Background: an optimization exercise with open tools, aiming at small area and a short achievable clock period. Do not read the settings as production practice.
At most, simulation tests tie the RTL to the original design; equivalence was not proved.
The series may have gaps, and a smaller design here may also do less where the tests do not look.
The RTL of runs 7 and 16 was laid out without a check of its function.

Figure 1. Sequential cells colored by netlist name (run 1).
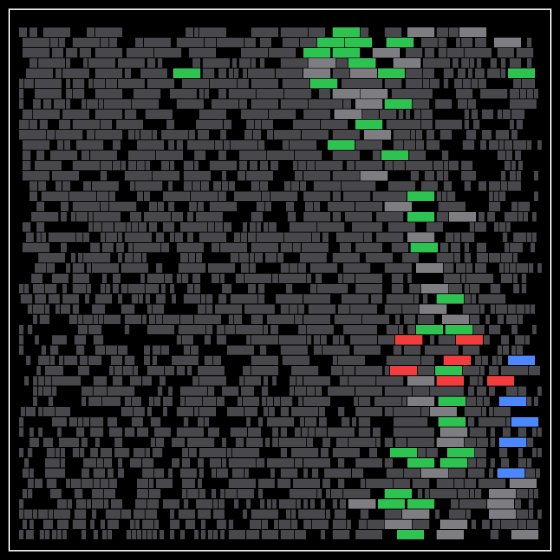
Figure 2. Worst path highlighted (run 1).
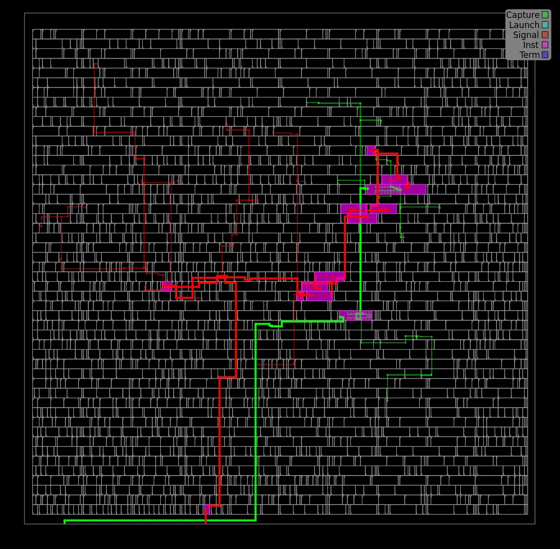
Figure 3. Routed clock nets over the placement (run 1).
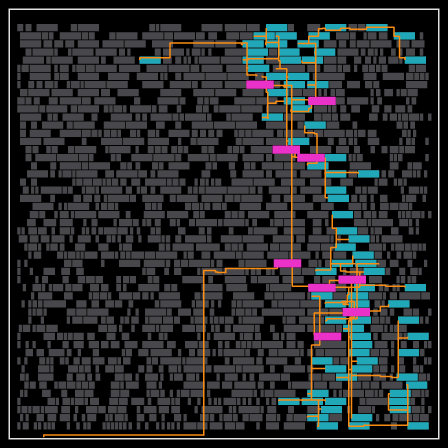
Figure 4. I/O nets highlighted (run 1).
Bar = 50 um.
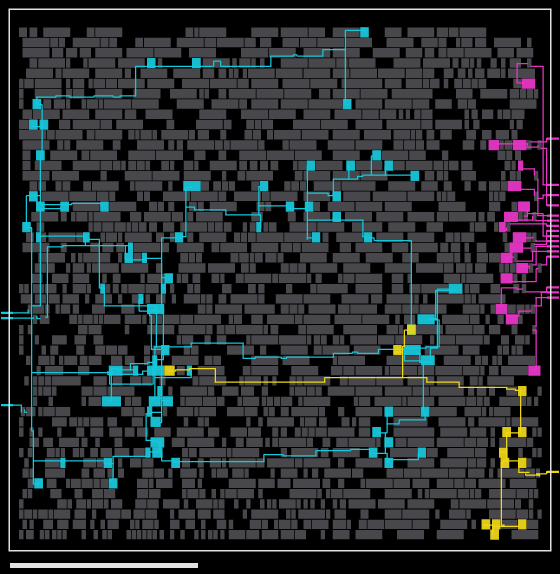
File: flow/flow/run.sh
#!/bin/bash
# The standard layout with two changes after synthesis (which is the
# standard one, unchanged): the port buffers that placement inserts start as
# buf_1 instead of the default delay buffer, and the resizer may swap a cell
# for one of another footprint.
set -e
bash standard.sh synth > synth.log 2>&1
export BUFFER_PORTS_ARGS="-buffer_cell sky130_fd_sc_hd__buf_1"
bash standard.sh MATCH_CELL_FOOTPRINT=0 finish > layout.log 2>&1
File: flow/standard.sh
#!/bin/bash
# synth_recipe.tcl (not shown) runs the flow's synth.tcl, then flattens the netlist and writes it again
# the make line also repeats each setting of config.mk as NAME=value (left out here)
make -C /OpenROAD-flow-scripts/flow DESIGN_CONFIG=/design/flow/config.mk WORK_HOME=/design/flow/orfs CLKGATE_MAP_FILE= SYNTH_SCRIPT=/design/flow/synth_recipe.tcl "${@:-finish}"
File: flow/config.mk
export PLATFORM = sky130hd
export DESIGN_NAME = SIMD
export DESIGN_NICKNAME = SIMD
export VERILOG_FILES = /design/flow/design.v
export SDC_FILE = /design/flow/constraint.sdc
export NUM_CORES = 4
export LEC_CHECK = 0
export CAP_MARGIN = 20
export CORE_MARGIN = 2
export CORE_UTILIZATION = 67
export SETUP_SLACK_MARGIN = 4
export SLEW_MARGIN = 20
export SYNTH_HIERARCHICAL = 1
export SYNTH_MINIMUM_KEEP_SIZE = 0
File: flow/constraint.sdc
create_clock -name core_clock -period 10.6 [get_ports {clk}]
set_input_delay 2.1200 -clock core_clock [delete_from_list [all_inputs] [get_ports {clk}]]
set_output_delay 2.1200 -clock core_clock [all_outputs]
set_load 0.01 [all_outputs]
File: flow/design.v
module SIMD(clk,rst,opcode,funct3,funct7,rd_data1,rd_data2,rd_data3,w_add,immed,instrc_add,wr_add,wr_data);
input clk;
input rst;
input [6:0] opcode;
input [2:0] funct3;
input [6:0] funct7;
input [15:0] rd_data1;
input [15:0] rd_data2;
input [15:0] rd_data3;
input [4:0] w_add;
input [11:0] immed;
output [6:0] instrc_add;
output [4:0] wr_add;
output [15:0] wr_data;
wire alu = (opcode == 7'b0111011);
wire mac = (opcode == 7'b1001011);
wire shl = (opcode == 7'b0100011) | (opcode == 7'b1010011);
wire shr = (opcode == 7'b1100011);
wire m16 = (funct3 == 3'b001);
wire m8  = (funct3 == 3'b010);
wire m4  = (funct3 == 3'b100);
wire op_add  = alu & (funct7 == 7'b0000000);
wire op_sub  = alu & (funct7 == 7'b0100000);
wire op_mul  = alu & (funct7 == 7'b1000001);
wire op_mulh = alu & (funct7 == 7'b1000010);
wire op_madd  = mac & (funct7[1:0] == 2'b01);
wire op_maddh = mac & (funct7[1:0] == 2'b10);
wire op_and = alu & (funct7 == 7'b0001000);
wire op_or  = alu & (funct7 == 7'b0010000);
wire op_xor = alu & (funct7 == 7'b0011000);
wire op_not = alu & (funct7 == 7'b0110000);
wire lov = op_add | op_sub | op_mul | op_madd;    
wire hiv = op_mulh | op_maddh;                    
wire [15:0] imm = {{4{immed[10]}}, immed};
wire [3:0] k = imm[3:0];
wire shz = |imm[15:4];                            
wire k0 = (k == 4'd0);
wire lg = op_and | op_or | op_xor | op_not;
wire sel_lo16 = lg | (m16 & lov) | (shl & ~shz) | (shr & k0 & ~shz);
wire sel_hi16 = (m16 & hiv) | (shr & ~k0 & ~shz);
wire ar = opcode[3];                   
wire bmul = opcode[6] | funct7[6];     
wire blog = funct7[4] | funct7[3];     
wire addsub = ar & ~bmul & ~blog;
wire sub = addsub & funct7[5];
wire sgn = ar & ~opcode[6] & funct7[6] & funct7[1];    
wire s4 = sgn & funct3[2];
wire s8 = sgn & funct3[1];
wire s16 = sgn & funct3[0];
wire i_16 = s16;
wire i_4 = s4;
wire i_4_8 = s4 | s8;
wire i_4_8_16 = s4 | s8 | s16;
wire i_8 = s8;
wire i_8_16 = s8 | s16;
wire u0 = sub;
wire u8 = sub & funct3[2];
wire u16 = sub & ~funct3[0];
wire [15:0] a = rd_data1;
wire [15:0] kd = 16'h0001 << k;
wire shsel_l = ~ar & ~(opcode[6] & opcode[5]);
wire shsel_r = ~ar & opcode[6] & opcode[5];
wire [15:0] bsh = ({16{shsel_l}} & kd) | ({16{shsel_r}} & {kd[1], kd[2], kd[3], kd[4], kd[5], kd[6], kd[7], kd[8], kd[9], kd[10], kd[11], kd[12], kd[13], kd[14], kd[15], kd[0]});
wire [15:0] lane1 = {3'b000, funct3[2], 3'b000, ~funct3[0], 3'b000, funct3[2], 4'b0001};
wire [15:0] b = ({16{ar & bmul}} & rd_data2) | ({16{addsub}} & lane1) | bsh;
wire [15:0] b8 = b & {16{~funct3[2] | ~ar}};
wire [15:0] b16 = b & {16{funct3[0] | ~ar}};
wire [15:0] csrc = ({16{ar & opcode[6]}} & rd_data3) | ({16{addsub}} & (rd_data2 ^ {16{funct7[5]}}));
wire [31:0] cc = {4'h0,
                  csrc[15:12] & {4{funct3[2]}},
                  csrc[15:12] & {4{funct3[1]}},
                  csrc[11:8] & {4{~funct3[0]}},
                  csrc[15:12] & {4{funct3[0]}},
                  (csrc[11:8] & {4{funct3[0]}}) | (csrc[7:4] & {4{funct3[2]}}),
                  csrc[7:4] & {4{~funct3[2]}},
                  csrc[3:0]};
wire p8 = ~funct3[2];   
wire p16 = funct3[0];   
wire [15:0] lres = ({16{op_and}} & (rd_data1 & rd_data2)) |
                   ({16{op_or}}  & (rd_data1 | rd_data2)) |
                   ({16{op_xor}} & (rd_data1 ^ rd_data2)) |
                   ({16{op_not}} & ~rd_data1);
wire pp1, pp2, pp3, pp4, pp5, pp6, pp7, pp8, pp9, pp10, pp11, pp12, pp13, pp14, pp15, pp16, pp17, pp18, pp19, pp20, pp21, pp22, pp23, pp24, pp25, pp26, pp27, pp28, pp29, pp30, pp31, pp32, pp33, pp34, pp35, pp36, pp37, pp38, pp39, pp40, pp41, pp42, pp43, pp44, pp45, pp46, pp47, pp48, pp49, pp50, pp51, pp52, pp53, pp54, pp55, pp56, pp57, pp58, pp59, pp60, pp61, pp62, pp63, pp64, pp65, pp66, pp67, pp68, pp69, pp70, pp71, pp72, pp73, pp74, pp75, pp76, pp77, pp78, pp79, pp80, pp81, pp82, pp83, pp84, pp85, pp86, pp87, pp88, pp89, pp90, pp91, pp92, pp93, pp94, pp95, pp96, pp97, pp98, pp99, pp100, pp101, pp102, pp103, pp104, pp105, pp106, pp107, pp108, pp109, pp110, pp111, pp112, pp113, pp114, pp115, pp116, pp117, pp118, pp119, pp120, pp121, pp122, pp123, pp124, pp125, pp126, pp127, pp128, pp129, pp130, pp131, pp132, pp133, pp134, pp135, pp136, pp137, pp138, pp139, pp140, pp141, pp142, pp143, pp144, pp145, pp146, pp147, pp148, pp149, pp150, pp151, pp152, pp153, pp154, pp155, pp156, pp157, pp158, pp159, pp160, pp161, pp162, pp163, pp164, pp165, pp166, pp167, pp168, pp169, pp170, pp171, pp172, pp173, pp174, pp175, pp176, pp177, pp178, pp179, pp180, pp181, pp182, pp183, pp184, pp185, pp186, pp187, pp188, pp189, pp190, pp191, pp192, pp193, pp194, pp195, pp196, pp197, pp198, pp199, pp200, pp201, pp202, pp203, pp204, pp205, pp206, pp207, pp208, pp209, pp210, pp211, pp212, pp213, pp214, pp215, pp216, pp217, pp218, pp219, pp220, pp221, pp222, pp223, pp224, pp225, pp226, pp227, pp228, pp229, pp230, pp231, pp232, pp233, pp234, pp235, pp236, pp237, pp238, pp239, pp240, pp241, pp242, pp243, pp244, pp245, pp246, pp247, pp248, pp249, pp250, pp251, pp252, pp253, pp254, pp255, pp256, s257, c258, s259, c260, s261, c262, s263, c264, s265, c266, s267, c268, s269, c270, s271, c272, s273, c274, s275, c276, s277, c278, s279, c280, s281, c282, s283, c284, s285, c286, s287, c288, s289, c290, s291, c292, s293, c294, s295, c296, s297, c298, s299, c300, s301, c302, k303, s304, c305, k306, s307, c308, k309, s310, c311, k312, s313, c314, k315, s316, c317, k318, s319, c320, k321, s322, c323, s324, c325, s326, c327, s328, c329, s330, c331, s332, c333, s334, c335, s336, c337, s338, c339, s340, c341, s342, c343, s344, c345, s346, c347, s348, c349, s350, c351, s352, c353, s354, c355, s356, c357, s358, c359, s360, c361, s362, c363, s364, c365, s366, c367, s368, c369, s370, c371, s372, c373, s374, c375, s376, c377, s378, c379, s380, c381, s382, c383, s384, c385, s386, c387, s388, c389, s390, c391, s392, c393, s394, c395, s396, c397, s398, c399, s400, c401, s402, c403, s404, c405, s406, c407, s408, c409, s410, c411, s412, c413, s414, c415, s416, c417, s418, c419, s420, c421, s422, c423, s424, c425, s426, c427, s428, c429, s430, c431, s432, c433, s434, c435, s436, c437, s438, c439, s440, c441, s442, c443, s444, c445, s446, c447, s448, c449, s450, c451, s452, c453, s454, c455, s456, c457, s458, c459, s460, c461, s462, c463, s464, c465, s466, c467, s468, c469, s470, c471, s472, c473, s474, c475, s476, c477, k478, s479, c480, k481, s482, c483, k484, s485, c486, k487, s488, c489, k490, s491, c492, k493, s494, c495, k496, s497, c498, k499, s500, c501, k502, s503, c504, k505, s506, c507, k508, s509, c510, k511, s512, c513, k514, s515, c516, k517, s518, c519, k520, s521, c522, s523, c524, s525, c526, s527, c528, s529, c530, s531, c532, s533, c534, s535, c536, s537, c538, s539, c540, s541, c542, s543, c544, s545, c546, s547, c548, s549, c550, s551, c552, s553, c554, s555, c556, s557, c558, s559, c560, s561, c562, s563, c564, s565, c566, s567, c568, s569, c570, s571, c572, s573, c574, s575, c576, s577, c578, s579, c580, s581, c582, s583, c584, s585, c586, s587, c588, s589, c590, s591, c592, s593, c594, s595, c596, s597, c598, s599, c600, s601, c602, s603, c604, s605, c606, s607, c608, s609, c610, s611, c612, s613, c614, s615, c616, s617, c618, s619, c620, s621, c622, s623, c624, s625, c626, s627, c628, s629, c630, s631, c632, s633, c634, s635, c636, s637, c638, s639, c640, s641, c642, s643, c644, s645, c646, s647, c648, s649, c650, s651, c652, s653, c654, s655, c656, s657, c658, s659, c660, s661, c662, s663, c664, s665, c666, s667, c668, s669, c670, s671, c672, s673, c674, s675, c676, s677, c678, s679, c680, s681, c682, s683, c684, s685, c686, s687, c688, s689, c690, k691, s692, c693, k694, s695, c696, k697, s698, c699, k700, s701, c702, k703, s704, c705, k706, s707, c708, k709, s710, c711, k712, s713, c714, s715, c716, s717, c718, s719, c720, s721, c722, s723, c724, s725, c726, s727, c728, s729, c730, s731, c732, s733, c734, s735, c736, s737, c738, s739, c740, s741, c742, s743, c744, s745, c746, s747, c748, s749, c750, s751, c752, s753, c754, s755, c756, s757, c758, s759, c760, s761, c762, s763, c764, s765, c766, s767, c768, s769, c770, s771, c772, s773, c774, s775, c776, s777, c778;
assign pp1 = a[0] & b[0];
assign pp2 = a[0] & b[1];
assign pp3 = a[0] & b[2];
assign pp4 = (a[0] & b[3]) ^ i_4;
assign pp5 = a[0] & b8[4];
assign pp6 = a[0] & b8[5];
assign pp7 = a[0] & b8[6];
assign pp8 = (a[0] & b8[7]) ^ i_8;
assign pp9 = a[0] & b16[8];
assign pp10 = a[0] & b16[9];
assign pp11 = a[0] & b16[10];
assign pp12 = a[0] & b16[11];
assign pp13 = a[0] & b16[12];
assign pp14 = a[0] & b16[13];
assign pp15 = a[0] & b16[14];
assign pp16 = (a[0] & b16[15]) ^ i_16;
assign pp17 = a[1] & b[0];
assign pp18 = a[1] & b[1];
assign pp19 = a[1] & b[2];
assign pp20 = (a[1] & b[3]) ^ i_4;
assign pp21 = a[1] & b8[4];
assign pp22 = a[1] & b8[5];
assign pp23 = a[1] & b8[6];
assign pp24 = (a[1] & b8[7]) ^ i_8;
assign pp25 = a[1] & b16[8];
assign pp26 = a[1] & b16[9];
assign pp27 = a[1] & b16[10];
assign pp28 = a[1] & b16[11];
assign pp29 = a[1] & b16[12];
assign pp30 = a[1] & b16[13];
assign pp31 = a[1] & b16[14];
assign pp32 = (a[1] & b16[15]) ^ i_16;
assign pp33 = a[2] & b[0];
assign pp34 = a[2] & b[1];
assign pp35 = a[2] & b[2];
assign pp36 = (a[2] & b[3]) ^ i_4;
assign pp37 = a[2] & b8[4];
assign pp38 = a[2] & b8[5];
assign pp39 = a[2] & b8[6];
assign pp40 = (a[2] & b8[7]) ^ i_8;
assign pp41 = a[2] & b16[8];
assign pp42 = a[2] & b16[9];
assign pp43 = a[2] & b16[10];
assign pp44 = a[2] & b16[11];
assign pp45 = a[2] & b16[12];
assign pp46 = a[2] & b16[13];
assign pp47 = a[2] & b16[14];
assign pp48 = (a[2] & b16[15]) ^ i_16;
assign pp49 = (a[3] & b[0]) ^ i_4;
assign pp50 = (a[3] & b[1]) ^ i_4;
assign pp51 = (a[3] & b[2]) ^ i_4;
assign pp52 = a[3] & b[3];
assign pp53 = a[3] & b8[4];
assign pp54 = a[3] & b8[5];
assign pp55 = a[3] & b8[6];
assign pp56 = (a[3] & b8[7]) ^ i_8;
assign pp57 = a[3] & b16[8];
assign pp58 = a[3] & b16[9];
assign pp59 = a[3] & b16[10];
assign pp60 = a[3] & b16[11];
assign pp61 = a[3] & b16[12];
assign pp62 = a[3] & b16[13];
assign pp63 = a[3] & b16[14];
assign pp64 = (a[3] & b16[15]) ^ i_16;
assign pp65 = a[4] & b8[0];
assign pp66 = a[4] & b8[1];
assign pp67 = a[4] & b8[2];
assign pp68 = a[4] & b8[3];
assign pp69 = a[4] & b[4];
assign pp70 = a[4] & b[5];
assign pp71 = a[4] & b[6];
assign pp72 = (a[4] & b[7]) ^ i_4_8;
assign pp73 = a[4] & b16[8];
assign pp74 = a[4] & b16[9];
assign pp75 = a[4] & b16[10];
assign pp76 = a[4] & b16[11];
assign pp77 = a[4] & b16[12];
assign pp78 = a[4] & b16[13];
assign pp79 = a[4] & b16[14];
assign pp80 = (a[4] & b16[15]) ^ i_16;
assign pp81 = a[5] & b8[0];
assign pp82 = a[5] & b8[1];
assign pp83 = a[5] & b8[2];
assign pp84 = a[5] & b8[3];
assign pp85 = a[5] & b[4];
assign pp86 = a[5] & b[5];
assign pp87 = a[5] & b[6];
assign pp88 = (a[5] & b[7]) ^ i_4_8;
assign pp89 = a[5] & b16[8];
assign pp90 = a[5] & b16[9];
assign pp91 = a[5] & b16[10];
assign pp92 = a[5] & b16[11];
assign pp93 = a[5] & b16[12];
assign pp94 = a[5] & b16[13];
assign pp95 = a[5] & b16[14];
assign pp96 = (a[5] & b16[15]) ^ i_16;
assign pp97 = a[6] & b8[0];
assign pp98 = a[6] & b8[1];
assign pp99 = a[6] & b8[2];
assign pp100 = a[6] & b8[3];
assign pp101 = a[6] & b[4];
assign pp102 = a[6] & b[5];
assign pp103 = a[6] & b[6];
assign pp104 = (a[6] & b[7]) ^ i_4_8;
assign pp105 = a[6] & b16[8];
assign pp106 = a[6] & b16[9];
assign pp107 = a[6] & b16[10];
assign pp108 = a[6] & b16[11];
assign pp109 = a[6] & b16[12];
assign pp110 = a[6] & b16[13];
assign pp111 = a[6] & b16[14];
assign pp112 = (a[6] & b16[15]) ^ i_16;
assign pp113 = (a[7] & b8[0]) ^ i_8;
assign pp114 = (a[7] & b8[1]) ^ i_8;
assign pp115 = (a[7] & b8[2]) ^ i_8;
assign pp116 = (a[7] & b8[3]) ^ i_8;
assign pp117 = (a[7] & b[4]) ^ i_4_8;
assign pp118 = (a[7] & b[5]) ^ i_4_8;
assign pp119 = (a[7] & b[6]) ^ i_4_8;
assign pp120 = a[7] & b[7];
assign pp121 = a[7] & b16[8];
assign pp122 = a[7] & b16[9];
assign pp123 = a[7] & b16[10];
assign pp124 = a[7] & b16[11];
assign pp125 = a[7] & b16[12];
assign pp126 = a[7] & b16[13];
assign pp127 = a[7] & b16[14];
assign pp128 = (a[7] & b16[15]) ^ i_16;
assign pp129 = a[8] & b16[0];
assign pp130 = a[8] & b16[1];
assign pp131 = a[8] & b16[2];
assign pp132 = a[8] & b16[3];
assign pp133 = a[8] & b16[4];
assign pp134 = a[8] & b16[5];
assign pp135 = a[8] & b16[6];
assign pp136 = a[8] & b16[7];
assign pp137 = a[8] & b[8];
assign pp138 = a[8] & b[9];
assign pp139 = a[8] & b[10];
assign pp140 = (a[8] & b[11]) ^ i_4;
assign pp141 = a[8] & b8[12];
assign pp142 = a[8] & b8[13];
assign pp143 = a[8] & b8[14];
assign pp144 = (a[8] & b8[15]) ^ i_8_16;
assign pp145 = a[9] & b16[0];
assign pp146 = a[9] & b16[1];
assign pp147 = a[9] & b16[2];
assign pp148 = a[9] & b16[3];
assign pp149 = a[9] & b16[4];
assign pp150 = a[9] & b16[5];
assign pp151 = a[9] & b16[6];
assign pp152 = a[9] & b16[7];
assign pp153 = a[9] & b[8];
assign pp154 = a[9] & b[9];
assign pp155 = a[9] & b[10];
assign pp156 = (a[9] & b[11]) ^ i_4;
assign pp157 = a[9] & b8[12];
assign pp158 = a[9] & b8[13];
assign pp159 = a[9] & b8[14];
assign pp160 = (a[9] & b8[15]) ^ i_8_16;
assign pp161 = a[10] & b16[0];
assign pp162 = a[10] & b16[1];
assign pp163 = a[10] & b16[2];
assign pp164 = a[10] & b16[3];
assign pp165 = a[10] & b16[4];
assign pp166 = a[10] & b16[5];
assign pp167 = a[10] & b16[6];
assign pp168 = a[10] & b16[7];
assign pp169 = a[10] & b[8];
assign pp170 = a[10] & b[9];
assign pp171 = a[10] & b[10];
assign pp172 = (a[10] & b[11]) ^ i_4;
assign pp173 = a[10] & b8[12];
assign pp174 = a[10] & b8[13];
assign pp175 = a[10] & b8[14];
assign pp176 = (a[10] & b8[15]) ^ i_8_16;
assign pp177 = a[11] & b16[0];
assign pp178 = a[11] & b16[1];
assign pp179 = a[11] & b16[2];
assign pp180 = a[11] & b16[3];
assign pp181 = a[11] & b16[4];
assign pp182 = a[11] & b16[5];
assign pp183 = a[11] & b16[6];
assign pp184 = a[11] & b16[7];
assign pp185 = (a[11] & b[8]) ^ i_4;
assign pp186 = (a[11] & b[9]) ^ i_4;
assign pp187 = (a[11] & b[10]) ^ i_4;
assign pp188 = a[11] & b[11];
assign pp189 = a[11] & b8[12];
assign pp190 = a[11] & b8[13];
assign pp191 = a[11] & b8[14];
assign pp192 = (a[11] & b8[15]) ^ i_8_16;
assign pp193 = a[12] & b16[0];
assign pp194 = a[12] & b16[1];
assign pp195 = a[12] & b16[2];
assign pp196 = a[12] & b16[3];
assign pp197 = a[12] & b16[4];
assign pp198 = a[12] & b16[5];
assign pp199 = a[12] & b16[6];
assign pp200 = a[12] & b16[7];
assign pp201 = a[12] & b8[8];
assign pp202 = a[12] & b8[9];
assign pp203 = a[12] & b8[10];
assign pp204 = a[12] & b8[11];
assign pp205 = a[12] & b[12];
assign pp206 = a[12] & b[13];
assign pp207 = a[12] & b[14];
assign pp208 = (a[12] & b[15]) ^ i_4_8_16;
assign pp209 = a[13] & b16[0];
assign pp210 = a[13] & b16[1];
assign pp211 = a[13] & b16[2];
assign pp212 = a[13] & b16[3];
assign pp213 = a[13] & b16[4];
assign pp214 = a[13] & b16[5];
assign pp215 = a[13] & b16[6];
assign pp216 = a[13] & b16[7];
assign pp217 = a[13] & b8[8];
assign pp218 = a[13] & b8[9];
assign pp219 = a[13] & b8[10];
assign pp220 = a[13] & b8[11];
assign pp221 = a[13] & b[12];
assign pp222 = a[13] & b[13];
assign pp223 = a[13] & b[14];
assign pp224 = (a[13] & b[15]) ^ i_4_8_16;
assign pp225 = a[14] & b16[0];
assign pp226 = a[14] & b16[1];
assign pp227 = a[14] & b16[2];
assign pp228 = a[14] & b16[3];
assign pp229 = a[14] & b16[4];
assign pp230 = a[14] & b16[5];
assign pp231 = a[14] & b16[6];
assign pp232 = a[14] & b16[7];
assign pp233 = a[14] & b8[8];
assign pp234 = a[14] & b8[9];
assign pp235 = a[14] & b8[10];
assign pp236 = a[14] & b8[11];
assign pp237 = a[14] & b[12];
assign pp238 = a[14] & b[13];
assign pp239 = a[14] & b[14];
assign pp240 = (a[14] & b[15]) ^ i_4_8_16;
assign pp241 = (a[15] & b16[0]) ^ i_16;
assign pp242 = (a[15] & b16[1]) ^ i_16;
assign pp243 = (a[15] & b16[2]) ^ i_16;
assign pp244 = (a[15] & b16[3]) ^ i_16;
assign pp245 = (a[15] & b16[4]) ^ i_16;
assign pp246 = (a[15] & b16[5]) ^ i_16;
assign pp247 = (a[15] & b16[6]) ^ i_16;
assign pp248 = (a[15] & b16[7]) ^ i_16;
assign pp249 = (a[15] & b8[8]) ^ i_8_16;
assign pp250 = (a[15] & b8[9]) ^ i_8_16;
assign pp251 = (a[15] & b8[10]) ^ i_8_16;
assign pp252 = (a[15] & b8[11]) ^ i_8_16;
assign pp253 = (a[15] & b[12]) ^ i_4_8_16;
assign pp254 = (a[15] & b[13]) ^ i_4_8_16;
assign pp255 = (a[15] & b[14]) ^ i_4_8_16;
assign pp256 = a[15] & b[15];
SIMD_ha us257 (.a(u0), .b((cc[0])), .s(s257), .co(c258));
SIMD_fa us259 (.a((cc[1])), .b(pp17), .c(pp2), .s(s259), .co(c260));
SIMD_fa us261 (.a((cc[2])), .b(pp18), .c(pp3), .s(s261), .co(c262));
SIMD_ha us263 (.a(pp33), .b(c260), .s(s263), .co(c264));
SIMD_fa us265 (.a((cc[3])), .b(pp19), .c(pp34), .s(s265), .co(c266));
SIMD_fa us267 (.a(pp4), .b(pp49), .c(c262), .s(s267), .co(c268));
SIMD_ha us269 (.a(s265), .b(c264), .s(s269), .co(c270));
SIMD_fa us271 (.a((s4 | cc[4])), .b(pp35), .c(pp5), .s(s271), .co(c272));
SIMD_fa us273 (.a(pp65), .b(pp20), .c(pp50), .s(s273), .co(c274));
SIMD_fa us275 (.a(c266), .b(s271), .c(s273), .s(s275), .co(c276));
SIMD_ha us277 (.a(c268), .b(c270), .s(s277), .co(c278));
SIMD_fa us279 (.a((cc[5])), .b(pp21), .c(pp6), .s(s279), .co(c280));
SIMD_fa us281 (.a(pp66), .b(pp81), .c(pp36), .s(s281), .co(c282));
SIMD_fa us283 (.a(pp51), .b(c272), .c(s279), .s(s283), .co(c284));
SIMD_fa us285 (.a(c274), .b(s281), .c(s283), .s(s285), .co(c286));
SIMD_ha us287 (.a(c276), .b(c278), .s(s287), .co(c288));
SIMD_fa us289 (.a((cc[6])), .b(pp22), .c(pp37), .s(s289), .co(c290));
SIMD_fa us291 (.a(pp52), .b(pp67), .c(pp7), .s(s291), .co(c292));
SIMD_fa us293 (.a(pp82), .b(pp97), .c(c280), .s(s293), .co(c294));
SIMD_fa us295 (.a(s289), .b(s291), .c(c282), .s(s295), .co(c296));
SIMD_fa us297 (.a(c284), .b(s293), .c(s295), .s(s297), .co(c298));
SIMD_ha us299 (.a(c286), .b(c288), .s(s299), .co(c300));
SIMD_fa us301 (.a((s4 | cc[7])), .b(pp23), .c(pp38), .s(s301), .co(c302));
assign k303 = c302 & p8;
SIMD_fa us304 (.a(pp53), .b(pp68), .c(pp83), .s(s304), .co(c305));
assign k306 = c305 & p8;
SIMD_fa us307 (.a(pp98), .b(pp113), .c(pp8), .s(s307), .co(c308));
assign k309 = c308 & p8;
SIMD_fa us310 (.a(c290), .b(c292), .c(s301), .s(s310), .co(c311));
assign k312 = c311 & p8;
SIMD_fa us313 (.a(s304), .b(s307), .c(c294), .s(s313), .co(c314));
assign k315 = c314 & p8;
SIMD_fa us316 (.a(c296), .b(s310), .c(s313), .s(s316), .co(c317));
assign k318 = c317 & p8;
SIMD_ha us319 (.a(c298), .b(c300), .s(s319), .co(c320));
assign k321 = c320 & p8;
SIMD_fa us322 (.a(u8), .b((s8 | cc[8])), .c(pp129), .s(s322), .co(c323));
SIMD_fa us324 (.a(pp39), .b(pp54), .c(pp69), .s(s324), .co(c325));
SIMD_fa us326 (.a(pp84), .b(pp9), .c(pp99), .s(s326), .co(c327));
SIMD_fa us328 (.a(pp114), .b(pp24), .c(s322), .s(s328), .co(c329));
SIMD_fa us330 (.a(s324), .b(s326), .c(k303), .s(s330), .co(c331));
SIMD_fa us332 (.a(k306), .b(k309), .c(s328), .s(s332), .co(c333));
SIMD_fa us334 (.a(k312), .b(s330), .c(k315), .s(s334), .co(c335));
SIMD_fa us336 (.a(s332), .b(k318), .c(s334), .s(s336), .co(c337));
SIMD_fa us338 (.a((cc[9])), .b(pp10), .c(pp100), .s(s338), .co(c339));
SIMD_fa us340 (.a(pp130), .b(pp145), .c(pp25), .s(s340), .co(c341));
SIMD_fa us342 (.a(pp55), .b(pp70), .c(pp85), .s(s342), .co(c343));
SIMD_fa us344 (.a(pp115), .b(pp40), .c(c323), .s(s344), .co(c345));
SIMD_fa us346 (.a(c325), .b(c327), .c(s338), .s(s346), .co(c347));
SIMD_fa us348 (.a(s340), .b(s342), .c(c329), .s(s348), .co(c349));
SIMD_fa us350 (.a(s344), .b(c331), .c(s346), .s(s350), .co(c351));
SIMD_fa us352 (.a(c333), .b(s348), .c(s350), .s(s352), .co(c353));
SIMD_ha us354 (.a(c335), .b(s352), .s(s354), .co(c355));
SIMD_fa us356 (.a((cc[10])), .b(pp101), .c(pp11), .s(s356), .co(c357));
SIMD_fa us358 (.a(pp131), .b(pp146), .c(pp161), .s(s358), .co(c359));
SIMD_fa us360 (.a(pp26), .b(pp41), .c(pp71), .s(s360), .co(c361));
SIMD_fa us362 (.a(pp86), .b(pp116), .c(pp56), .s(s362), .co(c363));
SIMD_fa us364 (.a(c339), .b(c341), .c(c343), .s(s364), .co(c365));
SIMD_fa us366 (.a(s356), .b(s358), .c(s360), .s(s366), .co(c367));
SIMD_fa us368 (.a(s362), .b(c345), .c(c347), .s(s368), .co(c369));
SIMD_fa us370 (.a(s364), .b(s366), .c(c349), .s(s370), .co(c371));
SIMD_fa us372 (.a(c351), .b(s368), .c(s370), .s(s372), .co(c373));
SIMD_ha us374 (.a(c353), .b(c355), .s(s374), .co(c375));
SIMD_fa us376 (.a((cc[11])), .b(pp102), .c(pp12), .s(s376), .co(c377));
SIMD_fa us378 (.a(pp132), .b(pp147), .c(pp162), .s(s378), .co(c379));
SIMD_fa us380 (.a(pp177), .b(pp27), .c(pp42), .s(s380), .co(c381));
SIMD_fa us382 (.a(pp57), .b(pp87), .c(pp117), .s(s382), .co(c383));
SIMD_fa us384 (.a(pp72), .b(c357), .c(c359), .s(s384), .co(c385));
SIMD_fa us386 (.a(c361), .b(s376), .c(s378), .s(s386), .co(c387));
SIMD_fa us388 (.a(s380), .b(c363), .c(s382), .s(s388), .co(c389));
SIMD_fa us390 (.a(c365), .b(c367), .c(s384), .s(s390), .co(c391));
SIMD_fa us392 (.a(s386), .b(s388), .c(c369), .s(s392), .co(c393));
SIMD_fa us394 (.a(s390), .b(c371), .c(s392), .s(s394), .co(c395));
SIMD_ha us396 (.a(c373), .b(s394), .s(s396), .co(c397));
SIMD_fa us398 (.a((s4 | cc[12])), .b(pp103), .c(pp13), .s(s398), .co(c399));
SIMD_fa us400 (.a(pp133), .b(pp148), .c(pp163), .s(s400), .co(c401));
SIMD_fa us402 (.a(pp178), .b(pp193), .c(pp28), .s(s402), .co(c403));
SIMD_fa us404 (.a(pp43), .b(pp58), .c(pp73), .s(s404), .co(c405));
SIMD_fa us406 (.a(pp118), .b(pp88), .c(c377), .s(s406), .co(c407));
SIMD_fa us408 (.a(c379), .b(c381), .c(s398), .s(s408), .co(c409));
SIMD_fa us410 (.a(s400), .b(s402), .c(s404), .s(s410), .co(c411));
SIMD_fa us412 (.a(c383), .b(c385), .c(c387), .s(s412), .co(c413));
SIMD_fa us414 (.a(s406), .b(s408), .c(s410), .s(s414), .co(c415));
SIMD_fa us416 (.a(c389), .b(c391), .c(s412), .s(s416), .co(c417));
SIMD_fa us418 (.a(s414), .b(c393), .c(s416), .s(s418), .co(c419));
SIMD_ha us420 (.a(c395), .b(s418), .s(s420), .co(c421));
SIMD_fa us422 (.a((cc[13])), .b(pp134), .c(pp14), .s(s422), .co(c423));
SIMD_fa us424 (.a(pp149), .b(pp164), .c(pp179), .s(s424), .co(c425));
SIMD_fa us426 (.a(pp194), .b(pp209), .c(pp29), .s(s426), .co(c427));
SIMD_fa us428 (.a(pp44), .b(pp59), .c(pp74), .s(s428), .co(c429));
SIMD_fa us430 (.a(pp89), .b(pp104), .c(pp119), .s(s430), .co(c431));
SIMD_fa us432 (.a(c399), .b(c401), .c(c403), .s(s432), .co(c433));
SIMD_fa us434 (.a(c405), .b(s422), .c(s424), .s(s434), .co(c435));
SIMD_fa us436 (.a(s426), .b(s428), .c(s430), .s(s436), .co(c437));
SIMD_fa us438 (.a(c407), .b(c409), .c(c411), .s(s438), .co(c439));
SIMD_fa us440 (.a(s432), .b(s434), .c(s436), .s(s440), .co(c441));
SIMD_fa us442 (.a(c413), .b(c415), .c(s438), .s(s442), .co(c443));
SIMD_fa us444 (.a(s440), .b(c417), .c(s442), .s(s444), .co(c445));
SIMD_ha us446 (.a(c419), .b(s444), .s(s446), .co(c447));
SIMD_fa us448 (.a((cc[14])), .b(pp105), .c(pp120), .s(s448), .co(c449));
SIMD_fa us450 (.a(pp135), .b(pp15), .c(pp150), .s(s450), .co(c451));
SIMD_fa us452 (.a(pp165), .b(pp180), .c(pp195), .s(s452), .co(c453));
SIMD_fa us454 (.a(pp210), .b(pp225), .c(pp30), .s(s454), .co(c455));
SIMD_fa us456 (.a(pp45), .b(pp60), .c(pp75), .s(s456), .co(c457));
SIMD_fa us458 (.a(pp90), .b(c423), .c(c425), .s(s458), .co(c459));
SIMD_fa us460 (.a(c427), .b(c429), .c(s448), .s(s460), .co(c461));
SIMD_fa us462 (.a(s450), .b(s452), .c(s454), .s(s462), .co(c463));
SIMD_fa us464 (.a(s456), .b(c431), .c(c433), .s(s464), .co(c465));
SIMD_fa us466 (.a(c435), .b(s458), .c(s460), .s(s466), .co(c467));
SIMD_fa us468 (.a(s462), .b(c437), .c(c439), .s(s468), .co(c469));
SIMD_fa us470 (.a(s464), .b(s466), .c(c441), .s(s470), .co(c471));
SIMD_fa us472 (.a(c443), .b(s468), .c(s470), .s(s472), .co(c473));
SIMD_ha us474 (.a(c445), .b(s472), .s(s474), .co(c475));
SIMD_fa us476 (.a((s4 | s8 | cc[15])), .b(pp106), .c(pp121), .s(s476), .co(c477));
assign k478 = c477 & p16;
SIMD_fa us479 (.a(pp136), .b(pp151), .c(pp166), .s(s479), .co(c480));
assign k481 = c480 & p16;
SIMD_fa us482 (.a(pp181), .b(pp196), .c(pp211), .s(s482), .co(c483));
assign k484 = c483 & p16;
SIMD_fa us485 (.a(pp226), .b(pp31), .c(pp46), .s(s485), .co(c486));
assign k487 = c486 & p16;
SIMD_fa us488 (.a(pp61), .b(pp76), .c(pp91), .s(s488), .co(c489));
assign k490 = c489 & p16;
SIMD_fa us491 (.a(pp16), .b(pp241), .c(c449), .s(s491), .co(c492));
assign k493 = c492 & p16;
SIMD_fa us494 (.a(c451), .b(c453), .c(c455), .s(s494), .co(c495));
assign k496 = c495 & p16;
SIMD_fa us497 (.a(c457), .b(s476), .c(s479), .s(s497), .co(c498));
assign k499 = c498 & p16;
SIMD_fa us500 (.a(s482), .b(s485), .c(s488), .s(s500), .co(c501));
assign k502 = c501 & p16;
SIMD_fa us503 (.a(c459), .b(c461), .c(c463), .s(s503), .co(c504));
assign k505 = c504 & p16;
SIMD_fa us506 (.a(s491), .b(s494), .c(s497), .s(s506), .co(c507));
assign k508 = c507 & p16;
SIMD_fa us509 (.a(s500), .b(c465), .c(c467), .s(s509), .co(c510));
assign k511 = c510 & p16;
SIMD_fa us512 (.a(s503), .b(s506), .c(c469), .s(s512), .co(c513));
assign k514 = c513 & p16;
SIMD_fa us515 (.a(s509), .b(c471), .c(s512), .s(s515), .co(c516));
assign k517 = c516 & p16;
SIMD_ha us518 (.a(c473), .b(s515), .s(s518), .co(c519));
assign k520 = c519 & p16;
SIMD_fa us521 (.a(u16), .b((s16 | cc[16])), .c(pp107), .s(s521), .co(c522));
SIMD_fa us523 (.a(pp122), .b(pp137), .c(pp152), .s(s523), .co(c524));
SIMD_fa us525 (.a(pp167), .b(pp182), .c(pp197), .s(s525), .co(c526));
SIMD_fa us527 (.a(pp212), .b(pp227), .c(pp47), .s(s527), .co(c528));
SIMD_fa us529 (.a(pp62), .b(pp77), .c(pp92), .s(s529), .co(c530));
SIMD_fa us531 (.a(pp242), .b(pp32), .c(s521), .s(s531), .co(c532));
SIMD_fa us533 (.a(s523), .b(s525), .c(s527), .s(s533), .co(c534));
SIMD_fa us535 (.a(s529), .b(k478), .c(k481), .s(s535), .co(c536));
SIMD_fa us537 (.a(k484), .b(k487), .c(k490), .s(s537), .co(c538));
SIMD_fa us539 (.a(k493), .b(k496), .c(s531), .s(s539), .co(c540));
SIMD_fa us541 (.a(s533), .b(k499), .c(k502), .s(s541), .co(c542));
SIMD_fa us543 (.a(s535), .b(s537), .c(k505), .s(s543), .co(c544));
SIMD_fa us545 (.a(s539), .b(k508), .c(s541), .s(s545), .co(c546));
SIMD_fa us547 (.a(k511), .b(s543), .c(s545), .s(s547), .co(c548));
SIMD_fa us549 (.a(k514), .b(s547), .c(k517), .s(s549), .co(c550));
SIMD_fa us551 (.a((cc[17])), .b(pp108), .c(pp123), .s(s551), .co(c552));
SIMD_fa us553 (.a(pp138), .b(pp153), .c(pp168), .s(s553), .co(c554));
SIMD_fa us555 (.a(pp183), .b(pp198), .c(pp213), .s(s555), .co(c556));
SIMD_fa us557 (.a(pp228), .b(pp63), .c(pp78), .s(s557), .co(c558));
SIMD_fa us559 (.a(pp93), .b(pp243), .c(pp48), .s(s559), .co(c560));
SIMD_fa us561 (.a(c522), .b(c524), .c(c526), .s(s561), .co(c562));
SIMD_fa us563 (.a(c528), .b(c530), .c(s551), .s(s563), .co(c564));
SIMD_fa us565 (.a(s553), .b(s555), .c(s557), .s(s565), .co(c566));
SIMD_fa us567 (.a(s559), .b(c532), .c(c534), .s(s567), .co(c568));
SIMD_fa us569 (.a(s561), .b(c536), .c(c538), .s(s569), .co(c570));
SIMD_fa us571 (.a(s563), .b(s565), .c(c540), .s(s571), .co(c572));
SIMD_fa us573 (.a(s567), .b(c542), .c(s569), .s(s573), .co(c574));
SIMD_fa us575 (.a(c544), .b(s571), .c(c546), .s(s575), .co(c576));
SIMD_fa us577 (.a(s573), .b(c548), .c(s575), .s(s577), .co(c578));
SIMD_fa us579 (.a((cc[18])), .b(pp109), .c(pp124), .s(s579), .co(c580));
SIMD_fa us581 (.a(pp139), .b(pp154), .c(pp169), .s(s581), .co(c582));
SIMD_fa us583 (.a(pp184), .b(pp199), .c(pp214), .s(s583), .co(c584));
SIMD_fa us585 (.a(pp229), .b(pp79), .c(pp94), .s(s585), .co(c586));
SIMD_fa us587 (.a(pp244), .b(pp64), .c(c552), .s(s587), .co(c588));
SIMD_fa us589 (.a(c554), .b(c556), .c(c558), .s(s589), .co(c590));
SIMD_fa us591 (.a(s579), .b(s581), .c(s583), .s(s591), .co(c592));
SIMD_fa us593 (.a(s585), .b(c560), .c(c562), .s(s593), .co(c594));
SIMD_fa us595 (.a(c564), .b(c566), .c(s587), .s(s595), .co(c596));
SIMD_fa us597 (.a(s589), .b(s591), .c(c568), .s(s597), .co(c598));
SIMD_fa us599 (.a(s593), .b(c570), .c(s595), .s(s599), .co(c600));
SIMD_fa us601 (.a(c572), .b(s597), .c(c574), .s(s601), .co(c602));
SIMD_fa us603 (.a(s599), .b(c576), .c(s601), .s(s603), .co(c604));
SIMD_fa us605 (.a((cc[19])), .b(pp110), .c(pp125), .s(s605), .co(c606));
SIMD_fa us607 (.a(pp155), .b(pp170), .c(pp200), .s(s607), .co(c608));
SIMD_fa us609 (.a(pp215), .b(pp230), .c(pp95), .s(s609), .co(c610));
SIMD_fa us611 (.a(pp140), .b(pp185), .c(pp245), .s(s611), .co(c612));
SIMD_fa us613 (.a(pp80), .b(c580), .c(c582), .s(s613), .co(c614));
SIMD_fa us615 (.a(c584), .b(c586), .c(s605), .s(s615), .co(c616));
SIMD_fa us617 (.a(s607), .b(s609), .c(s611), .s(s617), .co(c618));
SIMD_fa us619 (.a(c588), .b(c590), .c(c592), .s(s619), .co(c620));
SIMD_fa us621 (.a(s613), .b(s615), .c(c594), .s(s621), .co(c622));
SIMD_fa us623 (.a(s617), .b(c596), .c(s619), .s(s623), .co(c624));
SIMD_fa us625 (.a(c598), .b(s621), .c(c600), .s(s625), .co(c626));
SIMD_fa us627 (.a(s623), .b(c602), .c(s625), .s(s627), .co(c628));
SIMD_fa us629 (.a((s4 | cc[20])), .b(pp111), .c(pp126), .s(s629), .co(c630));
SIMD_fa us631 (.a(pp141), .b(pp171), .c(pp201), .s(s631), .co(c632));
SIMD_fa us633 (.a(pp216), .b(pp231), .c(pp156), .s(s633), .co(c634));
SIMD_fa us635 (.a(pp186), .b(pp246), .c(pp96), .s(s635), .co(c636));
SIMD_fa us637 (.a(c606), .b(c608), .c(c610), .s(s637), .co(c638));
SIMD_fa us639 (.a(s629), .b(s631), .c(c612), .s(s639), .co(c640));
SIMD_fa us641 (.a(s633), .b(s635), .c(c614), .s(s641), .co(c642));
SIMD_fa us643 (.a(c616), .b(s637), .c(c618), .s(s643), .co(c644));
SIMD_fa us645 (.a(s639), .b(c620), .c(s641), .s(s645), .co(c646));
SIMD_fa us647 (.a(c622), .b(s643), .c(c624), .s(s647), .co(c648));
SIMD_fa us649 (.a(s645), .b(c626), .c(s647), .s(s649), .co(c650));
SIMD_fa us651 (.a((cc[21])), .b(pp127), .c(pp142), .s(s651), .co(c652));
SIMD_fa us653 (.a(pp157), .b(pp202), .c(pp217), .s(s653), .co(c654));
SIMD_fa us655 (.a(pp232), .b(pp112), .c(pp172), .s(s655), .co(c656));
SIMD_fa us657 (.a(pp187), .b(pp247), .c(c630), .s(s657), .co(c658));
SIMD_fa us659 (.a(c632), .b(s651), .c(s653), .s(s659), .co(c660));
SIMD_fa us661 (.a(c634), .b(c636), .c(s655), .s(s661), .co(c662));
SIMD_fa us663 (.a(c638), .b(s657), .c(c640), .s(s663), .co(c664));
SIMD_fa us665 (.a(s659), .b(c642), .c(s661), .s(s665), .co(c666));
SIMD_fa us667 (.a(c644), .b(s663), .c(c646), .s(s667), .co(c668));
SIMD_fa us669 (.a(s665), .b(c648), .c(s667), .s(s669), .co(c670));
SIMD_fa us671 (.a((cc[22])), .b(pp143), .c(pp158), .s(s671), .co(c672));
SIMD_fa us673 (.a(pp173), .b(pp188), .c(pp203), .s(s673), .co(c674));
SIMD_fa us675 (.a(pp218), .b(pp233), .c(pp128), .s(s675), .co(c676));
SIMD_fa us677 (.a(pp248), .b(c652), .c(c654), .s(s677), .co(c678));
SIMD_fa us679 (.a(s671), .b(s673), .c(c656), .s(s679), .co(c680));
SIMD_fa us681 (.a(s675), .b(c658), .c(c660), .s(s681), .co(c682));
SIMD_fa us683 (.a(s677), .b(c662), .c(s679), .s(s683), .co(c684));
SIMD_fa us685 (.a(c664), .b(s681), .c(c666), .s(s685), .co(c686));
SIMD_fa us687 (.a(s683), .b(c668), .c(s685), .s(s687), .co(c688));
SIMD_fa us689 (.a((s4 | cc[23])), .b(pp159), .c(pp174), .s(s689), .co(c690));
assign k691 = c690 & p8;
SIMD_fa us692 (.a(pp189), .b(pp204), .c(pp219), .s(s692), .co(c693));
assign k694 = c693 & p8;
SIMD_fa us695 (.a(pp234), .b(pp144), .c(pp249), .s(s695), .co(c696));
assign k697 = c696 & p8;
SIMD_fa us698 (.a(c672), .b(c674), .c(s689), .s(s698), .co(c699));
assign k700 = c699 & p8;
SIMD_fa us701 (.a(s692), .b(c676), .c(s695), .s(s701), .co(c702));
assign k703 = c702 & p8;
SIMD_fa us704 (.a(c678), .b(c680), .c(s698), .s(s704), .co(c705));
assign k706 = c705 & p8;
SIMD_fa us707 (.a(s701), .b(c682), .c(c684), .s(s707), .co(c708));
assign k709 = c708 & p8;
SIMD_fa us710 (.a(s704), .b(c686), .c(s707), .s(s710), .co(c711));
assign k712 = c711 & p8;
SIMD_fa us713 (.a(u8), .b((s8 | cc[24])), .c(pp175), .s(s713), .co(c714));
SIMD_fa us715 (.a(pp190), .b(pp205), .c(pp220), .s(s715), .co(c716));
SIMD_fa us717 (.a(pp235), .b(pp160), .c(pp250), .s(s717), .co(c718));
SIMD_fa us719 (.a(s713), .b(s715), .c(k691), .s(s719), .co(c720));
SIMD_fa us721 (.a(k694), .b(s717), .c(k697), .s(s721), .co(c722));
SIMD_fa us723 (.a(k700), .b(s719), .c(k703), .s(s723), .co(c724));
SIMD_fa us725 (.a(s721), .b(k706), .c(s723), .s(s725), .co(c726));
SIMD_ha us727 (.a(k709), .b(s725), .s(s727), .co(c728));
SIMD_fa us729 (.a((cc[25])), .b(pp191), .c(pp206), .s(s729), .co(c730));
SIMD_fa us731 (.a(pp221), .b(pp236), .c(pp176), .s(s731), .co(c732));
SIMD_fa us733 (.a(pp251), .b(c714), .c(c716), .s(s733), .co(c734));
SIMD_fa us735 (.a(s729), .b(c718), .c(s731), .s(s735), .co(c736));
SIMD_fa us737 (.a(s733), .b(c720), .c(c722), .s(s737), .co(c738));
SIMD_fa us739 (.a(s735), .b(c724), .c(s737), .s(s739), .co(c740));
SIMD_ha us741 (.a(c726), .b(s739), .s(s741), .co(c742));
SIMD_fa us743 (.a((cc[26])), .b(pp207), .c(pp222), .s(s743), .co(c744));
SIMD_fa us745 (.a(pp237), .b(pp192), .c(pp252), .s(s745), .co(c746));
SIMD_fa us747 (.a(c730), .b(s743), .c(c732), .s(s747), .co(c748));
SIMD_fa us749 (.a(s745), .b(c734), .c(c736), .s(s749), .co(c750));
SIMD_fa us751 (.a(s747), .b(c738), .c(s749), .s(s751), .co(c752));
SIMD_ha us753 (.a(c740), .b(s751), .s(s753), .co(c754));
SIMD_fa us755 (.a((cc[27])), .b(pp223), .c(pp238), .s(s755), .co(c756));
SIMD_fa us757 (.a(pp208), .b(pp253), .c(c744), .s(s757), .co(c758));
SIMD_fa us759 (.a(s755), .b(c746), .c(s757), .s(s759), .co(c760));
SIMD_fa us761 (.a(c748), .b(s759), .c(c750), .s(s761), .co(c762));
SIMD_ha us763 (.a(c752), .b(s761), .s(s763), .co(c764));
SIMD_fa us765 (.a((s4)), .b(pp239), .c(pp224), .s(s765), .co(c766));
SIMD_fa us767 (.a(pp254), .b(c756), .c(s765), .s(s767), .co(c768));
SIMD_fa us769 (.a(c758), .b(s767), .c(c760), .s(s769), .co(c770));
SIMD_ha us771 (.a(s769), .b(c762), .s(s771), .co(c772));
SIMD_fa us773 (.a(pp240), .b(pp255), .c(c766), .s(s773), .co(c774));
SIMD_fa us775 (.a(c768), .b(s773), .c(c770), .s(s775), .co(c776));
SIMD_ha us777 (.a(pp256), .b(c774), .s(s777), .co(c778));
wire [31:0] tx = {(s4 | s8 | s16), c776, c772, c764, c754, c742, c728, k712, c688, c670, c650, c628, c604, c578, c550, k520, c475, c447, c421, c397, c375, s372, c337, k321, s316, s297, s285, s275, s267, s261, c258, pp1};
wire [31:0] ty = {c778, s777, s775, s771, s763, s753, s741, s727, s710, s687, s669, s649, s627, s603, s577, s549, s518, s474, s446, s420, s396, s374, s354, s336, s319, s299, s287, s277, s269, s263, s259, s257};
reg [4:0] pc;
reg [4:0] wr_add_r;
always @(posedge clk) begin
    if (!rst) begin
        pc <= 5'd0;
        wr_add_r <= 5'd0;
    end else begin
        pc <= pc + 5'd1;
        wr_add_r <= w_add;
    end
end
assign instrc_add = {pc, 2'b00};
assign wr_add = wr_add_r;
wire [31:0] nx = tx | {16'h0000, lres};
reg [31:0] rx, ry;
reg [5:0] rsel;
always @(posedge clk) begin
    rx <= nx;
    ry <= ty;
    if (!rst) rsel <= 6'd0;
    else rsel <= {m4 & hiv, m4 & lov, m8 & hiv, m8 & lov, sel_hi16, sel_lo16};
end
wire r_k8 = ~(rsel[4] | rsel[5]);    
wire r_k16 = rsel[0] | rsel[1];      
wire [34:0] gx = {rx[31:24], r_k8, rx[23:16], r_k16, rx[15:8], r_k8, rx[7:0]};
wire [34:0] gy = {ry[31:24], 1'b0, ry[23:16], 1'b0, ry[15:8], 1'b0, ry[7:0]};
wire [34:0] gs_g, gs_p;
assign gs_g[0] = gx[0] & gy[0];
assign gs_p[0] = gx[0] ^ gy[0];
assign gs_g[1] = gx[1] & gy[1];
assign gs_p[1] = gx[1] ^ gy[1];
assign gs_g[2] = gx[2] & gy[2];
assign gs_p[2] = gx[2] ^ gy[2];
assign gs_g[3] = gx[3] & gy[3];
assign gs_p[3] = gx[3] ^ gy[3];
assign gs_g[4] = gx[4] & gy[4];
assign gs_p[4] = gx[4] ^ gy[4];
assign gs_g[5] = gx[5] & gy[5];
assign gs_p[5] = gx[5] ^ gy[5];
assign gs_g[6] = gx[6] & gy[6];
assign gs_p[6] = gx[6] ^ gy[6];
assign gs_g[7] = gx[7] & gy[7];
assign gs_p[7] = gx[7] ^ gy[7];
assign gs_g[8] = gx[8] & gy[8];
assign gs_p[8] = gx[8] ^ gy[8];
assign gs_g[9] = gx[9] & gy[9];
assign gs_p[9] = gx[9] ^ gy[9];
assign gs_g[10] = gx[10] & gy[10];
assign gs_p[10] = gx[10] ^ gy[10];
assign gs_g[11] = gx[11] & gy[11];
assign gs_p[11] = gx[11] ^ gy[11];
assign gs_g[12] = gx[12] & gy[12];
assign gs_p[12] = gx[12] ^ gy[12];
assign gs_g[13] = gx[13] & gy[13];
assign gs_p[13] = gx[13] ^ gy[13];
assign gs_g[14] = gx[14] & gy[14];
assign gs_p[14] = gx[14] ^ gy[14];
assign gs_g[15] = gx[15] & gy[15];
assign gs_p[15] = gx[15] ^ gy[15];
assign gs_g[16] = gx[16] & gy[16];
assign gs_p[16] = gx[16] ^ gy[16];
assign gs_g[17] = gx[17] & gy[17];
assign gs_p[17] = gx[17] ^ gy[17];
assign gs_g[18] = gx[18] & gy[18];
assign gs_p[18] = gx[18] ^ gy[18];
assign gs_g[19] = gx[19] & gy[19];
assign gs_p[19] = gx[19] ^ gy[19];
assign gs_g[20] = gx[20] & gy[20];
assign gs_p[20] = gx[20] ^ gy[20];
assign gs_g[21] = gx[21] & gy[21];
assign gs_p[21] = gx[21] ^ gy[21];
assign gs_g[22] = gx[22] & gy[22];
assign gs_p[22] = gx[22] ^ gy[22];
assign gs_g[23] = gx[23] & gy[23];
assign gs_p[23] = gx[23] ^ gy[23];
assign gs_g[24] = gx[24] & gy[24];
assign gs_p[24] = gx[24] ^ gy[24];
assign gs_g[25] = gx[25] & gy[25];
assign gs_p[25] = gx[25] ^ gy[25];
assign gs_g[26] = gx[26] & gy[26];
assign gs_p[26] = gx[26] ^ gy[26];
assign gs_g[27] = gx[27] & gy[27];
assign gs_p[27] = gx[27] ^ gy[27];
assign gs_g[28] = gx[28] & gy[28];
assign gs_p[28] = gx[28] ^ gy[28];
assign gs_g[29] = gx[29] & gy[29];
assign gs_p[29] = gx[29] ^ gy[29];
assign gs_g[30] = gx[30] & gy[30];
assign gs_p[30] = gx[30] ^ gy[30];
assign gs_g[31] = gx[31] & gy[31];
assign gs_p[31] = gx[31] ^ gy[31];
assign gs_g[32] = gx[32] & gy[32];
assign gs_p[32] = gx[32] ^ gy[32];
assign gs_g[33] = gx[33] & gy[33];
assign gs_p[33] = gx[33] ^ gy[33];
assign gs_g[34] = gx[34] & gy[34];
assign gs_p[34] = gx[34] ^ gy[34];
wire gs_G1 = gs_g[1] | (gs_p[1] & gs_g[0]);
wire gs_P1 = gs_p[1] & gs_p[0];
wire gs_G2 = gs_g[3] | (gs_p[3] & gs_g[2]);
wire gs_P2 = gs_p[3] & gs_p[2];
wire gs_G3 = gs_g[5] | (gs_p[5] & gs_g[4]);
wire gs_P3 = gs_p[5] & gs_p[4];
wire gs_G4 = gs_g[7] | (gs_p[7] & gs_g[6]);
wire gs_P4 = gs_p[7] & gs_p[6];
wire gs_G5 = gs_g[9] | (gs_p[9] & gs_g[8]);
wire gs_P5 = gs_p[9] & gs_p[8];
wire gs_G6 = gs_g[11] | (gs_p[11] & gs_g[10]);
wire gs_P6 = gs_p[11] & gs_p[10];
wire gs_G7 = gs_g[13] | (gs_p[13] & gs_g[12]);
wire gs_P7 = gs_p[13] & gs_p[12];
wire gs_G8 = gs_g[15] | (gs_p[15] & gs_g[14]);
wire gs_P8 = gs_p[15] & gs_p[14];
wire gs_G9 = gs_g[17] | (gs_p[17] & gs_g[16]);
wire gs_P9 = gs_p[17] & gs_p[16];
wire gs_G10 = gs_g[19] | (gs_p[19] & gs_g[18]);
wire gs_P10 = gs_p[19] & gs_p[18];
wire gs_G11 = gs_g[21] | (gs_p[21] & gs_g[20]);
wire gs_P11 = gs_p[21] & gs_p[20];
wire gs_G12 = gs_g[23] | (gs_p[23] & gs_g[22]);
wire gs_P12 = gs_p[23] & gs_p[22];
wire gs_G13 = gs_g[25] | (gs_p[25] & gs_g[24]);
wire gs_P13 = gs_p[25] & gs_p[24];
wire gs_G14 = gs_g[27] | (gs_p[27] & gs_g[26]);
wire gs_P14 = gs_p[27] & gs_p[26];
wire gs_G15 = gs_g[29] | (gs_p[29] & gs_g[28]);
wire gs_P15 = gs_p[29] & gs_p[28];
wire gs_G16 = gs_g[31] | (gs_p[31] & gs_g[30]);
wire gs_P16 = gs_p[31] & gs_p[30];
wire gs_G17 = gs_g[33] | (gs_p[33] & gs_g[32]);
wire gs_P17 = gs_p[33] & gs_p[32];
wire gs_G18 = gs_G2 | (gs_P2 & gs_G1);
wire gs_P18 = gs_P2 & gs_P1;
wire gs_G19 = gs_G4 | (gs_P4 & gs_G3);
wire gs_P19 = gs_P4 & gs_P3;
wire gs_G20 = gs_G6 | (gs_P6 & gs_G5);
wire gs_P20 = gs_P6 & gs_P5;
wire gs_G21 = gs_G8 | (gs_P8 & gs_G7);
wire gs_P21 = gs_P8 & gs_P7;
wire gs_G22 = gs_G10 | (gs_P10 & gs_G9);
wire gs_P22 = gs_P10 & gs_P9;
wire gs_G23 = gs_G12 | (gs_P12 & gs_G11);
wire gs_P23 = gs_P12 & gs_P11;
wire gs_G24 = gs_G14 | (gs_P14 & gs_G13);
wire gs_P24 = gs_P14 & gs_P13;
wire gs_G25 = gs_G16 | (gs_P16 & gs_G15);
wire gs_P25 = gs_P16 & gs_P15;
wire gs_G26 = gs_G19 | (gs_P19 & gs_G18);
wire gs_P26 = gs_P19 & gs_P18;
wire gs_G27 = gs_G21 | (gs_P21 & gs_G20);
wire gs_P27 = gs_P21 & gs_P20;
wire gs_G28 = gs_G23 | (gs_P23 & gs_G22);
wire gs_P28 = gs_P23 & gs_P22;
wire gs_G29 = gs_G25 | (gs_P25 & gs_G24);
wire gs_P29 = gs_P25 & gs_P24;
wire gs_G30 = gs_G27 | (gs_P27 & gs_G26);
wire gs_P30 = gs_P27 & gs_P26;
wire gs_G31 = gs_G29 | (gs_P29 & gs_G28);
wire gs_P31 = gs_P29 & gs_P28;
wire gs_G32 = gs_G31 | (gs_P31 & gs_G30);
wire gs_P32 = gs_P31 & gs_P30;
wire gs_G33 = gs_G28 | (gs_P28 & gs_G30);
wire gs_P33 = gs_P28 & gs_P30;
wire gs_G34 = gs_G20 | (gs_P20 & gs_G26);
wire gs_P34 = gs_P20 & gs_P26;
wire gs_G35 = gs_G22 | (gs_P22 & gs_G30);
wire gs_P35 = gs_P22 & gs_P30;
wire gs_G36 = gs_G24 | (gs_P24 & gs_G33);
wire gs_P36 = gs_P24 & gs_P33;
wire gs_G37 = gs_G3 | (gs_P3 & gs_G18);
wire gs_P37 = gs_P3 & gs_P18;
wire gs_G38 = gs_G5 | (gs_P5 & gs_G26);
wire gs_P38 = gs_P5 & gs_P26;
wire gs_G39 = gs_G7 | (gs_P7 & gs_G34);
wire gs_P39 = gs_P7 & gs_P34;
wire gs_G40 = gs_G9 | (gs_P9 & gs_G30);
wire gs_P40 = gs_P9 & gs_P30;
wire gs_G41 = gs_G11 | (gs_P11 & gs_G35);
wire gs_P41 = gs_P11 & gs_P35;
wire gs_G42 = gs_G13 | (gs_P13 & gs_G33);
wire gs_P42 = gs_P13 & gs_P33;
wire gs_G43 = gs_G15 | (gs_P15 & gs_G36);
wire gs_P43 = gs_P15 & gs_P36;
wire gs_G44 = gs_G17 | (gs_P17 & gs_G32);
wire gs_P44 = gs_P17 & gs_P32;
wire gs_G45 = gs_g[2] | (gs_p[2] & gs_G1);
wire gs_P45 = gs_p[2] & gs_P1;
wire gs_G46 = gs_g[4] | (gs_p[4] & gs_G18);
wire gs_P46 = gs_p[4] & gs_P18;
wire gs_G47 = gs_g[6] | (gs_p[6] & gs_G37);
wire gs_P47 = gs_p[6] & gs_P37;
wire gs_G48 = gs_g[8] | (gs_p[8] & gs_G26);
wire gs_P48 = gs_p[8] & gs_P26;
wire gs_G49 = gs_g[10] | (gs_p[10] & gs_G38);
wire gs_P49 = gs_p[10] & gs_P38;
wire gs_G50 = gs_g[12] | (gs_p[12] & gs_G34);
wire gs_P50 = gs_p[12] & gs_P34;
wire gs_G51 = gs_g[14] | (gs_p[14] & gs_G39);
wire gs_P51 = gs_p[14] & gs_P39;
wire gs_G52 = gs_g[16] | (gs_p[16] & gs_G30);
wire gs_P52 = gs_p[16] & gs_P30;
wire gs_G53 = gs_g[18] | (gs_p[18] & gs_G40);
wire gs_P53 = gs_p[18] & gs_P40;
wire gs_G54 = gs_g[20] | (gs_p[20] & gs_G35);
wire gs_P54 = gs_p[20] & gs_P35;
wire gs_G55 = gs_g[22] | (gs_p[22] & gs_G41);
wire gs_P55 = gs_p[22] & gs_P41;
wire gs_G56 = gs_g[24] | (gs_p[24] & gs_G33);
wire gs_P56 = gs_p[24] & gs_P33;
wire gs_G57 = gs_g[26] | (gs_p[26] & gs_G42);
wire gs_P57 = gs_p[26] & gs_P42;
wire gs_G58 = gs_g[28] | (gs_p[28] & gs_G36);
wire gs_P58 = gs_p[28] & gs_P36;
wire gs_G59 = gs_g[30] | (gs_p[30] & gs_G43);
wire gs_P59 = gs_p[30] & gs_P43;
wire gs_G60 = gs_g[32] | (gs_p[32] & gs_G32);
wire gs_P60 = gs_p[32] & gs_P32;
wire gs_G61 = gs_g[34] | (gs_p[34] & gs_G44);
wire gs_P61 = gs_p[34] & gs_P44;
wire [34:0] gs = {gs_p[34] ^ gs_G44, gs_p[33] ^ gs_G60, gs_p[32] ^ gs_G32, gs_p[31] ^ gs_G59, gs_p[30] ^ gs_G43, gs_p[29] ^ gs_G58, gs_p[28] ^ gs_G36, gs_p[27] ^ gs_G57, gs_p[26] ^ gs_G42, gs_p[25] ^ gs_G56, gs_p[24] ^ gs_G33, gs_p[23] ^ gs_G55, gs_p[22] ^ gs_G41, gs_p[21] ^ gs_G54, gs_p[20] ^ gs_G35, gs_p[19] ^ gs_G53, gs_p[18] ^ gs_G40, gs_p[17] ^ gs_G52, gs_p[16] ^ gs_G30, gs_p[15] ^ gs_G51, gs_p[14] ^ gs_G39, gs_p[13] ^ gs_G50, gs_p[12] ^ gs_G34, gs_p[11] ^ gs_G49, gs_p[10] ^ gs_G38, gs_p[9] ^ gs_G48, gs_p[8] ^ gs_G26, gs_p[7] ^ gs_G47, gs_p[6] ^ gs_G37, gs_p[5] ^ gs_G46, gs_p[4] ^ gs_G18, gs_p[3] ^ gs_G45, gs_p[2] ^ gs_G1, gs_p[1] ^ gs_g[0], gs_p[0]};
wire [31:0] P = {gs[34:27], gs[25:18], gs[16:9], gs[7:0]};
wire [15:0] res = ({16{rsel[0]}} & P[15:0]) | ({16{rsel[1]}} & P[31:16]) |
                  ({16{rsel[2]}} & {P[23:16], P[7:0]}) | ({16{rsel[3]}} & {P[31:24], P[15:8]}) |
                  ({16{rsel[4]}} & {P[27:24], P[19:16], P[11:8], P[3:0]}) |
                  ({16{rsel[5]}} & {P[31:28], P[23:20], P[15:12], P[7:4]});
assign wr_data = res;
endmodule
module SIMD_fa(input a, input b, input c, output s, output co);
assign s = a ^ b ^ c;
assign co = (a & b) | (c & (a ^ b));
endmodule
module SIMD_ha(input a, input b, output s, output co);
assign s = a ^ b;
assign co = a & b;
endmodule
==> results.txt, run 1 <==
Worst path slowest cell = buf_1
Synth cell types = 70
Worst endpoint data arrival time = 6910 ps
Total of max-cap violations = 0
WL per Instance = 26.0 um
Largest net degree at the start of global routing = 60
Worst-path maximum fanout = 11
Vias per cell = 6.73
WL final = 43500 um
R2R setup slack = 9530 ps
Hold_buf cts = 0
CTS tree = built
Diode count = 0
Slew Limit Headroom = 0.326
Final Cycle Share = 0.633
Most used DFF post-synth = dfxtp_1
Hold Fails Final Rpt = 0
DRC Markers = 0
Worst Setup End Kind = flop
DP Area = 13600 um2
Area grow syn2layout = 7.87%
Drt first pass iters = 10
Post-Place Setup Slack = 2600 ps
Die Y = 143 um
RSZ-0062 raised after global routing = true
Hold Path Class = flop to flop
Fin Hold WS = 505 ps
Slew @ Worst Pin = 1010 ps
GPL Wtd Cong = 1.05
Final clock skew = 0.264 ps
CP Class = primary input to flop
R2R Path Start = pc[0]$_SDFF_PN0_
#FFs+latches synth = 80
Initial core utilization = 0.688
Initial antenna violation count = 4
1st-iter DRT viols = 1383
Clock latency at the later pin of the worst-skew pair = 330 ps
Most area-consuming cells after synthesis = fa_1, dfxtp_1, ha_1
Synth warn = 7
Core Region = 18900 um2
Nets = 1814
Reg2Reg Depth = 4
Mapped Avg Cell Area = 9.66 um2
Clock sinks = 80
Most frequent cell after synthesis = fa_1
Total global routing overflow = 0
Post-synth top cells = fa_1, and3_1, nor3_1
Busiest grt layer = met2
Startpoint types = primary input
GRT met1 Usage = 0.556
Clock transition at the registers of the reported paths = 60 ps
Die area = 20500 um2
Req. time, crit path = 10800 ps
Total GRT Usage = 0.434
Number of synthesized flops with an enable pin = 0
Sequential fraction of the synthesis area = 0.123
Die W = 143 um
Final setup vio count = 0
Leading area contributor after synthesis = fa_1
RR Endpoint = pc[4]$_SDFF_PN0_
Most frequent CP cell = fa_1
Netlist Area Pre-Place = 13000 um2
Final Cell Area = 14000 um2
Max-slew violation count = 0
Root Driver = clkbuf_16
Global routing usage on met3 = 0.157
Fmax = 149 MHz
First-pass GRT wire length = 65500 um
Post-synth ARST share = 0
Status = no timing/DRC/antenna violations
Clk buf depth = 2
H-tree levels = 3
CP endpoint = ry[16]$_DFF_P_
Worst path cell trace = buf_1 > clkinvlp_4 > nor3_1 > fa_1 > fa_2 > fa_1 > fa_2 > fa_1 > fa_1 > and2_1 > fa_1
Detailed-placement wirelength estimate = 32500 um
Yosys top cell area share = 0.370
Routed vias = 11300
DP Cell Count = 1651
Beginning of the critical path = rd_data1[10]
Mapped Cells = 1346
Number of global-route vias before repair = 11300
Cts bufs inserted = 9
Rows = 50
Worst stage delay on the critical path = 720 ps
Final ANT Viol Nets = 0
Routing usage on met2 = 0.675
Layout cells sized above 1 = 0.0574
Notes on Figure 1 above:
color	signal	placed flops
green	`ry`	32
red	`rsel`	6
blue	`wr_add_r`	5
not colored	37
Storage cell area: 1600 um2
fin util: 0.742
Seq/total area: 0.114

Notes on Figure 2 above:
clock period minus worst slack: 6710 ps
Final Non-Filler Cells: 1672
post-route setup slack: 3890 ps
Final TNS setup: 0 ps

Notes on Figure 3 above:
[orange] clock wires | length: 1010 um
[magenta] clock drivers | count: 9
[cyan] flip-flops | count: 80
routed clock nets	10

Notes on Figure 4 above:
color	port	bits	direction	end cells	buffers	wire
cyan	`funct3`	3	input	75	5	1160 um
yellow	`rst`	1	input	13	2	193 um
magenta	`wr_data`	16	output	16	16	262 um
# port buffers: 109
I/O Pins: 112

[run 1: worst min-delay path by stage]
stage | startpoint | to | depth (start not counted)
after floorplan | pc[0]$_SDFF_PN0_ | pc[0]$_SDFF_PN0_ | 1
after global placement | pc[0]$_SDFF_PN0_ | pc[0]$_SDFF_PN0_ | 1
after detailed placement | pc[0]$_SDFF_PN0_ | pc[0]$_SDFF_PN0_ | 1
after CTS | pc[0]$_SDFF_PN0_ | pc[0]$_SDFF_PN0_ | 1
after global routing | pc[0]$_SDFF_PN0_ | pc[0]$_SDFF_PN0_ | 1
final | pc[0]$_SDFF_PN0_ | pc[0]$_SDFF_PN0_ | 1
[run 1: modules after synthesis, one instance, submodules excluded]
module	area, um2	cells inside
SIMD	8220	1100
SIMD_fa	20.0	1
SIMD_ha	12.5	1
[run 1: routing by layer]
metal,vias to the layer above,routed length [um]
li1,4708,-
met1,5441,15800
met2,902,19100
met3,201,6320
met4,4,2260
met5,-,23
[run 1: layout make-up]
cell class	count	area (um2)
Tap cell	260	325
Clock inverter	6	116
Clock buffer	10	229
Multi-Input combinational cell	1100	10800
Sequential cell	80	1600
Inverter	81	312
Timing Repair inverter	1	7.51
Timing Repair Buffer	134	619
Fill cell	1460	4870
[run 1: worst max-delay path, delay by kind of cell]
family | cells | cell delay (ps)
adders and majority gates | 7 | 2920
buffers and inverters | 2 | 1300
and+or+nand+nor | 2 | 540
[run 1: repair_timing]
action,in CTS,in global routing
setup endpoints to repair,33,9
pin swaps,1,0
gates cloned,1,0
setup buffers,4,0
gates resized for setup,12,16
[run 1: state kept, by name (all words and copies together), names as in the netlist]
register,flops
ry,32
rsel,6
pc,5
wr_add_r,5
rx,32
[run 1: logic make-up after synthesis]
kind of cell               count (synthesis)  synth area share
DFF                                       80             0.123
buffers and inverters                    167            0.0511
adders and majority gates                323             0.450
other                                      1          0.000288
and+or+nand+nor                          488             0.201
xor gates and xnor gates                  92            0.0620
AOI/OAI and AO/OA                        178            0.0996
muxes                                     17            0.0131
[run 1: cells in the final DEF (no fill, tap or decap), types with 5 or more instances in the layout]
cell       count
nand4_1        5
a211o_1        5
dfxtp_1       80
a22o_1        14
nand2_1       78
o21ai_0       24
xor2_1        61
nor3_1        87
or3_1          9
nand3_1       16
clkbuf_16      9
and3_1        88
a22oi_1        9
ha_1          83
a222oi_1       9
a221o_1        5
o211ai_1       6
a21o_1         8
xnor2_1       31
nand3b_1       5
buf_4         23
o221ai_1      19
inv_1         63
mux2i_1       17
nand2b_1       8
nor2_1        74
fa_1         237
nor2b_1       25
a21oi_1       34
o21a_1         5
clkinv_1      14
buf_1        106
and2_1        54
--- run 2 (diff from run 1) ---
--- a/flow/config.mk
+++ b/flow/config.mk
@@ -9,3 +9,3 @@
 export CORE_MARGIN = 2
-export CORE_UTILIZATION = 67
+export CORE_UTILIZATION = 60
 export SETUP_SLACK_MARGIN = 4
==> run 2 against run 1 <==
Compared with the run above: maximum frequency grew 1.5%; synthesized cell count stayed put; register-to-register slack about the same; hold slack worse by 22 ps; cell area barely moved; sequential share of layout area hardly changed; flip-flop and latch count unchanged; clock skew increased by 3.3 ps; critical endpoint unchanged.
==> results.txt, run 2 <==
Leading area contributor after synthesis = fa_1 (unchanged)
CP Class = primary input to flop (unchanged)
Total global routing overflow = 0 (unchanged)
Clock sinks = 80 (unchanged)
Synth cell types = 70 (unchanged)
Post-synth top cells = fa_1, and3_1, nor3_1 (unchanged)
Hold Crit Depth = 1 (unchanged)
Detailed-placement wirelength estimate = 33100 um (was 32500 um)
Drt first pass iters = 6 (was 10)
I/O Pins = 112 (unchanged)
#FFs+latches synth = 80 (unchanged)
Most area-consuming cells after synthesis = fa_1, dfxtp_1, ha_1 (unchanged)
Worst stage delay on the critical path = 740 ps (was 720 ps)
Final ANT Viol Nets = 0 (unchanged)
Initial core utilization = 0.614 (was 0.688)
Worst path slowest cell = clkdlybuf4s15_1 (was buf_1)
Hold Fails Final Rpt = 0 (unchanged)
Initial antenna violation count = 3 (was 4)
Req. time, crit path = 10810 ps (was 10800 ps)
WL per Instance = 25.9 um (was 26.0 um)
Slew @ Worst Pin = 1020 ps (was 1010 ps)
Most used DFF post-synth = dfxtp_1 (unchanged)
Hold Path Class = flop to flop (unchanged)
H-tree levels = 3 (unchanged)
CTS tree = built (unchanged)
DP Cell Count = 1665 (was 1651)
Nets = 1813 (was 1814)
Max-slew violation count = 0 (unchanged)
1st-iter DRT viols = 996 (was 1383)
Clk buf depth = 2 (unchanged)
Core Region = 21200 um2 (was 18900 um2)
Cts bufs inserted = 9 (unchanged)
Vias per cell = 6.51 (was 6.73)
# port buffers = 109 (unchanged)
Fill count = 1763 (was 1460)
Most frequent cells in the layout = fa_1, buf_1, nor3_1, and3_1, ha_1 (was fa_1, buf_1, and3_1)
Beginning of the critical path = rd_data1[8] (was rd_data1[10])
Final Cycle Share = 0.623 (was 0.633)
Largest net degree at the start of global routing = 60 (unchanged)
Worst path cell trace = clkdlybuf4s15_1 > clkinvlp_4 > nor3_1 > fa_1 > fa_1 > fa_1 > and2_1 > fa_1 > fa_1 > fa_1 (was buf_1 > clkinvlp_4 > nor3_1 > fa_1 > fa_2 > fa_1 > fa_2 > fa_1 > fa_1 > and2_1 > fa_1)
Die Y = 151 um (was 143 um)
Root Driver = clkbuf_16 (unchanged)
Mapped Avg Cell Area = 9.66 um2 (unchanged)
Most frequent cell after synthesis = fa_1 (unchanged)
Total of max-cap violations = 0 (unchanged)
RSZ-0062 raised after global routing = true (unchanged)
Final TNS setup = 0 ps (unchanged)
Worst hold start = pc[0]$_SDFF_PN0_ (unchanged)
GPL Wtd Cong = 0.985 (was 1.05)
Status = no timing/DRC/antenna violations (unchanged)
Netlist Area Pre-Place = 13000 um2 (unchanged)
Startpoint types = primary input (unchanged)
Yosys top cell area share = 0.370 (unchanged)
Critical path depth in cells = 10 (was 11)
Number of synthesized flops with an enable pin = 0 (unchanged)
DRC Markers = 0 (unchanged)
Top flop regs = rx (32), ry (32), rsel (6) (unchanged)
WL final = 43700 um (was 43500 um)
Most frequent CP cell = fa_1 (unchanged)
R2R Path Start = pc[0]$_SDFF_PN0_ (unchanged)
## run 2: cell counts after synthesis
No cell type changed its count.
## run 2: worst paths after layout
kind | end | slack (ps)
max | ry[16]$_DFF_P_ | 3990
max reg2reg | pc[4]$_SDFF_PN0_ | 9520
min | pc[0]$_SDFF_PN0_ | 480
min reg2reg | pc[0]$_SDFF_PN0_ | 480
## run 2: cell type report
type / instances / area [um2] / area share
multi-input cells: 1100 / 10800 / 0.770
flip-flops and latches: 80 / 1600 / 0.114
repair buffers: 133 / 637 / 0.0454
well taps: 275 / 344 / 0.0245
inverters: 81 / 315 / 0.0225
clock buffers: 9 / 225 / 0.0161
clock inverters: 7 / 82.6 / 0.00589
diodes: 4 / 10.0 / 0.000713
repair inverters: 1 / 5.00 / 0.000357
## run 2: timing repair
item | in CTS | in global routing
cloned | 1 | 1
gates resized for setup | 14 | 19
hold buffers | 0 | 0
setup buffers | 0 | 3
setup endpoints to repair | 28 | 15
## run 2: layer usage
metal,share of wire,vias to the layer above,track usage
met5,0,-,0
met4,0.041,0,0.149
met3,0.15,153,0.154
met2,0.42,786,0.587
met1,0.39,5355,0.523
li1,-,4703,-
## run 2: per-module statistics from Yosys (local to each module, per instance)
module / cells / area [um2]
SIMD: 1100 / 8220
SIMD_fa: 1 / 20.0
SIMD_ha: 1 / 12.5
## run 2: cells by family after synthesis
logic type | count (synthesis) | synth area share
other | 1 | 0.000288
AND/OR/NAND/NOR | 488 | 0.201
XOR/XNOR | 92 | 0.0620
AO/OA/AOI/OAI | 178 | 0.0996
adder cells (fa/ha/maj) | 323 | 0.450
flip-flops | 80 | 0.123
multiplexers | 17 | 0.0131
buffers and inverters | 167 | 0.0511
## run 2: stage by stage
stage | worst slack (ps) | util | cell area [um2] | hold WS [ps]
2_1_floorplan | 4010 | - | 13000 | 476
3_3_place_gp | 2920 | 0.642 | 13600 | 455
3_5_place_dp | 2820 | 0.642 | 13600 | 461
4_1_cts | 4000 | 0.658 | 13900 | 477
5_1_grt | 3940 | 0.663 | 14000 | 546
6_report | 3990 | 0.663 | 14000 | 482
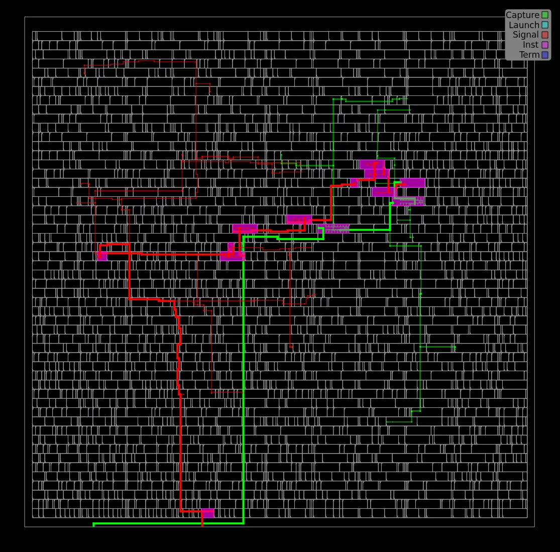
Figure 5: run 2, worst path highlighted.
post-route setup slack: 3990 ps
fin util: 0.663
Final Non-Filler Cells: 1690
clock period minus worst slack: 6610 ps

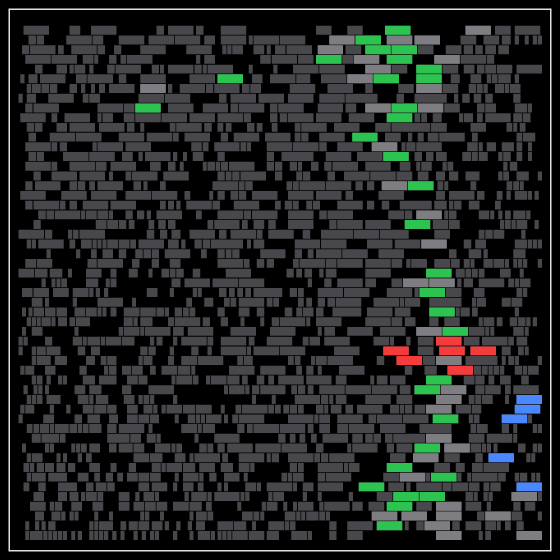
Figure 6: run 2, sequential cells colored by netlist name.
color	signal	placed flops
blue	`wr_add_r`	5
red	`rsel`	6
green	`ry`	32
not colored	37
Seq/total area: 0.114

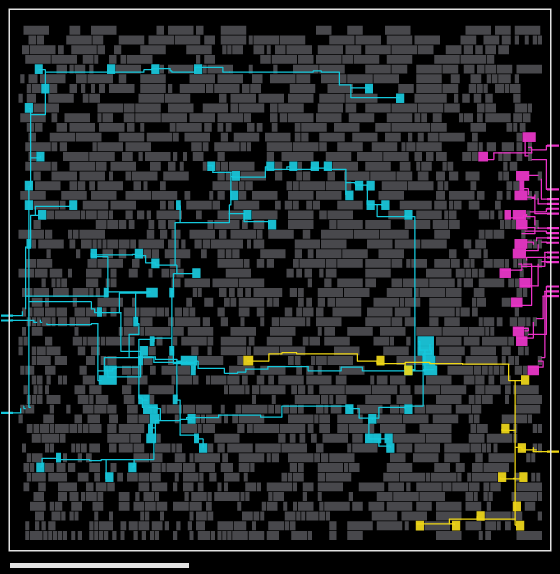
Figure 7: run 2, I/O nets highlighted.
Bar = 50 um.
color	port	bits	direction	end cells	buffers	wire
yellow	`rst`	1	input	13	1	184 um
cyan	`funct3`	3	input	75	5	1120 um
magenta	`wr_data`	16	output	16	16	248 um

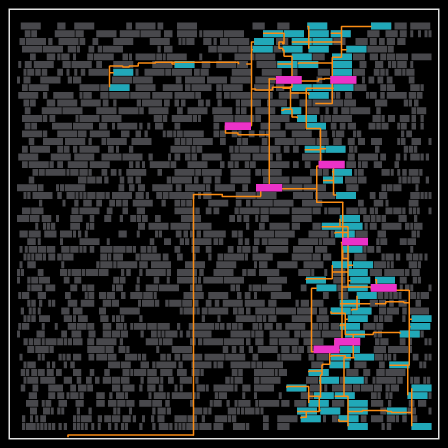
Figure 8: run 2, routed clock nets over the placement.
[cyan] flip-flops | count: 80
[magenta] clock drivers | count: 9
[orange] clock wires | length: 1070 um
flops lie	a vertical strip on the right
final clock skew: 3.54 ps
clock latency at the later pin of the worst-skew pair: 340 ps

--- run 3 (diff from run 2) ---
--- a/flow/config.mk
+++ b/flow/config.mk
@@ -10,2 +10,3 @@
 export CORE_UTILIZATION = 60
+export CTS_BUF_LIST = sky130_fd_sc_hd__clkbuf_4 sky130_fd_sc_hd__clkbuf_8
 export SETUP_SLACK_MARGIN = 4
==> run 3 against run 2 <==
Compared with the run above: still clean; wire length up 0.28%; critical path depth up 1; flip-flop and latch count unchanged; global-route usage down 0.12 points; non-clock buffer count up 7; clock skew up 5.9 ps; hold slack better by 0.93 ps; critical path type unchanged; critical endpoint unchanged.
==> results.txt, run 3 <==
Status = no timing/DRC/antenna violations (unchanged)
Hold_buf cts = 0 (unchanged)
Worst hold start = pc[0]$_SDFF_PN0_ (unchanged)
Cts bufs inserted = 9 (unchanged)
Hold Path Sink = pc[0]$_SDFF_PN0_ (unchanged)
Layout cells sized above 1 = 0.0663 (was 0.0595)
Final Cycle Share = 0.618 (was 0.623)
Die Y = 151 um (unchanged)
Synth warn = 7 (unchanged)
Number of global-route vias before repair = 11100 (about the same)
Total of max-cap violations = 0 (unchanged)
Detailed-placement wirelength estimate = 33100 um (unchanged)
Worst stage delay on the critical path = 600 ps (was 740 ps)
DP Area = 13600 um2 (unchanged)
Die W = 151 um (unchanged)
Leading area contributor after synthesis = fa_1 (unchanged)
Root Driver = clkbuf_8 (was clkbuf_16)
Total global routing overflow = 0 (unchanged)
First-pass GRT wire length = 65200 um (was 65500 um)
R2R Path Start = pc[0]$_SDFF_PN0_ (unchanged)
Netlist Area Pre-Place = 13000 um2 (unchanged)
H-tree levels = 3 (unchanged)
Most frequent CP cell = fa_1 (unchanged)
Hold Crit Depth = 1 (unchanged)
Synth cell types = 70 (unchanged)
Initial core utilization = 0.614 (unchanged)
Total GRT Usage = 0.393 (was 0.394)
Routed vias = 11000 (about the same)
Startpoint types = primary input (unchanged)
Drt first pass iters = 5 (was 6)
Worst Setup End Kind = flop (unchanged)
RSZ-0062 raised after global routing = true (unchanged)
Final setup vio count = 0 (unchanged)
WL per Instance = 25.8 um (was 25.9 um)
Largest net degree at the start of global routing = 60 (unchanged)
Worst path slowest cell = clkinv_1 (was clkdlybuf4s15_1)
Top flop regs = rx (32), ry (32), rsel (6) (unchanged)
Initial antenna violation count = 2 (was 3)
Reg2Reg Depth = 4 (unchanged)
WL final = 43800 um (was 43700 um)
I/O Pins = 112 (unchanged)
Clk buf depth = 2 (unchanged)
Commonest non-fill, non-tap cell in the layout = fa_1 (unchanged)
Rows = 53 (unchanged)
Fmax = 153 MHz (was 151 MHz)
Worst path cell trace = buf_1 > clkinv_1 > nor2_1 > fa_1 > fa_1 > fa_1 > fa_2 > fa_1 > fa_1 > and2_1 > fa_1 (was clkdlybuf4s15_1 > clkinvlp_4 > nor3_1 > fa_1 > fa_1 > fa_1 > and2_1 > fa_1 > fa_1 > fa_1)
GPL Wtd Cong = 0.985 (unchanged)
Final ANT Viol Nets = 0 (unchanged)
Worst-path maximum fanout = 11 (was 12)
Most used DFF post-synth = dfxtp_1 (unchanged)
Mapped Avg Cell Area = 9.66 um2 (unchanged)
Vias per cell = 6.51 (about the same)
Final Cell Area = 14000 um2 (about the same)
Hold Path Class = flop to flop (unchanged)
Die area = 22900 um2 (unchanged)
Slew Limit Headroom = 0.298 (was 0.322)
1st-iter DRT viols = 1017 (was 996)
Clock transition at the registers of the reported paths = 90 ps (was 70 ps)
## run 3: cell counts after synthesis
No cell type changed its count.
## run 3: how the worst max path moves through the flow
stage	start	end	slack, ps
2_1_floorplan	opcode[6]	ry[16]$_DFF_P_	4010
3_3_place_gp	opcode[3]	ry[16]$_DFF_P_	2920
3_5_place_dp	opcode[3]	ry[16]$_DFF_P_	2820
4_1_cts	opcode[6]	ry[16]$_DFF_P_	4010
5_1_grt	rx[0]$_DFF_P_	wr_data[15]	3990
6_report	rd_data1[6]	ry[16]$_DFF_P_	4050
## run 3: final cells by class
type                    count  area, um2
repair inverters            1       5.00
fillers                  1765       7130
clock inverters             7       82.6
well taps                 275        344
inverters                  81        319
repair buffers            140        702
multi-input cells        1100      10800
flip-flops and latches     80       1600
diodes                      3       7.51
clock buffers               9        124
## run 3: cells by family after synthesis
group	Yosys count	synth area share
buf+inv	167	0.0511
flops	80	0.123
mux	17	0.0131
compound gates	178	0.0996
other cells	1	0.000288
simple gates	488	0.201
xor+xnor	92	0.0620
fa+ha+maj	323	0.450
## run 3: metrics by stage
step	instances	hold WS (ps)	util	worst slack, ps
after floorplan	1347	476	-	4010
after global placement	1665	455	0.642	2920
after detailed placement	1665	461	0.642	2820
after CTS	1682	485	0.653	4010
after global routing	1693	551	0.663	3990
final	1696	483	0.663	4050
## run 3: what timing repair did
action	CTS	global route
resized for setup	12	25
pin swaps	0	2
gates cloned	1	1
endpoints found under the setup margin	27	11
buffers inserted	0	10
## run 3: layer usage
layer  up-vias  share of wire  wire length (um)  global-route usage
li1       4721              -                 -                   -
met1      5364           0.39             17100               0.516
met2       803           0.43             18600               0.587
met3       151           0.14              6170               0.158
met4         0          0.043              1880               0.149
met5         -              0                 0                   0
## run 3: modules after synthesis (local to each module, per instance)
module | times used | cells | flip-flops and latches | cell area [um2]
SIMD | 1 | 1100 | 80 | 8220
SIMD_fa | 226 | 1 | 0 | 20.0
SIMD_ha | 20 | 1 | 0 | 12.5
## run 3: worst max-delay path: cells and delay by family
family / cells / cell delay, ps
AND/OR/NAND/NOR: 2 / 480
buffers and inverters: 2 / 1160
adder cells (fa/ha/maj): 7 / 3010
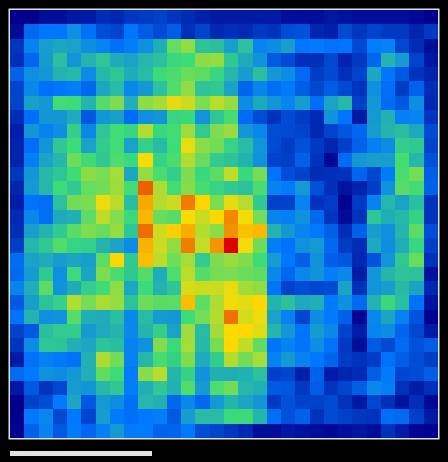
Figure 9: run 3, signal metal coverage by tile.
Bar = 50 um. 30 x 30 tiles, from dark blue (low) to red (high), scaled to the fullest tile. Values are wire area over tile area, all layers added.
fullest tile	1.0
densest ninth of the die	center
nearly empty tiles	1.7%
mean over tiles	0.34

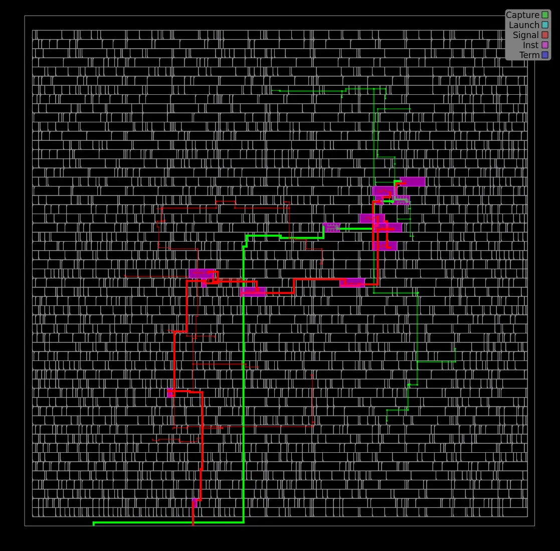
Figure 10: run 3, worst path highlighted.
clock period minus worst slack: 6550 ps
fin util: 0.663
Final Non-Filler Cells: 1696
post-route setup slack: 4050 ps

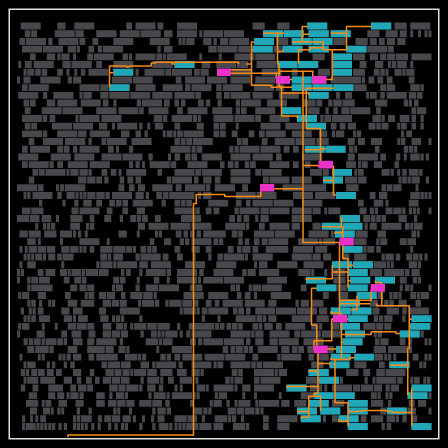
Figure 11: run 3, routed clock nets over the placement.
[cyan] flip-flops | count: 80
[magenta] clock drivers | count: 9
[orange] clock wires | length: 1030 um
flops lie	a vertical strip on the right
routed clock nets	10
clock latency at the later pin of the worst-skew pair: 370 ps
final clock skew: 9.47 ps

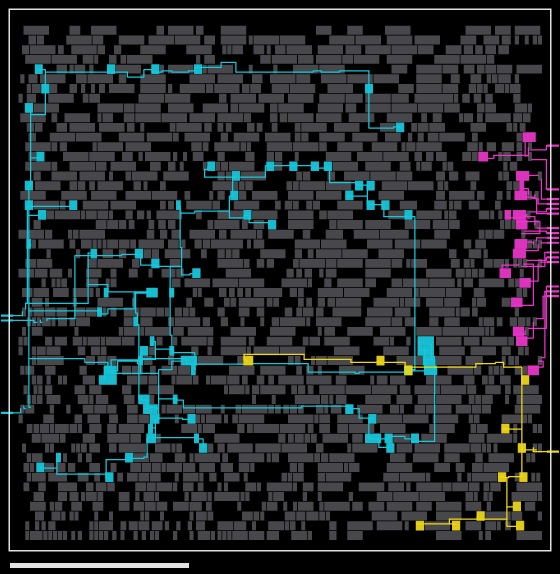
Figure 12: run 3, I/O nets highlighted.
Bar = 50 um.
color	port	bits	direction	end cells	buffers	wire
yellow	`rst`	1	input	13	1	188 um
magenta	`wr_data`	16	output	16	16	245 um
cyan	`funct3`	3	input	75	5	1140 um

--- run 4 (diff from run 3) ---
==> flow/flow/run.sh (replaced) <==
#!/bin/bash
# The standard layout; synthesis is the standard one, unchanged. After it:
#  - the port buffers that placement inserts start as buf_1 instead of the
#    default delay buffer (the resizer still sizes them as timing needs);
#  - the resizer may swap a cell for one of another footprint;
#  - the resizer may not use the delay cells and the low-power inverters
#    (added to the platform's don't-use list).
set -e
bash standard.sh synth > synth.log 2>&1
DU="sky130_fd_sc_hd__probe_p_8 sky130_fd_sc_hd__probec_p_8 sky130_fd_sc_hd__lpflow_bleeder_1 sky130_fd_sc_hd__lpflow_clkbufkapwr_1 sky130_fd_sc_hd__lpflow_clkbufkapwr_16 sky130_fd_sc_hd__lpflow_clkbufkapwr_2 sky130_fd_sc_hd__lpflow_clkbufkapwr_4 sky130_fd_sc_hd__lpflow_clkbufkapwr_8 sky130_fd_sc_hd__lpflow_clkinvkapwr_1 sky130_fd_sc_hd__lpflow_clkinvkapwr_16 sky130_fd_sc_hd__lpflow_clkinvkapwr_2 sky130_fd_sc_hd__lpflow_clkinvkapwr_4 sky130_fd_sc_hd__lpflow_clkinvkapwr_8 sky130_fd_sc_hd__lpflow_decapkapwr_12 sky130_fd_sc_hd__lpflow_decapkapwr_3 sky130_fd_sc_hd__lpflow_decapkapwr_4 sky130_fd_sc_hd__lpflow_decapkapwr_6 sky130_fd_sc_hd__lpflow_decapkapwr_8 sky130_fd_sc_hd__lpflow_inputiso0n_1 sky130_fd_sc_hd__lpflow_inputiso0p_1 sky130_fd_sc_hd__lpflow_inputiso1n_1 sky130_fd_sc_hd__lpflow_inputiso1p_1 sky130_fd_sc_hd__lpflow_inputisolatch_1 sky130_fd_sc_hd__lpflow_isobufsrc_1 sky130_fd_sc_hd__lpflow_isobufsrc_16 sky130_fd_sc_hd__lpflow_isobufsrc_2 sky130_fd_sc_hd__lpflow_isobufsrc_4 sky130_fd_sc_hd__lpflow_isobufsrc_8 sky130_fd_sc_hd__lpflow_isobufsrckapwr_16 sky130_fd_sc_hd__lpflow_lsbuf_lh_hl_isowell_tap_1 sky130_fd_sc_hd__lpflow_lsbuf_lh_hl_isowell_tap_2 sky130_fd_sc_hd__lpflow_lsbuf_lh_hl_isowell_tap_4 sky130_fd_sc_hd__lpflow_lsbuf_lh_isowell_4 sky130_fd_sc_hd__lpflow_lsbuf_lh_isowell_tap_1 sky130_fd_sc_hd__lpflow_lsbuf_lh_isowell_tap_2 sky130_fd_sc_hd__lpflow_lsbuf_lh_isowell_tap_4"
DU="$DU sky130_fd_sc_hd__clkdlybuf4s15_1 sky130_fd_sc_hd__clkdlybuf4s15_2 sky130_fd_sc_hd__clkdlybuf4s18_1 sky130_fd_sc_hd__clkdlybuf4s18_2 sky130_fd_sc_hd__clkdlybuf4s25_1 sky130_fd_sc_hd__clkdlybuf4s25_2 sky130_fd_sc_hd__clkdlybuf4s50_1 sky130_fd_sc_hd__clkdlybuf4s50_2 sky130_fd_sc_hd__dlygate4sd1_1 sky130_fd_sc_hd__dlygate4sd2_1 sky130_fd_sc_hd__dlygate4sd3_1 sky130_fd_sc_hd__dlymetal6s2s_1 sky130_fd_sc_hd__dlymetal6s4s_1 sky130_fd_sc_hd__dlymetal6s6s_1 sky130_fd_sc_hd__clkinvlp_2 sky130_fd_sc_hd__clkinvlp_4"
export BUFFER_PORTS_ARGS="-buffer_cell sky130_fd_sc_hd__buf_1"
bash standard.sh MATCH_CELL_FOOTPRINT=0 "DONT_USE_CELLS=$DU" finish > layout.log 2>&1
--- a/flow/config.mk
+++ b/flow/config.mk
@@ -10,3 +10,2 @@
 export CORE_UTILIZATION = 60
-export CTS_BUF_LIST = sky130_fd_sc_hd__clkbuf_4 sky130_fd_sc_hd__clkbuf_8
 export SETUP_SLACK_MARGIN = 4
==> run 4 against run 3 <==
Compared with the run above: area after synthesis stayed put; wire length is 0.25% higher; sequential share of layout area hardly changed; still clean; hold slack worse by 0.66 ps; cell count is 0.29% lower; die area stayed put.
==> results.txt, run 4 <==
Status = no timing/DRC/antenna violations (unchanged)
Nets = 1816 (was 1820)
Slew @ Worst Pin = 1060 ps (was 1050 ps)
First-pass GRT wire length = 65800 um (was 65200 um)
Die Y = 151 um (unchanged)
Slew Limit Headroom = 0.283 (was 0.298)
Max-slew violation count = 0 (unchanged)
Final Cycle Share = 0.630 (was 0.618)
Synth cell types = 70 (unchanged)
Global routing usage on met3 = 0.140 (was 0.158)
Total global routing overflow = 0 (unchanged)
Clock transition at the registers of the reported paths = 60 ps (was 90 ps)
Most frequent cell after synthesis = fa_1 (unchanged)
Number of synthesized flops with an enable pin = 0 (unchanged)
Number of global-route vias before repair = 11200 (was 11100)
Worst Setup End Kind = flop (unchanged)
Final clock skew = 0.312 ps (was 9.47 ps)
Leading area contributor after synthesis = fa_1 (unchanged)
Mapped Avg Cell Area = 9.66 um2 (unchanged)
Cts bufs inserted = 9 (unchanged)
Req. time, crit path = 10800 ps (was 10840 ps)
Commonest non-fill, non-tap cell in the layout = fa_1 (unchanged)
Initial core utilization = 0.614 (unchanged)
Hold_buf cts = 0 (unchanged)
Netlist Area Pre-Place = 13000 um2 (unchanged)
Fill count = 1794 (was 1765)
Die area = 22900 um2 (unchanged)
Hold Crit Depth = 1 (unchanged)
CP Class = primary input to flop (unchanged)
Synth warn = 7 (unchanged)
Layout cells sized above 1 = 0.0573 (was 0.0663)
I/O Pins = 112 (unchanged)
# port buffers = 109 (unchanged)
DRC Markers = 0 (unchanged)
Worst-path maximum fanout = 11 (unchanged)
Clock latency at the later pin of the worst-skew pair = 330 ps (was 370 ps)
CTS tree = built (unchanged)
Clk buf depth = 2 (unchanged)
Mapped Cells = 1346 (unchanged)
Most used DFF post-synth = dfxtp_1 (unchanged)
#FFs+latches synth = 80 (unchanged)
RSZ-0062 raised after global routing = true (unchanged)
Root Driver = clkbuf_16 (was clkbuf_8)
Most area-consuming cells after synthesis = fa_1, dfxtp_1, ha_1 (unchanged)
Busiest grt layer = met2 (unchanged)
1st-iter DRT viols = 942 (was 1017)
Post-synth top cells = fa_1, and3_1, nor3_1 (unchanged)
Core Region = 21200 um2 (unchanged)
Final setup vio count = 0 (unchanged)
Routing usage on met2 = 0.594 (was 0.587)
Post-Place Setup Slack = 3000 ps (was 2820 ps)
Die W = 151 um (unchanged)
Most frequent cells in the layout = fa_1, buf_1, and3_1 (unchanged)
Yosys top cell area share = 0.370 (unchanged)
Total GRT Usage = 0.400 (was 0.393)
Sequential fraction of the synthesis area = 0.123 (unchanged)
Hold Path Class = flop to flop (unchanged)
GRT met1 Usage = 0.526 (was 0.516)
Hold Fails Final Rpt = 0 (unchanged)
Initial antenna violation count = 2 (unchanged)
Post-synth ARST share = 0 (unchanged)
Final TNS setup = 0 ps (unchanged)
GPL Wtd Cong = 1.00 (was 0.985)
Area grow syn2layout = 7.53% (was 7.88%)
Worst endpoint data arrival time = 6870 ps (was 6790 ps)
Reg2Reg Depth = 4 (unchanged)
Drt first pass iters = 6 (was 5)
Final ANT Viol Nets = 0 (unchanged)
Startpoint types = primary input (unchanged)
Fmax = 150 MHz (was 153 MHz)
Clock sinks = 80 (unchanged)
H-tree levels = 3 (unchanged)
Total of max-cap violations = 0 (unchanged)
Rows = 53 (unchanged)
WL per Instance = 26.0 um (was 25.8 um)
Largest net degree at the start of global routing = 65 (was 60)
Detailed-placement wirelength estimate = 33600 um (was 33100 um)
Top flop regs = rx (32), ry (32), rsel (6) (unchanged)
Vias per cell = 6.51 (about the same)
[run 4: path summary, 6_finish.rpt]
| check | from | to | slack, ps |
|---|---|---|---|
| setup / recovery | rd_data1[6] | ry[16]$_DFF_P_ | 3930 |
| hold reg to reg | pc[0]$_SDFF_PN0_ | pc[0]$_SDFF_PN0_ | 480 |
| setup reg to reg | pc[0]$_SDFF_PN0_ | pc[4]$_SDFF_PN0_ | 9550 |
| hold / removal | pc[0]$_SDFF_PN0_ | pc[0]$_SDFF_PN0_ | 480 |
[run 4: cells by family after synthesis]
logic type	Yosys count	synth area share
fa+ha+maj	323	0.450
flops	80	0.123
other cells	1	0.000288
mux	17	0.0131
simple gates	488	0.201
xor+xnor	92	0.0620
compound gates	178	0.0996
buf+inv	167	0.0511
[run 4: what timing repair did]
action	4_1_cts	5_1_grt
pin swaps	1	2
gates resized for setup	18	29
setup buffers	3	7
endpoints found under the setup margin	30	28
cloned	1	0
[run 4: layout make-up]
cell class / count / area, um2 / area share
clock buffer: 11 / 243 / 0.0174
clock inverter: 5 / 62.6 / 0.00448
tap: 275 / 344 / 0.0246
inverter: 81 / 304 / 0.0218
timing repair buffer: 136 / 561 / 0.0401
sequential: 80 / 1600 / 0.115
antenna: 2 / 5.00 / 0.000358
multi-input combinational: 1101 / 10900 / 0.777
[run 4: worst max-delay path, cell delays in order]
cell      delay (ps)
buf_1            620
clkinv_1         640
nor3_1           440
fa_1             560
fa_1             560
fa_1             460
fa_1             580
fa_1             440
fa_1             450
[run 4: stage by stage]
stage / hold WS (ps) / cells / cell area, um2
after floorplan: 476 / 1347 / 13000
after global routing: 518 / 1689 / 14000
after detailed placement: 458 / 1662 / 13500
final: 483 / 1691 / 14000
after global placement: 452 / 1662 / 13500
after CTS: 477 / 1682 / 13900
[run 4: routing by layer]
| layer | wire (um) | share of wire |
|---|---|---|
| met1 | 17200 | 0.39 |
| met2 | 18500 | 0.42 |
| met3 | 5950 | 0.14 |
| met4 | 2230 | 0.051 |
| met5 | 13 | 0.00030 |
[run 4: modules after synthesis (local to each module, per instance)]
module	cells inside	copies in the design
SIMD_fa	1	226
SIMD	1100	1
SIMD_ha	1	20
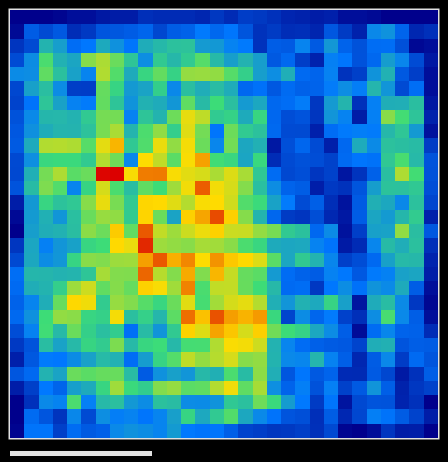
Figure 13: run 4, signal metal coverage by tile.
Bar = 50 um. 30 x 30 tiles, from dark blue (low) to red (high), scaled to the fullest tile. Values are wire area over tile area, all layers added.
routed vias: 11000
WL final: 43900 um

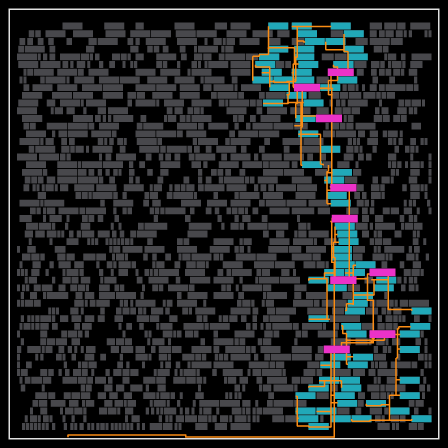
Figure 14: run 4, routed clock nets over the placement.
[cyan] flip-flops | count: 80
[magenta] clock drivers | count: 9
[orange] clock wires | length: 968 um
routed clock nets	10

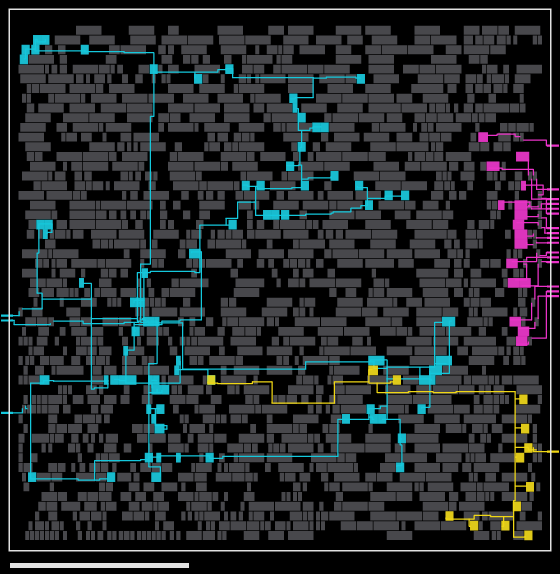
Figure 15: run 4, I/O nets highlighted.
Bar = 50 um.
color	port	bits	direction	end cells	buffers	wire
magenta	`wr_data`	16	output	16	16	213 um
cyan	`funct3`	3	input	76	5	1130 um
yellow	`rst`	1	input	13	1	202 um

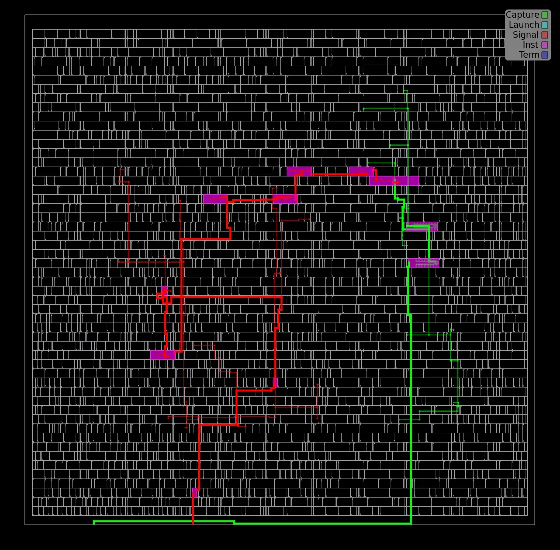
Figure 16: run 4, worst path highlighted.
fin util: 0.661
Final Non-Filler Cells: 1691
clock period minus worst slack: 6670 ps
post-route setup slack: 3930 ps

--- run 5 (diff from run 4) ---
--- a/flow/design.v
+++ b/flow/design.v
@@ -630,8 +630,55 @@
 assign wr_add = wr_add_r;
-wire [31:0] nx = tx | {16'h0000, lres};
-reg [31:0] rx, ry;
+wire [8:0] lo_g, lo_p;
+assign lo_g[0] = tx[0] & ty[0];
+assign lo_p[0] = tx[0] ^ ty[0];
+assign lo_g[1] = tx[1] & ty[1];
+assign lo_p[1] = tx[1] ^ ty[1];
+assign lo_g[2] = tx[2] & ty[2];
+assign lo_p[2] = tx[2] ^ ty[2];
+assign lo_g[3] = tx[3] & ty[3];
+assign lo_p[3] = tx[3] ^ ty[3];
+assign lo_g[4] = tx[4] & ty[4];
+assign lo_p[4] = tx[4] ^ ty[4];
+assign lo_g[5] = tx[5] & ty[5];
+assign lo_p[5] = tx[5] ^ ty[5];
+assign lo_g[6] = tx[6] & ty[6];
+assign lo_p[6] = tx[6] ^ ty[6];
+assign lo_g[7] = tx[7] & ty[7];
+assign lo_p[7] = tx[7] ^ ty[7];
+assign lo_g[8] = 1'b0 & 1'b0;
+assign lo_p[8] = 1'b0 ^ 1'b0;
+wire lo_G1 = lo_g[1] | (lo_p[1] & lo_g[0]);
+wire lo_P1 = lo_p[1] & lo_p[0];
+wire lo_G2 = lo_g[3] | (lo_p[3] & lo_g[2]);
+wire lo_P2 = lo_p[3] & lo_p[2];
+wire lo_G3 = lo_g[5] | (lo_p[5] & lo_g[4]);
+wire lo_P3 = lo_p[5] & lo_p[4];
+wire lo_G4 = lo_g[7] | (lo_p[7] & lo_g[6]);
+wire lo_P4 = lo_p[7] & lo_p[6];
+wire lo_G5 = lo_G2 | (lo_P2 & lo_G1);
+wire lo_P5 = lo_P2 & lo_P1;
+wire lo_G6 = lo_G4 | (lo_P4 & lo_G3);
+wire lo_P6 = lo_P4 & lo_P3;
+wire lo_G7 = lo_G6 | (lo_P6 & lo_G5);
+wire lo_P7 = lo_P6 & lo_P5;
+wire lo_G8 = lo_G3 | (lo_P3 & lo_G5);
+wire lo_P8 = lo_P3 & lo_P5;
+wire lo_G9 = lo_g[2] | (lo_p[2] & lo_G1);
+wire lo_P9 = lo_p[2] & lo_P1;
+wire lo_G10 = lo_g[4] | (lo_p[4] & lo_G5);
+wire lo_P10 = lo_p[4] & lo_P5;
+wire lo_G11 = lo_g[6] | (lo_p[6] & lo_G8);
+wire lo_P11 = lo_p[6] & lo_P8;
+wire lo_G12 = lo_g[8] | (lo_p[8] & lo_G7);
+wire lo_P12 = lo_p[8] & lo_P7;
+wire [8:0] lo = {lo_p[8] ^ lo_G7, lo_p[7] ^ lo_G11, lo_p[6] ^ lo_G8, lo_p[5] ^ lo_G10, lo_p[4] ^ lo_G5, lo_p[3] ^ lo_G9, lo_p[2] ^ lo_G1, lo_p[1] ^ lo_g[0], lo_p[0]};
+reg [7:0] rlo;
+reg rc8;
+reg [31:8] rx, ry;
 reg [5:0] rsel;
 always @(posedge clk) begin
-    rx <= nx;
-    ry <= ty;
+    rlo <= lo[7:0] | lres[7:0];
+    rc8 <= lo[8] & p8;
+    rx <= tx[31:8] | {16'h0000, lres[15:8]};
+    ry <= ty[31:8];
     if (!rst) rsel <= 6'd0;
@@ -641,5 +688,5 @@
 wire r_k16 = rsel[0] | rsel[1];      
-wire [34:0] gx = {rx[31:24], r_k8, rx[23:16], r_k16, rx[15:8], r_k8, rx[7:0]};
-wire [34:0] gy = {ry[31:24], 1'b0, ry[23:16], 1'b0, ry[15:8], 1'b0, ry[7:0]};
-wire [34:0] gs_g, gs_p;
+wire [26:0] gx = {rx[31:24], r_k8, rx[23:16], r_k16, rx[15:8], rc8};
+wire [26:0] gy = {ry[31:24], 1'b0, ry[23:16], 1'b0, ry[15:8], rc8};
+wire [26:0] gs_g, gs_p;
 assign gs_g[0] = gx[0] & gy[0];
@@ -698,18 +745,2 @@
 assign gs_p[26] = gx[26] ^ gy[26];
-assign gs_g[27] = gx[27] & gy[27];
-assign gs_p[27] = gx[27] ^ gy[27];
-assign gs_g[28] = gx[28] & gy[28];
-assign gs_p[28] = gx[28] ^ gy[28];
-assign gs_g[29] = gx[29] & gy[29];
-assign gs_p[29] = gx[29] ^ gy[29];
-assign gs_g[30] = gx[30] & gy[30];
-assign gs_p[30] = gx[30] ^ gy[30];
-assign gs_g[31] = gx[31] & gy[31];
-assign gs_p[31] = gx[31] ^ gy[31];
-assign gs_g[32] = gx[32] & gy[32];
-assign gs_p[32] = gx[32] ^ gy[32];
-assign gs_g[33] = gx[33] & gy[33];
-assign gs_p[33] = gx[33] ^ gy[33];
-assign gs_g[34] = gx[34] & gy[34];
-assign gs_p[34] = gx[34] ^ gy[34];
 wire gs_G1 = gs_g[1] | (gs_p[1] & gs_g[0]);
@@ -740,100 +771,68 @@
 wire gs_P13 = gs_p[25] & gs_p[24];
-wire gs_G14 = gs_g[27] | (gs_p[27] & gs_g[26]);
-wire gs_P14 = gs_p[27] & gs_p[26];
-wire gs_G15 = gs_g[29] | (gs_p[29] & gs_g[28]);
-wire gs_P15 = gs_p[29] & gs_p[28];
-wire gs_G16 = gs_g[31] | (gs_p[31] & gs_g[30]);
-wire gs_P16 = gs_p[31] & gs_p[30];
-wire gs_G17 = gs_g[33] | (gs_p[33] & gs_g[32]);
-wire gs_P17 = gs_p[33] & gs_p[32];
-wire gs_G18 = gs_G2 | (gs_P2 & gs_G1);
-wire gs_P18 = gs_P2 & gs_P1;
-wire gs_G19 = gs_G4 | (gs_P4 & gs_G3);
-wire gs_P19 = gs_P4 & gs_P3;
-wire gs_G20 = gs_G6 | (gs_P6 & gs_G5);
-wire gs_P20 = gs_P6 & gs_P5;
-wire gs_G21 = gs_G8 | (gs_P8 & gs_G7);
-wire gs_P21 = gs_P8 & gs_P7;
-wire gs_G22 = gs_G10 | (gs_P10 & gs_G9);
-wire gs_P22 = gs_P10 & gs_P9;
-wire gs_G23 = gs_G12 | (gs_P12 & gs_G11);
-wire gs_P23 = gs_P12 & gs_P11;
-wire gs_G24 = gs_G14 | (gs_P14 & gs_G13);
-wire gs_P24 = gs_P14 & gs_P13;
-wire gs_G25 = gs_G16 | (gs_P16 & gs_G15);
-wire gs_P25 = gs_P16 & gs_P15;
-wire gs_G26 = gs_G19 | (gs_P19 & gs_G18);
-wire gs_P26 = gs_P19 & gs_P18;
-wire gs_G27 = gs_G21 | (gs_P21 & gs_G20);
-wire gs_P27 = gs_P21 & gs_P20;
-wire gs_G28 = gs_G23 | (gs_P23 & gs_G22);
-wire gs_P28 = gs_P23 & gs_P22;
-wire gs_G29 = gs_G25 | (gs_P25 & gs_G24);
-wire gs_P29 = gs_P25 & gs_P24;
-wire gs_G30 = gs_G27 | (gs_P27 & gs_G26);
-wire gs_P30 = gs_P27 & gs_P26;
-wire gs_G31 = gs_G29 | (gs_P29 & gs_G28);
-wire gs_P31 = gs_P29 & gs_P28;
-wire gs_G32 = gs_G31 | (gs_P31 & gs_G30);
-wire gs_P32 = gs_P31 & gs_P30;
-wire gs_G33 = gs_G28 | (gs_P28 & gs_G30);
-wire gs_P33 = gs_P28 & gs_P30;
-wire gs_G34 = gs_G20 | (gs_P20 & gs_G26);
-wire gs_P34 = gs_P20 & gs_P26;
-wire gs_G35 = gs_G22 | (gs_P22 & gs_G30);
-wire gs_P35 = gs_P22 & gs_P30;
-wire gs_G36 = gs_G24 | (gs_P24 & gs_G33);
-wire gs_P36 = gs_P24 & gs_P33;
-wire gs_G37 = gs_G3 | (gs_P3 & gs_G18);
-wire gs_P37 = gs_P3 & gs_P18;
-wire gs_G38 = gs_G5 | (gs_P5 & gs_G26);
-wire gs_P38 = gs_P5 & gs_P26;
-wire gs_G39 = gs_G7 | (gs_P7 & gs_G34);
-wire gs_P39 = gs_P7 & gs_P34;
-wire gs_G40 = gs_G9 | (gs_P9 & gs_G30);
-wire gs_P40 = gs_P9 & gs_P30;
-wire gs_G41 = gs_G11 | (gs_P11 & gs_G35);
-wire gs_P41 = gs_P11 & gs_P35;
-wire gs_G42 = gs_G13 | (gs_P13 & gs_G33);
-wire gs_P42 = gs_P13 & gs_P33;
-wire gs_G43 = gs_G15 | (gs_P15 & gs_G36);
-wire gs_P43 = gs_P15 & gs_P36;
-wire gs_G44 = gs_G17 | (gs_P17 & gs_G32);
-wire gs_P44 = gs_P17 & gs_P32;
-wire gs_G45 = gs_g[2] | (gs_p[2] & gs_G1);
-wire gs_P45 = gs_p[2] & gs_P1;
-wire gs_G46 = gs_g[4] | (gs_p[4] & gs_G18);
-wire gs_P46 = gs_p[4] & gs_P18;
-wire gs_G47 = gs_g[6] | (gs_p[6] & gs_G37);
-wire gs_P47 = gs_p[6] & gs_P37;
-wire gs_G48 = gs_g[8] | (gs_p[8] & gs_G26);
-wire gs_P48 = gs_p[8] & gs_P26;
-wire gs_G49 = gs_g[10] | (gs_p[10] & gs_G38);
-wire gs_P49 = gs_p[10] & gs_P38;
-wire gs_G50 = gs_g[12] | (gs_p[12] & gs_G34);
-wire gs_P50 = gs_p[12] & gs_P34;
-wire gs_G51 = gs_g[14] | (gs_p[14] & gs_G39);
-wire gs_P51 = gs_p[14] & gs_P39;
-wire gs_G52 = gs_g[16] | (gs_p[16] & gs_G30);
-wire gs_P52 = gs_p[16] & gs_P30;
-wire gs_G53 = gs_g[18] | (gs_p[18] & gs_G40);
-wire gs_P53 = gs_p[18] & gs_P40;
-wire gs_G54 = gs_g[20] | (gs_p[20] & gs_G35);
-wire gs_P54 = gs_p[20] & gs_P35;
-wire gs_G55 = gs_g[22] | (gs_p[22] & gs_G41);
-wire gs_P55 = gs_p[22] & gs_P41;
-wire gs_G56 = gs_g[24] | (gs_p[24] & gs_G33);
-wire gs_P56 = gs_p[24] & gs_P33;
-wire gs_G57 = gs_g[26] | (gs_p[26] & gs_G42);
-wire gs_P57 = gs_p[26] & gs_P42;
-wire gs_G58 = gs_g[28] | (gs_p[28] & gs_G36);
-wire gs_P58 = gs_p[28] & gs_P36;
-wire gs_G59 = gs_g[30] | (gs_p[30] & gs_G43);
-wire gs_P59 = gs_p[30] & gs_P43;
-wire gs_G60 = gs_g[32] | (gs_p[32] & gs_G32);
-wire gs_P60 = gs_p[32] & gs_P32;
-wire gs_G61 = gs_g[34] | (gs_p[34] & gs_G44);
-wire gs_P61 = gs_p[34] & gs_P44;
-wire [34:0] gs = {gs_p[34] ^ gs_G44, gs_p[33] ^ gs_G60, gs_p[32] ^ gs_G32, gs_p[31] ^ gs_G59, gs_p[30] ^ gs_G43, gs_p[29] ^ gs_G58, gs_p[28] ^ gs_G36, gs_p[27] ^ gs_G57, gs_p[26] ^ gs_G42, gs_p[25] ^ gs_G56, gs_p[24] ^ gs_G33, gs_p[23] ^ gs_G55, gs_p[22] ^ gs_G41, gs_p[21] ^ gs_G54, gs_p[20] ^ gs_G35, gs_p[19] ^ gs_G53, gs_p[18] ^ gs_G40, gs_p[17] ^ gs_G52, gs_p[16] ^ gs_G30, gs_p[15] ^ gs_G51, gs_p[14] ^ gs_G39, gs_p[13] ^ gs_G50, gs_p[12] ^ gs_G34, gs_p[11] ^ gs_G49, gs_p[10] ^ gs_G38, gs_p[9] ^ gs_G48, gs_p[8] ^ gs_G26, gs_p[7] ^ gs_G47, gs_p[6] ^ gs_G37, gs_p[5] ^ gs_G46, gs_p[4] ^ gs_G18, gs_p[3] ^ gs_G45, gs_p[2] ^ gs_G1, gs_p[1] ^ gs_g[0], gs_p[0]};
-wire [31:0] P = {gs[34:27], gs[25:18], gs[16:9], gs[7:0]};
+wire gs_G14 = gs_G2 | (gs_P2 & gs_G1);
+wire gs_P14 = gs_P2 & gs_P1;
+wire gs_G15 = gs_G4 | (gs_P4 & gs_G3);
+wire gs_P15 = gs_P4 & gs_P3;
+wire gs_G16 = gs_G6 | (gs_P6 & gs_G5);
+wire gs_P16 = gs_P6 & gs_P5;
+wire gs_G17 = gs_G8 | (gs_P8 & gs_G7);
+wire gs_P17 = gs_P8 & gs_P7;
+wire gs_G18 = gs_G10 | (gs_P10 & gs_G9);
+wire gs_P18 = gs_P10 & gs_P9;
+wire gs_G19 = gs_G12 | (gs_P12 & gs_G11);
+wire gs_P19 = gs_P12 & gs_P11;
+wire gs_G20 = gs_G15 | (gs_P15 & gs_G14);
+wire gs_P20 = gs_P15 & gs_P14;
+wire gs_G21 = gs_G17 | (gs_P17 & gs_G16);
+wire gs_P21 = gs_P17 & gs_P16;
+wire gs_G22 = gs_G19 | (gs_P19 & gs_G18);
+wire gs_P22 = gs_P19 & gs_P18;
+wire gs_G23 = gs_G21 | (gs_P21 & gs_G20);
+wire gs_P23 = gs_P21 & gs_P20;
+wire gs_G24 = gs_G22 | (gs_P22 & gs_G23);
+wire gs_P24 = gs_P22 & gs_P23;
+wire gs_G25 = gs_G16 | (gs_P16 & gs_G20);
+wire gs_P25 = gs_P16 & gs_P20;
+wire gs_G26 = gs_G18 | (gs_P18 & gs_G23);
+wire gs_P26 = gs_P18 & gs_P23;
+wire gs_G27 = gs_G3 | (gs_P3 & gs_G14);
+wire gs_P27 = gs_P3 & gs_P14;
+wire gs_G28 = gs_G5 | (gs_P5 & gs_G20);
+wire gs_P28 = gs_P5 & gs_P20;
+wire gs_G29 = gs_G7 | (gs_P7 & gs_G25);
+wire gs_P29 = gs_P7 & gs_P25;
+wire gs_G30 = gs_G9 | (gs_P9 & gs_G23);
+wire gs_P30 = gs_P9 & gs_P23;
+wire gs_G31 = gs_G11 | (gs_P11 & gs_G26);
+wire gs_P31 = gs_P11 & gs_P26;
+wire gs_G32 = gs_G13 | (gs_P13 & gs_G24);
+wire gs_P32 = gs_P13 & gs_P24;
+wire gs_G33 = gs_g[2] | (gs_p[2] & gs_G1);
+wire gs_P33 = gs_p[2] & gs_P1;
+wire gs_G34 = gs_g[4] | (gs_p[4] & gs_G14);
+wire gs_P34 = gs_p[4] & gs_P14;
+wire gs_G35 = gs_g[6] | (gs_p[6] & gs_G27);
+wire gs_P35 = gs_p[6] & gs_P27;
+wire gs_G36 = gs_g[8] | (gs_p[8] & gs_G20);
+wire gs_P36 = gs_p[8] & gs_P20;
+wire gs_G37 = gs_g[10] | (gs_p[10] & gs_G28);
+wire gs_P37 = gs_p[10] & gs_P28;
+wire gs_G38 = gs_g[12] | (gs_p[12] & gs_G25);
+wire gs_P38 = gs_p[12] & gs_P25;
+wire gs_G39 = gs_g[14] | (gs_p[14] & gs_G29);
+wire gs_P39 = gs_p[14] & gs_P29;
+wire gs_G40 = gs_g[16] | (gs_p[16] & gs_G23);
+wire gs_P40 = gs_p[16] & gs_P23;
+wire gs_G41 = gs_g[18] | (gs_p[18] & gs_G30);
+wire gs_P41 = gs_p[18] & gs_P30;
+wire gs_G42 = gs_g[20] | (gs_p[20] & gs_G26);
+wire gs_P42 = gs_p[20] & gs_P26;
+wire gs_G43 = gs_g[22] | (gs_p[22] & gs_G31);
+wire gs_P43 = gs_p[22] & gs_P31;
+wire gs_G44 = gs_g[24] | (gs_p[24] & gs_G24);
+wire gs_P44 = gs_p[24] & gs_P24;
+wire gs_G45 = gs_g[26] | (gs_p[26] & gs_G32);
+wire gs_P45 = gs_p[26] & gs_P32;
+wire [26:0] gs = {gs_p[26] ^ gs_G32, gs_p[25] ^ gs_G44, gs_p[24] ^ gs_G24, gs_p[23] ^ gs_G43, gs_p[22] ^ gs_G31, gs_p[21] ^ gs_G42, gs_p[20] ^ gs_G26, gs_p[19] ^ gs_G41, gs_p[18] ^ gs_G30, gs_p[17] ^ gs_G40, gs_p[16] ^ gs_G23, gs_p[15] ^ gs_G39, gs_p[14] ^ gs_G29, gs_p[13] ^ gs_G38, gs_p[12] ^ gs_G25, gs_p[11] ^ gs_G37, gs_p[10] ^ gs_G28, gs_p[9] ^ gs_G36, gs_p[8] ^ gs_G20, gs_p[7] ^ gs_G35, gs_p[6] ^ gs_G27, gs_p[5] ^ gs_G34, gs_p[4] ^ gs_G14, gs_p[3] ^ gs_G33, gs_p[2] ^ gs_G1, gs_p[1] ^ gs_g[0], gs_p[0]};
+wire [31:0] P = {gs[26:19], gs[17:10], gs[8:1], rlo};
 wire [15:0] res = ({16{rsel[0]}} & P[15:0]) | ({16{rsel[1]}} & P[31:16]) |
==> flow/flow/run.sh (replaced) <==
#!/bin/bash
# The standard layout with two changes after synthesis (which is the
# standard one, unchanged): the port buffers that placement inserts start as
# buf_1 instead of the default delay buffer, and the resizer may swap a cell
# for one of another footprint.
set -e
bash standard.sh synth > synth.log 2>&1
export BUFFER_PORTS_ARGS="-buffer_cell sky130_fd_sc_hd__buf_1"
bash standard.sh MATCH_CELL_FOOTPRINT=0 finish > layout.log 2>&1
==> run 5 against run 4 <==
Compared with the run above: critical path depth up 5; cell area shrank 2.3%; global-route usage down 0.86 points; register-to-register slack lost 30 ps; clock skew grew 6.7 ps; synthesized cell count is 3.5% lower; flip-flop and latch count down 7; setup slack better by 140 ps; area after synthesis decreased by 3.2%.
==> results.txt, run 5 <==
Vias per cell = 6.39 (was 6.51)
Worst path slowest cell = a221o_4 (was clkinv_1)
Most frequent cells in the layout = fa_1, nand2_1, nor2_1 (was fa_1, buf_1, and3_1)
Clk buf depth = 2 (unchanged)
H-tree levels = 3 (unchanged)
Worst Setup End Kind = flop (unchanged)
Startpoint types = primary input (unchanged)
Commonest non-fill, non-tap cell in the layout = fa_1 (unchanged)
Final setup vio count = 0 (unchanged)
Detailed-placement wirelength estimate = 32300 um (was 33600 um)
Worst endpoint data arrival time = 6750 ps (was 6870 ps)
Most area-consuming cells after synthesis = fa_1, dfxtp_1, ha_1 (unchanged)
Fill count = 1738 (was 1794)
Hold Fails Final Rpt = 0 (unchanged)
Initial core utilization = 0.616 (was 0.614)
RSZ-0062 raised after global routing = false (was true)
Post-synth ARST share = 0 (unchanged)
CTS tree = built (unchanged)
Worst path cell trace = clkbuf_4 > and2b_1 > nor4b_4 > buf_6 > a221o_4 > and3_1 > fa_1 > fa_1 > fa_2 > fa_2 > fa_1 > fa_1 > and2_1 > fa_1 (was buf_1 > clkinv_1 > nor3_1 > fa_1 > fa_1 > fa_1 > fa_1 > fa_1 > fa_1)
Final TNS setup = 0 ps (unchanged)
Rows = 52 (was 53)
Die Y = 149 um (was 151 um)
1st-iter DRT viols = 1172 (was 942)
Req. time, crit path = 10810 ps (was 10800 ps)
Max-slew violation count = 0 (unchanged)
Mapped Avg Cell Area = 9.68 um2 (was 9.66 um2)
Yosys top cell area share = 0.384 (was 0.370)
Die W = 149 um (was 151 um)
Number of global-route vias before repair = 10800 (was 11200)
I/O Pins = 112 (unchanged)
Netlist Area Pre-Place = 12600 um2 (was 13000 um2)
Cts bufs inserted = 9 (unchanged)
Most used DFF post-synth = dfxtp_1 (unchanged)
Clock sinks = 73 (was 80)
GPL Wtd Cong = 1.02 (was 1.00)
Storage cell area = 1460 um2 (was 1600 um2)
Top flop regs = rx (24), ry (24), rlo (8) (was rx (32), ry (32), rsel (6))
Layout cells sized above 1 = 0.0761 (was 0.0573)
Fin Hold WS = 475 ps (was 483 ps)
Core Region = 20400 um2 (was 21200 um2)
Most frequent CP cell = fa_1 (unchanged)
Slew Limit Headroom = 0.365 (was 0.283)
Sequential fraction of the synthesis area = 0.116 (was 0.123)
Final clock skew = 7.04 ps (was 0.312 ps)
Most frequent cell after synthesis = fa_1 (unchanged)
Mapped Cells = 1299 (was 1346)
First-pass GRT wire length = 63600 um (was 65800 um)
Hold Path Class = flop to flop (unchanged)
Synth cell types = 73 (was 70)
Fmax = 153 MHz (was 150 MHz)
Drt first pass iters = 6 (unchanged)
Worst stage delay on the critical path = 550 ps (was 640 ps)
Largest net degree at the start of global routing = 78 (was 65)
Leading area contributor after synthesis = fa_1 (unchanged)
Total of max-cap violations = 0 (unchanged)
Initial antenna violation count = 1 (was 2)
Multi-input logic area = 10700 um2 (was 10900 um2)
Worst-path maximum fanout = 24 (was 11)
# port buffers = 109 (unchanged)
Root Driver = clkbuf_16 (unchanged)
Die area = 22100 um2 (was 22900 um2)
Clock transition at the registers of the reported paths = 70 ps (was 60 ps)
Final ANT Viol Nets = 0 (unchanged)
Diode count = 0 (was 2)
Clock latency at the later pin of the worst-skew pair = 340 ps (was 330 ps)
DRC Markers = 0 (unchanged)
Status = no timing/DRC/antenna violations (unchanged)
#FFs+latches synth = 73 (was 80)
Slew @ Worst Pin = 951 ps (was 1060 ps)
Nets = 1782 (was 1816)
Post-synth top cells = fa_1, nand2_1, nor2_1 (was fa_1, and3_1, nor3_1)
CP Class = primary input to flop (unchanged)
Synth warn = 7 (unchanged)
Total global routing overflow = 0 (unchanged)
Area grow syn2layout = 8.58% (was 7.53%)
Final Cycle Share = 0.616 (was 0.630)
Number of synthesized flops with an enable pin = 0 (unchanged)
==> run 5: cell families after synthesis <==
family | share of synthesized area
adder cells (fa/ha/maj) | 0.465
AND/OR/NAND/NOR | 0.206
XOR/XNOR | 0.0620
buffers and inverters | 0.0469
other | 0.000298
multiplexers | 0.0127
flip-flops | 0.116
AO/OA/AOI/OAI | 0.0906
==> run 5: final cells by class <==
class | instances | share of cell area
Inverter | 60 | 0.0165
Multi-Input combinational cell | 1091 | 0.780
Tap cell | 270 | 0.0247
Clock buffer | 9 | 0.0165
Clock inverter | 7 | 0.00568
Sequential cell | 73 | 0.107
Timing Repair Buffer | 140 | 0.0493
==> run 5: repair_timing <==
action                                  CTS  global route
pin swaps                                 0             2
resized for setup                        14            22
buffers inserted                          0             8
hold buffers                              0             0
endpoints found under the setup margin   31            21
==> run 5: worst paths after layout <==
check	startpoint	end	slack, ps	cells past startpoint
hold / removal	pc[0]$_SDFF_PN0_	pc[0]$_SDFF_PN0_	480	1
hold reg to reg	pc[0]$_SDFF_PN0_	pc[0]$_SDFF_PN0_	480	1
setup / recovery	opcode[3]	ry[16]$_DFF_P_	4070	14
setup reg to reg	pc[0]$_SDFF_PN0_	pc[4]$_SDFF_PN0_	9520	4
==> run 5: worst max-delay path: cells and delay by family <==
| family | cells | cell delay (ps) |
|---|---|---|
| adder cells (fa/ha/maj) | 7 | 2880 |
| AO/OA/AOI/OAI | 1 | 550 |
| AND/OR/NAND/NOR | 4 | 760 |
| buffers and inverters | 2 | 410 |
==> run 5: through the flow <==
step | utilization | cell area [um2] | worst slack, ps | cells
after global placement | 0.645 | 13200 | 3210 | 1626
after detailed placement | 0.645 | 13200 | 3100 | 1626
after CTS | 0.662 | 13500 | 3960 | 1642
final | 0.668 | 13700 | 4070 | 1650
after floorplan | - | 12600 | 4020 | 1300
after global routing | 0.668 | 13700 | 4000 | 1650
==> run 5: modules after synthesis, one instance, submodules excluded <==
module   flip-flops and latches  cells  times used  cell area, um2
SIMD                         73   1053           1            7800
SIMD_ha                       0      1          20            12.5
SIMD_fa                       0      1         226            20.0
==> run 5: per-layer routing <==
metal | global-route usage | up-vias | part of all wire
met5 | 0 | - | 0
met4 | 0.162 | 0 | 0.044
met3 | 0.114 | 107 | 0.11
met2 | 0.600 | 676 | 0.45
met1 | 0.526 | 5222 | 0.40
li1 | - | 4539 | -
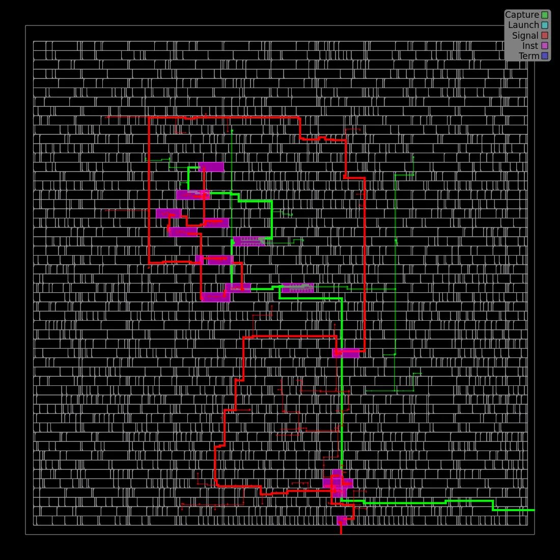
Figure 17: run 5, worst path highlighted.
clock period minus worst slack: 6530 ps
fin util: 0.668
Final Non-Filler Cells: 1650

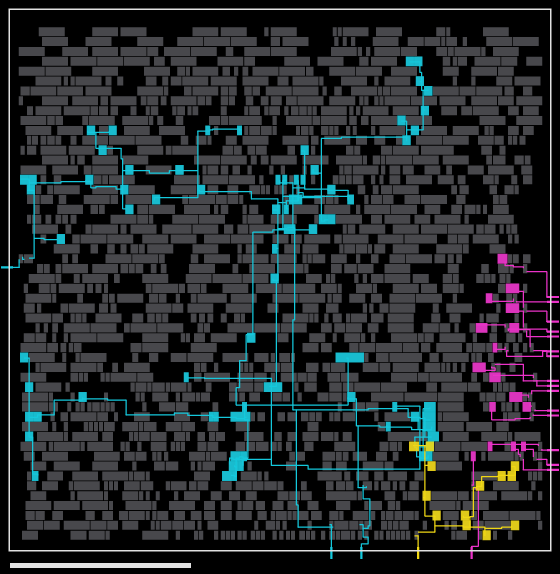
Figure 18: run 5, I/O nets highlighted.
Bar = 50 um.

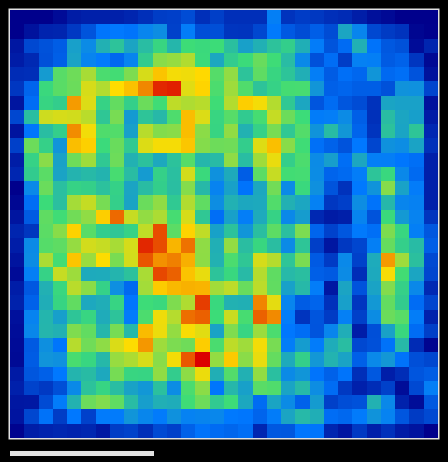
Figure 19: run 5, signal metal coverage by tile.
Bar = 50 um. 30 x 30 tiles, from dark blue (low) to red (high), scaled to the fullest tile. Values are wire area over tile area, all layers added.
fullest tile	0.86
tiles over half the peak	30%
nearly empty tiles	1.8%
mean over tiles	0.33
WL final: 42000 um
WL per Instance: 25.5 um
routed vias: 10500
Total GRT Usage: 0.391

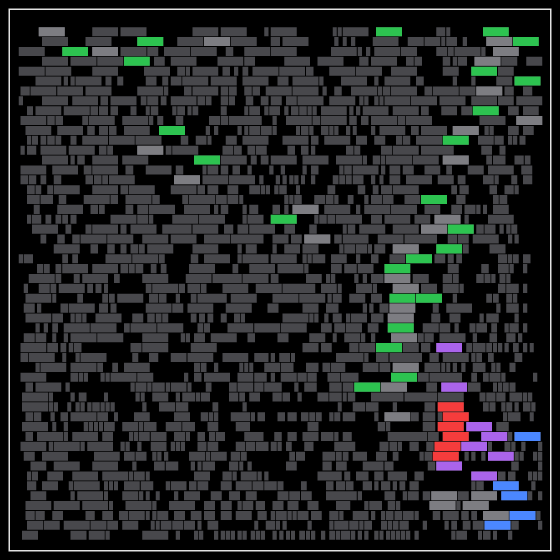
Figure 20: run 5, sequential cells colored by netlist name.
color	signal	placed flops
green	`ry`	24
purple	`rlo`	8
blue	`wr_add_r`	5
red	`rsel`	6
not colored	30

--- run 6 (diff from run 5) ---
--- a/flow/config.mk
+++ b/flow/config.mk
@@ -10,2 +10,3 @@
 export CORE_UTILIZATION = 60
+export CTS_BUF_LIST = sky130_fd_sc_hd__clkbuf_4 sky130_fd_sc_hd__clkbuf_8
 export SETUP_SLACK_MARGIN = 4
==> run 6 against run 5 <==
Compared with the run above: critical path type unchanged; global-route usage fell by 0.20 points; sequential share of layout area rose by 0.094 points; still clean; die area did not move; count of clock-buffer cells in the layout did not move; hold slack improved by 7.2 ps; cell count barely moved.
==> results.txt, run 6 <==
Status = no timing/DRC/antenna violations (unchanged)
Final setup vio count = 0 (unchanged)
Synth warn = 7 (unchanged)
Slew @ Worst Pin = 946 ps (was 951 ps)
Number of global-route vias before repair = 10800 (about the same)
Startpoint types = primary input (unchanged)
Fmax = 153 MHz (about the same)
Max-slew violation count = 0 (unchanged)
GPL Wtd Cong = 1.02 (unchanged)
Fill count = 1755 (was 1738)
Sequential fraction of the synthesis area = 0.116 (unchanged)
Die area = 22100 um2 (unchanged)
Post-synth top cells = fa_1, nand2_1, nor2_1 (unchanged)
DRC Markers = 0 (unchanged)
Final Cell Area = 13500 um2 (was 13700 um2)
Final TNS setup = 0 ps (unchanged)
Top flop regs = rx (24), ry (24), rlo (8) (unchanged)
Final Cycle Share = 0.617 (was 0.616)
Die Y = 149 um (unchanged)
Post-synth ARST share = 0 (unchanged)
Total of max-cap violations = 0 (unchanged)
Post-Place Setup Slack = 3100 ps (unchanged)
Most frequent cells in the layout = fa_1, nand2_1, nor2_1, buf_1, ha_1 (was fa_1, nand2_1, nor2_1)
Netlist Area Pre-Place = 12600 um2 (unchanged)
WL final = 41900 um (was 42000 um)
Routed vias = 10500 (about the same)
Final ANT Viol Nets = 0 (unchanged)
Slew Limit Headroom = 0.368 (was 0.365)
Root Driver = clkbuf_8 (was clkbuf_16)
Diode count = 0 (unchanged)
Nets = 1781 (was 1782)
Rows = 52 (unchanged)
Clk buf depth = 2 (unchanged)
CTS tree = built (unchanged)
# port buffers = 109 (unchanged)
Total global routing overflow = 0 (unchanged)
Clock sinks = 73 (unchanged)
Total GRT Usage = 0.389 (was 0.391)
Most frequent cell after synthesis = fa_1 (unchanged)
Clock transition at the registers of the reported paths = 100 ps (was 70 ps)
DP Area = 13200 um2 (unchanged)
Worst-path maximum fanout = 13 (was 24)
Hold Path Class = flop to flop (unchanged)
Largest net degree at the start of global routing = 78 (unchanged)
Core Region = 20400 um2 (unchanged)
Yosys top cell area share = 0.384 (unchanged)
Beginning of the critical path = immed[1] (was opcode[3])
Worst hold start = pc[0]$_SDFF_PN0_ (unchanged)
Hold Fails Final Rpt = 0 (unchanged)
Layout cells sized above 1 = 0.0747 (was 0.0761)
Req. time, crit path = 10830 ps (was 10810 ps)
Commonest non-fill, non-tap cell in the layout = fa_1 (unchanged)
Worst endpoint data arrival time = 6770 ps (was 6750 ps)
Cts bufs inserted = 9 (unchanged)
Number of synthesized flops with an enable pin = 0 (unchanged)
Mapped Avg Cell Area = 9.68 um2 (unchanged)
I/O Pins = 112 (unchanged)
1st-iter DRT viols = 1197 (was 1172)
Drt first pass iters = 8 (was 6)
Die W = 149 um (unchanged)
WL per Instance = 25.4 um (was 25.5 um)
Leading area contributor after synthesis = fa_1 (unchanged)
H-tree levels = 3 (unchanged)
Initial core utilization = 0.616 (unchanged)
Synth cell types = 73 (unchanged)
Most area-consuming cells after synthesis = fa_1, dfxtp_1, ha_1 (unchanged)
First-pass GRT wire length = 63200 um (was 63600 um)
Detailed-placement wirelength estimate = 32300 um (unchanged)
#FFs+latches synth = 73 (unchanged)
Vias per cell = 6.39 (about the same)
Initial antenna violation count = 1 (unchanged)
==> run 6: kinds of logic (layout without fill, tap and decap cells) <==
kind of cell | Yosys count | count (layout) | share of synthesized area
mux | 16 | 16 | 0.0127
buf+inv | 136 | 215 | 0.0469
other cells | 1 | 2 | 0.000298
compound gates | 152 | 152 | 0.0906
fa+ha+maj | 323 | 323 | 0.465
xor+xnor | 89 | 89 | 0.0620
flops | 73 | 73 | 0.116
simple gates | 509 | 509 | 0.206
==> run 6: final timing paths <==
kind | to | slack (ps) | cells past startpoint
max reg2reg | pc[4]$_SDFF_PN0_ | 9510 | 4
min | pc[0]$_SDFF_PN0_ | 480 | 1
min reg2reg | pc[0]$_SDFF_PN0_ | 480 | 1
max | ry[16]$_DFF_P_ | 4060 | 14
==> run 6: per-module statistics from Yosys (local to each module, per instance) <==
module | copies in the design | flip-flops and latches | area, um2 | cells inside
SIMD | 1 | 73 | 7800 | 1053
SIMD_fa | 226 | 0 | 20.0 | 1
SIMD_ha | 20 | 0 | 12.5 | 1
==> run 6: area by class of cell <==
| type | instances | area share |
|---|---|---|
| well taps | 270 | 0.0250 |
| inverters | 60 | 0.0166 |
| multi-input cells | 1091 | 0.787 |
| repair buffers | 139 | 0.0489 |
| clock inverters | 7 | 0.00573 |
| clock buffers | 9 | 0.00915 |
| flip-flops and latches | 73 | 0.108 |
==> run 6: metrics by stage <==
step	util	hold WS, ps	instances
6_report	0.663	482	1649
3_3_place_gp	0.645	457	1626
4_1_cts	0.657	485	1642
5_1_grt	0.663	531	1649
3_5_place_dp	0.645	462	1626
2_1_floorplan	-	476	1300
==> run 6: critical path, stage by stage <==
cell and delay [ps]:
buf_1 310, nor3b_2 380, a21boi_1 370, a21oi_1 80, buf_4 220, nor3_1 250, fa_1 490, fa_2 400
fa_2 360, fa_2 350, fa_1 470, fa_1 370, and2_1 170, fa_1 430
==> run 6: layer usage <==
layer | track usage | up-vias | wire [um]
li1 | - | 4526 | -
met4 | 0.159 | 0 | 1900
met3 | 0.113 | 122 | 4770
met5 | 0 | - | 0
met1 | 0.526 | 5218 | 16700
met2 | 0.596 | 667 | 18500
==> run 6: what timing repair did <==
item / 4_1_cts / 5_1_grt
resized for setup: 14 / 19
hold buffers: 0 / 0
endpoints found under the setup margin: 29 / 16
buffers inserted: 0 / 7
pin swaps: 0 / 2
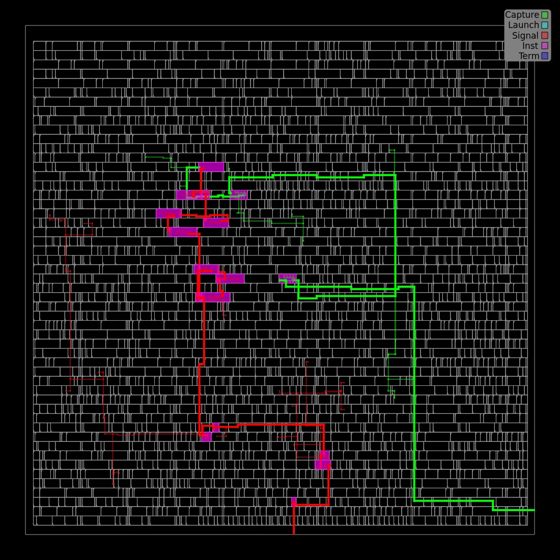
Figure 21: run 6, worst path highlighted.
post-route setup slack: 4060 ps
Final Non-Filler Cells: 1649
clock period minus worst slack: 6540 ps
fin util: 0.663

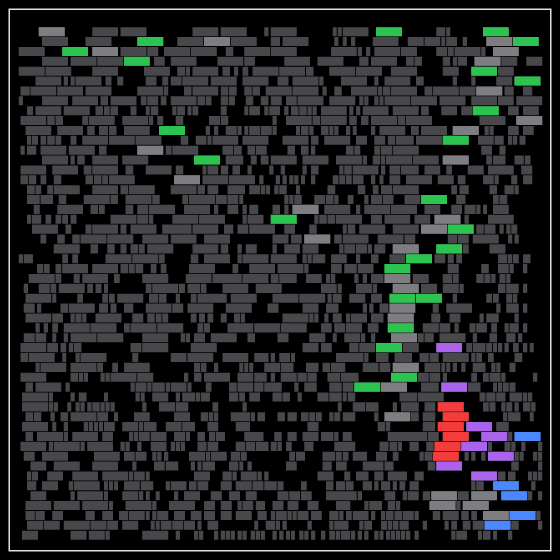
Figure 22: run 6, sequential cells colored by netlist name.
color	signal	placed flops
red	`rsel`	6
green	`ry`	24
blue	`wr_add_r`	5
purple	`rlo`	8
Seq/total area: 0.108
Storage cell area: 1460 um2

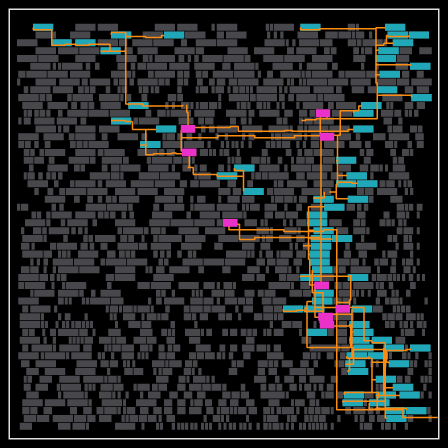
Figure 23: run 6, routed clock nets over the placement.
[magenta] clock drivers | count: 9
[orange] clock wires | length: 1190 um
[cyan] flip-flops | count: 73
routed clock nets	10
clock latency at the later pin of the worst-skew pair: 360 ps
final clock skew: 13.1 ps

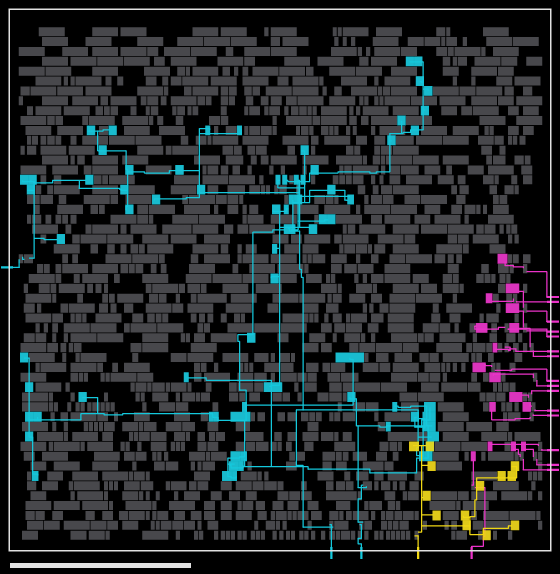
Figure 24: run 6, I/O nets highlighted.
Bar = 50 um.
color	port	bits	direction	end cells	buffers	wire
cyan	`funct3`	3	input	74	5	1100 um
magenta	`wr_data`	16	output	16	16	260 um
yellow	`rst`	1	input	13	1	101 um

--- run 7 (diff from run 6) ---
--- a/flow/design.v
+++ b/flow/design.v
@@ -674,5 +674,7 @@
 wire [8:0] lo = {lo_p[8] ^ lo_G7, lo_p[7] ^ lo_G11, lo_p[6] ^ lo_G8, lo_p[5] ^ lo_G10, lo_p[4] ^ lo_G5, lo_p[3] ^ lo_G9, lo_p[2] ^ lo_G1, lo_p[1] ^ lo_g[0], lo_p[0]};
+wire [3:0] hi4 = tx[31:28] + ty[31:28];
 reg [7:0] rlo;
+reg [3:0] rhi;
 reg rc8;
-reg [31:8] rx, ry;
+reg [27:8] rx, ry;
 reg [5:0] rsel;
@@ -680,5 +682,6 @@
     rlo <= lo[7:0] | lres[7:0];
+    rhi <= hi4;
     rc8 <= lo[8] & p8;
-    rx <= tx[31:8] | {16'h0000, lres[15:8]};
-    ry <= ty[31:8];
+    rx <= tx[27:8] | {12'h000, lres[15:8]};
+    ry <= ty[27:8];
     if (!rst) rsel <= 6'd0;
@@ -688,5 +691,5 @@
 wire r_k16 = rsel[0] | rsel[1];      
-wire [26:0] gx = {rx[31:24], r_k8, rx[23:16], r_k16, rx[15:8], rc8};
-wire [26:0] gy = {ry[31:24], 1'b0, ry[23:16], 1'b0, ry[15:8], rc8};
-wire [26:0] gs_g, gs_p;
+wire [23:0] gx = {1'b0, rx[27:24], r_k8, rx[23:16], r_k16, rx[15:8], rc8};
+wire [23:0] gy = {1'b0, ry[27:24], 1'b0, ry[23:16], 1'b0, ry[15:8], rc8};
+wire [23:0] gs_g, gs_p;
 assign gs_g[0] = gx[0] & gy[0];
@@ -739,8 +742,2 @@
 assign gs_p[23] = gx[23] ^ gy[23];
-assign gs_g[24] = gx[24] & gy[24];
-assign gs_p[24] = gx[24] ^ gy[24];
-assign gs_g[25] = gx[25] & gy[25];
-assign gs_p[25] = gx[25] ^ gy[25];
-assign gs_g[26] = gx[26] & gy[26];
-assign gs_p[26] = gx[26] ^ gy[26];
 wire gs_G1 = gs_g[1] | (gs_p[1] & gs_g[0]);
@@ -769,70 +766,63 @@
 wire gs_P12 = gs_p[23] & gs_p[22];
-wire gs_G13 = gs_g[25] | (gs_p[25] & gs_g[24]);
-wire gs_P13 = gs_p[25] & gs_p[24];
-wire gs_G14 = gs_G2 | (gs_P2 & gs_G1);
-wire gs_P14 = gs_P2 & gs_P1;
-wire gs_G15 = gs_G4 | (gs_P4 & gs_G3);
-wire gs_P15 = gs_P4 & gs_P3;
-wire gs_G16 = gs_G6 | (gs_P6 & gs_G5);
-wire gs_P16 = gs_P6 & gs_P5;
-wire gs_G17 = gs_G8 | (gs_P8 & gs_G7);
-wire gs_P17 = gs_P8 & gs_P7;
-wire gs_G18 = gs_G10 | (gs_P10 & gs_G9);
-wire gs_P18 = gs_P10 & gs_P9;
-wire gs_G19 = gs_G12 | (gs_P12 & gs_G11);
-wire gs_P19 = gs_P12 & gs_P11;
-wire gs_G20 = gs_G15 | (gs_P15 & gs_G14);
-wire gs_P20 = gs_P15 & gs_P14;
-wire gs_G21 = gs_G17 | (gs_P17 & gs_G16);
-wire gs_P21 = gs_P17 & gs_P16;
-wire gs_G22 = gs_G19 | (gs_P19 & gs_G18);
-wire gs_P22 = gs_P19 & gs_P18;
-wire gs_G23 = gs_G21 | (gs_P21 & gs_G20);
-wire gs_P23 = gs_P21 & gs_P20;
-wire gs_G24 = gs_G22 | (gs_P22 & gs_G23);
-wire gs_P24 = gs_P22 & gs_P23;
-wire gs_G25 = gs_G16 | (gs_P16 & gs_G20);
-wire gs_P25 = gs_P16 & gs_P20;
-wire gs_G26 = gs_G18 | (gs_P18 & gs_G23);
-wire gs_P26 = gs_P18 & gs_P23;
-wire gs_G27 = gs_G3 | (gs_P3 & gs_G14);
-wire gs_P27 = gs_P3 & gs_P14;
-wire gs_G28 = gs_G5 | (gs_P5 & gs_G20);
-wire gs_P28 = gs_P5 & gs_P20;
-wire gs_G29 = gs_G7 | (gs_P7 & gs_G25);
-wire gs_P29 = gs_P7 & gs_P25;
-wire gs_G30 = gs_G9 | (gs_P9 & gs_G23);
-wire gs_P30 = gs_P9 & gs_P23;
-wire gs_G31 = gs_G11 | (gs_P11 & gs_G26);
-wire gs_P31 = gs_P11 & gs_P26;
-wire gs_G32 = gs_G13 | (gs_P13 & gs_G24);
-wire gs_P32 = gs_P13 & gs_P24;
-wire gs_G33 = gs_g[2] | (gs_p[2] & gs_G1);
-wire gs_P33 = gs_p[2] & gs_P1;
-wire gs_G34 = gs_g[4] | (gs_p[4] & gs_G14);
-wire gs_P34 = gs_p[4] & gs_P14;
-wire gs_G35 = gs_g[6] | (gs_p[6] & gs_G27);
-wire gs_P35 = gs_p[6] & gs_P27;
-wire gs_G36 = gs_g[8] | (gs_p[8] & gs_G20);
-wire gs_P36 = gs_p[8] & gs_P20;
-wire gs_G37 = gs_g[10] | (gs_p[10] & gs_G28);
-wire gs_P37 = gs_p[10] & gs_P28;
-wire gs_G38 = gs_g[12] | (gs_p[12] & gs_G25);
-wire gs_P38 = gs_p[12] & gs_P25;
-wire gs_G39 = gs_g[14] | (gs_p[14] & gs_G29);
-wire gs_P39 = gs_p[14] & gs_P29;
-wire gs_G40 = gs_g[16] | (gs_p[16] & gs_G23);
-wire gs_P40 = gs_p[16] & gs_P23;
-wire gs_G41 = gs_g[18] | (gs_p[18] & gs_G30);
-wire gs_P41 = gs_p[18] & gs_P30;
-wire gs_G42 = gs_g[20] | (gs_p[20] & gs_G26);
-wire gs_P42 = gs_p[20] & gs_P26;
-wire gs_G43 = gs_g[22] | (gs_p[22] & gs_G31);
-wire gs_P43 = gs_p[22] & gs_P31;
-wire gs_G44 = gs_g[24] | (gs_p[24] & gs_G24);
-wire gs_P44 = gs_p[24] & gs_P24;
-wire gs_G45 = gs_g[26] | (gs_p[26] & gs_G32);
-wire gs_P45 = gs_p[26] & gs_P32;
-wire [26:0] gs = {gs_p[26] ^ gs_G32, gs_p[25] ^ gs_G44, gs_p[24] ^ gs_G24, gs_p[23] ^ gs_G43, gs_p[22] ^ gs_G31, gs_p[21] ^ gs_G42, gs_p[20] ^ gs_G26, gs_p[19] ^ gs_G41, gs_p[18] ^ gs_G30, gs_p[17] ^ gs_G40, gs_p[16] ^ gs_G23, gs_p[15] ^ gs_G39, gs_p[14] ^ gs_G29, gs_p[13] ^ gs_G38, gs_p[12] ^ gs_G25, gs_p[11] ^ gs_G37, gs_p[10] ^ gs_G28, gs_p[9] ^ gs_G36, gs_p[8] ^ gs_G20, gs_p[7] ^ gs_G35, gs_p[6] ^ gs_G27, gs_p[5] ^ gs_G34, gs_p[4] ^ gs_G14, gs_p[3] ^ gs_G33, gs_p[2] ^ gs_G1, gs_p[1] ^ gs_g[0], gs_p[0]};
-wire [31:0] P = {gs[26:19], gs[17:10], gs[8:1], rlo};
+wire gs_G13 = gs_G2 | (gs_P2 & gs_G1);
+wire gs_P13 = gs_P2 & gs_P1;
+wire gs_G14 = gs_G4 | (gs_P4 & gs_G3);
+wire gs_P14 = gs_P4 & gs_P3;
+wire gs_G15 = gs_G6 | (gs_P6 & gs_G5);
+wire gs_P15 = gs_P6 & gs_P5;
+wire gs_G16 = gs_G8 | (gs_P8 & gs_G7);
+wire gs_P16 = gs_P8 & gs_P7;
+wire gs_G17 = gs_G10 | (gs_P10 & gs_G9);
+wire gs_P17 = gs_P10 & gs_P9;
+wire gs_G18 = gs_G12 | (gs_P12 & gs_G11);
+wire gs_P18 = gs_P12 & gs_P11;
+wire gs_G19 = gs_G14 | (gs_P14 & gs_G13);
+wire gs_P19 = gs_P14 & gs_P13;
+wire gs_G20 = gs_G16 | (gs_P16 & gs_G15);
+wire gs_P20 = gs_P16 & gs_P15;
+wire gs_G21 = gs_G18 | (gs_P18 & gs_G17);
+wire gs_P21 = gs_P18 & gs_P17;
+wire gs_G22 = gs_G20 | (gs_P20 & gs_G19);
+wire gs_P22 = gs_P20 & gs_P19;
+wire gs_G23 = gs_G21 | (gs_P21 & gs_G22);
+wire gs_P23 = gs_P21 & gs_P22;
+wire gs_G24 = gs_G15 | (gs_P15 & gs_G19);
+wire gs_P24 = gs_P15 & gs_P19;
+wire gs_G25 = gs_G17 | (gs_P17 & gs_G22);
+wire gs_P25 = gs_P17 & gs_P22;
+wire gs_G26 = gs_G3 | (gs_P3 & gs_G13);
+wire gs_P26 = gs_P3 & gs_P13;
+wire gs_G27 = gs_G5 | (gs_P5 & gs_G19);
+wire gs_P27 = gs_P5 & gs_P19;
+wire gs_G28 = gs_G7 | (gs_P7 & gs_G24);
+wire gs_P28 = gs_P7 & gs_P24;
+wire gs_G29 = gs_G9 | (gs_P9 & gs_G22);
+wire gs_P29 = gs_P9 & gs_P22;
+wire gs_G30 = gs_G11 | (gs_P11 & gs_G25);
+wire gs_P30 = gs_P11 & gs_P25;
+wire gs_G31 = gs_g[2] | (gs_p[2] & gs_G1);
+wire gs_P31 = gs_p[2] & gs_P1;
+wire gs_G32 = gs_g[4] | (gs_p[4] & gs_G13);
+wire gs_P32 = gs_p[4] & gs_P13;
+wire gs_G33 = gs_g[6] | (gs_p[6] & gs_G26);
+wire gs_P33 = gs_p[6] & gs_P26;
+wire gs_G34 = gs_g[8] | (gs_p[8] & gs_G19);
+wire gs_P34 = gs_p[8] & gs_P19;
+wire gs_G35 = gs_g[10] | (gs_p[10] & gs_G27);
+wire gs_P35 = gs_p[10] & gs_P27;
+wire gs_G36 = gs_g[12] | (gs_p[12] & gs_G24);
+wire gs_P36 = gs_p[12] & gs_P24;
+wire gs_G37 = gs_g[14] | (gs_p[14] & gs_G28);
+wire gs_P37 = gs_p[14] & gs_P28;
+wire gs_G38 = gs_g[16] | (gs_p[16] & gs_G22);
+wire gs_P38 = gs_p[16] & gs_P22;
+wire gs_G39 = gs_g[18] | (gs_p[18] & gs_G29);
+wire gs_P39 = gs_p[18] & gs_P29;
+wire gs_G40 = gs_g[20] | (gs_p[20] & gs_G25);
+wire gs_P40 = gs_p[20] & gs_P25;
+wire gs_G41 = gs_g[22] | (gs_p[22] & gs_G30);
+wire gs_P41 = gs_p[22] & gs_P30;
+wire [23:0] gs = {gs_p[23] ^ gs_G41, gs_p[22] ^ gs_G30, gs_p[21] ^ gs_G40, gs_p[20] ^ gs_G25, gs_p[19] ^ gs_G39, gs_p[18] ^ gs_G29, gs_p[17] ^ gs_G38, gs_p[16] ^ gs_G22, gs_p[15] ^ gs_G37, gs_p[14] ^ gs_G28, gs_p[13] ^ gs_G36, gs_p[12] ^ gs_G24, gs_p[11] ^ gs_G35, gs_p[10] ^ gs_G27, gs_p[9] ^ gs_G34, gs_p[8] ^ gs_G19, gs_p[7] ^ gs_G33, gs_p[6] ^ gs_G26, gs_p[5] ^ gs_G32, gs_p[4] ^ gs_G13, gs_p[3] ^ gs_G31, gs_p[2] ^ gs_G1, gs_p[1] ^ gs_g[0], gs_p[0]};
+wire [3:0] top = rhi + {3'b000, gs[23]};
+wire [31:0] P = {top, gs[22:19], gs[17:10], gs[8:1], rlo};
 wire [15:0] res = ({16{rsel[0]}} & P[15:0]) | ({16{rsel[1]}} & P[31:16]) |
==> run 7 against run 6 <==
Compared with the run above: global-route usage grew 2.6 points; area after synthesis decreased by 2.2%; flip-flop and latch count decreased by 4; setup slack gained 3.1 ps; critical endpoint unchanged; synthesized cell count is 0.69% lower; wire length is 2.6% higher; critical path type unchanged; via count grew 0.74%; still clean; clock skew fell by 13 ps.
==> results.txt, run 7 <==
Status = no timing/DRC/antenna violations (unchanged)
Final Cell Area = 13400 um2 (was 13500 um2)
GPL Wtd Cong = 0.998 (was 1.02)
Fin Hold WS = 488 ps (was 482 ps)
Vias per cell = 6.39 (about the same)
Sequential fraction of the synthesis area = 0.112 (was 0.116)
Final setup vio count = 0 (unchanged)
# port buffers = 109 (unchanged)
Commonest non-fill, non-tap cell in the layout = fa_1 (unchanged)
Die W = 147 um (was 149 um)
Worst-path maximum fanout = 15 (was 13)
Initial core utilization = 0.610 (was 0.616)
Layout cells sized above 1 = 0.0683 (was 0.0747)
Diode count = 0 (unchanged)
Number of global-route vias before repair = 11000 (was 10800)
DRC Markers = 0 (unchanged)
Clock transition at the registers of the reported paths = 100 ps (about the same)
Detailed-placement wirelength estimate = 33000 um (was 32300 um)
Fill count = 1754 (was 1755)
Worst path cell trace = clkbuf_2 > nor3_1 > a221oi_1 > buf_4 > nor3_1 > fa_1 > fa_2 > fa_1 > fa_1 > fa_1 > fa_1 > and2_1 > fa_1 (was buf_1 > nor3b_2 > a21boi_1 > a21oi_1 > buf_4 > nor3_1 > fa_1 > fa_2 > fa_2 > fa_2 > fa_1 > fa_1 > and2_1 > fa_1)
Total global routing overflow = 0 (unchanged)
Netlist Area Pre-Place = 12300 um2 (was 12600 um2)
CP Class = primary input to flop (unchanged)
Startpoint types = primary input (unchanged)
Worst stage delay on the critical path = 720 ps (was 490 ps)
Fmax = 153 MHz (about the same)
CP top delay family = adder cells (unchanged)
Total of max-cap violations = 0 (unchanged)
Most frequent CP cell = fa_1 (unchanged)
Slew @ Worst Pin = 1110 ps (was 946 ps)
CTS tree = built (unchanged)
Worst path slowest cell = nor3_1 (was fa_1)
Clock latency at the later pin of the worst-skew pair = 380 ps (was 360 ps)
Number of synthesized flops with an enable pin = 0 (unchanged)
Routed vias = 10600 (was 10500)
Hold Fails Final Rpt = 0 (unchanged)
Cts bufs inserted = 9 (unchanged)
Hold Path Class = flop to flop (unchanged)
Initial antenna violation count = 2 (was 1)
Post-synth top cells = fa_1, nor2_1, nand2_1 (was fa_1, nand2_1, nor2_1)
Final Cycle Share = 0.617 (about the same)
Die area = 21700 um2 (was 22100 um2)
Mapped Cells = 1290 (was 1299)
Yosys top cell area share = 0.392 (was 0.384)
Synth warn = 7 (unchanged)
Drt first pass iters = 7 (was 8)
Total GRT Usage = 0.416 (was 0.389)
Slew Limit Headroom = 0.251 (was 0.368)
Most frequent cell after synthesis = fa_1 (unchanged)
Leading area contributor after synthesis = fa_1 (unchanged)
Clk buf depth = 2 (unchanged)
Max-slew violation count = 0 (unchanged)
RSZ-0062 raised after global routing = true (was false)
Final clock skew = 0.353 ps (was 13.1 ps)
Synth cell types = 59 (was 73)
Final ANT Viol Nets = 0 (unchanged)
Mapped Avg Cell Area = 9.53 um2 (was 9.68 um2)
Hold_buf cts = 0 (unchanged)
Most frequent cells in the layout = fa_1, nor2_1, nand2_1 (was fa_1, nand2_1, nor2_1, buf_1, ha_1)
Area grow syn2layout = 8.99% (was 7.64%)
First-pass GRT wire length = 66100 um (was 63200 um)
I/O Pins = 112 (unchanged)
Worst endpoint data arrival time = 6810 ps (was 6770 ps)
Worst Setup End Kind = flop (unchanged)
DP Area = 13000 um2 (was 13200 um2)
Most area-consuming cells after synthesis = fa_1, dfxtp_1, ha_1 (unchanged)
Core Region = 20200 um2 (was 20400 um2)
DP Cell Count = 1624 (was 1626)
Top flop regs = rx (20), ry (20), rlo (8) (was rx (24), ry (24), rlo (8))
Final TNS setup = 0 ps (unchanged)
#FFs+latches synth = 69 (was 73)
Rows = 52 (unchanged)
Largest net degree at the start of global routing = 48 (was 78)
1st-iter DRT viols = 1131 (was 1197)
Most used DFF post-synth = dfxtp_1 (unchanged)
Post-synth ARST share = 0 (unchanged)
Post-Place Setup Slack = 3070 ps (was 3100 ps)
Clock sinks = 69 (was 73)
Root Driver = clkbuf_8 (unchanged)
Nets = 1794 (was 1781)
H-tree levels = 3 (unchanged)
Die Y = 147 um (was 149 um)
CP bufs+invs = 2 (unchanged)
[run 7: changes by cell type after synthesis, sizes merged, moves of 5 or more]
| cell | delta |
|---|---|
| nor2 | +48 |
| xnor2 | +11 |
| a222oi | -5 |
| nor4b | -5 |
| and3 | -10 |
| clkbuf | -13 |
| nor3 | -31 |
| nand2 | +13 |
| a22oi | +5 |
| xor2 | -9 |
| inv | +12 |
[run 7: cell families (layout without fill, tap and decap cells)]
family | Yosys count | after routing | synth area share
buffers and inverters | 141 | 241 | 0.0467
muxes | 19 | 19 | 0.0155
other | 1 | 2 | 0.000305
and+or+nand+nor | 506 | 506 | 0.199
DFF | 69 | 69 | 0.112
adders and majority gates | 324 | 324 | 0.477
xor gates and xnor gates | 91 | 91 | 0.0648
AOI/OAI and AO/OA | 139 | 139 | 0.0842
[run 7: timing repair]
item / in CTS / in global routing
hold endpoints to repair: 0 / 0
setup buffers: 19 / 2
pin swaps: 4 / 1
setup endpoints to repair: 32 / 17
gates resized for setup: 16 / 10
[run 7: worst paths after layout]
path	from	endpoint	slack [ps]	cells past startpoint
worst max-delay path	immed[3]	ry[16]$_DFF_P_	4060	13
worst min-delay path	pc[0]$_SDFF_PN0_	pc[0]$_SDFF_PN0_	490	1
worst max register to register	pc[0]$_SDFF_PN0_	pc[4]$_SDFF_PN0_	9540	4
worst min register to register	pc[0]$_SDFF_PN0_	pc[0]$_SDFF_PN0_	490	1
[run 7: area by class of cell]
cell class	count	area (um2)	share of cell area
Timing Repair Buffer	151	763	0.0569
Inverter	74	282	0.0210
Tap cell	270	338	0.0252
Sequential cell	69	1380	0.103
Multi-Input combinational cell	1081	10500	0.780
Clock buffer	9	124	0.00924
Clock inverter	7	65.1	0.00485
[run 7: modules after synthesis (local to each module, per instance)]
| module | cell area [um2] | times used | flip-flops and latches |
|---|---|---|---|
| SIMD | 7520 | 1 | 69 |
| SIMD_ha | 12.5 | 20 | 0 |
| SIMD_fa | 20.0 | 226 | 0 |
[run 7: metal layers]
metal / GRT usage / routed length, um / part of all wire / vias to the layer above
met5: 0 / 15 / 0.00035 / -
met4: 0.236 / 2930 / 0.068 / 2
met3: 0.101 / 5250 / 0.12 / 193
met2: 0.624 / 18900 / 0.44 / 747
met1: 0.556 / 15900 / 0.37 / 5223
li1: - / - / - / 4446
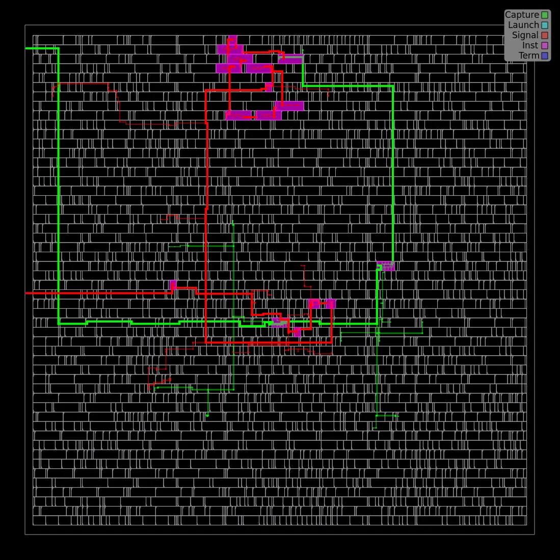
Figure 25: run 7, worst path highlighted.
fin util: 0.665
post-route setup slack: 4060 ps
Final Non-Filler Cells: 1661
clock period minus worst slack: 6540 ps

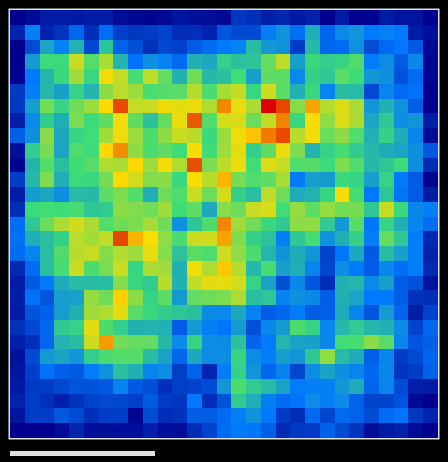
Figure 26: run 7, signal metal coverage by tile.
Bar = 50 um. 29 x 29 tiles, from dark blue (low) to red (high), scaled to the fullest tile. Values are wire area over tile area, all layers added.
WL final: 43000 um
WL per Instance: 25.9 um

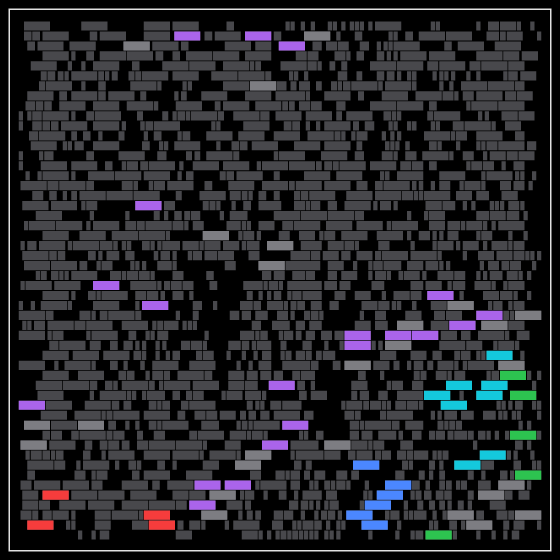
Figure 27: run 7, sequential cells colored by netlist name.
color	signal	placed flops
cyan	`rlo`	8
green	`wr_add_r`	5
blue	`rsel`	6
purple	`ry`	20
red	`rhi`	4

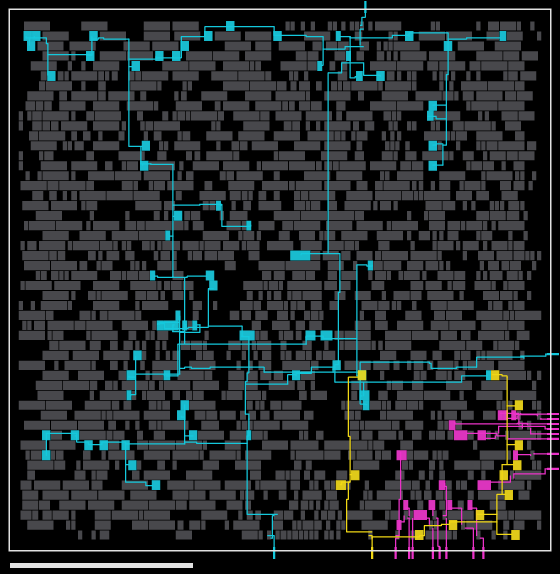
Figure 28: run 7, I/O nets highlighted.
Bar = 50 um.
color	port	bits	direction	end cells	buffers	wire
cyan	`funct3`	3	input	66	5	1090 um
magenta	`wr_data`	16	output	16	16	251 um
yellow	`rst`	1	input	13	1	168 um

--- run 8 (diff from run 7) ---
--- a/flow/design.v
+++ b/flow/design.v
@@ -679,3 +679,3 @@
 reg [27:8] rx, ry;
-reg [5:0] rsel;
+reg r16, r8, r4, rh;    
 always @(posedge clk) begin
@@ -686,7 +686,16 @@
     ry <= ty[27:8];
-    if (!rst) rsel <= 6'd0;
-    else rsel <= {m4 & hiv, m4 & lov, m8 & hiv, m8 & lov, sel_hi16, sel_lo16};
+    if (!rst) begin
+        r16 <= 1'b0;
+        r8 <= 1'b0;
+        r4 <= 1'b0;
+        rh <= 1'b0;
+    end else begin
+        r16 <= sel_lo16 | sel_hi16;
+        r8 <= m8 & (lov | hiv);
+        r4 <= m4 & (lov | hiv);
+        rh <= sel_hi16 | hiv;
+    end
 end
-wire r_k8 = ~(rsel[4] | rsel[5]);    
-wire r_k16 = rsel[0] | rsel[1];      
+wire r_k8 = ~r4;     
+wire r_k16 = r16;    
 wire [23:0] gx = {1'b0, rx[27:24], r_k8, rx[23:16], r_k16, rx[15:8], rc8};
@@ -827,6 +836,6 @@
 wire [31:0] P = {top, gs[22:19], gs[17:10], gs[8:1], rlo};
-wire [15:0] res = ({16{rsel[0]}} & P[15:0]) | ({16{rsel[1]}} & P[31:16]) |
-                  ({16{rsel[2]}} & {P[23:16], P[7:0]}) | ({16{rsel[3]}} & {P[31:24], P[15:8]}) |
-                  ({16{rsel[4]}} & {P[27:24], P[19:16], P[11:8], P[3:0]}) |
-                  ({16{rsel[5]}} & {P[31:28], P[23:20], P[15:12], P[7:4]});
+wire [15:0] res = ({16{r16 & ~rh}} & P[15:0]) | ({16{r16 & rh}} & P[31:16]) |
+                  ({16{r8 & ~rh}} & {P[23:16], P[7:0]}) | ({16{r8 & rh}} & {P[31:24], P[15:8]}) |
+                  ({16{r4 & ~rh}} & {P[27:24], P[19:16], P[11:8], P[3:0]}) |
+                  ({16{r4 & rh}} & {P[31:28], P[23:20], P[15:12], P[7:4]});
 assign wr_data = res;
--- a/flow/config.mk
+++ b/flow/config.mk
@@ -10,3 +10,2 @@
 export CORE_UTILIZATION = 60
-export CTS_BUF_LIST = sky130_fd_sc_hd__clkbuf_4 sky130_fd_sc_hd__clkbuf_8
 export SETUP_SLACK_MARGIN = 4
==> run 8 against run 7 <==
Compared with the run above: still clean; setup slack better by 21 ps; area after synthesis is 0.16% lower; via count is 0.97% lower; register-to-register slack hardly changed; global-route usage is 2.8 points lower; critical endpoint unchanged; highest routed layer unchanged.
==> results.txt, run 8 <==
Status = no timing/DRC/antenna violations (unchanged)
Commonest non-fill, non-tap cell in the layout = fa_1 (unchanged)
1st-iter DRT viols = 1101 (was 1131)
RSZ-0062 raised after global routing = true (unchanged)
Worst stage delay on the critical path = 500 ps (was 720 ps)
Worst endpoint data arrival time = 6730 ps (was 6810 ps)
First-pass GRT wire length = 62200 um (was 66100 um)
Vias per cell = 6.29 (was 6.39)
Synth cell types = 64 (was 59)
Leading area contributor after synthesis = fa_1 (unchanged)
Top flop regs = rx (20), ry (20), rlo (8) (unchanged)
Hold_buf cts = 0 (unchanged)
Final setup vio count = 0 (unchanged)
Req. time, crit path = 10810 ps (was 10870 ps)
Hold Fails Final Rpt = 0 (unchanged)
Most frequent CP cell = fa_1 (unchanged)
Post-synth top cells = fa_1, nor2_1, nand2_1 (unchanged)
Sequential fraction of the synthesis area = 0.109 (was 0.112)
Fmax = 153 MHz (about the same)
Total global routing overflow = 0 (unchanged)
WL per Instance = 24.6 um (was 25.9 um)
Fill count = 1689 (was 1754)
Slew @ Worst Pin = 1080 ps (was 1110 ps)
Worst-path maximum fanout = 13 (was 15)
Most area-consuming cells after synthesis = fa_1, dfxtp_1, ha_1 (unchanged)
Worst path slowest cell = fa_1 (was nor3_1)
Most used DFF post-synth = dfxtp_1 (unchanged)
WL final = 41200 um (was 43000 um)
Synth warn = 7 (unchanged)
Initial antenna violation count = 1 (was 2)
Most frequent cell after synthesis = fa_1 (unchanged)
CP Class = primary input to flop (unchanged)
H-tree levels = 3 (unchanged)
Total of max-cap violations = 0 (unchanged)
Total GRT Usage = 0.387 (was 0.416)
Netlist Area Pre-Place = 12300 um2 (about the same)
Area grow syn2layout = 10.8% (was 8.99%)
Hold Path Class = flop to flop (unchanged)
Clock transition at the registers of the reported paths = 60 ps (was 100 ps)
Startpoint types = primary input (unchanged)
Die W = 147 um (about the same)
Max-slew violation count = 0 (unchanged)
Root Driver = clkbuf_16 (was clkbuf_8)
Clock sinks = 67 (was 69)
Layout cells sized above 1 = 0.0807 (was 0.0683)
Final ANT Viol Nets = 0 (unchanged)
# port buffers = 109 (unchanged)
Mapped Cells = 1301 (was 1290)
Post-synth ARST share = 0 (unchanged)
Largest net degree at the start of global routing = 51 (was 48)
Initial core utilization = 0.609 (was 0.610)
Die Y = 147 um (about the same)
Final clock skew = 3.98 ps (was 0.353 ps)
Most frequent cells in the layout = fa_1, nor2_1, nand2_1 (unchanged)
Worst Setup End Kind = flop (unchanged)
Final TNS setup = 0 ps (unchanged)
Detailed-placement wirelength estimate = 32100 um (was 33000 um)
Yosys top cell area share = 0.393 (was 0.392)
CP bufs+invs = 3 (was 2)
CP top delay family = adder cells (unchanged)
I/O Pins = 112 (unchanged)
#FFs+latches synth = 67 (was 69)
Nets = 1803 (was 1794)
CTS tree = built (unchanged)
Final Cycle Share = 0.615 (was 0.617)
run 8: area by class of cell:
type	count	area (um2)	area share
flip-flops and latches	67	1340	0.0986
diodes	1	2.50	0.000184
repair buffers	156	835	0.0614
well taps	270	338	0.0248
inverters	73	278	0.0204
clock inverters	6	48.8	0.00359
clock buffers	10	239	0.0176
multi-input cells	1088	10500	0.773
run 8: through the flow:
stage	util	instances	hold WS, ps	instance area, um2	setup slack, ps
floorplan	-	1302	476	12300	4030
global placement	0.642	1630	449	13000	3090
detailed placement	0.642	1630	461	13000	3040
CTS	0.663	1657	480	13400	3940
global route	0.674	1670	502	13600	3980
finish	0.674	1671	475	13600	4080
run 8: Yosys stat by module, one instance, submodules excluded:
module,copies in the design,flip-flops and latches,cell area (um2),cells
SIMD,1,67,7500,1055
SIMD_fa,226,0,20.0,1
SIMD_ha,20,0,12.5,1
run 8: cell families (layout without fill, tap and decap cells):
logic type                 Yosys count  after routing  share of synthesized area
and+or+nand+nor                    477            477                      0.191
adders and majority gates          324            324                      0.478
AOI/OAI and AO/OA                  186            186                      0.104
buffers and inverters              147            245                     0.0466
xor gates and xnor gates            92             92                     0.0656
DFF                                 67             67                      0.109
muxes                                7              7                    0.00581
other                                1              3                   0.000305
run 8: worst register-to-register path: cells and delay by family, from the launching register on:
family | cells | cell delay (ps)
flops | 1 | 370
fa+ha+maj | 1 | 200
simple gates | 2 | 240
xor+xnor | 1 | 120
run 8: final timing paths:
path,start,end,slack (ps),cells after the start
setup / recovery,opcode[6],ry[16]$_DFF_P_,4080,15
hold / removal,pc[0]$_SDFF_PN0_,pc[0]$_SDFF_PN0_,480,1
setup reg to reg,pc[0]$_SDFF_PN0_,pc[4]$_SDFF_PN0_,9550,4
hold reg to reg,pc[0]$_SDFF_PN0_,pc[0]$_SDFF_PN0_,480,1
run 8: repair_timing:
action                     4_1_cts  5_1_grt
pin swaps                        2        1
cloned                           0        1
resized for setup               14       41
setup endpoints to repair       36       21
buffers inserted                11       12
run 8: metal layers:
metal | wire length (um) | share of wire | track usage
met3 | 5580 | 0.14 | 0.149
met2 | 18500 | 0.45 | 0.603
met1 | 15500 | 0.38 | 0.499
met5 | 13 | 0.00032 | 0
met4 | 1600 | 0.039 | 0.134
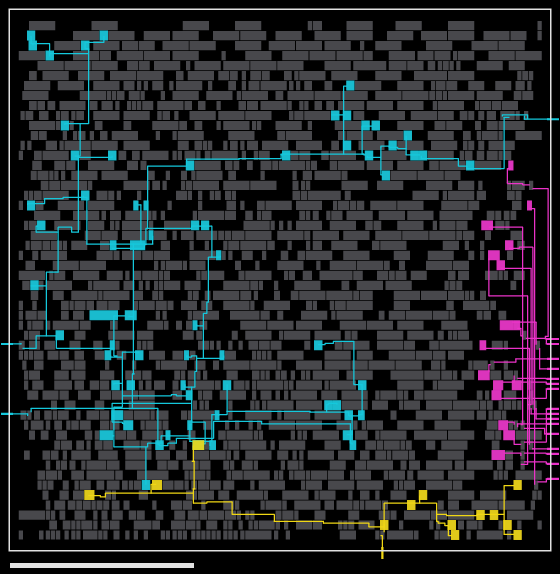
Figure 29: run 8, I/O nets highlighted.
Bar = 50 um.
color	port	bits	direction	end cells	buffers	wire
cyan	`funct3`	3	input	67	5	985 um
yellow	`rst`	1	input	13	1	189 um
magenta	`wr_data`	16	output	16	16	568 um

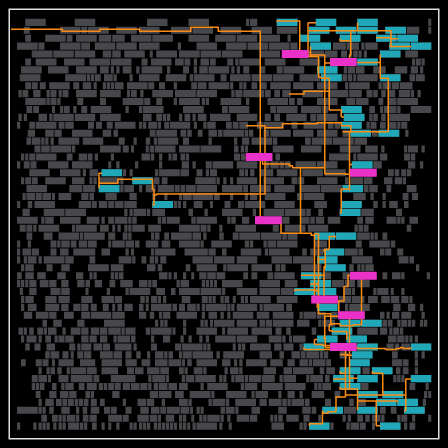
Figure 30: run 8, routed clock nets over the placement.
[cyan] flip-flops | count: 67
[orange] clock wires | length: 1100 um
[magenta] clock drivers | count: 9
flops lie	a vertical strip on the right

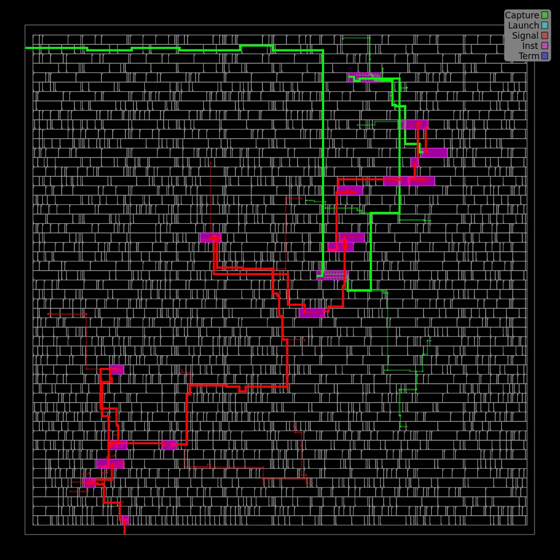
Figure 31: run 8, worst path highlighted.
fin util: 0.674
clock period minus worst slack: 6520 ps
post-route setup slack: 4080 ps
Final Non-Filler Cells: 1671

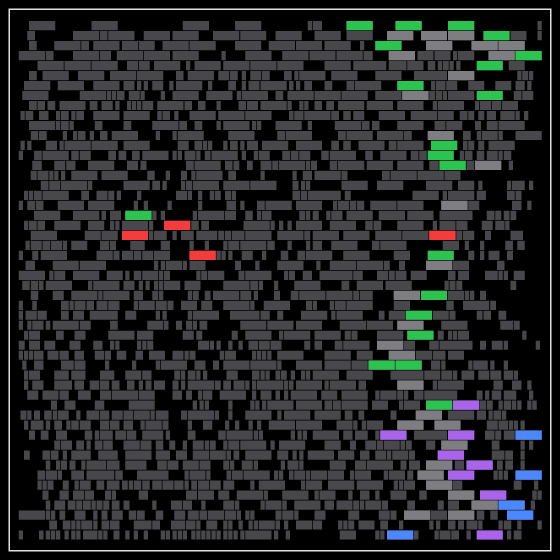
Figure 32: run 8, sequential cells colored by netlist name.
color	signal	placed flops
purple	`rlo`	8
green	`ry`	20
red	`rhi`	4
blue	`wr_add_r`	5
not colored	30
Storage cell area: 1340 um2
Seq/total area: 0.0986

--- run 9 (diff from run 8) ---
--- a/flow/config.mk
+++ b/flow/config.mk
@@ -10,2 +10,3 @@
 export CORE_UTILIZATION = 60
+export CTS_BUF_LIST = sky130_fd_sc_hd__clkbuf_8 sky130_fd_sc_hd__clkbuf_16
 export SETUP_SLACK_MARGIN = 4
==> run 9 against run 8 <==
Compared with the run above: largest cell class unchanged; still clean on timing, DRC and antenna; cell area is the same; area after synthesis unchanged; cell count stayed put; via count unchanged; highest routed layer unchanged; critical path type unchanged.
==> results.txt, run 9 <==
CTS tree = built (unchanged)
Commonest non-fill, non-tap cell in the layout = fa_1 (unchanged)
Die W = 147 um (unchanged)
I/O Pins = 112 (unchanged)
Startpoint types = primary input (unchanged)
Worst path slowest cell = fa_1 (unchanged)
RSZ-0062 raised after global routing = true (unchanged)
Yosys top cell area share = 0.393 (unchanged)
Sequential fraction of the synthesis area = 0.109 (unchanged)
Fmax = 153 MHz (unchanged)
Nets = 1803 (unchanged)
Cts bufs inserted = 9 (unchanged)
Top flop regs = rx (20), ry (20), rlo (8) (unchanged)
Die Y = 147 um (unchanged)
Mapped Cells = 1301 (unchanged)
Worst endpoint data arrival time = 6730 ps (about the same)
Final setup vio count = 0 (unchanged)
Vias per cell = 6.29 (unchanged)
Hold Fails Final Rpt = 0 (unchanged)
Area grow syn2layout = 10.8% (unchanged)
Clock period minus worst slack = 6520 ps (unchanged)
Worst hold start = pc[0]$_SDFF_PN0_ (unchanged)
Most frequent cells in the layout = fa_1, nor2_1, nand2_1 (unchanged)
Drt first pass iters = 7 (unchanged)
Number of global-route vias before repair = 10600 (unchanged)
Root Driver = clkbuf_16 (unchanged)
DRC Markers = 0 (unchanged)
Detailed-placement wirelength estimate = 32100 um (unchanged)
Largest net degree at the start of global routing = 51 (unchanged)
Worst Setup End Kind = flop (unchanged)
Final TNS setup = 0 ps (unchanged)
Number of synthesized flops with an enable pin = 0 (unchanged)
Post-synth top cells = fa_1, nor2_1, nand2_1 (unchanged)
Max-slew violation count = 0 (unchanged)
Layout cells sized above 1 = 0.0807 (unchanged)
GPL Wtd Cong = 0.955 (unchanged)
Clock latency at the later pin of the worst-skew pair = 340 ps (about the same)
Synth warn = 7 (unchanged)
R2R Path Start = pc[0]$_SDFF_PN0_ (unchanged)
Clock transition at the registers of the reported paths = 60 ps (about the same)
H-tree levels = 3 (unchanged)
Total of max-cap violations = 0 (unchanged)
# port buffers = 109 (unchanged)
Slew @ Worst Pin = 1080 ps (unchanged)
Status = no timing/DRC/antenna violations (unchanged)
Most used DFF post-synth = dfxtp_1 (unchanged)
Worst path cell trace = clkbuf_2 > nand2b_2 > nor4_4 > buf_6 > a221oi_2 > buf_6 > nor3_4 > fa_1 > fa_1 > fa_1 > fa_1 > fa_1 > fa_1 > and2_1 > fa_1 (unchanged)
Core Region = 20200 um2 (unchanged)
Clk buf depth = 2 (unchanged)
Initial core utilization = 0.609 (unchanged)
Hold Path Class = flop to flop (unchanged)
Fin Hold WS = 475 ps (unchanged)
#FFs+latches synth = 67 (unchanged)
Most area-consuming cells after synthesis = fa_1, dfxtp_1, ha_1 (unchanged)
Post-synth ARST share = 0 (unchanged)
Leading area contributor after synthesis = fa_1 (unchanged)
CP top delay family = adder cells (unchanged)
Final clock skew = 3.98 ps (unchanged)
1st-iter DRT viols = 1101 (unchanged)
Initial antenna violation count = 1 (unchanged)
Mapped Avg Cell Area = 9.44 um2 (unchanged)
Rows = 52 (unchanged)
Die area = 21600 um2 (unchanged)
Most frequent cell after synthesis = fa_1 (unchanged)
Req. time, crit path = 10810 ps (about the same)
Storage cell area = 1340 um2 (unchanged)
Multi-input logic area = 10500 um2 (unchanged)
Worst stage delay on the critical path = 500 ps (about the same)
Fill count = 1689 (unchanged)
Worst-path maximum fanout = 13 (unchanged)
Final Cycle Share = 0.615 (unchanged)
Beginning of the critical path = opcode[6] (unchanged)
Slew Limit Headroom = 0.277 (unchanged)
Total global routing overflow = 0 (unchanged)
Netlist Area Pre-Place = 12300 um2 (unchanged)
Synth cell types = 64 (unchanged)
Most frequent CP cell = fa_1 (unchanged)
First-pass GRT wire length = 62200 um (unchanged)
CP Class = primary input to flop (unchanged)
Final ANT Viol Nets = 0 (unchanged)
CP bufs+invs = 3 (unchanged)
Clock sinks = 67 (unchanged)
## run 9: cell counts in the layout (fill, tap and decap cells not counted)
No cell type changed its count.
## run 9: worst paths after layout
kind,cells after the start,end,slack (ps)
max,15,ry[16]$_DFF_P_,4080
min,1,pc[0]$_SDFF_PN0_,480
min reg2reg,1,pc[0]$_SDFF_PN0_,480
max reg2reg,4,pc[4]$_SDFF_PN0_,9550
## run 9: area by class of cell
type	instances	share of cell area
clock buffers	10	0.0176
clock inverters	6	0.00359
diodes	1	0.000184
multi-input cells	1088	0.773
flip-flops and latches	67	0.0986
repair buffers	156	0.0614
inverters	73	0.0204
well taps	270	0.0248
## run 9: through the flow
| stage | utilization | cell area, um2 | setup slack (ps) | instances |
|---|---|---|---|---|
| after floorplan | - | 12300 | 4030 | 1302 |
| after global placement | 0.642 | 13000 | 3090 | 1630 |
| after detailed placement | 0.642 | 13000 | 3040 | 1630 |
| after CTS | 0.663 | 13400 | 3940 | 1657 |
| after global routing | 0.674 | 13600 | 3980 | 1670 |
| final | 0.674 | 13600 | 4080 | 1671 |
## run 9: logic make-up (layout without fill, tap and decap cells)
kind of cell             after synthesis  after routing  share of synthesized area
AO/OA/AOI/OAI                        186            186                      0.104
XOR/XNOR                              92             92                     0.0656
adder cells (fa/ha/maj)              324            324                      0.478
buffers and inverters                147            245                     0.0466
flip-flops                            67             67                      0.109
multiplexers                           7              7                    0.00581
other                                  1              3                   0.000305
AND/OR/NAND/NOR                      477            477                      0.191
## run 9: worst register-to-register path: stages (launching register included)
cell     delay [ps]
dfxtp_1         370
ha_1            200
nand3_1         100
xnor2_1         120
and2_1          140
## run 9: what timing repair did
action / 4_1_cts / 5_1_grt
resized for setup: 14 / 41
setup buffers: 11 / 12
endpoints found under the setup margin: 36 / 21
pin swaps: 2 / 1
gates cloned: 0 / 1
hold buffers: 0 / 0
## run 9: layer usage
metal	share of wire	up-vias	GRT usage
met3	0.14	123	0.149
met1	0.38	5154	0.499
li1	-	4515	-
met4	0.039	2	0.134
met2	0.45	714	0.603
met5	0.00032	-	0
## run 9: modules after synthesis, one instance, submodules excluded
module / flip-flops and latches / cells inside
SIMD: 67 / 1055
SIMD_fa: 0 / 1
SIMD_ha: 0 / 1
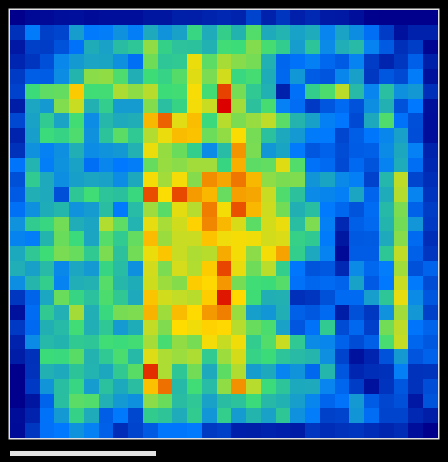
Figure 33: run 9, signal metal coverage by tile.
Bar = 50 um. 29 x 29 tiles, from dark blue (low) to red (high), scaled to the fullest tile. Values are wire area over tile area, all layers added.
nearly empty tiles	1.4%
tiles over half the peak	30%
densest ninth of the die	center
fullest tile	0.86
mean over tiles	0.33
WL per Instance: 24.6 um
Total GRT Usage: 0.387
WL final: 41200 um
routed vias: 10500

--- run 10 (diff from run 9) ---
--- a/flow/config.mk
+++ b/flow/config.mk
@@ -10,3 +10,3 @@
 export CORE_UTILIZATION = 60
-export CTS_BUF_LIST = sky130_fd_sc_hd__clkbuf_8 sky130_fd_sc_hd__clkbuf_16
+export CTS_BUF_LIST = sky130_fd_sc_hd__clkbuf_4 sky130_fd_sc_hd__clkbuf_8
 export SETUP_SLACK_MARGIN = 4
==> run 10 against run 9 <==
Compared with the run above: first-iteration DRC count shrank 7.8%; still clean; wire length shrank 0.42%; largest cell class unchanged; hold slack gained 11 ps; critical endpoint unchanged.
==> results.txt, run 10 <==
Status = no timing/DRC/antenna violations (unchanged)
Final ANT Viol Nets = 0 (unchanged)
Most frequent cells in the layout = fa_1, nor2_1, nand2_1 (unchanged)
Fmax = 153 MHz (about the same)
First-pass GRT wire length = 62200 um (about the same)
Cts bufs inserted = 9 (unchanged)
Root Driver = clkbuf_8 (was clkbuf_16)
Largest net degree at the start of global routing = 51 (unchanged)
Final Cycle Share = 0.618 (was 0.615)
Slew @ Worst Pin = 1060 ps (was 1080 ps)
Leading area contributor after synthesis = fa_1 (unchanged)
#FFs+latches synth = 67 (unchanged)
Synth warn = 7 (unchanged)
GRT met1 Usage = 0.491 (was 0.499)
Vias per cell = 6.21 (was 6.29)
Number of synthesized flops with an enable pin = 0 (unchanged)
Final TNS setup = 0 ps (unchanged)
Core Region = 20200 um2 (unchanged)
Max-slew violation count = 0 (unchanged)
Clock transition at the registers of the reported paths = 90 ps (was 60 ps)
Slew Limit Headroom = 0.292 (was 0.277)
Rows = 52 (unchanged)
Die area = 21600 um2 (unchanged)
DP Area = 13000 um2 (unchanged)
Sequential fraction of the synthesis area = 0.109 (unchanged)
H-tree levels = 3 (unchanged)
Clock latency at the later pin of the worst-skew pair = 370 ps (was 340 ps)
1st-iter DRT viols = 1015 (was 1101)
Startpoint types = primary input (unchanged)
Hold Fails Final Rpt = 0 (unchanged)
Final Cell Area = 13400 um2 (was 13600 um2)
GPL Wtd Cong = 0.955 (unchanged)
Req. time, crit path = 10840 ps (was 10810 ps)
RSZ-0062 raised after global routing = true (unchanged)
Netlist Area Pre-Place = 12300 um2 (unchanged)
DRC Markers = 0 (unchanged)
Multi-input logic area = 10500 um2 (about the same)
Most area-consuming cells after synthesis = fa_1, dfxtp_1, ha_1 (unchanged)
# port buffers = 109 (unchanged)
run 10: cell count changes in the layout (fill, tap and decap cells not counted), sizes merged:
cell / delta
buf: -3
inv: +1
clkinvlp: -1
clkbuf: -1
diode: -1
run 10: metrics by stage:
step                      hold WS, ps
after floorplan                   476
after global placement            449
after detailed placement          461
after CTS                         486
after global routing              509
final                             486
run 10: timing repair:
action,in CTS,in global routing
gates resized for setup,13,29
buffers inserted,11,8
endpoints found under the setup margin,36,21
gates cloned,0,1
pin swaps,2,1
hold buffers,0,0
run 10: metal layers:
metal | share of wire | routed length (um) | vias to the layer above
li1 | - | - | 4512
met1 | 0.37 | 15300 | 5058
met2 | 0.45 | 18300 | 663
met3 | 0.14 | 5720 | 113
met4 | 0.042 | 1710 | 2
met5 | 0.00032 | 13 | -
run 10: final timing paths:
| path | cells after the start | slack [ps] | from | end |
|---|---|---|---|---|
| worst min register to register | 1 | 490 | pc[0]$_SDFF_PN0_ | pc[0]$_SDFF_PN0_ |
| worst min-delay path | 1 | 490 | pc[0]$_SDFF_PN0_ | pc[0]$_SDFF_PN0_ |
| worst max register to register | 4 | 9530 | pc[0]$_SDFF_PN0_ | pc[4]$_SDFF_PN0_ |
| worst max-delay path | 14 | 4050 | opcode[6] | ry[16]$_DFF_P_ |
run 10: modules after synthesis, one instance, submodules excluded:
module | times used | flip-flops and latches | cells inside
SIMD | 1 | 67 | 1055
SIMD_fa | 226 | 0 | 1
SIMD_ha | 20 | 0 | 1
run 10: logic make-up after synthesis:
family,share of synthesized area
other,0.000305
AND/OR/NAND/NOR,0.191
XOR/XNOR,0.0656
flip-flops,0.109
multiplexers,0.00581
AO/OA/AOI/OAI,0.104
buffers and inverters,0.0466
adder cells (fa/ha/maj),0.478
run 10: critical path: stages:
cell	delay [ps]
clkbuf_2	160
nand2b_2	240
nor4_4	310
buf_4	170
a221o_2	420
and3_1	250
fa_1	430
fa_1	410
fa_1	440
fa_1	410
fa_1	460
fa_1	360
and2_1	170
fa_1	420
run 10: final cells by class:
cell class / count / share of cell area
Sequential cell: 67 / 0.100
Timing Repair Buffer: 152 / 0.0586
Tap cell: 270 / 0.0252
Clock inverter: 6 / 0.00364
Multi-Input combinational cell: 1088 / 0.782
Clock buffer: 10 / 0.0103
Inverter: 73 / 0.0204
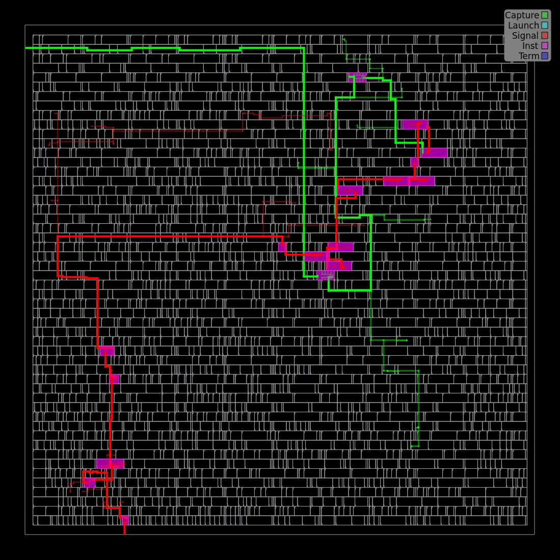
Figure 34: run 10, worst path highlighted.
fin util: 0.665
post-route setup slack: 4050 ps
Final Non-Filler Cells: 1666
clock period minus worst slack: 6550 ps

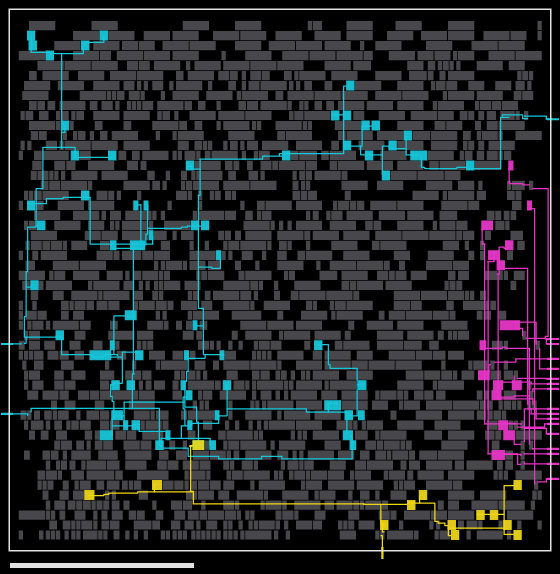
Figure 35: run 10, I/O nets highlighted.
Bar = 50 um.
color	port	bits	direction	end cells	buffers	wire
yellow	`rst`	1	input	13	1	186 um
cyan	`funct3`	3	input	67	5	946 um
magenta	`wr_data`	16	output	16	16	570 um

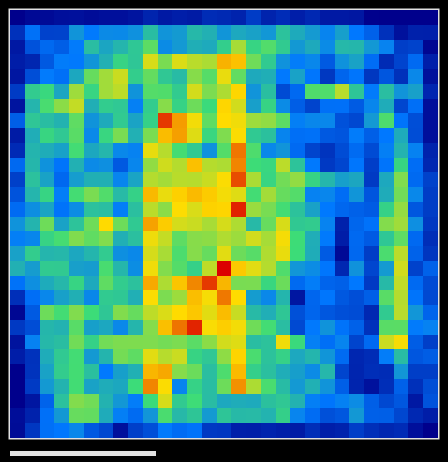
Figure 36: run 10, signal metal coverage by tile.
Bar = 50 um. 29 x 29 tiles, from dark blue (low) to red (high), scaled to the fullest tile. Values are wire area over tile area, all layers added.
nearly empty tiles	1.5%
mean over tiles	0.33
densest ninth of the die	center
tiles over half the peak	30%
fullest tile	0.87
Total GRT Usage: 0.387
WL final: 41000 um
WL per Instance: 24.6 um
routed vias: 10300

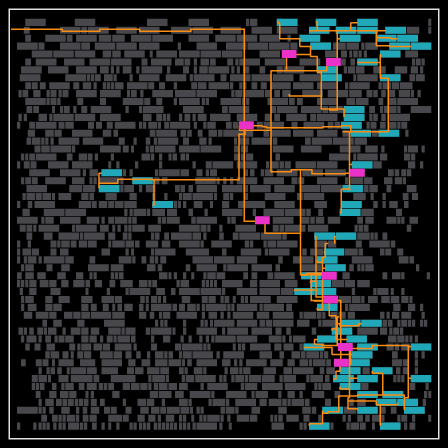
Figure 37: run 10, routed clock nets over the placement.
[magenta] clock drivers | count: 9
[cyan] flip-flops | count: 67
[orange] clock wires | length: 1090 um
routed clock nets	10
flops lie	a vertical strip on the right
final clock skew: 9.77 ps

--- run 11 (diff from run 10) ---
--- a/flow/config.mk
+++ b/flow/config.mk
@@ -10,4 +10,4 @@
 export CORE_UTILIZATION = 60
-export CTS_BUF_LIST = sky130_fd_sc_hd__clkbuf_4 sky130_fd_sc_hd__clkbuf_8
-export SETUP_SLACK_MARGIN = 4
+export CTS_BUF_LIST = sky130_fd_sc_hd__clkbuf_8
+export SETUP_SLACK_MARGIN = 3.8
 export SLEW_MARGIN = 20
==> run 11 against run 10 <==
Compared with the run above: die area did not move; wire length up 0.27%; flip-flop and latch count did not move; highest routed layer is now met4; non-clock buffer count is 18 lower; synthesized cell count did not move; still clean on timing, DRC and antenna; critical path depth is the same; utilization fell by 1.3 points.
==> results.txt, run 11 <==
CTS tree = built (unchanged)
Worst-path maximum fanout = 17 (was 16)
#FFs+latches synth = 67 (unchanged)
Status = no timing/DRC/antenna violations (unchanged)
1st-iter DRT viols = 1074 (was 1015)
Layout cells sized above 1 = 0.0479 (was 0.0738)
GPL Wtd Cong = 1.01 (was 0.955)
Mapped Cells = 1301 (unchanged)
Final TNS setup = 0 ps (unchanged)
Fill count = 1776 (was 1716)
Clock transition at the registers of the reported paths = 80 ps (was 90 ps)
Number of synthesized flops with an enable pin = 0 (unchanged)
Final ANT Viol Nets = 0 (unchanged)
Clk buf depth = 2 (unchanged)
Routed vias = 10300 (about the same)
Final Cycle Share = 0.633 (was 0.618)
Die W = 147 um (unchanged)
Fmax = 149 MHz (was 153 MHz)
Clock latency at the later pin of the worst-skew pair = 360 ps (was 370 ps)
Most frequent cells in the layout = fa_1, nor2_1, nand2_1 (unchanged)
Initial core utilization = 0.609 (unchanged)
Root Driver = clkbuf_8 (unchanged)
Post-synth ARST share = 0 (unchanged)
Commonest non-fill, non-tap cell in the layout = fa_1 (unchanged)
Hold Path Class = flop to flop (unchanged)
Most used DFF post-synth = dfxtp_1 (unchanged)
Most area-consuming cells after synthesis = fa_1, dfxtp_1, ha_1 (unchanged)
Final clock skew = 4.57 ps (was 9.77 ps)
Most frequent cell after synthesis = fa_1 (unchanged)
Clock sinks = 67 (unchanged)
Hold Crit Depth = 1 (unchanged)
Netlist Area Pre-Place = 12300 um2 (unchanged)
Req. time, crit path = 10850 ps (was 10840 ps)
# port buffers = 109 (unchanged)
Synth warn = 7 (unchanged)
Largest net degree at the start of global routing = 51 (unchanged)
DRC Markers = 0 (unchanged)
Nets = 1781 (was 1799)
H-tree levels = 3 (unchanged)
Area grow syn2layout = 7.13% (was 9.27%)
Cts bufs inserted = 9 (unchanged)
Mapped Avg Cell Area = 9.44 um2 (unchanged)
run 11: cell type report:
| class | instances | area, um2 | area share |
|---|---|---|---|
| multi-input combinational | 1088 | 10400 | 0.791 |
| sequential | 67 | 1340 | 0.102 |
| timing repair buffer | 134 | 606 | 0.0460 |
| tap | 270 | 338 | 0.0257 |
| inverter | 73 | 274 | 0.0208 |
| clock buffer | 9 | 124 | 0.00942 |
| clock inverter | 7 | 70.1 | 0.00533 |
run 11: cell families after synthesis:
logic type	Yosys count	synth area share
other	1	0.000305
muxes	7	0.00581
buffers and inverters	147	0.0466
adders and majority gates	324	0.478
and+or+nand+nor	477	0.191
xor gates and xnor gates	92	0.0656
AOI/OAI and AO/OA	186	0.104
DFF	67	0.109
run 11: routing by layer:
metal  GRT usage  up-vias  part of all wire
met5           0        -                 0
met4       0.154        0             0.044
met3       0.128      106              0.13
met2       0.597      655              0.44
met1       0.529     5096              0.39
li1            -     4466                 -
run 11: path summary, 6_finish.rpt:
| path | startpoint | slack (ps) | end |
|---|---|---|---|
| setup / recovery | opcode[3] | 3890 | ry[16]$_DFF_P_ |
| hold / removal | pc[0]$_SDFF_PN0_ | 470 | pc[0]$_SDFF_PN0_ |
| setup reg to reg | pc[0]$_SDFF_PN0_ | 9540 | pc[4]$_SDFF_PN0_ |
| hold reg to reg | pc[0]$_SDFF_PN0_ | 470 | pc[0]$_SDFF_PN0_ |
run 11: worst max-delay path, cell delays in order:
cell	delay, ps
clkbuf_2	240
nor2_1	330
and2_0	400
a22oi_1	110
buf_4	240
nor3_1	260
fa_1	500
fa_1	450
fa_1	450
fa_1	420
fa_1	460
fa_1	360
and2_1	170
fa_1	420
run 11: through the flow:
stage	instances	setup WS (ps)	util	area, um2
2_1_floorplan	1302	3900	-	12300
3_3_place_gp	1631	3270	0.641	12900
3_5_place_dp	1631	3210	0.641	12900
4_1_cts	1648	3850	0.651	13100
5_1_grt	1648	3800	0.652	13200
6_report	1648	3890	0.652	13200
run 11: per-module statistics from Yosys, one instance, submodules excluded:
module | cells inside | cell area (um2) | flip-flops and latches | copies in the design
SIMD | 1055 | 7500 | 67 | 1
SIMD_fa | 1 | 20.0 | 0 | 226
SIMD_ha | 1 | 12.5 | 0 | 20
run 11: repair_timing:
item	4_1_cts	5_1_grt
pin swaps	1	0
endpoints found under the setup margin	9	18
gates resized for setup	5	11
setup buffers	1	0
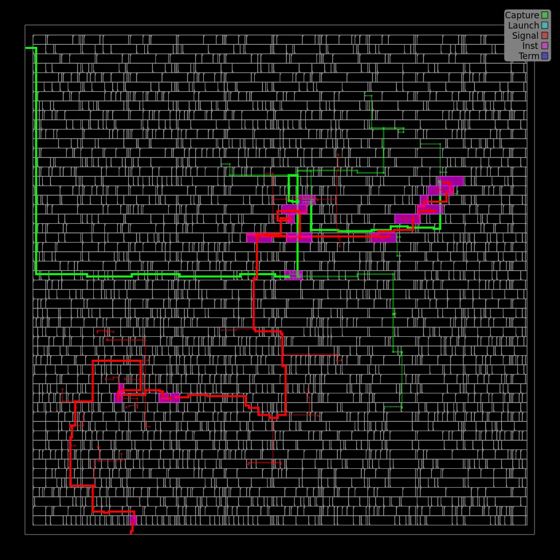
Figure 38: run 11, worst path highlighted.
Final Non-Filler Cells: 1648
clock period minus worst slack: 6710 ps
post-route setup slack: 3890 ps
fin util: 0.652

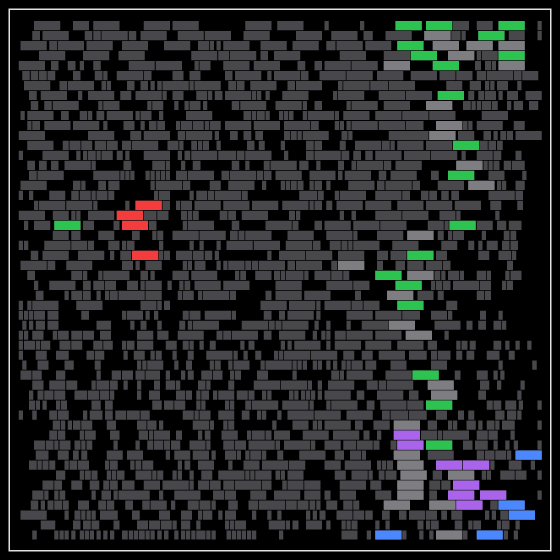
Figure 39: run 11, sequential cells colored by netlist name.
color	signal	placed flops
blue	`wr_add_r`	5
green	`ry`	20
red	`rhi`	4
purple	`rlo`	8
not colored	30

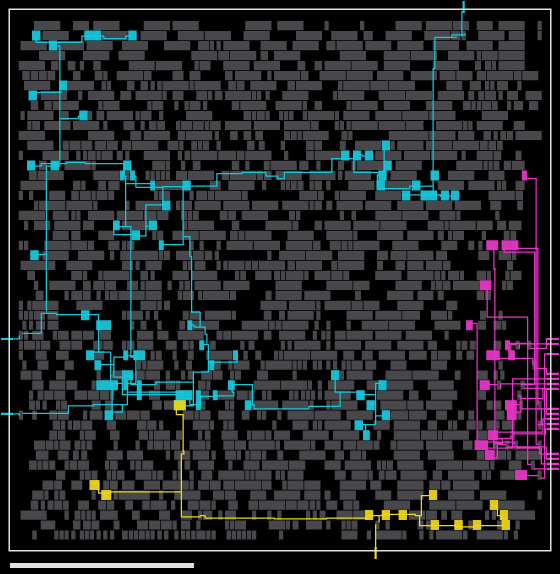
Figure 40: run 11, I/O nets highlighted.
Bar = 50 um.
color	port	bits	direction	end cells	buffers	wire
magenta	`wr_data`	16	output	16	16	595 um
cyan	`funct3`	3	input	67	5	861 um
yellow	`rst`	1	input	13	1	180 um

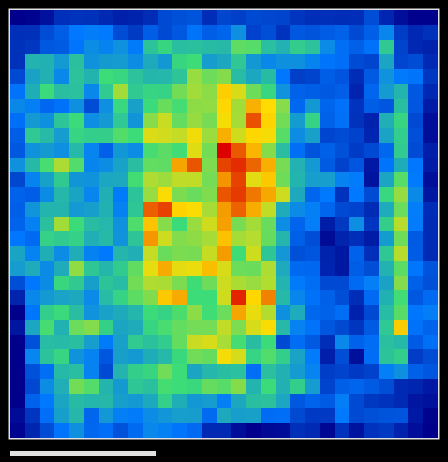
Figure 41: run 11, signal metal coverage by tile.
Bar = 50 um. 29 x 29 tiles, from dark blue (low) to red (high), scaled to the fullest tile. Values are wire area over tile area, all layers added.
Total GRT Usage: 0.393
WL per Instance: 24.9 um

--- run 12 (diff from run 11) ---
--- a/flow/config.mk
+++ b/flow/config.mk
@@ -11,3 +11,3 @@
 export CTS_BUF_LIST = sky130_fd_sc_hd__clkbuf_8
-export SETUP_SLACK_MARGIN = 3.8
+export SETUP_SLACK_MARGIN = 4.25
 export SLEW_MARGIN = 20
==> run 12 against run 11 <==
Compared with the run above: still clean on timing, DRC and antenna; area after synthesis is the same; count of clock-buffer cells in the layout is the same; cell count grew 2.9%; first-iteration DRC count grew 2.0%; clock skew grew 1.7 ps; critical path depth grew 1; via count grew 5.3%; register-to-register slack is essentially flat.
==> results.txt, run 12 <==
Status = no timing/DRC/antenna violations (unchanged)
Reg2Reg Depth = 4 (unchanged)
Slew @ Worst Pin = 944 ps (was 1110 ps)
Hold Crit Depth = 1 (unchanged)
Fill count = 1627 (was 1776)
R2R setup slack = 9540 ps (about the same)
Post-route met1 wirelength = 15800 um (was 16100 um)
CP top delay family = adder cells (unchanged)
Die W = 147 um (unchanged)
Most used DFF post-synth = dfxtp_1 (unchanged)
Fmax = 158 MHz (was 149 MHz)
Layout cells sized above 1 = 0.137 (was 0.0479)
Routed length on met2 = 19100 um (was 18000 um)
Worst Setup End Kind = flop (unchanged)
Nets = 1827 (was 1781)
Final ANT Viol Nets = 0 (unchanged)
Hold Fails Final Rpt = 0 (unchanged)
Rows = 52 (unchanged)
RSZ-0062 raised after global routing = true (unchanged)
Final clock skew = 6.28 ps (was 4.57 ps)
Max-slew violation count = 0 (unchanged)
Clk buf depth = 2 (unchanged)
# port buffers = 109 (unchanged)
Detailed-placement wirelength estimate = 32000 um (was 32500 um)
Final Cell Area = 14200 um2 (was 13200 um2)
Fin util = 0.702 (was 0.652)
Startpoint types = primary input (unchanged)
Core Region = 20200 um2 (unchanged)
Leading area contributor after synthesis = fa_1 (unchanged)
Drt first pass iters = 6 (was 5)
Final setup vio count = 0 (unchanged)
Mapped Cells = 1301 (unchanged)
Largest net degree at the start of global routing = 51 (unchanged)
Routed length on met3 = 5900 um (was 5190 um)
Total GRT Usage = 0.396 (was 0.393)
GPL Wtd Cong = 0.995 (was 1.01)
## run 12: changes by cell type in the layout (fill, tap and decap cells not counted), sizes merged
cell	change
bufinv	+2
clkinv	-1
o21a	+1
buf	+41
clkbuf	+3
diode	+1
a22oi	+1
inv	-1
## run 12: cell type report
type,count,area (um2),share of cell area
flip-flops and latches,67,1340,0.0947
multi-input cells,1090,10800,0.765
clock buffers,9,124,0.00874
well taps,270,338,0.0238
inverters,73,278,0.0196
repair buffers,178,1120,0.0793
diodes,1,2.50,0.000177
clock inverters,7,118,0.00830
## run 12: worst reg2reg max path: cells and delay by family, from the launching register on
| kind | cells | cell delay [ps] |
|---|---|---|
| flip-flops | 1 | 380 |
| AND/OR/NAND/NOR | 2 | 250 |
| adder cells (fa/ha/maj) | 1 | 210 |
| XOR/XNOR | 1 | 120 |
## run 12: worst min-delay path by stage
stage                                   to              from  slack [ps]
after floorplan           pc[0]$_SDFF_PN0_  pc[0]$_SDFF_PN0_         480
after detailed placement  pc[0]$_SDFF_PN0_  pc[0]$_SDFF_PN0_         470
after global routing      pc[0]$_SDFF_PN0_  pc[0]$_SDFF_PN0_         530
after CTS                 pc[0]$_SDFF_PN0_  pc[0]$_SDFF_PN0_         500
final                     pc[0]$_SDFF_PN0_  pc[0]$_SDFF_PN0_         490
after global placement    pc[0]$_SDFF_PN0_  pc[0]$_SDFF_PN0_         450
## run 12: cells by family (layout without fill, tap and decap cells)
family	Yosys count	in the layout	synth area share
flops	67	67	0.109
fa+ha+maj	324	324	0.478
simple gates	477	477	0.191
compound gates	186	188	0.104
mux	7	7	0.00581
xor+xnor	92	92	0.0656
buf+inv	147	267	0.0466
other cells	1	3	0.000305
## run 12: per-layer routing
metal	vias to the layer above	GRT usage
li1	4566	-
met2	827	0.608
met4	4	0.165
met5	-	0
met1	5293	0.512
met3	175	0.146
## run 12: through the flow
step / hold WS, ps
2_1_floorplan: 476
3_3_place_gp: 450
3_5_place_dp: 466
4_1_cts: 497
5_1_grt: 525
6_report: 491
## run 12: what timing repair did
item,in CTS,in global routing
gates resized for setup,38,100
setup buffers,26,21
setup endpoints to repair,42,25
gates cloned,2,2
pin swaps,7,14
hold buffers,0,0
## run 12: modules after synthesis (local to each module, per instance)
| module | cell area (um2) | cells |
|---|---|---|
| SIMD_ha | 12.5 | 1 |
| SIMD_fa | 20.0 | 1 |
| SIMD | 7500 | 1055 |
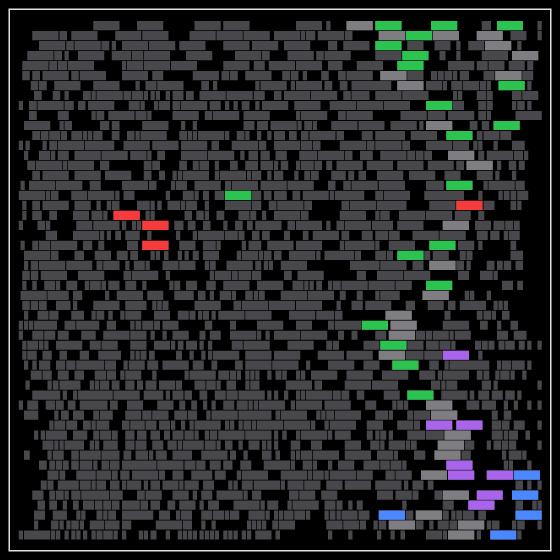
Figure 42: run 12, sequential cells colored by netlist name.
color	signal	placed flops
purple	`rlo`	8
green	`ry`	20
red	`rhi`	4
blue	`wr_add_r`	5
not colored	30

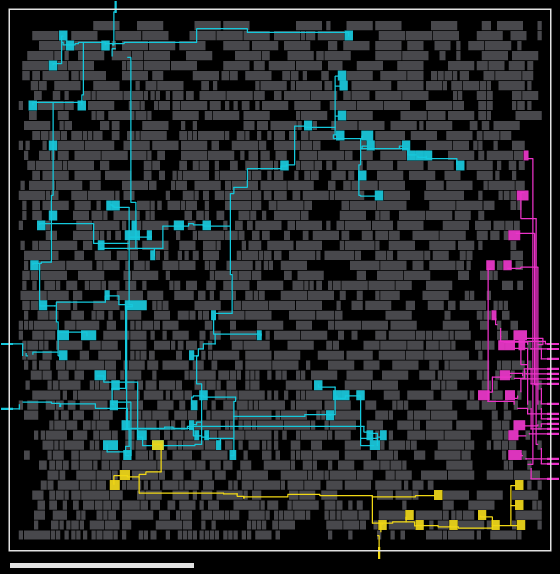
Figure 43: run 12, I/O nets highlighted.
Bar = 50 um.
color	port	bits	direction	end cells	buffers	wire
yellow	`rst`	1	input	13	1	193 um
magenta	`wr_data`	16	output	16	16	491 um
cyan	`funct3`	3	input	67	5	1070 um

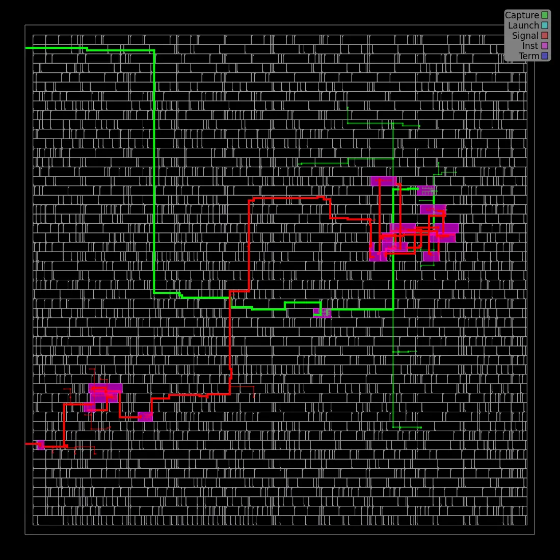
Figure 44: run 12, worst path highlighted.
clock period minus worst slack: 6310 ps
post-route setup slack: 4290 ps

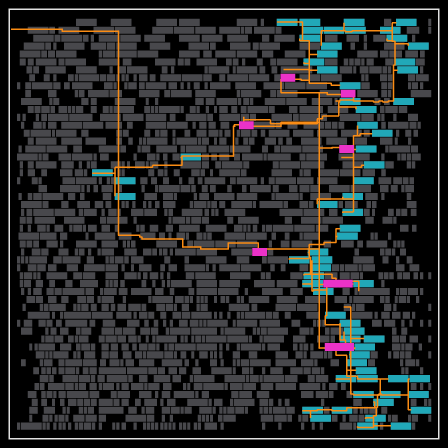
Figure 45: run 12, routed clock nets over the placement.
[cyan] flip-flops | count: 67
[magenta] clock drivers | count: 9
[orange] clock wires | length: 1020 um
flops lie	a vertical strip on the right

--- run 13 (diff from run 12) ---
--- a/flow/config.mk
+++ b/flow/config.mk
@@ -11,3 +11,4 @@
 export CTS_BUF_LIST = sky130_fd_sc_hd__clkbuf_8
-export SETUP_SLACK_MARGIN = 4.25
+export GPL_ROUTABILITY_DRIVEN = 0
+export SETUP_SLACK_MARGIN = 4
 export SLEW_MARGIN = 20
==> run 13 against run 12 <==
Compared with the run above: still clean on timing, DRC and antenna; largest cell class unchanged; maximum frequency down 2.9%; hold slack got worse by 0.63 ps; critical endpoint is now ry[16]$_DFF_P_; die area is the same; first-iteration DRC count up 9.7%; non-clock buffer count shrank 7; synthesized cell count is the same; critical path depth decreased by 1; count of clock-buffer cells in the layout grew 1; cell area is 3.9% lower.
==> results.txt, run 13 <==
Status = no timing/DRC/antenna violations (unchanged)
Largest net degree at the start of global routing = 39 (was 51)
Final ANT Viol Nets = 0 (unchanged)
Number of synthesized flops with an enable pin = 0 (unchanged)
Max-slew violation count = 0 (unchanged)
Area grow syn2layout = 10.9% (was 15.4%)
Most frequent cell after synthesis = fa_1 (unchanged)
I/O Pins = 112 (unchanged)
DP Area = 12900 um2 (was 13000 um2)
# port buffers = 109 (unchanged)
Most used DFF post-synth = dfxtp_1 (unchanged)
H-tree levels = 3 (unchanged)
Clock transition at the registers of the reported paths = 90 ps (was 80 ps)
Core Region = 20200 um2 (unchanged)
Clk buf depth = 2 (unchanged)
Fill count = 1710 (was 1627)
Worst Setup End Kind = flop (unchanged)
WL final = 41200 um (was 42900 um)
Layout cells sized above 1 = 0.0919 (was 0.137)
Rows = 52 (unchanged)
Leading area contributor after synthesis = fa_1 (unchanged)
Cts bufs inserted = 9 (unchanged)
First-pass GRT wire length = 62700 um (was 63700 um)
Req. time, crit path = 10830 ps (was 10800 ps)
Die W = 147 um (unchanged)
1st-iter DRT viols = 1202 (was 1096)
Post-synth top cells = fa_1, nor2_1, nand2_1 (unchanged)
Worst-path maximum fanout = 16 (was 10)
Total GRT Usage = 0.390 (was 0.396)
Clock sinks = 67 (unchanged)
Fin Hold WS = 491 ps (about the same)
Diode count = 0 (was 1)
Number of global-route vias before repair = 10600 (was 10900)
Final TNS setup = 0 ps (unchanged)
Die Y = 147 um (unchanged)
Initial antenna violation count = 1 (was 4)
Vias per cell = 6.29 (was 6.41)
Netlist Area Pre-Place = 12300 um2 (unchanged)
Final setup vio count = 0 (unchanged)
Hold_buf cts = 0 (unchanged)
Hold Path Class = flop to flop (unchanged)
Hold Fails Final Rpt = 0 (unchanged)
Worst endpoint data arrival time = 6730 ps (was 6510 ps)
Slew Limit Headroom = 0.371 (was 0.370)
RSZ-0062 raised after global routing = false (was true)
WL per Instance = 24.5 um (was 25.3 um)
Post-synth ARST share = 0 (unchanged)
Slew @ Worst Pin = 942 ps (was 944 ps)
Clock latency at the later pin of the worst-skew pair = 360 ps (was 350 ps)
#FFs+latches synth = 67 (unchanged)
Total global routing overflow = 0 (unchanged)
CP Class = primary input to flop (unchanged)
Fmax = 154 MHz (was 158 MHz)
Initial core utilization = 0.609 (unchanged)
Synth cell types = 64 (unchanged)
Sequential fraction of the synthesis area = 0.109 (unchanged)
DRC Markers = 0 (unchanged)
Yosys top cell area share = 0.393 (unchanged)
Nets = 1818 (was 1827)
Root Driver = clkbuf_8 (unchanged)
Detailed-placement wirelength estimate = 31900 um (was 32000 um)
Final Cell Area = 13600 um2 (was 14200 um2)
Final Cycle Share = 0.613 (was 0.595)
Mapped Avg Cell Area = 9.44 um2 (unchanged)
CTS tree = built (unchanged)
run 13: final timing paths:
path | depth (start not counted) | to | slack, ps | startpoint
max | 14 | ry[16]$_DFF_P_ | 4100 | opcode[6]
min | 1 | pc[0]$_SDFF_PN0_ | 490 | pc[0]$_SDFF_PN0_
min reg2reg | 1 | pc[0]$_SDFF_PN0_ | 490 | pc[0]$_SDFF_PN0_
max reg2reg | 4 | pc[4]$_SDFF_PN0_ | 9530 | pc[0]$_SDFF_PN0_
run 13: repair_timing:
item / 4_1_cts / 5_1_grt
resized for setup: 17 / 38
setup endpoints to repair: 35 / 26
pin swaps: 2 / 1
cloned: 0 / 1
setup buffers: 19 / 19
run 13: routing by layer:
layer  track usage  vias up  wire [um]
met4         0.126        0       1490
li1              -     4551          -
met2         0.592      714      18100
met3         0.122      109       5370
met1         0.538     5228      16200
met5             0        -          0
run 13: kinds of logic after synthesis:
kind of cell | share of synthesized area
AND/OR/NAND/NOR | 0.191
adder cells (fa/ha/maj) | 0.478
AO/OA/AOI/OAI | 0.104
buffers and inverters | 0.0466
XOR/XNOR | 0.0656
flip-flops | 0.109
multiplexers | 0.00581
other | 0.000305
run 13: critical path: stages:
cell and delay, ps:
clkbuf_2 190, nand2_1 210, and3_1 300, a221oi_2 260
buf_4 300, nor2_1 110, fa_1 450, fa_1 430
fa_1 470, fa_1 420, fa_1 470, fa_1 390
and2_1 180, fa_1 420
run 13: metrics by stage:
step	cells
finish	1685
global route	1685
CTS	1664
detailed placement	1629
global placement	1629
floorplan	1302
run 13: layout make-up:
cell class,instances,area [um2],area share
Sequential cell,67,1340,0.0985
Timing Repair Buffer,171,925,0.0679
Clock inverter,6,48.8,0.00358
Tap cell,270,338,0.0248
Inverter,73,278,0.0204
Multi-Input combinational cell,1088,10500,0.775
Clock buffer,10,138,0.0101
run 13: per-module statistics from Yosys, one instance, submodules excluded:
| module | copies in the design | area, um2 | flops+latches | cells |
|---|---|---|---|---|
| SIMD | 1 | 7500 | 67 | 1055 |
| SIMD_fa | 226 | 20.0 | 0 | 1 |
| SIMD_ha | 20 | 12.5 | 0 | 1 |
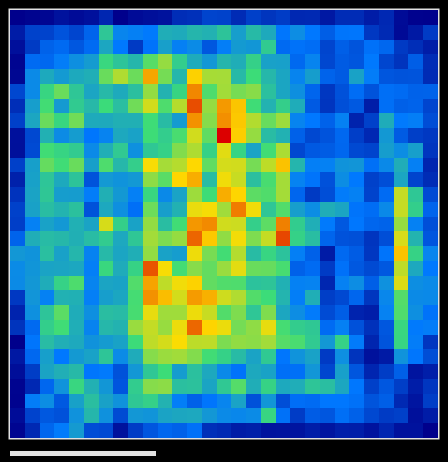
Figure 46: run 13, signal metal coverage by tile.
Bar = 50 um. 29 x 29 tiles, from dark blue (low) to red (high), scaled to the fullest tile. Values are wire area over tile area, all layers added.
emptiest ninth of the die	north-east
nearly empty tiles	1.5%
mean over tiles	0.33
densest ninth of the die	center
tiles over half the peak	23%
fullest tile	0.94

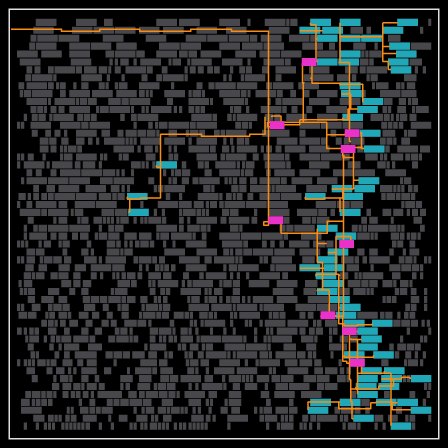
Figure 47: run 13, routed clock nets over the placement.
[cyan] flip-flops | count: 67
[orange] clock wires | length: 975 um
[magenta] clock drivers | count: 9
routed clock nets	10
final clock skew: 14.1 ps

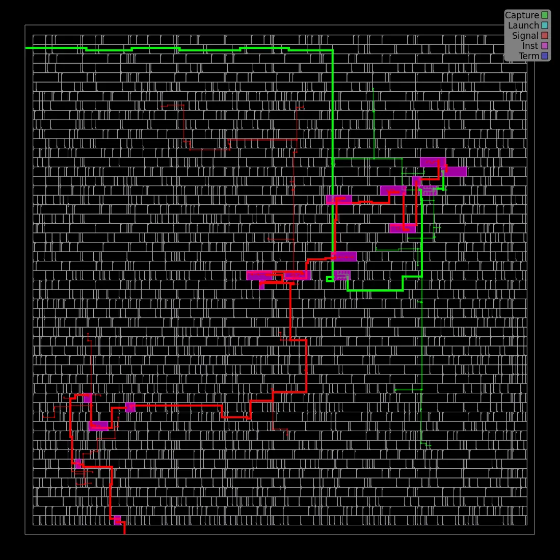
Figure 48: run 13, worst path highlighted.
clock period minus worst slack: 6500 ps
fin util: 0.675
Final Non-Filler Cells: 1685
post-route setup slack: 4100 ps

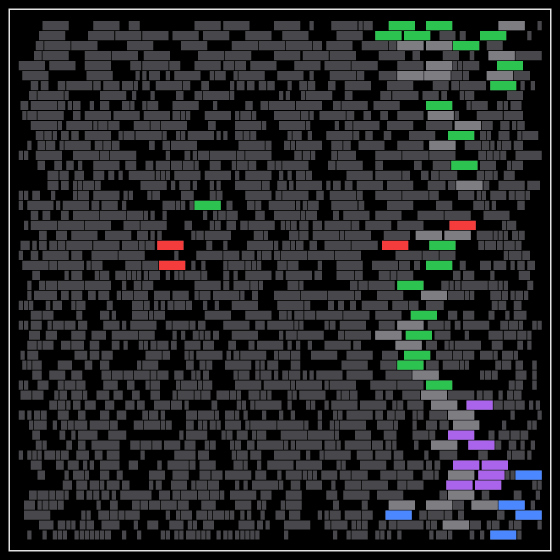
Figure 49: run 13, sequential cells colored by netlist name.
Seq/total area: 0.0985

--- run 14 (diff from run 13) ---
--- a/flow/config.mk
+++ b/flow/config.mk
@@ -11,3 +11,2 @@
 export CTS_BUF_LIST = sky130_fd_sc_hd__clkbuf_8
-export GPL_ROUTABILITY_DRIVEN = 0
 export SETUP_SLACK_MARGIN = 4
==> run 14 against run 13 <==
Compared with the run above: synthesized cell count stayed put; setup slack worse by 56 ps; count of clock-buffer cells in the layout stayed put; utilization is 0.98 points lower.
==> results.txt, run 14 <==
Status = no timing/DRC/antenna violations (unchanged)
Slew @ Worst Pin = 1060 ps (was 942 ps)
Detailed-placement wirelength estimate = 32100 um (was 31900 um)
Most frequent cells in the layout = fa_1, nor2_1, nand2_1 (unchanged)
Nets = 1799 (was 1818)
RSZ-0062 raised after global routing = true (was false)
Final Cell Area = 13400 um2 (was 13600 um2)
Rows = 52 (unchanged)
CP top delay family = adder cells (unchanged)
CP bufs+invs = 2 (unchanged)
Startpoint types = primary input (unchanged)
Worst Setup End Kind = flop (unchanged)
Clock transition at the registers of the reported paths = 90 ps (about the same)
Max-slew violation count = 0 (unchanged)
First-pass GRT wire length = 62200 um (was 62700 um)
Clock latency at the later pin of the worst-skew pair = 370 ps (was 360 ps)
Post-synth ARST share = 0 (unchanged)
Most area-consuming cells after synthesis = fa_1, dfxtp_1, ha_1 (unchanged)
Synth warn = 7 (unchanged)
DP Area = 13000 um2 (was 12900 um2)
Number of synthesized flops with an enable pin = 0 (unchanged)
Worst path slowest cell = fa_1 (unchanged)
Total GRT Usage = 0.387 (was 0.390)
Post-route setup slack = 4050 ps (was 4100 ps)
GPL Wtd Cong = 0.955
Hold Path Class = flop to flop (unchanged)
Diode count = 0 (unchanged)
Vias per cell = 6.21 (was 6.29)
Largest net degree at the start of global routing = 51 (was 39)
Fin Hold WS = 486 ps (was 491 ps)
Mapped Avg Cell Area = 9.44 um2 (unchanged)
Netlist Area Pre-Place = 12300 um2 (unchanged)
Yosys top cell area share = 0.393 (unchanged)
Initial core utilization = 0.609 (unchanged)
CP Class = primary input to flop (unchanged)
Worst stage delay on the critical path = 460 ps (was 470 ps)
Fill count = 1716 (was 1710)
H-tree levels = 3 (unchanged)
Post-Place Setup Slack = 3040 ps (was 2980 ps)
Synth cell types = 64 (unchanged)
Worst path cell trace = clkbuf_2 > nand2b_2 > nor4_4 > buf_4 > a221o_2 > and3_1 > fa_1 > fa_1 > fa_1 > fa_1 > fa_1 > fa_1 > and2_1 > fa_1 (was clkbuf_2 > nand2_1 > and3_1 > a221oi_2 > buf_4 > nor2_1 > fa_1 > fa_1 > fa_1 > fa_1 > fa_1 > fa_1 > and2_1 > fa_1)
Routed vias = 10300 (was 10600)
Multi-input logic area = 10500 um2 (about the same)
I/O Pins = 112 (unchanged)
Worst-path maximum fanout = 16 (unchanged)
WL final = 41000 um (was 41200 um)
Root Driver = clkbuf_8 (unchanged)
Final clock skew = 9.77 ps (was 14.1 ps)
Number of global-route vias before repair = 10600 (about the same)
Area grow syn2layout = 9.27% (was 10.9%)
Final TNS setup = 0 ps (unchanged)
Clk buf depth = 2 (unchanged)
Cts bufs inserted = 9 (unchanged)
1st-iter DRT viols = 1015 (was 1202)
Die Y = 147 um (unchanged)
Clock sinks = 67 (unchanged)
Mapped Cells = 1301 (unchanged)
Most frequent CP cell = fa_1 (unchanged)
Final Cycle Share = 0.618 (was 0.613)
Most frequent cell after synthesis = fa_1 (unchanged)
Final setup vio count = 0 (unchanged)
DRC Markers = 0 (unchanged)
# port buffers = 109 (unchanged)
Layout cells sized above 1 = 0.0738 (was 0.0919)
Initial antenna violation count = 2 (was 1)
Clock period minus worst slack = 6550 ps (was 6500 ps)
Core Region = 20200 um2 (unchanged)
CTS tree = built (unchanged)
Slew Limit Headroom = 0.292 (was 0.371)
Most used DFF post-synth = dfxtp_1 (unchanged)
Commonest non-fill, non-tap cell in the layout = fa_1 (unchanged)
Die W = 147 um (unchanged)
Hold Fails Final Rpt = 0 (unchanged)
Req. time, crit path = 10840 ps (was 10830 ps)
Post-synth top cells = fa_1, nor2_1, nand2_1 (unchanged)
Final ANT Viol Nets = 0 (unchanged)
Sequential fraction of the synthesis area = 0.109 (unchanged)
Leading area contributor after synthesis = fa_1 (unchanged)
WL per Instance = 24.6 um (was 24.5 um)
#FFs+latches synth = 67 (unchanged)
## run 14: per-stage QoR
step	cells	util
2_1_floorplan	1302	-
3_3_place_gp	1630	0.642
3_5_place_dp	1630	0.642
4_1_cts	1657	0.658
5_1_grt	1666	0.665
6_report	1666	0.665
## run 14: metal layers
| metal | vias to the layer above | track usage | wire length [um] |
|---|---|---|---|
| met5 | - | 0 | 13 |
| met4 | 2 | 0.154 | 1710 |
| met3 | 113 | 0.162 | 5720 |
| met2 | 663 | 0.593 | 18300 |
| met1 | 5058 | 0.491 | 15300 |
| li1 | 4512 | - | - |
## run 14: final cells by class
class / instances / area share
Timing Repair Buffer: 152 / 0.0586
Clock inverter: 6 / 0.00364
Sequential cell: 67 / 0.100
Clock buffer: 10 / 0.0103
Multi-Input combinational cell: 1088 / 0.782
Tap cell: 270 / 0.0252
Inverter: 73 / 0.0204
## run 14: Yosys stat by module (local to each module, per instance)
module / area [um2] / cells inside / flip-flops and latches
SIMD: 7500 / 1055 / 67
SIMD_fa: 20.0 / 1 / 0
SIMD_ha: 12.5 / 1 / 0
## run 14: cell families after synthesis
kind of cell / after synthesis / synth area share
AND/OR/NAND/NOR: 477 / 0.191
adder cells (fa/ha/maj): 324 / 0.478
AO/OA/AOI/OAI: 186 / 0.104
buffers and inverters: 147 / 0.0466
XOR/XNOR: 92 / 0.0656
flip-flops: 67 / 0.109
multiplexers: 7 / 0.00581
other: 1 / 0.000305
## run 14: final timing paths
check                           cells after the start                to              from  slack (ps)
worst max-delay path                               14    ry[16]$_DFF_P_         opcode[6]        4050
worst min-delay path                                1  pc[0]$_SDFF_PN0_  pc[0]$_SDFF_PN0_         490
worst max register to register                      4  pc[4]$_SDFF_PN0_  pc[0]$_SDFF_PN0_        9530
worst min register to register                      1  pc[0]$_SDFF_PN0_  pc[0]$_SDFF_PN0_         490
## run 14: what timing repair did
action / in CTS / in global routing
pin swaps: 2 / 1
hold buffers: 0 / 0
gates resized for setup: 13 / 29
buffers inserted: 11 / 8
endpoints found under the setup margin: 36 / 21
gates cloned: 0 / 1
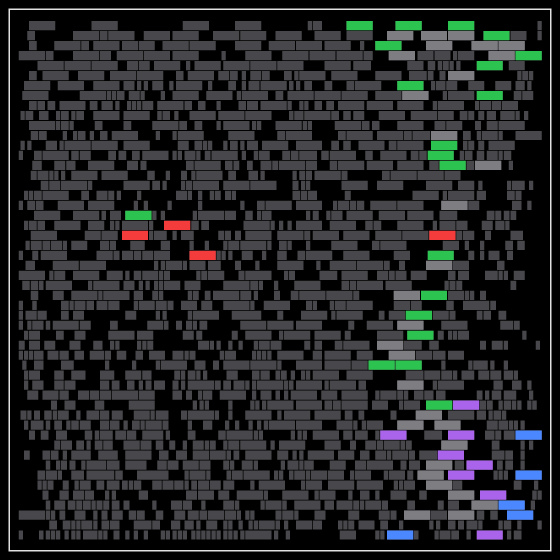
Figure 50: run 14, sequential cells colored by netlist name.
color	signal	placed flops
blue	`wr_add_r`	5
green	`ry`	20
purple	`rlo`	8
red	`rhi`	4
not colored	30

--- run 15 (diff from run 14) ---
--- a/flow/config.mk
+++ b/flow/config.mk
@@ -9,3 +9,3 @@
 export CORE_MARGIN = 2
-export CORE_UTILIZATION = 60
+export CORE_UTILIZATION = 55
 export CTS_BUF_LIST = sky130_fd_sc_hd__clkbuf_8
==> run 15 against run 14 <==
Compared with the run above: global-route usage down 2.2 points; cell count rose by 1.0%; critical path depth is 2 higher; register-to-register slack better by 30 ps; via count is 1.0% higher; synthesized cell count unchanged; hold slack got worse by 4.9 ps; die area is 8.8% higher; critical path type unchanged; critical endpoint is now rx[12]$_DFF_P_; largest cell class unchanged.
==> results.txt, run 15 <==
Rows = 54 (was 52)
Post-synth ARST share = 0 (unchanged)
Most frequent cell after synthesis = fa_1 (unchanged)
Initial core utilization = 0.561 (was 0.609)
Vias per cell = 6.21 (about the same)
Slew @ Worst Pin = 994 ps (was 1060 ps)
Most used DFF post-synth = dfxtp_1 (unchanged)
Initial antenna violation count = 4 (was 2)
Worst-path maximum fanout = 11 (was 16)
1st-iter DRT viols = 965 (was 1015)
WL final = 42300 um (was 41000 um)
Clock sinks = 67 (unchanged)
Synth cell types = 64 (unchanged)
Worst Setup End Kind = flop (unchanged)
Final Cycle Share = 0.611 (was 0.618)
Mapped Cells = 1301 (unchanged)
Slew Limit Headroom = 0.337 (was 0.292)
Clk buf depth = 2 (unchanged)
Drt first pass iters = 5 (unchanged)
Total of max-cap violations = 0 (unchanged)
Die area = 23500 um2 (was 21600 um2)
Largest net degree at the start of global routing = 51 (unchanged)
Area grow syn2layout = 10.3% (was 9.27%)
Hold Path Class = flop to flop (unchanged)
#FFs+latches synth = 67 (unchanged)
First-pass GRT wire length = 64200 um (was 62200 um)
DRC Markers = 0 (unchanged)
Yosys top cell area share = 0.393 (unchanged)
Nets = 1806 (was 1799)
Clock period minus worst slack = 6480 ps (was 6550 ps)
Post-synth top cells = fa_1, nor2_1, nand2_1 (unchanged)
Req. time, crit path = 10750 ps (was 10840 ps)
Final clock skew = 0.616 ps (was 9.77 ps)
Final ANT Viol Nets = 0 (unchanged)
Diode count = 0 (unchanged)
Die Y = 153 um (was 147 um)
Status = no timing/DRC/antenna violations (unchanged)
Most area-consuming cells after synthesis = fa_1, dfxtp_1, ha_1 (unchanged)
Number of synthesized flops with an enable pin = 0 (unchanged)
Final TNS setup = 0 ps (unchanged)
Worst endpoint data arrival time = 6630 ps (was 6800 ps)
Total global routing overflow = 0 (unchanged)
RSZ-0062 raised after global routing = false (was true)
-- run 15: metal layers --
layer,GRT usage,wire (um),vias up
li1,-,-,4514
met1,0.496,17000,5172
met2,0.554,18700,682
met3,0.125,5290,84
met4,0.119,1280,0
met5,0,0,-
-- run 15: logic make-up (layout without fill, tap and decap cells) --
kind of cell | Yosys count | count (layout) | synth area share
other | 1 | 2 | 0.000305
xor gates and xnor gates | 92 | 92 | 0.0656
AOI/OAI and AO/OA | 186 | 186 | 0.104
buffers and inverters | 147 | 248 | 0.0466
and+or+nand+nor | 477 | 477 | 0.191
DFF | 67 | 67 | 0.109
adders and majority gates | 324 | 324 | 0.478
muxes | 7 | 7 | 0.00581
-- run 15: critical path, stage by stage --
cell	delay (ps)
clkbuf_2	180
nand2b_1	250
nor4_4	270
buf_4	170
buf_2	280
a22o_1	210
nand2_1	70
o21ai_0	140
fa_1	450
fa_1	390
fa_1	470
fa_1	530
fa_1	420
ha_1	260
a221oi_1	220
o21ai_1	200
-- run 15: what timing repair did --
action | 4_1_cts | 5_1_grt
setup buffers | 18 | 8
hold endpoints to repair | 0 | 0
resized for setup | 12 | 36
gates cloned | 0 | 1
setup endpoints to repair | 35 | 26
pin swaps | 3 | 1
-- run 15: path summary, 6_finish.rpt --
| path | from | endpoint | slack [ps] | cells past startpoint |
|---|---|---|---|---|
| worst min register to register | pc[0]$_SDFF_PN0_ | pc[0]$_SDFF_PN0_ | 480 | 1 |
| worst max-delay path | opcode[6] | rx[12]$_DFF_P_ | 4120 | 16 |
| worst min-delay path | pc[0]$_SDFF_PN0_ | pc[0]$_SDFF_PN0_ | 480 | 1 |
| worst max register to register | pc[0]$_SDFF_PN0_ | pc[4]$_SDFF_PN0_ | 9560 | 4 |
-- run 15: cell type report --
type                    instances  area (um2)
inverters                      73         278
clock buffers                   9         124
flip-flops and latches         67        1340
clock inverters                 7        70.1
well taps                     280         350
fillers                      1956        8350
repair buffers                159         848
multi-input cells            1088       10500
-- run 15: stage by stage --
stage | cells | setup slack, ps | area (um2) | util
3_3_place_gp | 1639 | 3190 | 13000 | 0.593
2_1_floorplan | 1302 | 4030 | 12300 | -
3_5_place_dp | 1639 | 3120 | 13000 | 0.593
5_1_grt | 1683 | 4010 | 13500 | 0.619
6_report | 1683 | 4120 | 13500 | 0.619
4_1_cts | 1673 | 3990 | 13400 | 0.610
-- run 15: Yosys stat by module, one instance, submodules excluded --
module / area (um2) / times used / cells inside
SIMD_ha: 12.5 / 20 / 1
SIMD: 7500 / 1 / 1055
SIMD_fa: 20.0 / 226 / 1
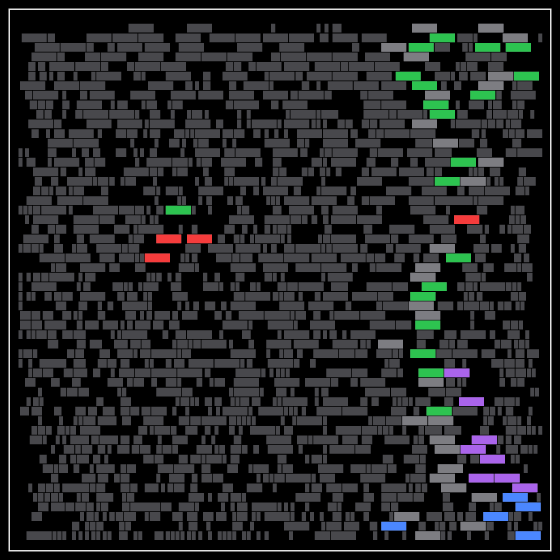
Figure 51: run 15, sequential cells colored by netlist name.
Seq/total area: 0.0991
fin util: 0.619

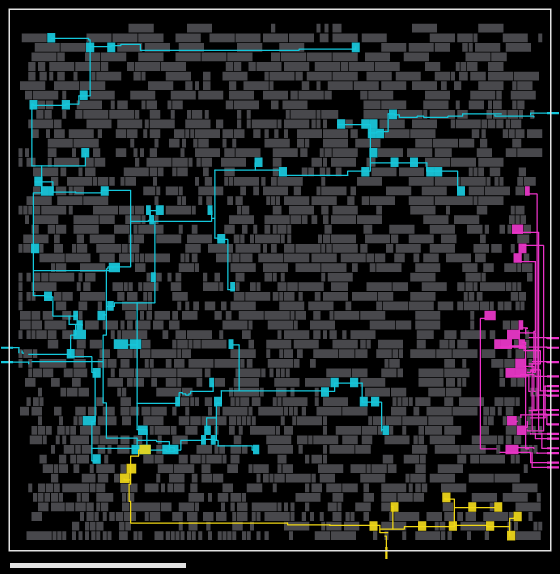
Figure 52: run 15, I/O nets highlighted.
Bar = 50 um.
color	port	bits	direction	end cells	buffers	wire
yellow	`rst`	1	input	13	1	181 um
cyan	`funct3`	3	input	67	5	986 um
magenta	`wr_data`	16	output	16	16	520 um

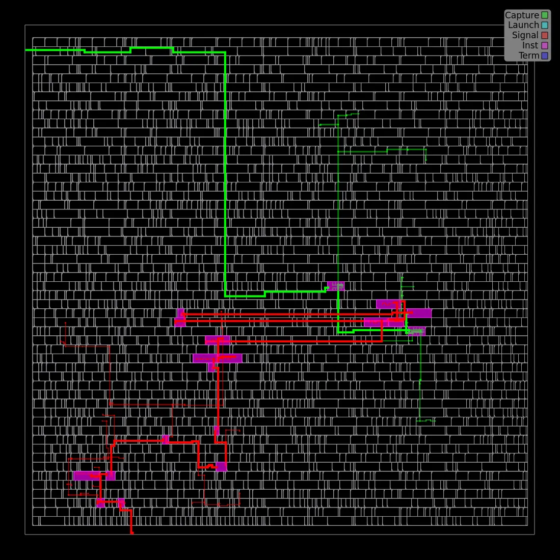
Figure 53: run 15, worst path highlighted.
post-route setup slack: 4120 ps
Final Non-Filler Cells: 1683

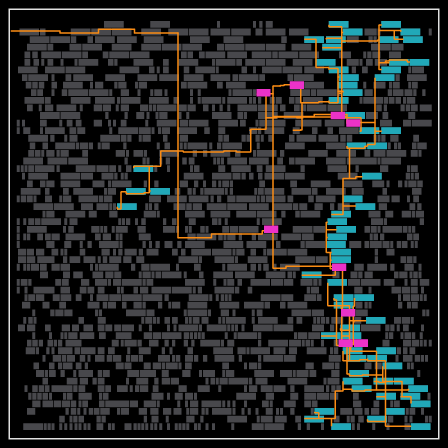
Figure 54: run 15, routed clock nets over the placement.
[magenta] clock drivers | count: 9
[orange] clock wires | length: 1100 um
[cyan] flip-flops | count: 67
routed clock nets	10

## Run 16: large edit since run 15, in outline
flow/design.v: 850 -> 850 lines; modules unchanged: 2
  SIMD: edited, 842 -> 842 lines
--- a/flow/config.mk
+++ b/flow/config.mk
@@ -8,5 +8,5 @@
 export CAP_MARGIN = 20
 export CORE_MARGIN = 2
-export CORE_UTILIZATION = 55
+export CORE_UTILIZATION = 60
 export CTS_BUF_LIST = sky130_fd_sc_hd__clkbuf_8
 export SETUP_SLACK_MARGIN = 4
==> run 16 against run 15 <==
Compared with the run above: still clean on timing, DRC and antenna; critical path depth shrank 2; wire length grew 1.6%; cell area grew 1.9%; via count grew 1.6%; register-to-register slack gained 70 ps; hold slack lost 9.8 ps; critical endpoint is now ry[16]$_DFF_P_.
==> results.txt, run 16 <==
Die area = 22300 um2 (was 23500 um2)
Clock latency at the later pin of the worst-skew pair = 340 ps (was 350 ps)
Most frequent cells in the layout = fa_1, nand2_1, buf_1 (was fa_1, nor2_1, nand2_1)
Number of synthesized flops with an enable pin = 0 (unchanged)
Root Driver = clkbuf_8 (unchanged)
Worst path cell trace = clkbuf_2 > or2_2 > mux2i_2 > a22oi_1 > buf_4 > nor3_2 > fa_1 > fa_1 > fa_1 > fa_1 > fa_1 > fa_1 > and2_1 > fa_1 (was clkbuf_2 > nand2b_1 > nor4_4 > buf_4 > buf_2 > a22o_1 > nand2_1 > o21ai_0 > fa_1 > fa_1 > fa_1 > fa_1 > fa_1 > ha_1 > a221oi_1 > o21ai_1)
Layout cells sized above 1 = 0.0895 (was 0.0813)
Die Y = 149 um (was 153 um)
Final Cycle Share = 0.617 (was 0.611)
RSZ-0062 raised after global routing = false (unchanged)
Most frequent CP cell = fa_1 (unchanged)
Cts bufs inserted = 9 (unchanged)
Synth cell types = 78 (was 64)
Sequential fraction of the synthesis area = 0.106 (was 0.109)
Worst endpoint data arrival time = 6750 ps (was 6630 ps)
I/O Pins = 112 (unchanged)
Nets = 1799 (was 1806)
Max-slew violation count = 0 (unchanged)
Initial antenna violation count = 2 (was 4)
Status = no timing/DRC/antenna violations (unchanged)
Hold Fails Final Rpt = 0 (unchanged)
Clock sinks = 67 (unchanged)
Post-synth top cells = fa_1, nand2_1, and3_1 (was fa_1, nor2_1, nand2_1)
CTS tree = built (unchanged)
Worst stage delay on the critical path = 490 ps (was 530 ps)
CP bufs+invs = 2 (was 3)
Leading area contributor after synthesis = fa_1 (unchanged)
Total global routing overflow = 0 (unchanged)
Slew Limit Headroom = 0.204 (was 0.337)
CP Class = primary input to flop (unchanged)
Commonest non-fill, non-tap cell in the layout = fa_1 (unchanged)
Mapped Cells = 1307 (was 1301)
Post-synth ARST share = 0 (unchanged)
#FFs+latches synth = 67 (unchanged)
Most used DFF post-synth = dfxtp_1 (unchanged)
Final TNS setup = 0 ps (unchanged)
Synth warn = 7 (unchanged)
Final clock skew = 4.82 ps (was 0.616 ps)
Number of global-route vias before repair = 10600 (was 10700)
Worst-path maximum fanout = 16 (was 11)
Largest net degree at the start of global routing = 83 (was 51)
Clk buf depth = 2 (unchanged)
Slew @ Worst Pin = 1180 ps (was 994 ps)
Area grow syn2layout = 8.94% (was 10.3%)
1st-iter DRT viols = 1013 (was 965)
Most frequent cell after synthesis = fa_1 (unchanged)
First-pass GRT wire length = 64000 um (was 64200 um)
GPL Wtd Cong = 0.995 (was 0.976)
Top flop regs = rx (20), ry (20), rlo (8) (unchanged)
Hold_buf cts = 0 (unchanged)
Startpoint types = primary input (unchanged)
Final setup vio count = 0 (unchanged)
Yosys top cell area share = 0.381 (was 0.393)
Rows = 53 (was 54)
Netlist Area Pre-Place = 12700 um2 (was 12300 um2)
Post-Place Setup Slack = 3120 ps (about the same)
Initial core utilization = 0.607 (was 0.561)
H-tree levels = 3 (unchanged)
Fin Hold WS = 471 ps (was 481 ps)
Total of max-cap violations = 0 (unchanged)
Worst path slowest cell = fa_1 (unchanged)
Worst Setup End Kind = flop (unchanged)
CP top delay family = adder cells (unchanged)
DRC Markers = 0 (unchanged)
# port buffers = 109 (unchanged)
DP Cell Count = 1624 (was 1639)
Most area-consuming cells after synthesis = fa_1, dfxtp_1, ha_1 (unchanged)
Req. time, crit path = 10820 ps (was 10750 ps)
Detailed-placement wirelength estimate = 32400 um (was 32700 um)
Fmax = 153 MHz (was 154 MHz)
Drt first pass iters = 6 (was 5)
Clock transition at the registers of the reported paths = 80 ps (about the same)
Final ANT Viol Nets = 0 (unchanged)
Mapped Avg Cell Area = 9.70 um2 (was 9.44 um2)
Core Region = 20900 um2 (was 21900 um2)
Hold Path Class = flop to flop (unchanged)
Die W = 149 um (was 153 um)
-- run 16: changes by cell type in the layout (fill, tap and decap cells not counted), sizes merged, moves of 11 or more --
cell | previous run | this run
and3 | 55 | 88
nor2 | 138 | 69
nand3 | 12 | 31
o21ai | 56 | 28
mux2i | 6 | 23
a22o | 15 | 3
nor3 | 43 | 54
-- run 16: layout make-up --
type | instances | area, um2
antenna | 1 | 2.50
clock buffer | 9 | 124
clock inverter | 7 | 118
fill | 1785 | 7080
inverter | 74 | 287
multi-input combinational | 1081 | 10800
sequential | 67 | 1340
tap | 275 | 344
timing repair buffer | 158 | 816
-- run 16: cells by family (layout without fill, tap and decap cells) --
| logic type | after synthesis | count (layout) | synth area share |
|---|---|---|---|
| AO/OA/AOI/OAI | 145 | 146 | 0.0852 |
| XOR/XNOR | 92 | 92 | 0.0636 |
| adder cells (fa/ha/maj) | 324 | 324 | 0.463 |
| buffers and inverters | 162 | 248 | 0.0549 |
| flip-flops | 67 | 67 | 0.106 |
| multiplexers | 23 | 23 | 0.0182 |
| other | 1 | 3 | 0.000296 |
| AND/OR/NAND/NOR | 493 | 494 | 0.209 |
-- run 16: final timing paths --
path	startpoint	end	slack (ps)	depth (start not counted)
max	immed[3]	ry[16]$_DFF_P_	4060	14
min	pc[0]$_SDFF_PN0_	pc[0]$_SDFF_PN0_	470	1
max reg2reg	pc[0]$_SDFF_PN0_	pc[4]$_SDFF_PN0_	9630	4
min reg2reg	pc[0]$_SDFF_PN0_	pc[0]$_SDFF_PN0_	470	1
-- run 16: modules after synthesis, one instance, submodules excluded --
module / cells inside / area (um2) / times used / flip-flops and latches
SIMD: 1061 / 7900 / 1 / 67
SIMD_ha: 1 / 12.5 / 20 / 0
SIMD_fa: 1 / 20.0 / 226 / 0
-- run 16: metrics by stage --
step | utilization | instance area [um2]
2_1_floorplan | - | 12700
4_1_cts | 0.649 | 13600
3_3_place_gp | 0.630 | 13200
3_5_place_dp | 0.630 | 13200
5_1_grt | 0.661 | 13800
6_report | 0.661 | 13800
-- run 16: routing by layer --
layer,vias to the layer above,part of all wire,global-route usage,wire [um]
met5,-,0,0,0
met3,111,0.12,0.113,5080
met2,647,0.44,0.598,19000
li1,4550,-,-,-
met4,0,0.041,0.149,1760
met1,5309,0.40,0.539,17100
-- run 16: repair_timing --
item                                    in CTS  in global routing
cloned                                       0                  2
endpoints found under the setup margin      27                  9
pin swaps                                    2                  4
setup buffers                               15                 14
gates resized for setup                     13                 35
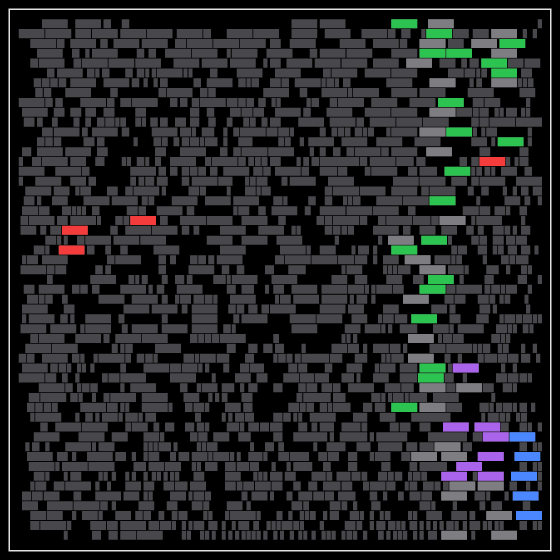
Figure 55: run 16, sequential cells colored by netlist name.
Seq/total area: 0.0972
fin util: 0.661

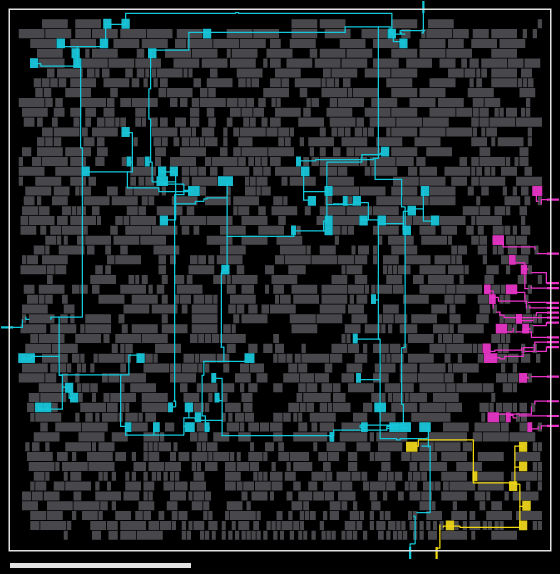
Figure 56: run 16, I/O nets highlighted.
Bar = 50 um.
color	port	bits	direction	end cells	buffers	wire
cyan	`funct3`	3	input	64	6	1240 um
magenta	`wr_data`	16	output	16	16	202 um
yellow	`rst`	1	input	8	1	99.9 um

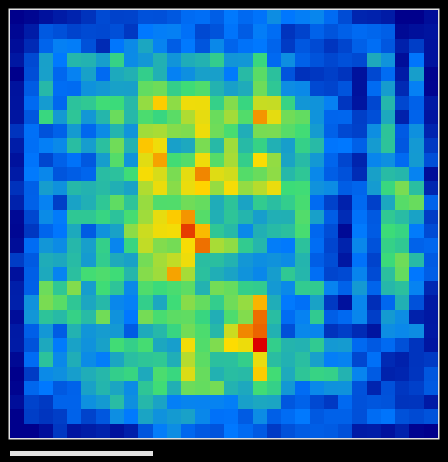
Figure 57: run 16, signal metal coverage by tile.
Bar = 50 um. 30 x 30 tiles, from dark blue (low) to red (high), scaled to the fullest tile. Values are wire area over tile area, all layers added.
tiles over half the peak	19%
densest ninth of the die	center
fullest tile	1.0
nearly empty tiles	2.0%
mean over tiles	0.33
routed vias: 10600
WL per Instance: 25.7 um
Total GRT Usage: 0.394
WL final: 42900 um

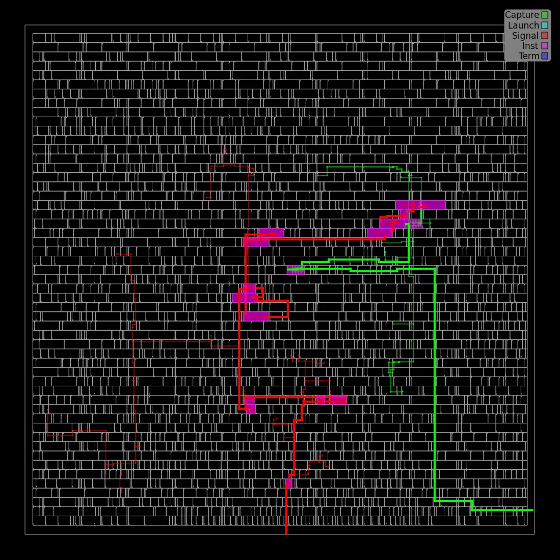
Figure 58: run 16, worst path highlighted.
clock period minus worst slack: 6540 ps
Final Non-Filler Cells: 1672
post-route setup slack: 4060 ps


==> screenshots <==
Routed clock nets over the placement.
image #1
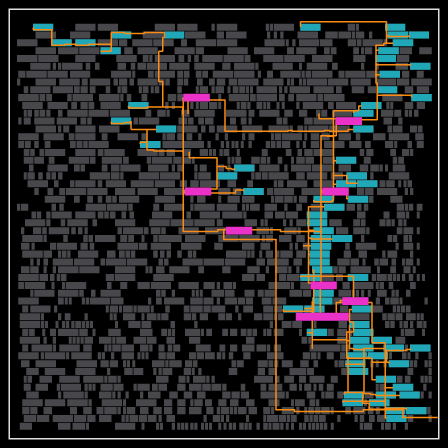
image #2
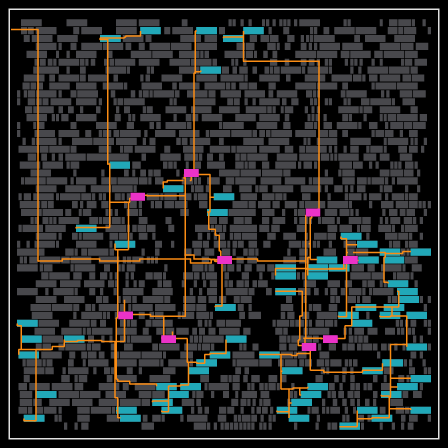
image #3
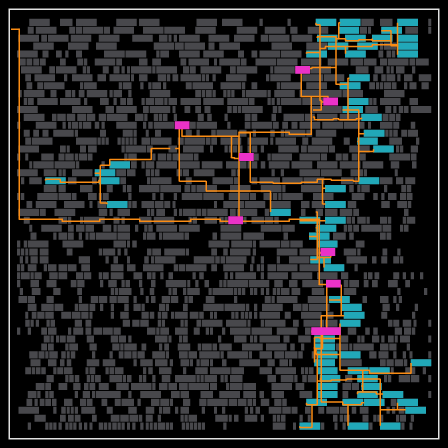
- run 7 = image #2
- run 11 = image #3
- run 5 = image #1

Key to image #2:
[cyan] flip-flops | count: 69
[orange] clock wires | length: 1380 um
[magenta] clock drivers | count: 9
routed clock nets	10

## port drivers added, routing unchanged
The flow's constraints put no driver on any port. The routed layouts listed below were extracted and timed again, unchanged, in two steps. Step 1 (the two cells are an assumption about what drives the block):
set clk [get_ports {clk}]
set_driving_cell -lib_cell sky130_fd_sc_hd__clkbuf_16 $clk
set_driving_cell -lib_cell sky130_fd_sc_hd__buf_2 [delete_from_list [all_inputs] $clk]
Step 2 times the ports against the registers' clock, not the clock port: input delays grow and output delays shrink by t, the midpoint of the rising clock arrivals with the driver on. Three values: no drivers, after step 1, after step 2; two values: the first two.
run | t, ns | setup slack, ns | worst setup path after step 2
run 1 | 0.374 | 3.894 / 3.913 / 3.539 | input to register
run 2 | 0.388 | 3.995 / 4.022 / 3.634 | input to register
run 3 | 0.407 | 4.051 / 4.070 / 3.663 | input to register
run 4 | 0.373 | 3.927 / 3.944 / 3.571 | input to register
run 5 | 0.390 | 4.068 / 4.091 / 3.702 | input to register
run 6 | 0.399 | 4.060 / 4.076 / 3.677 | input to register
run 7 | 0.436 | 4.063 / 4.064 / 3.628 | input to register
run 8 | 0.391 | 4.085 / 4.118 / 3.727 | input to register
run 9 | 0.391 | 4.085 / 4.118 / 3.727 | input to register
run 10 | 0.413 | 4.046 / 4.072 / 3.658 | input to register
run 11 | 0.405 | 3.893 / 3.919 / 3.514 | input to register
run 12 | 0.405 | 4.291 / 4.320 / 3.915 | input to register
run 13 | 0.401 | 4.102 / 4.128 / 3.726 | input to register
run 14 | 0.413 | 4.046 / 4.072 / 3.658 | input to register
run 15 | 0.396 | 4.120 / 4.143 / 3.746 | input to register
run 16 | 0.390 | 4.064 / 4.079 / 3.689 | input to register
After both steps every run listed still meets setup and hold. For run 7, which loses most, drivers alone change the setup slack by +0.001 ns; drivers and shift together by -0.435 ns.
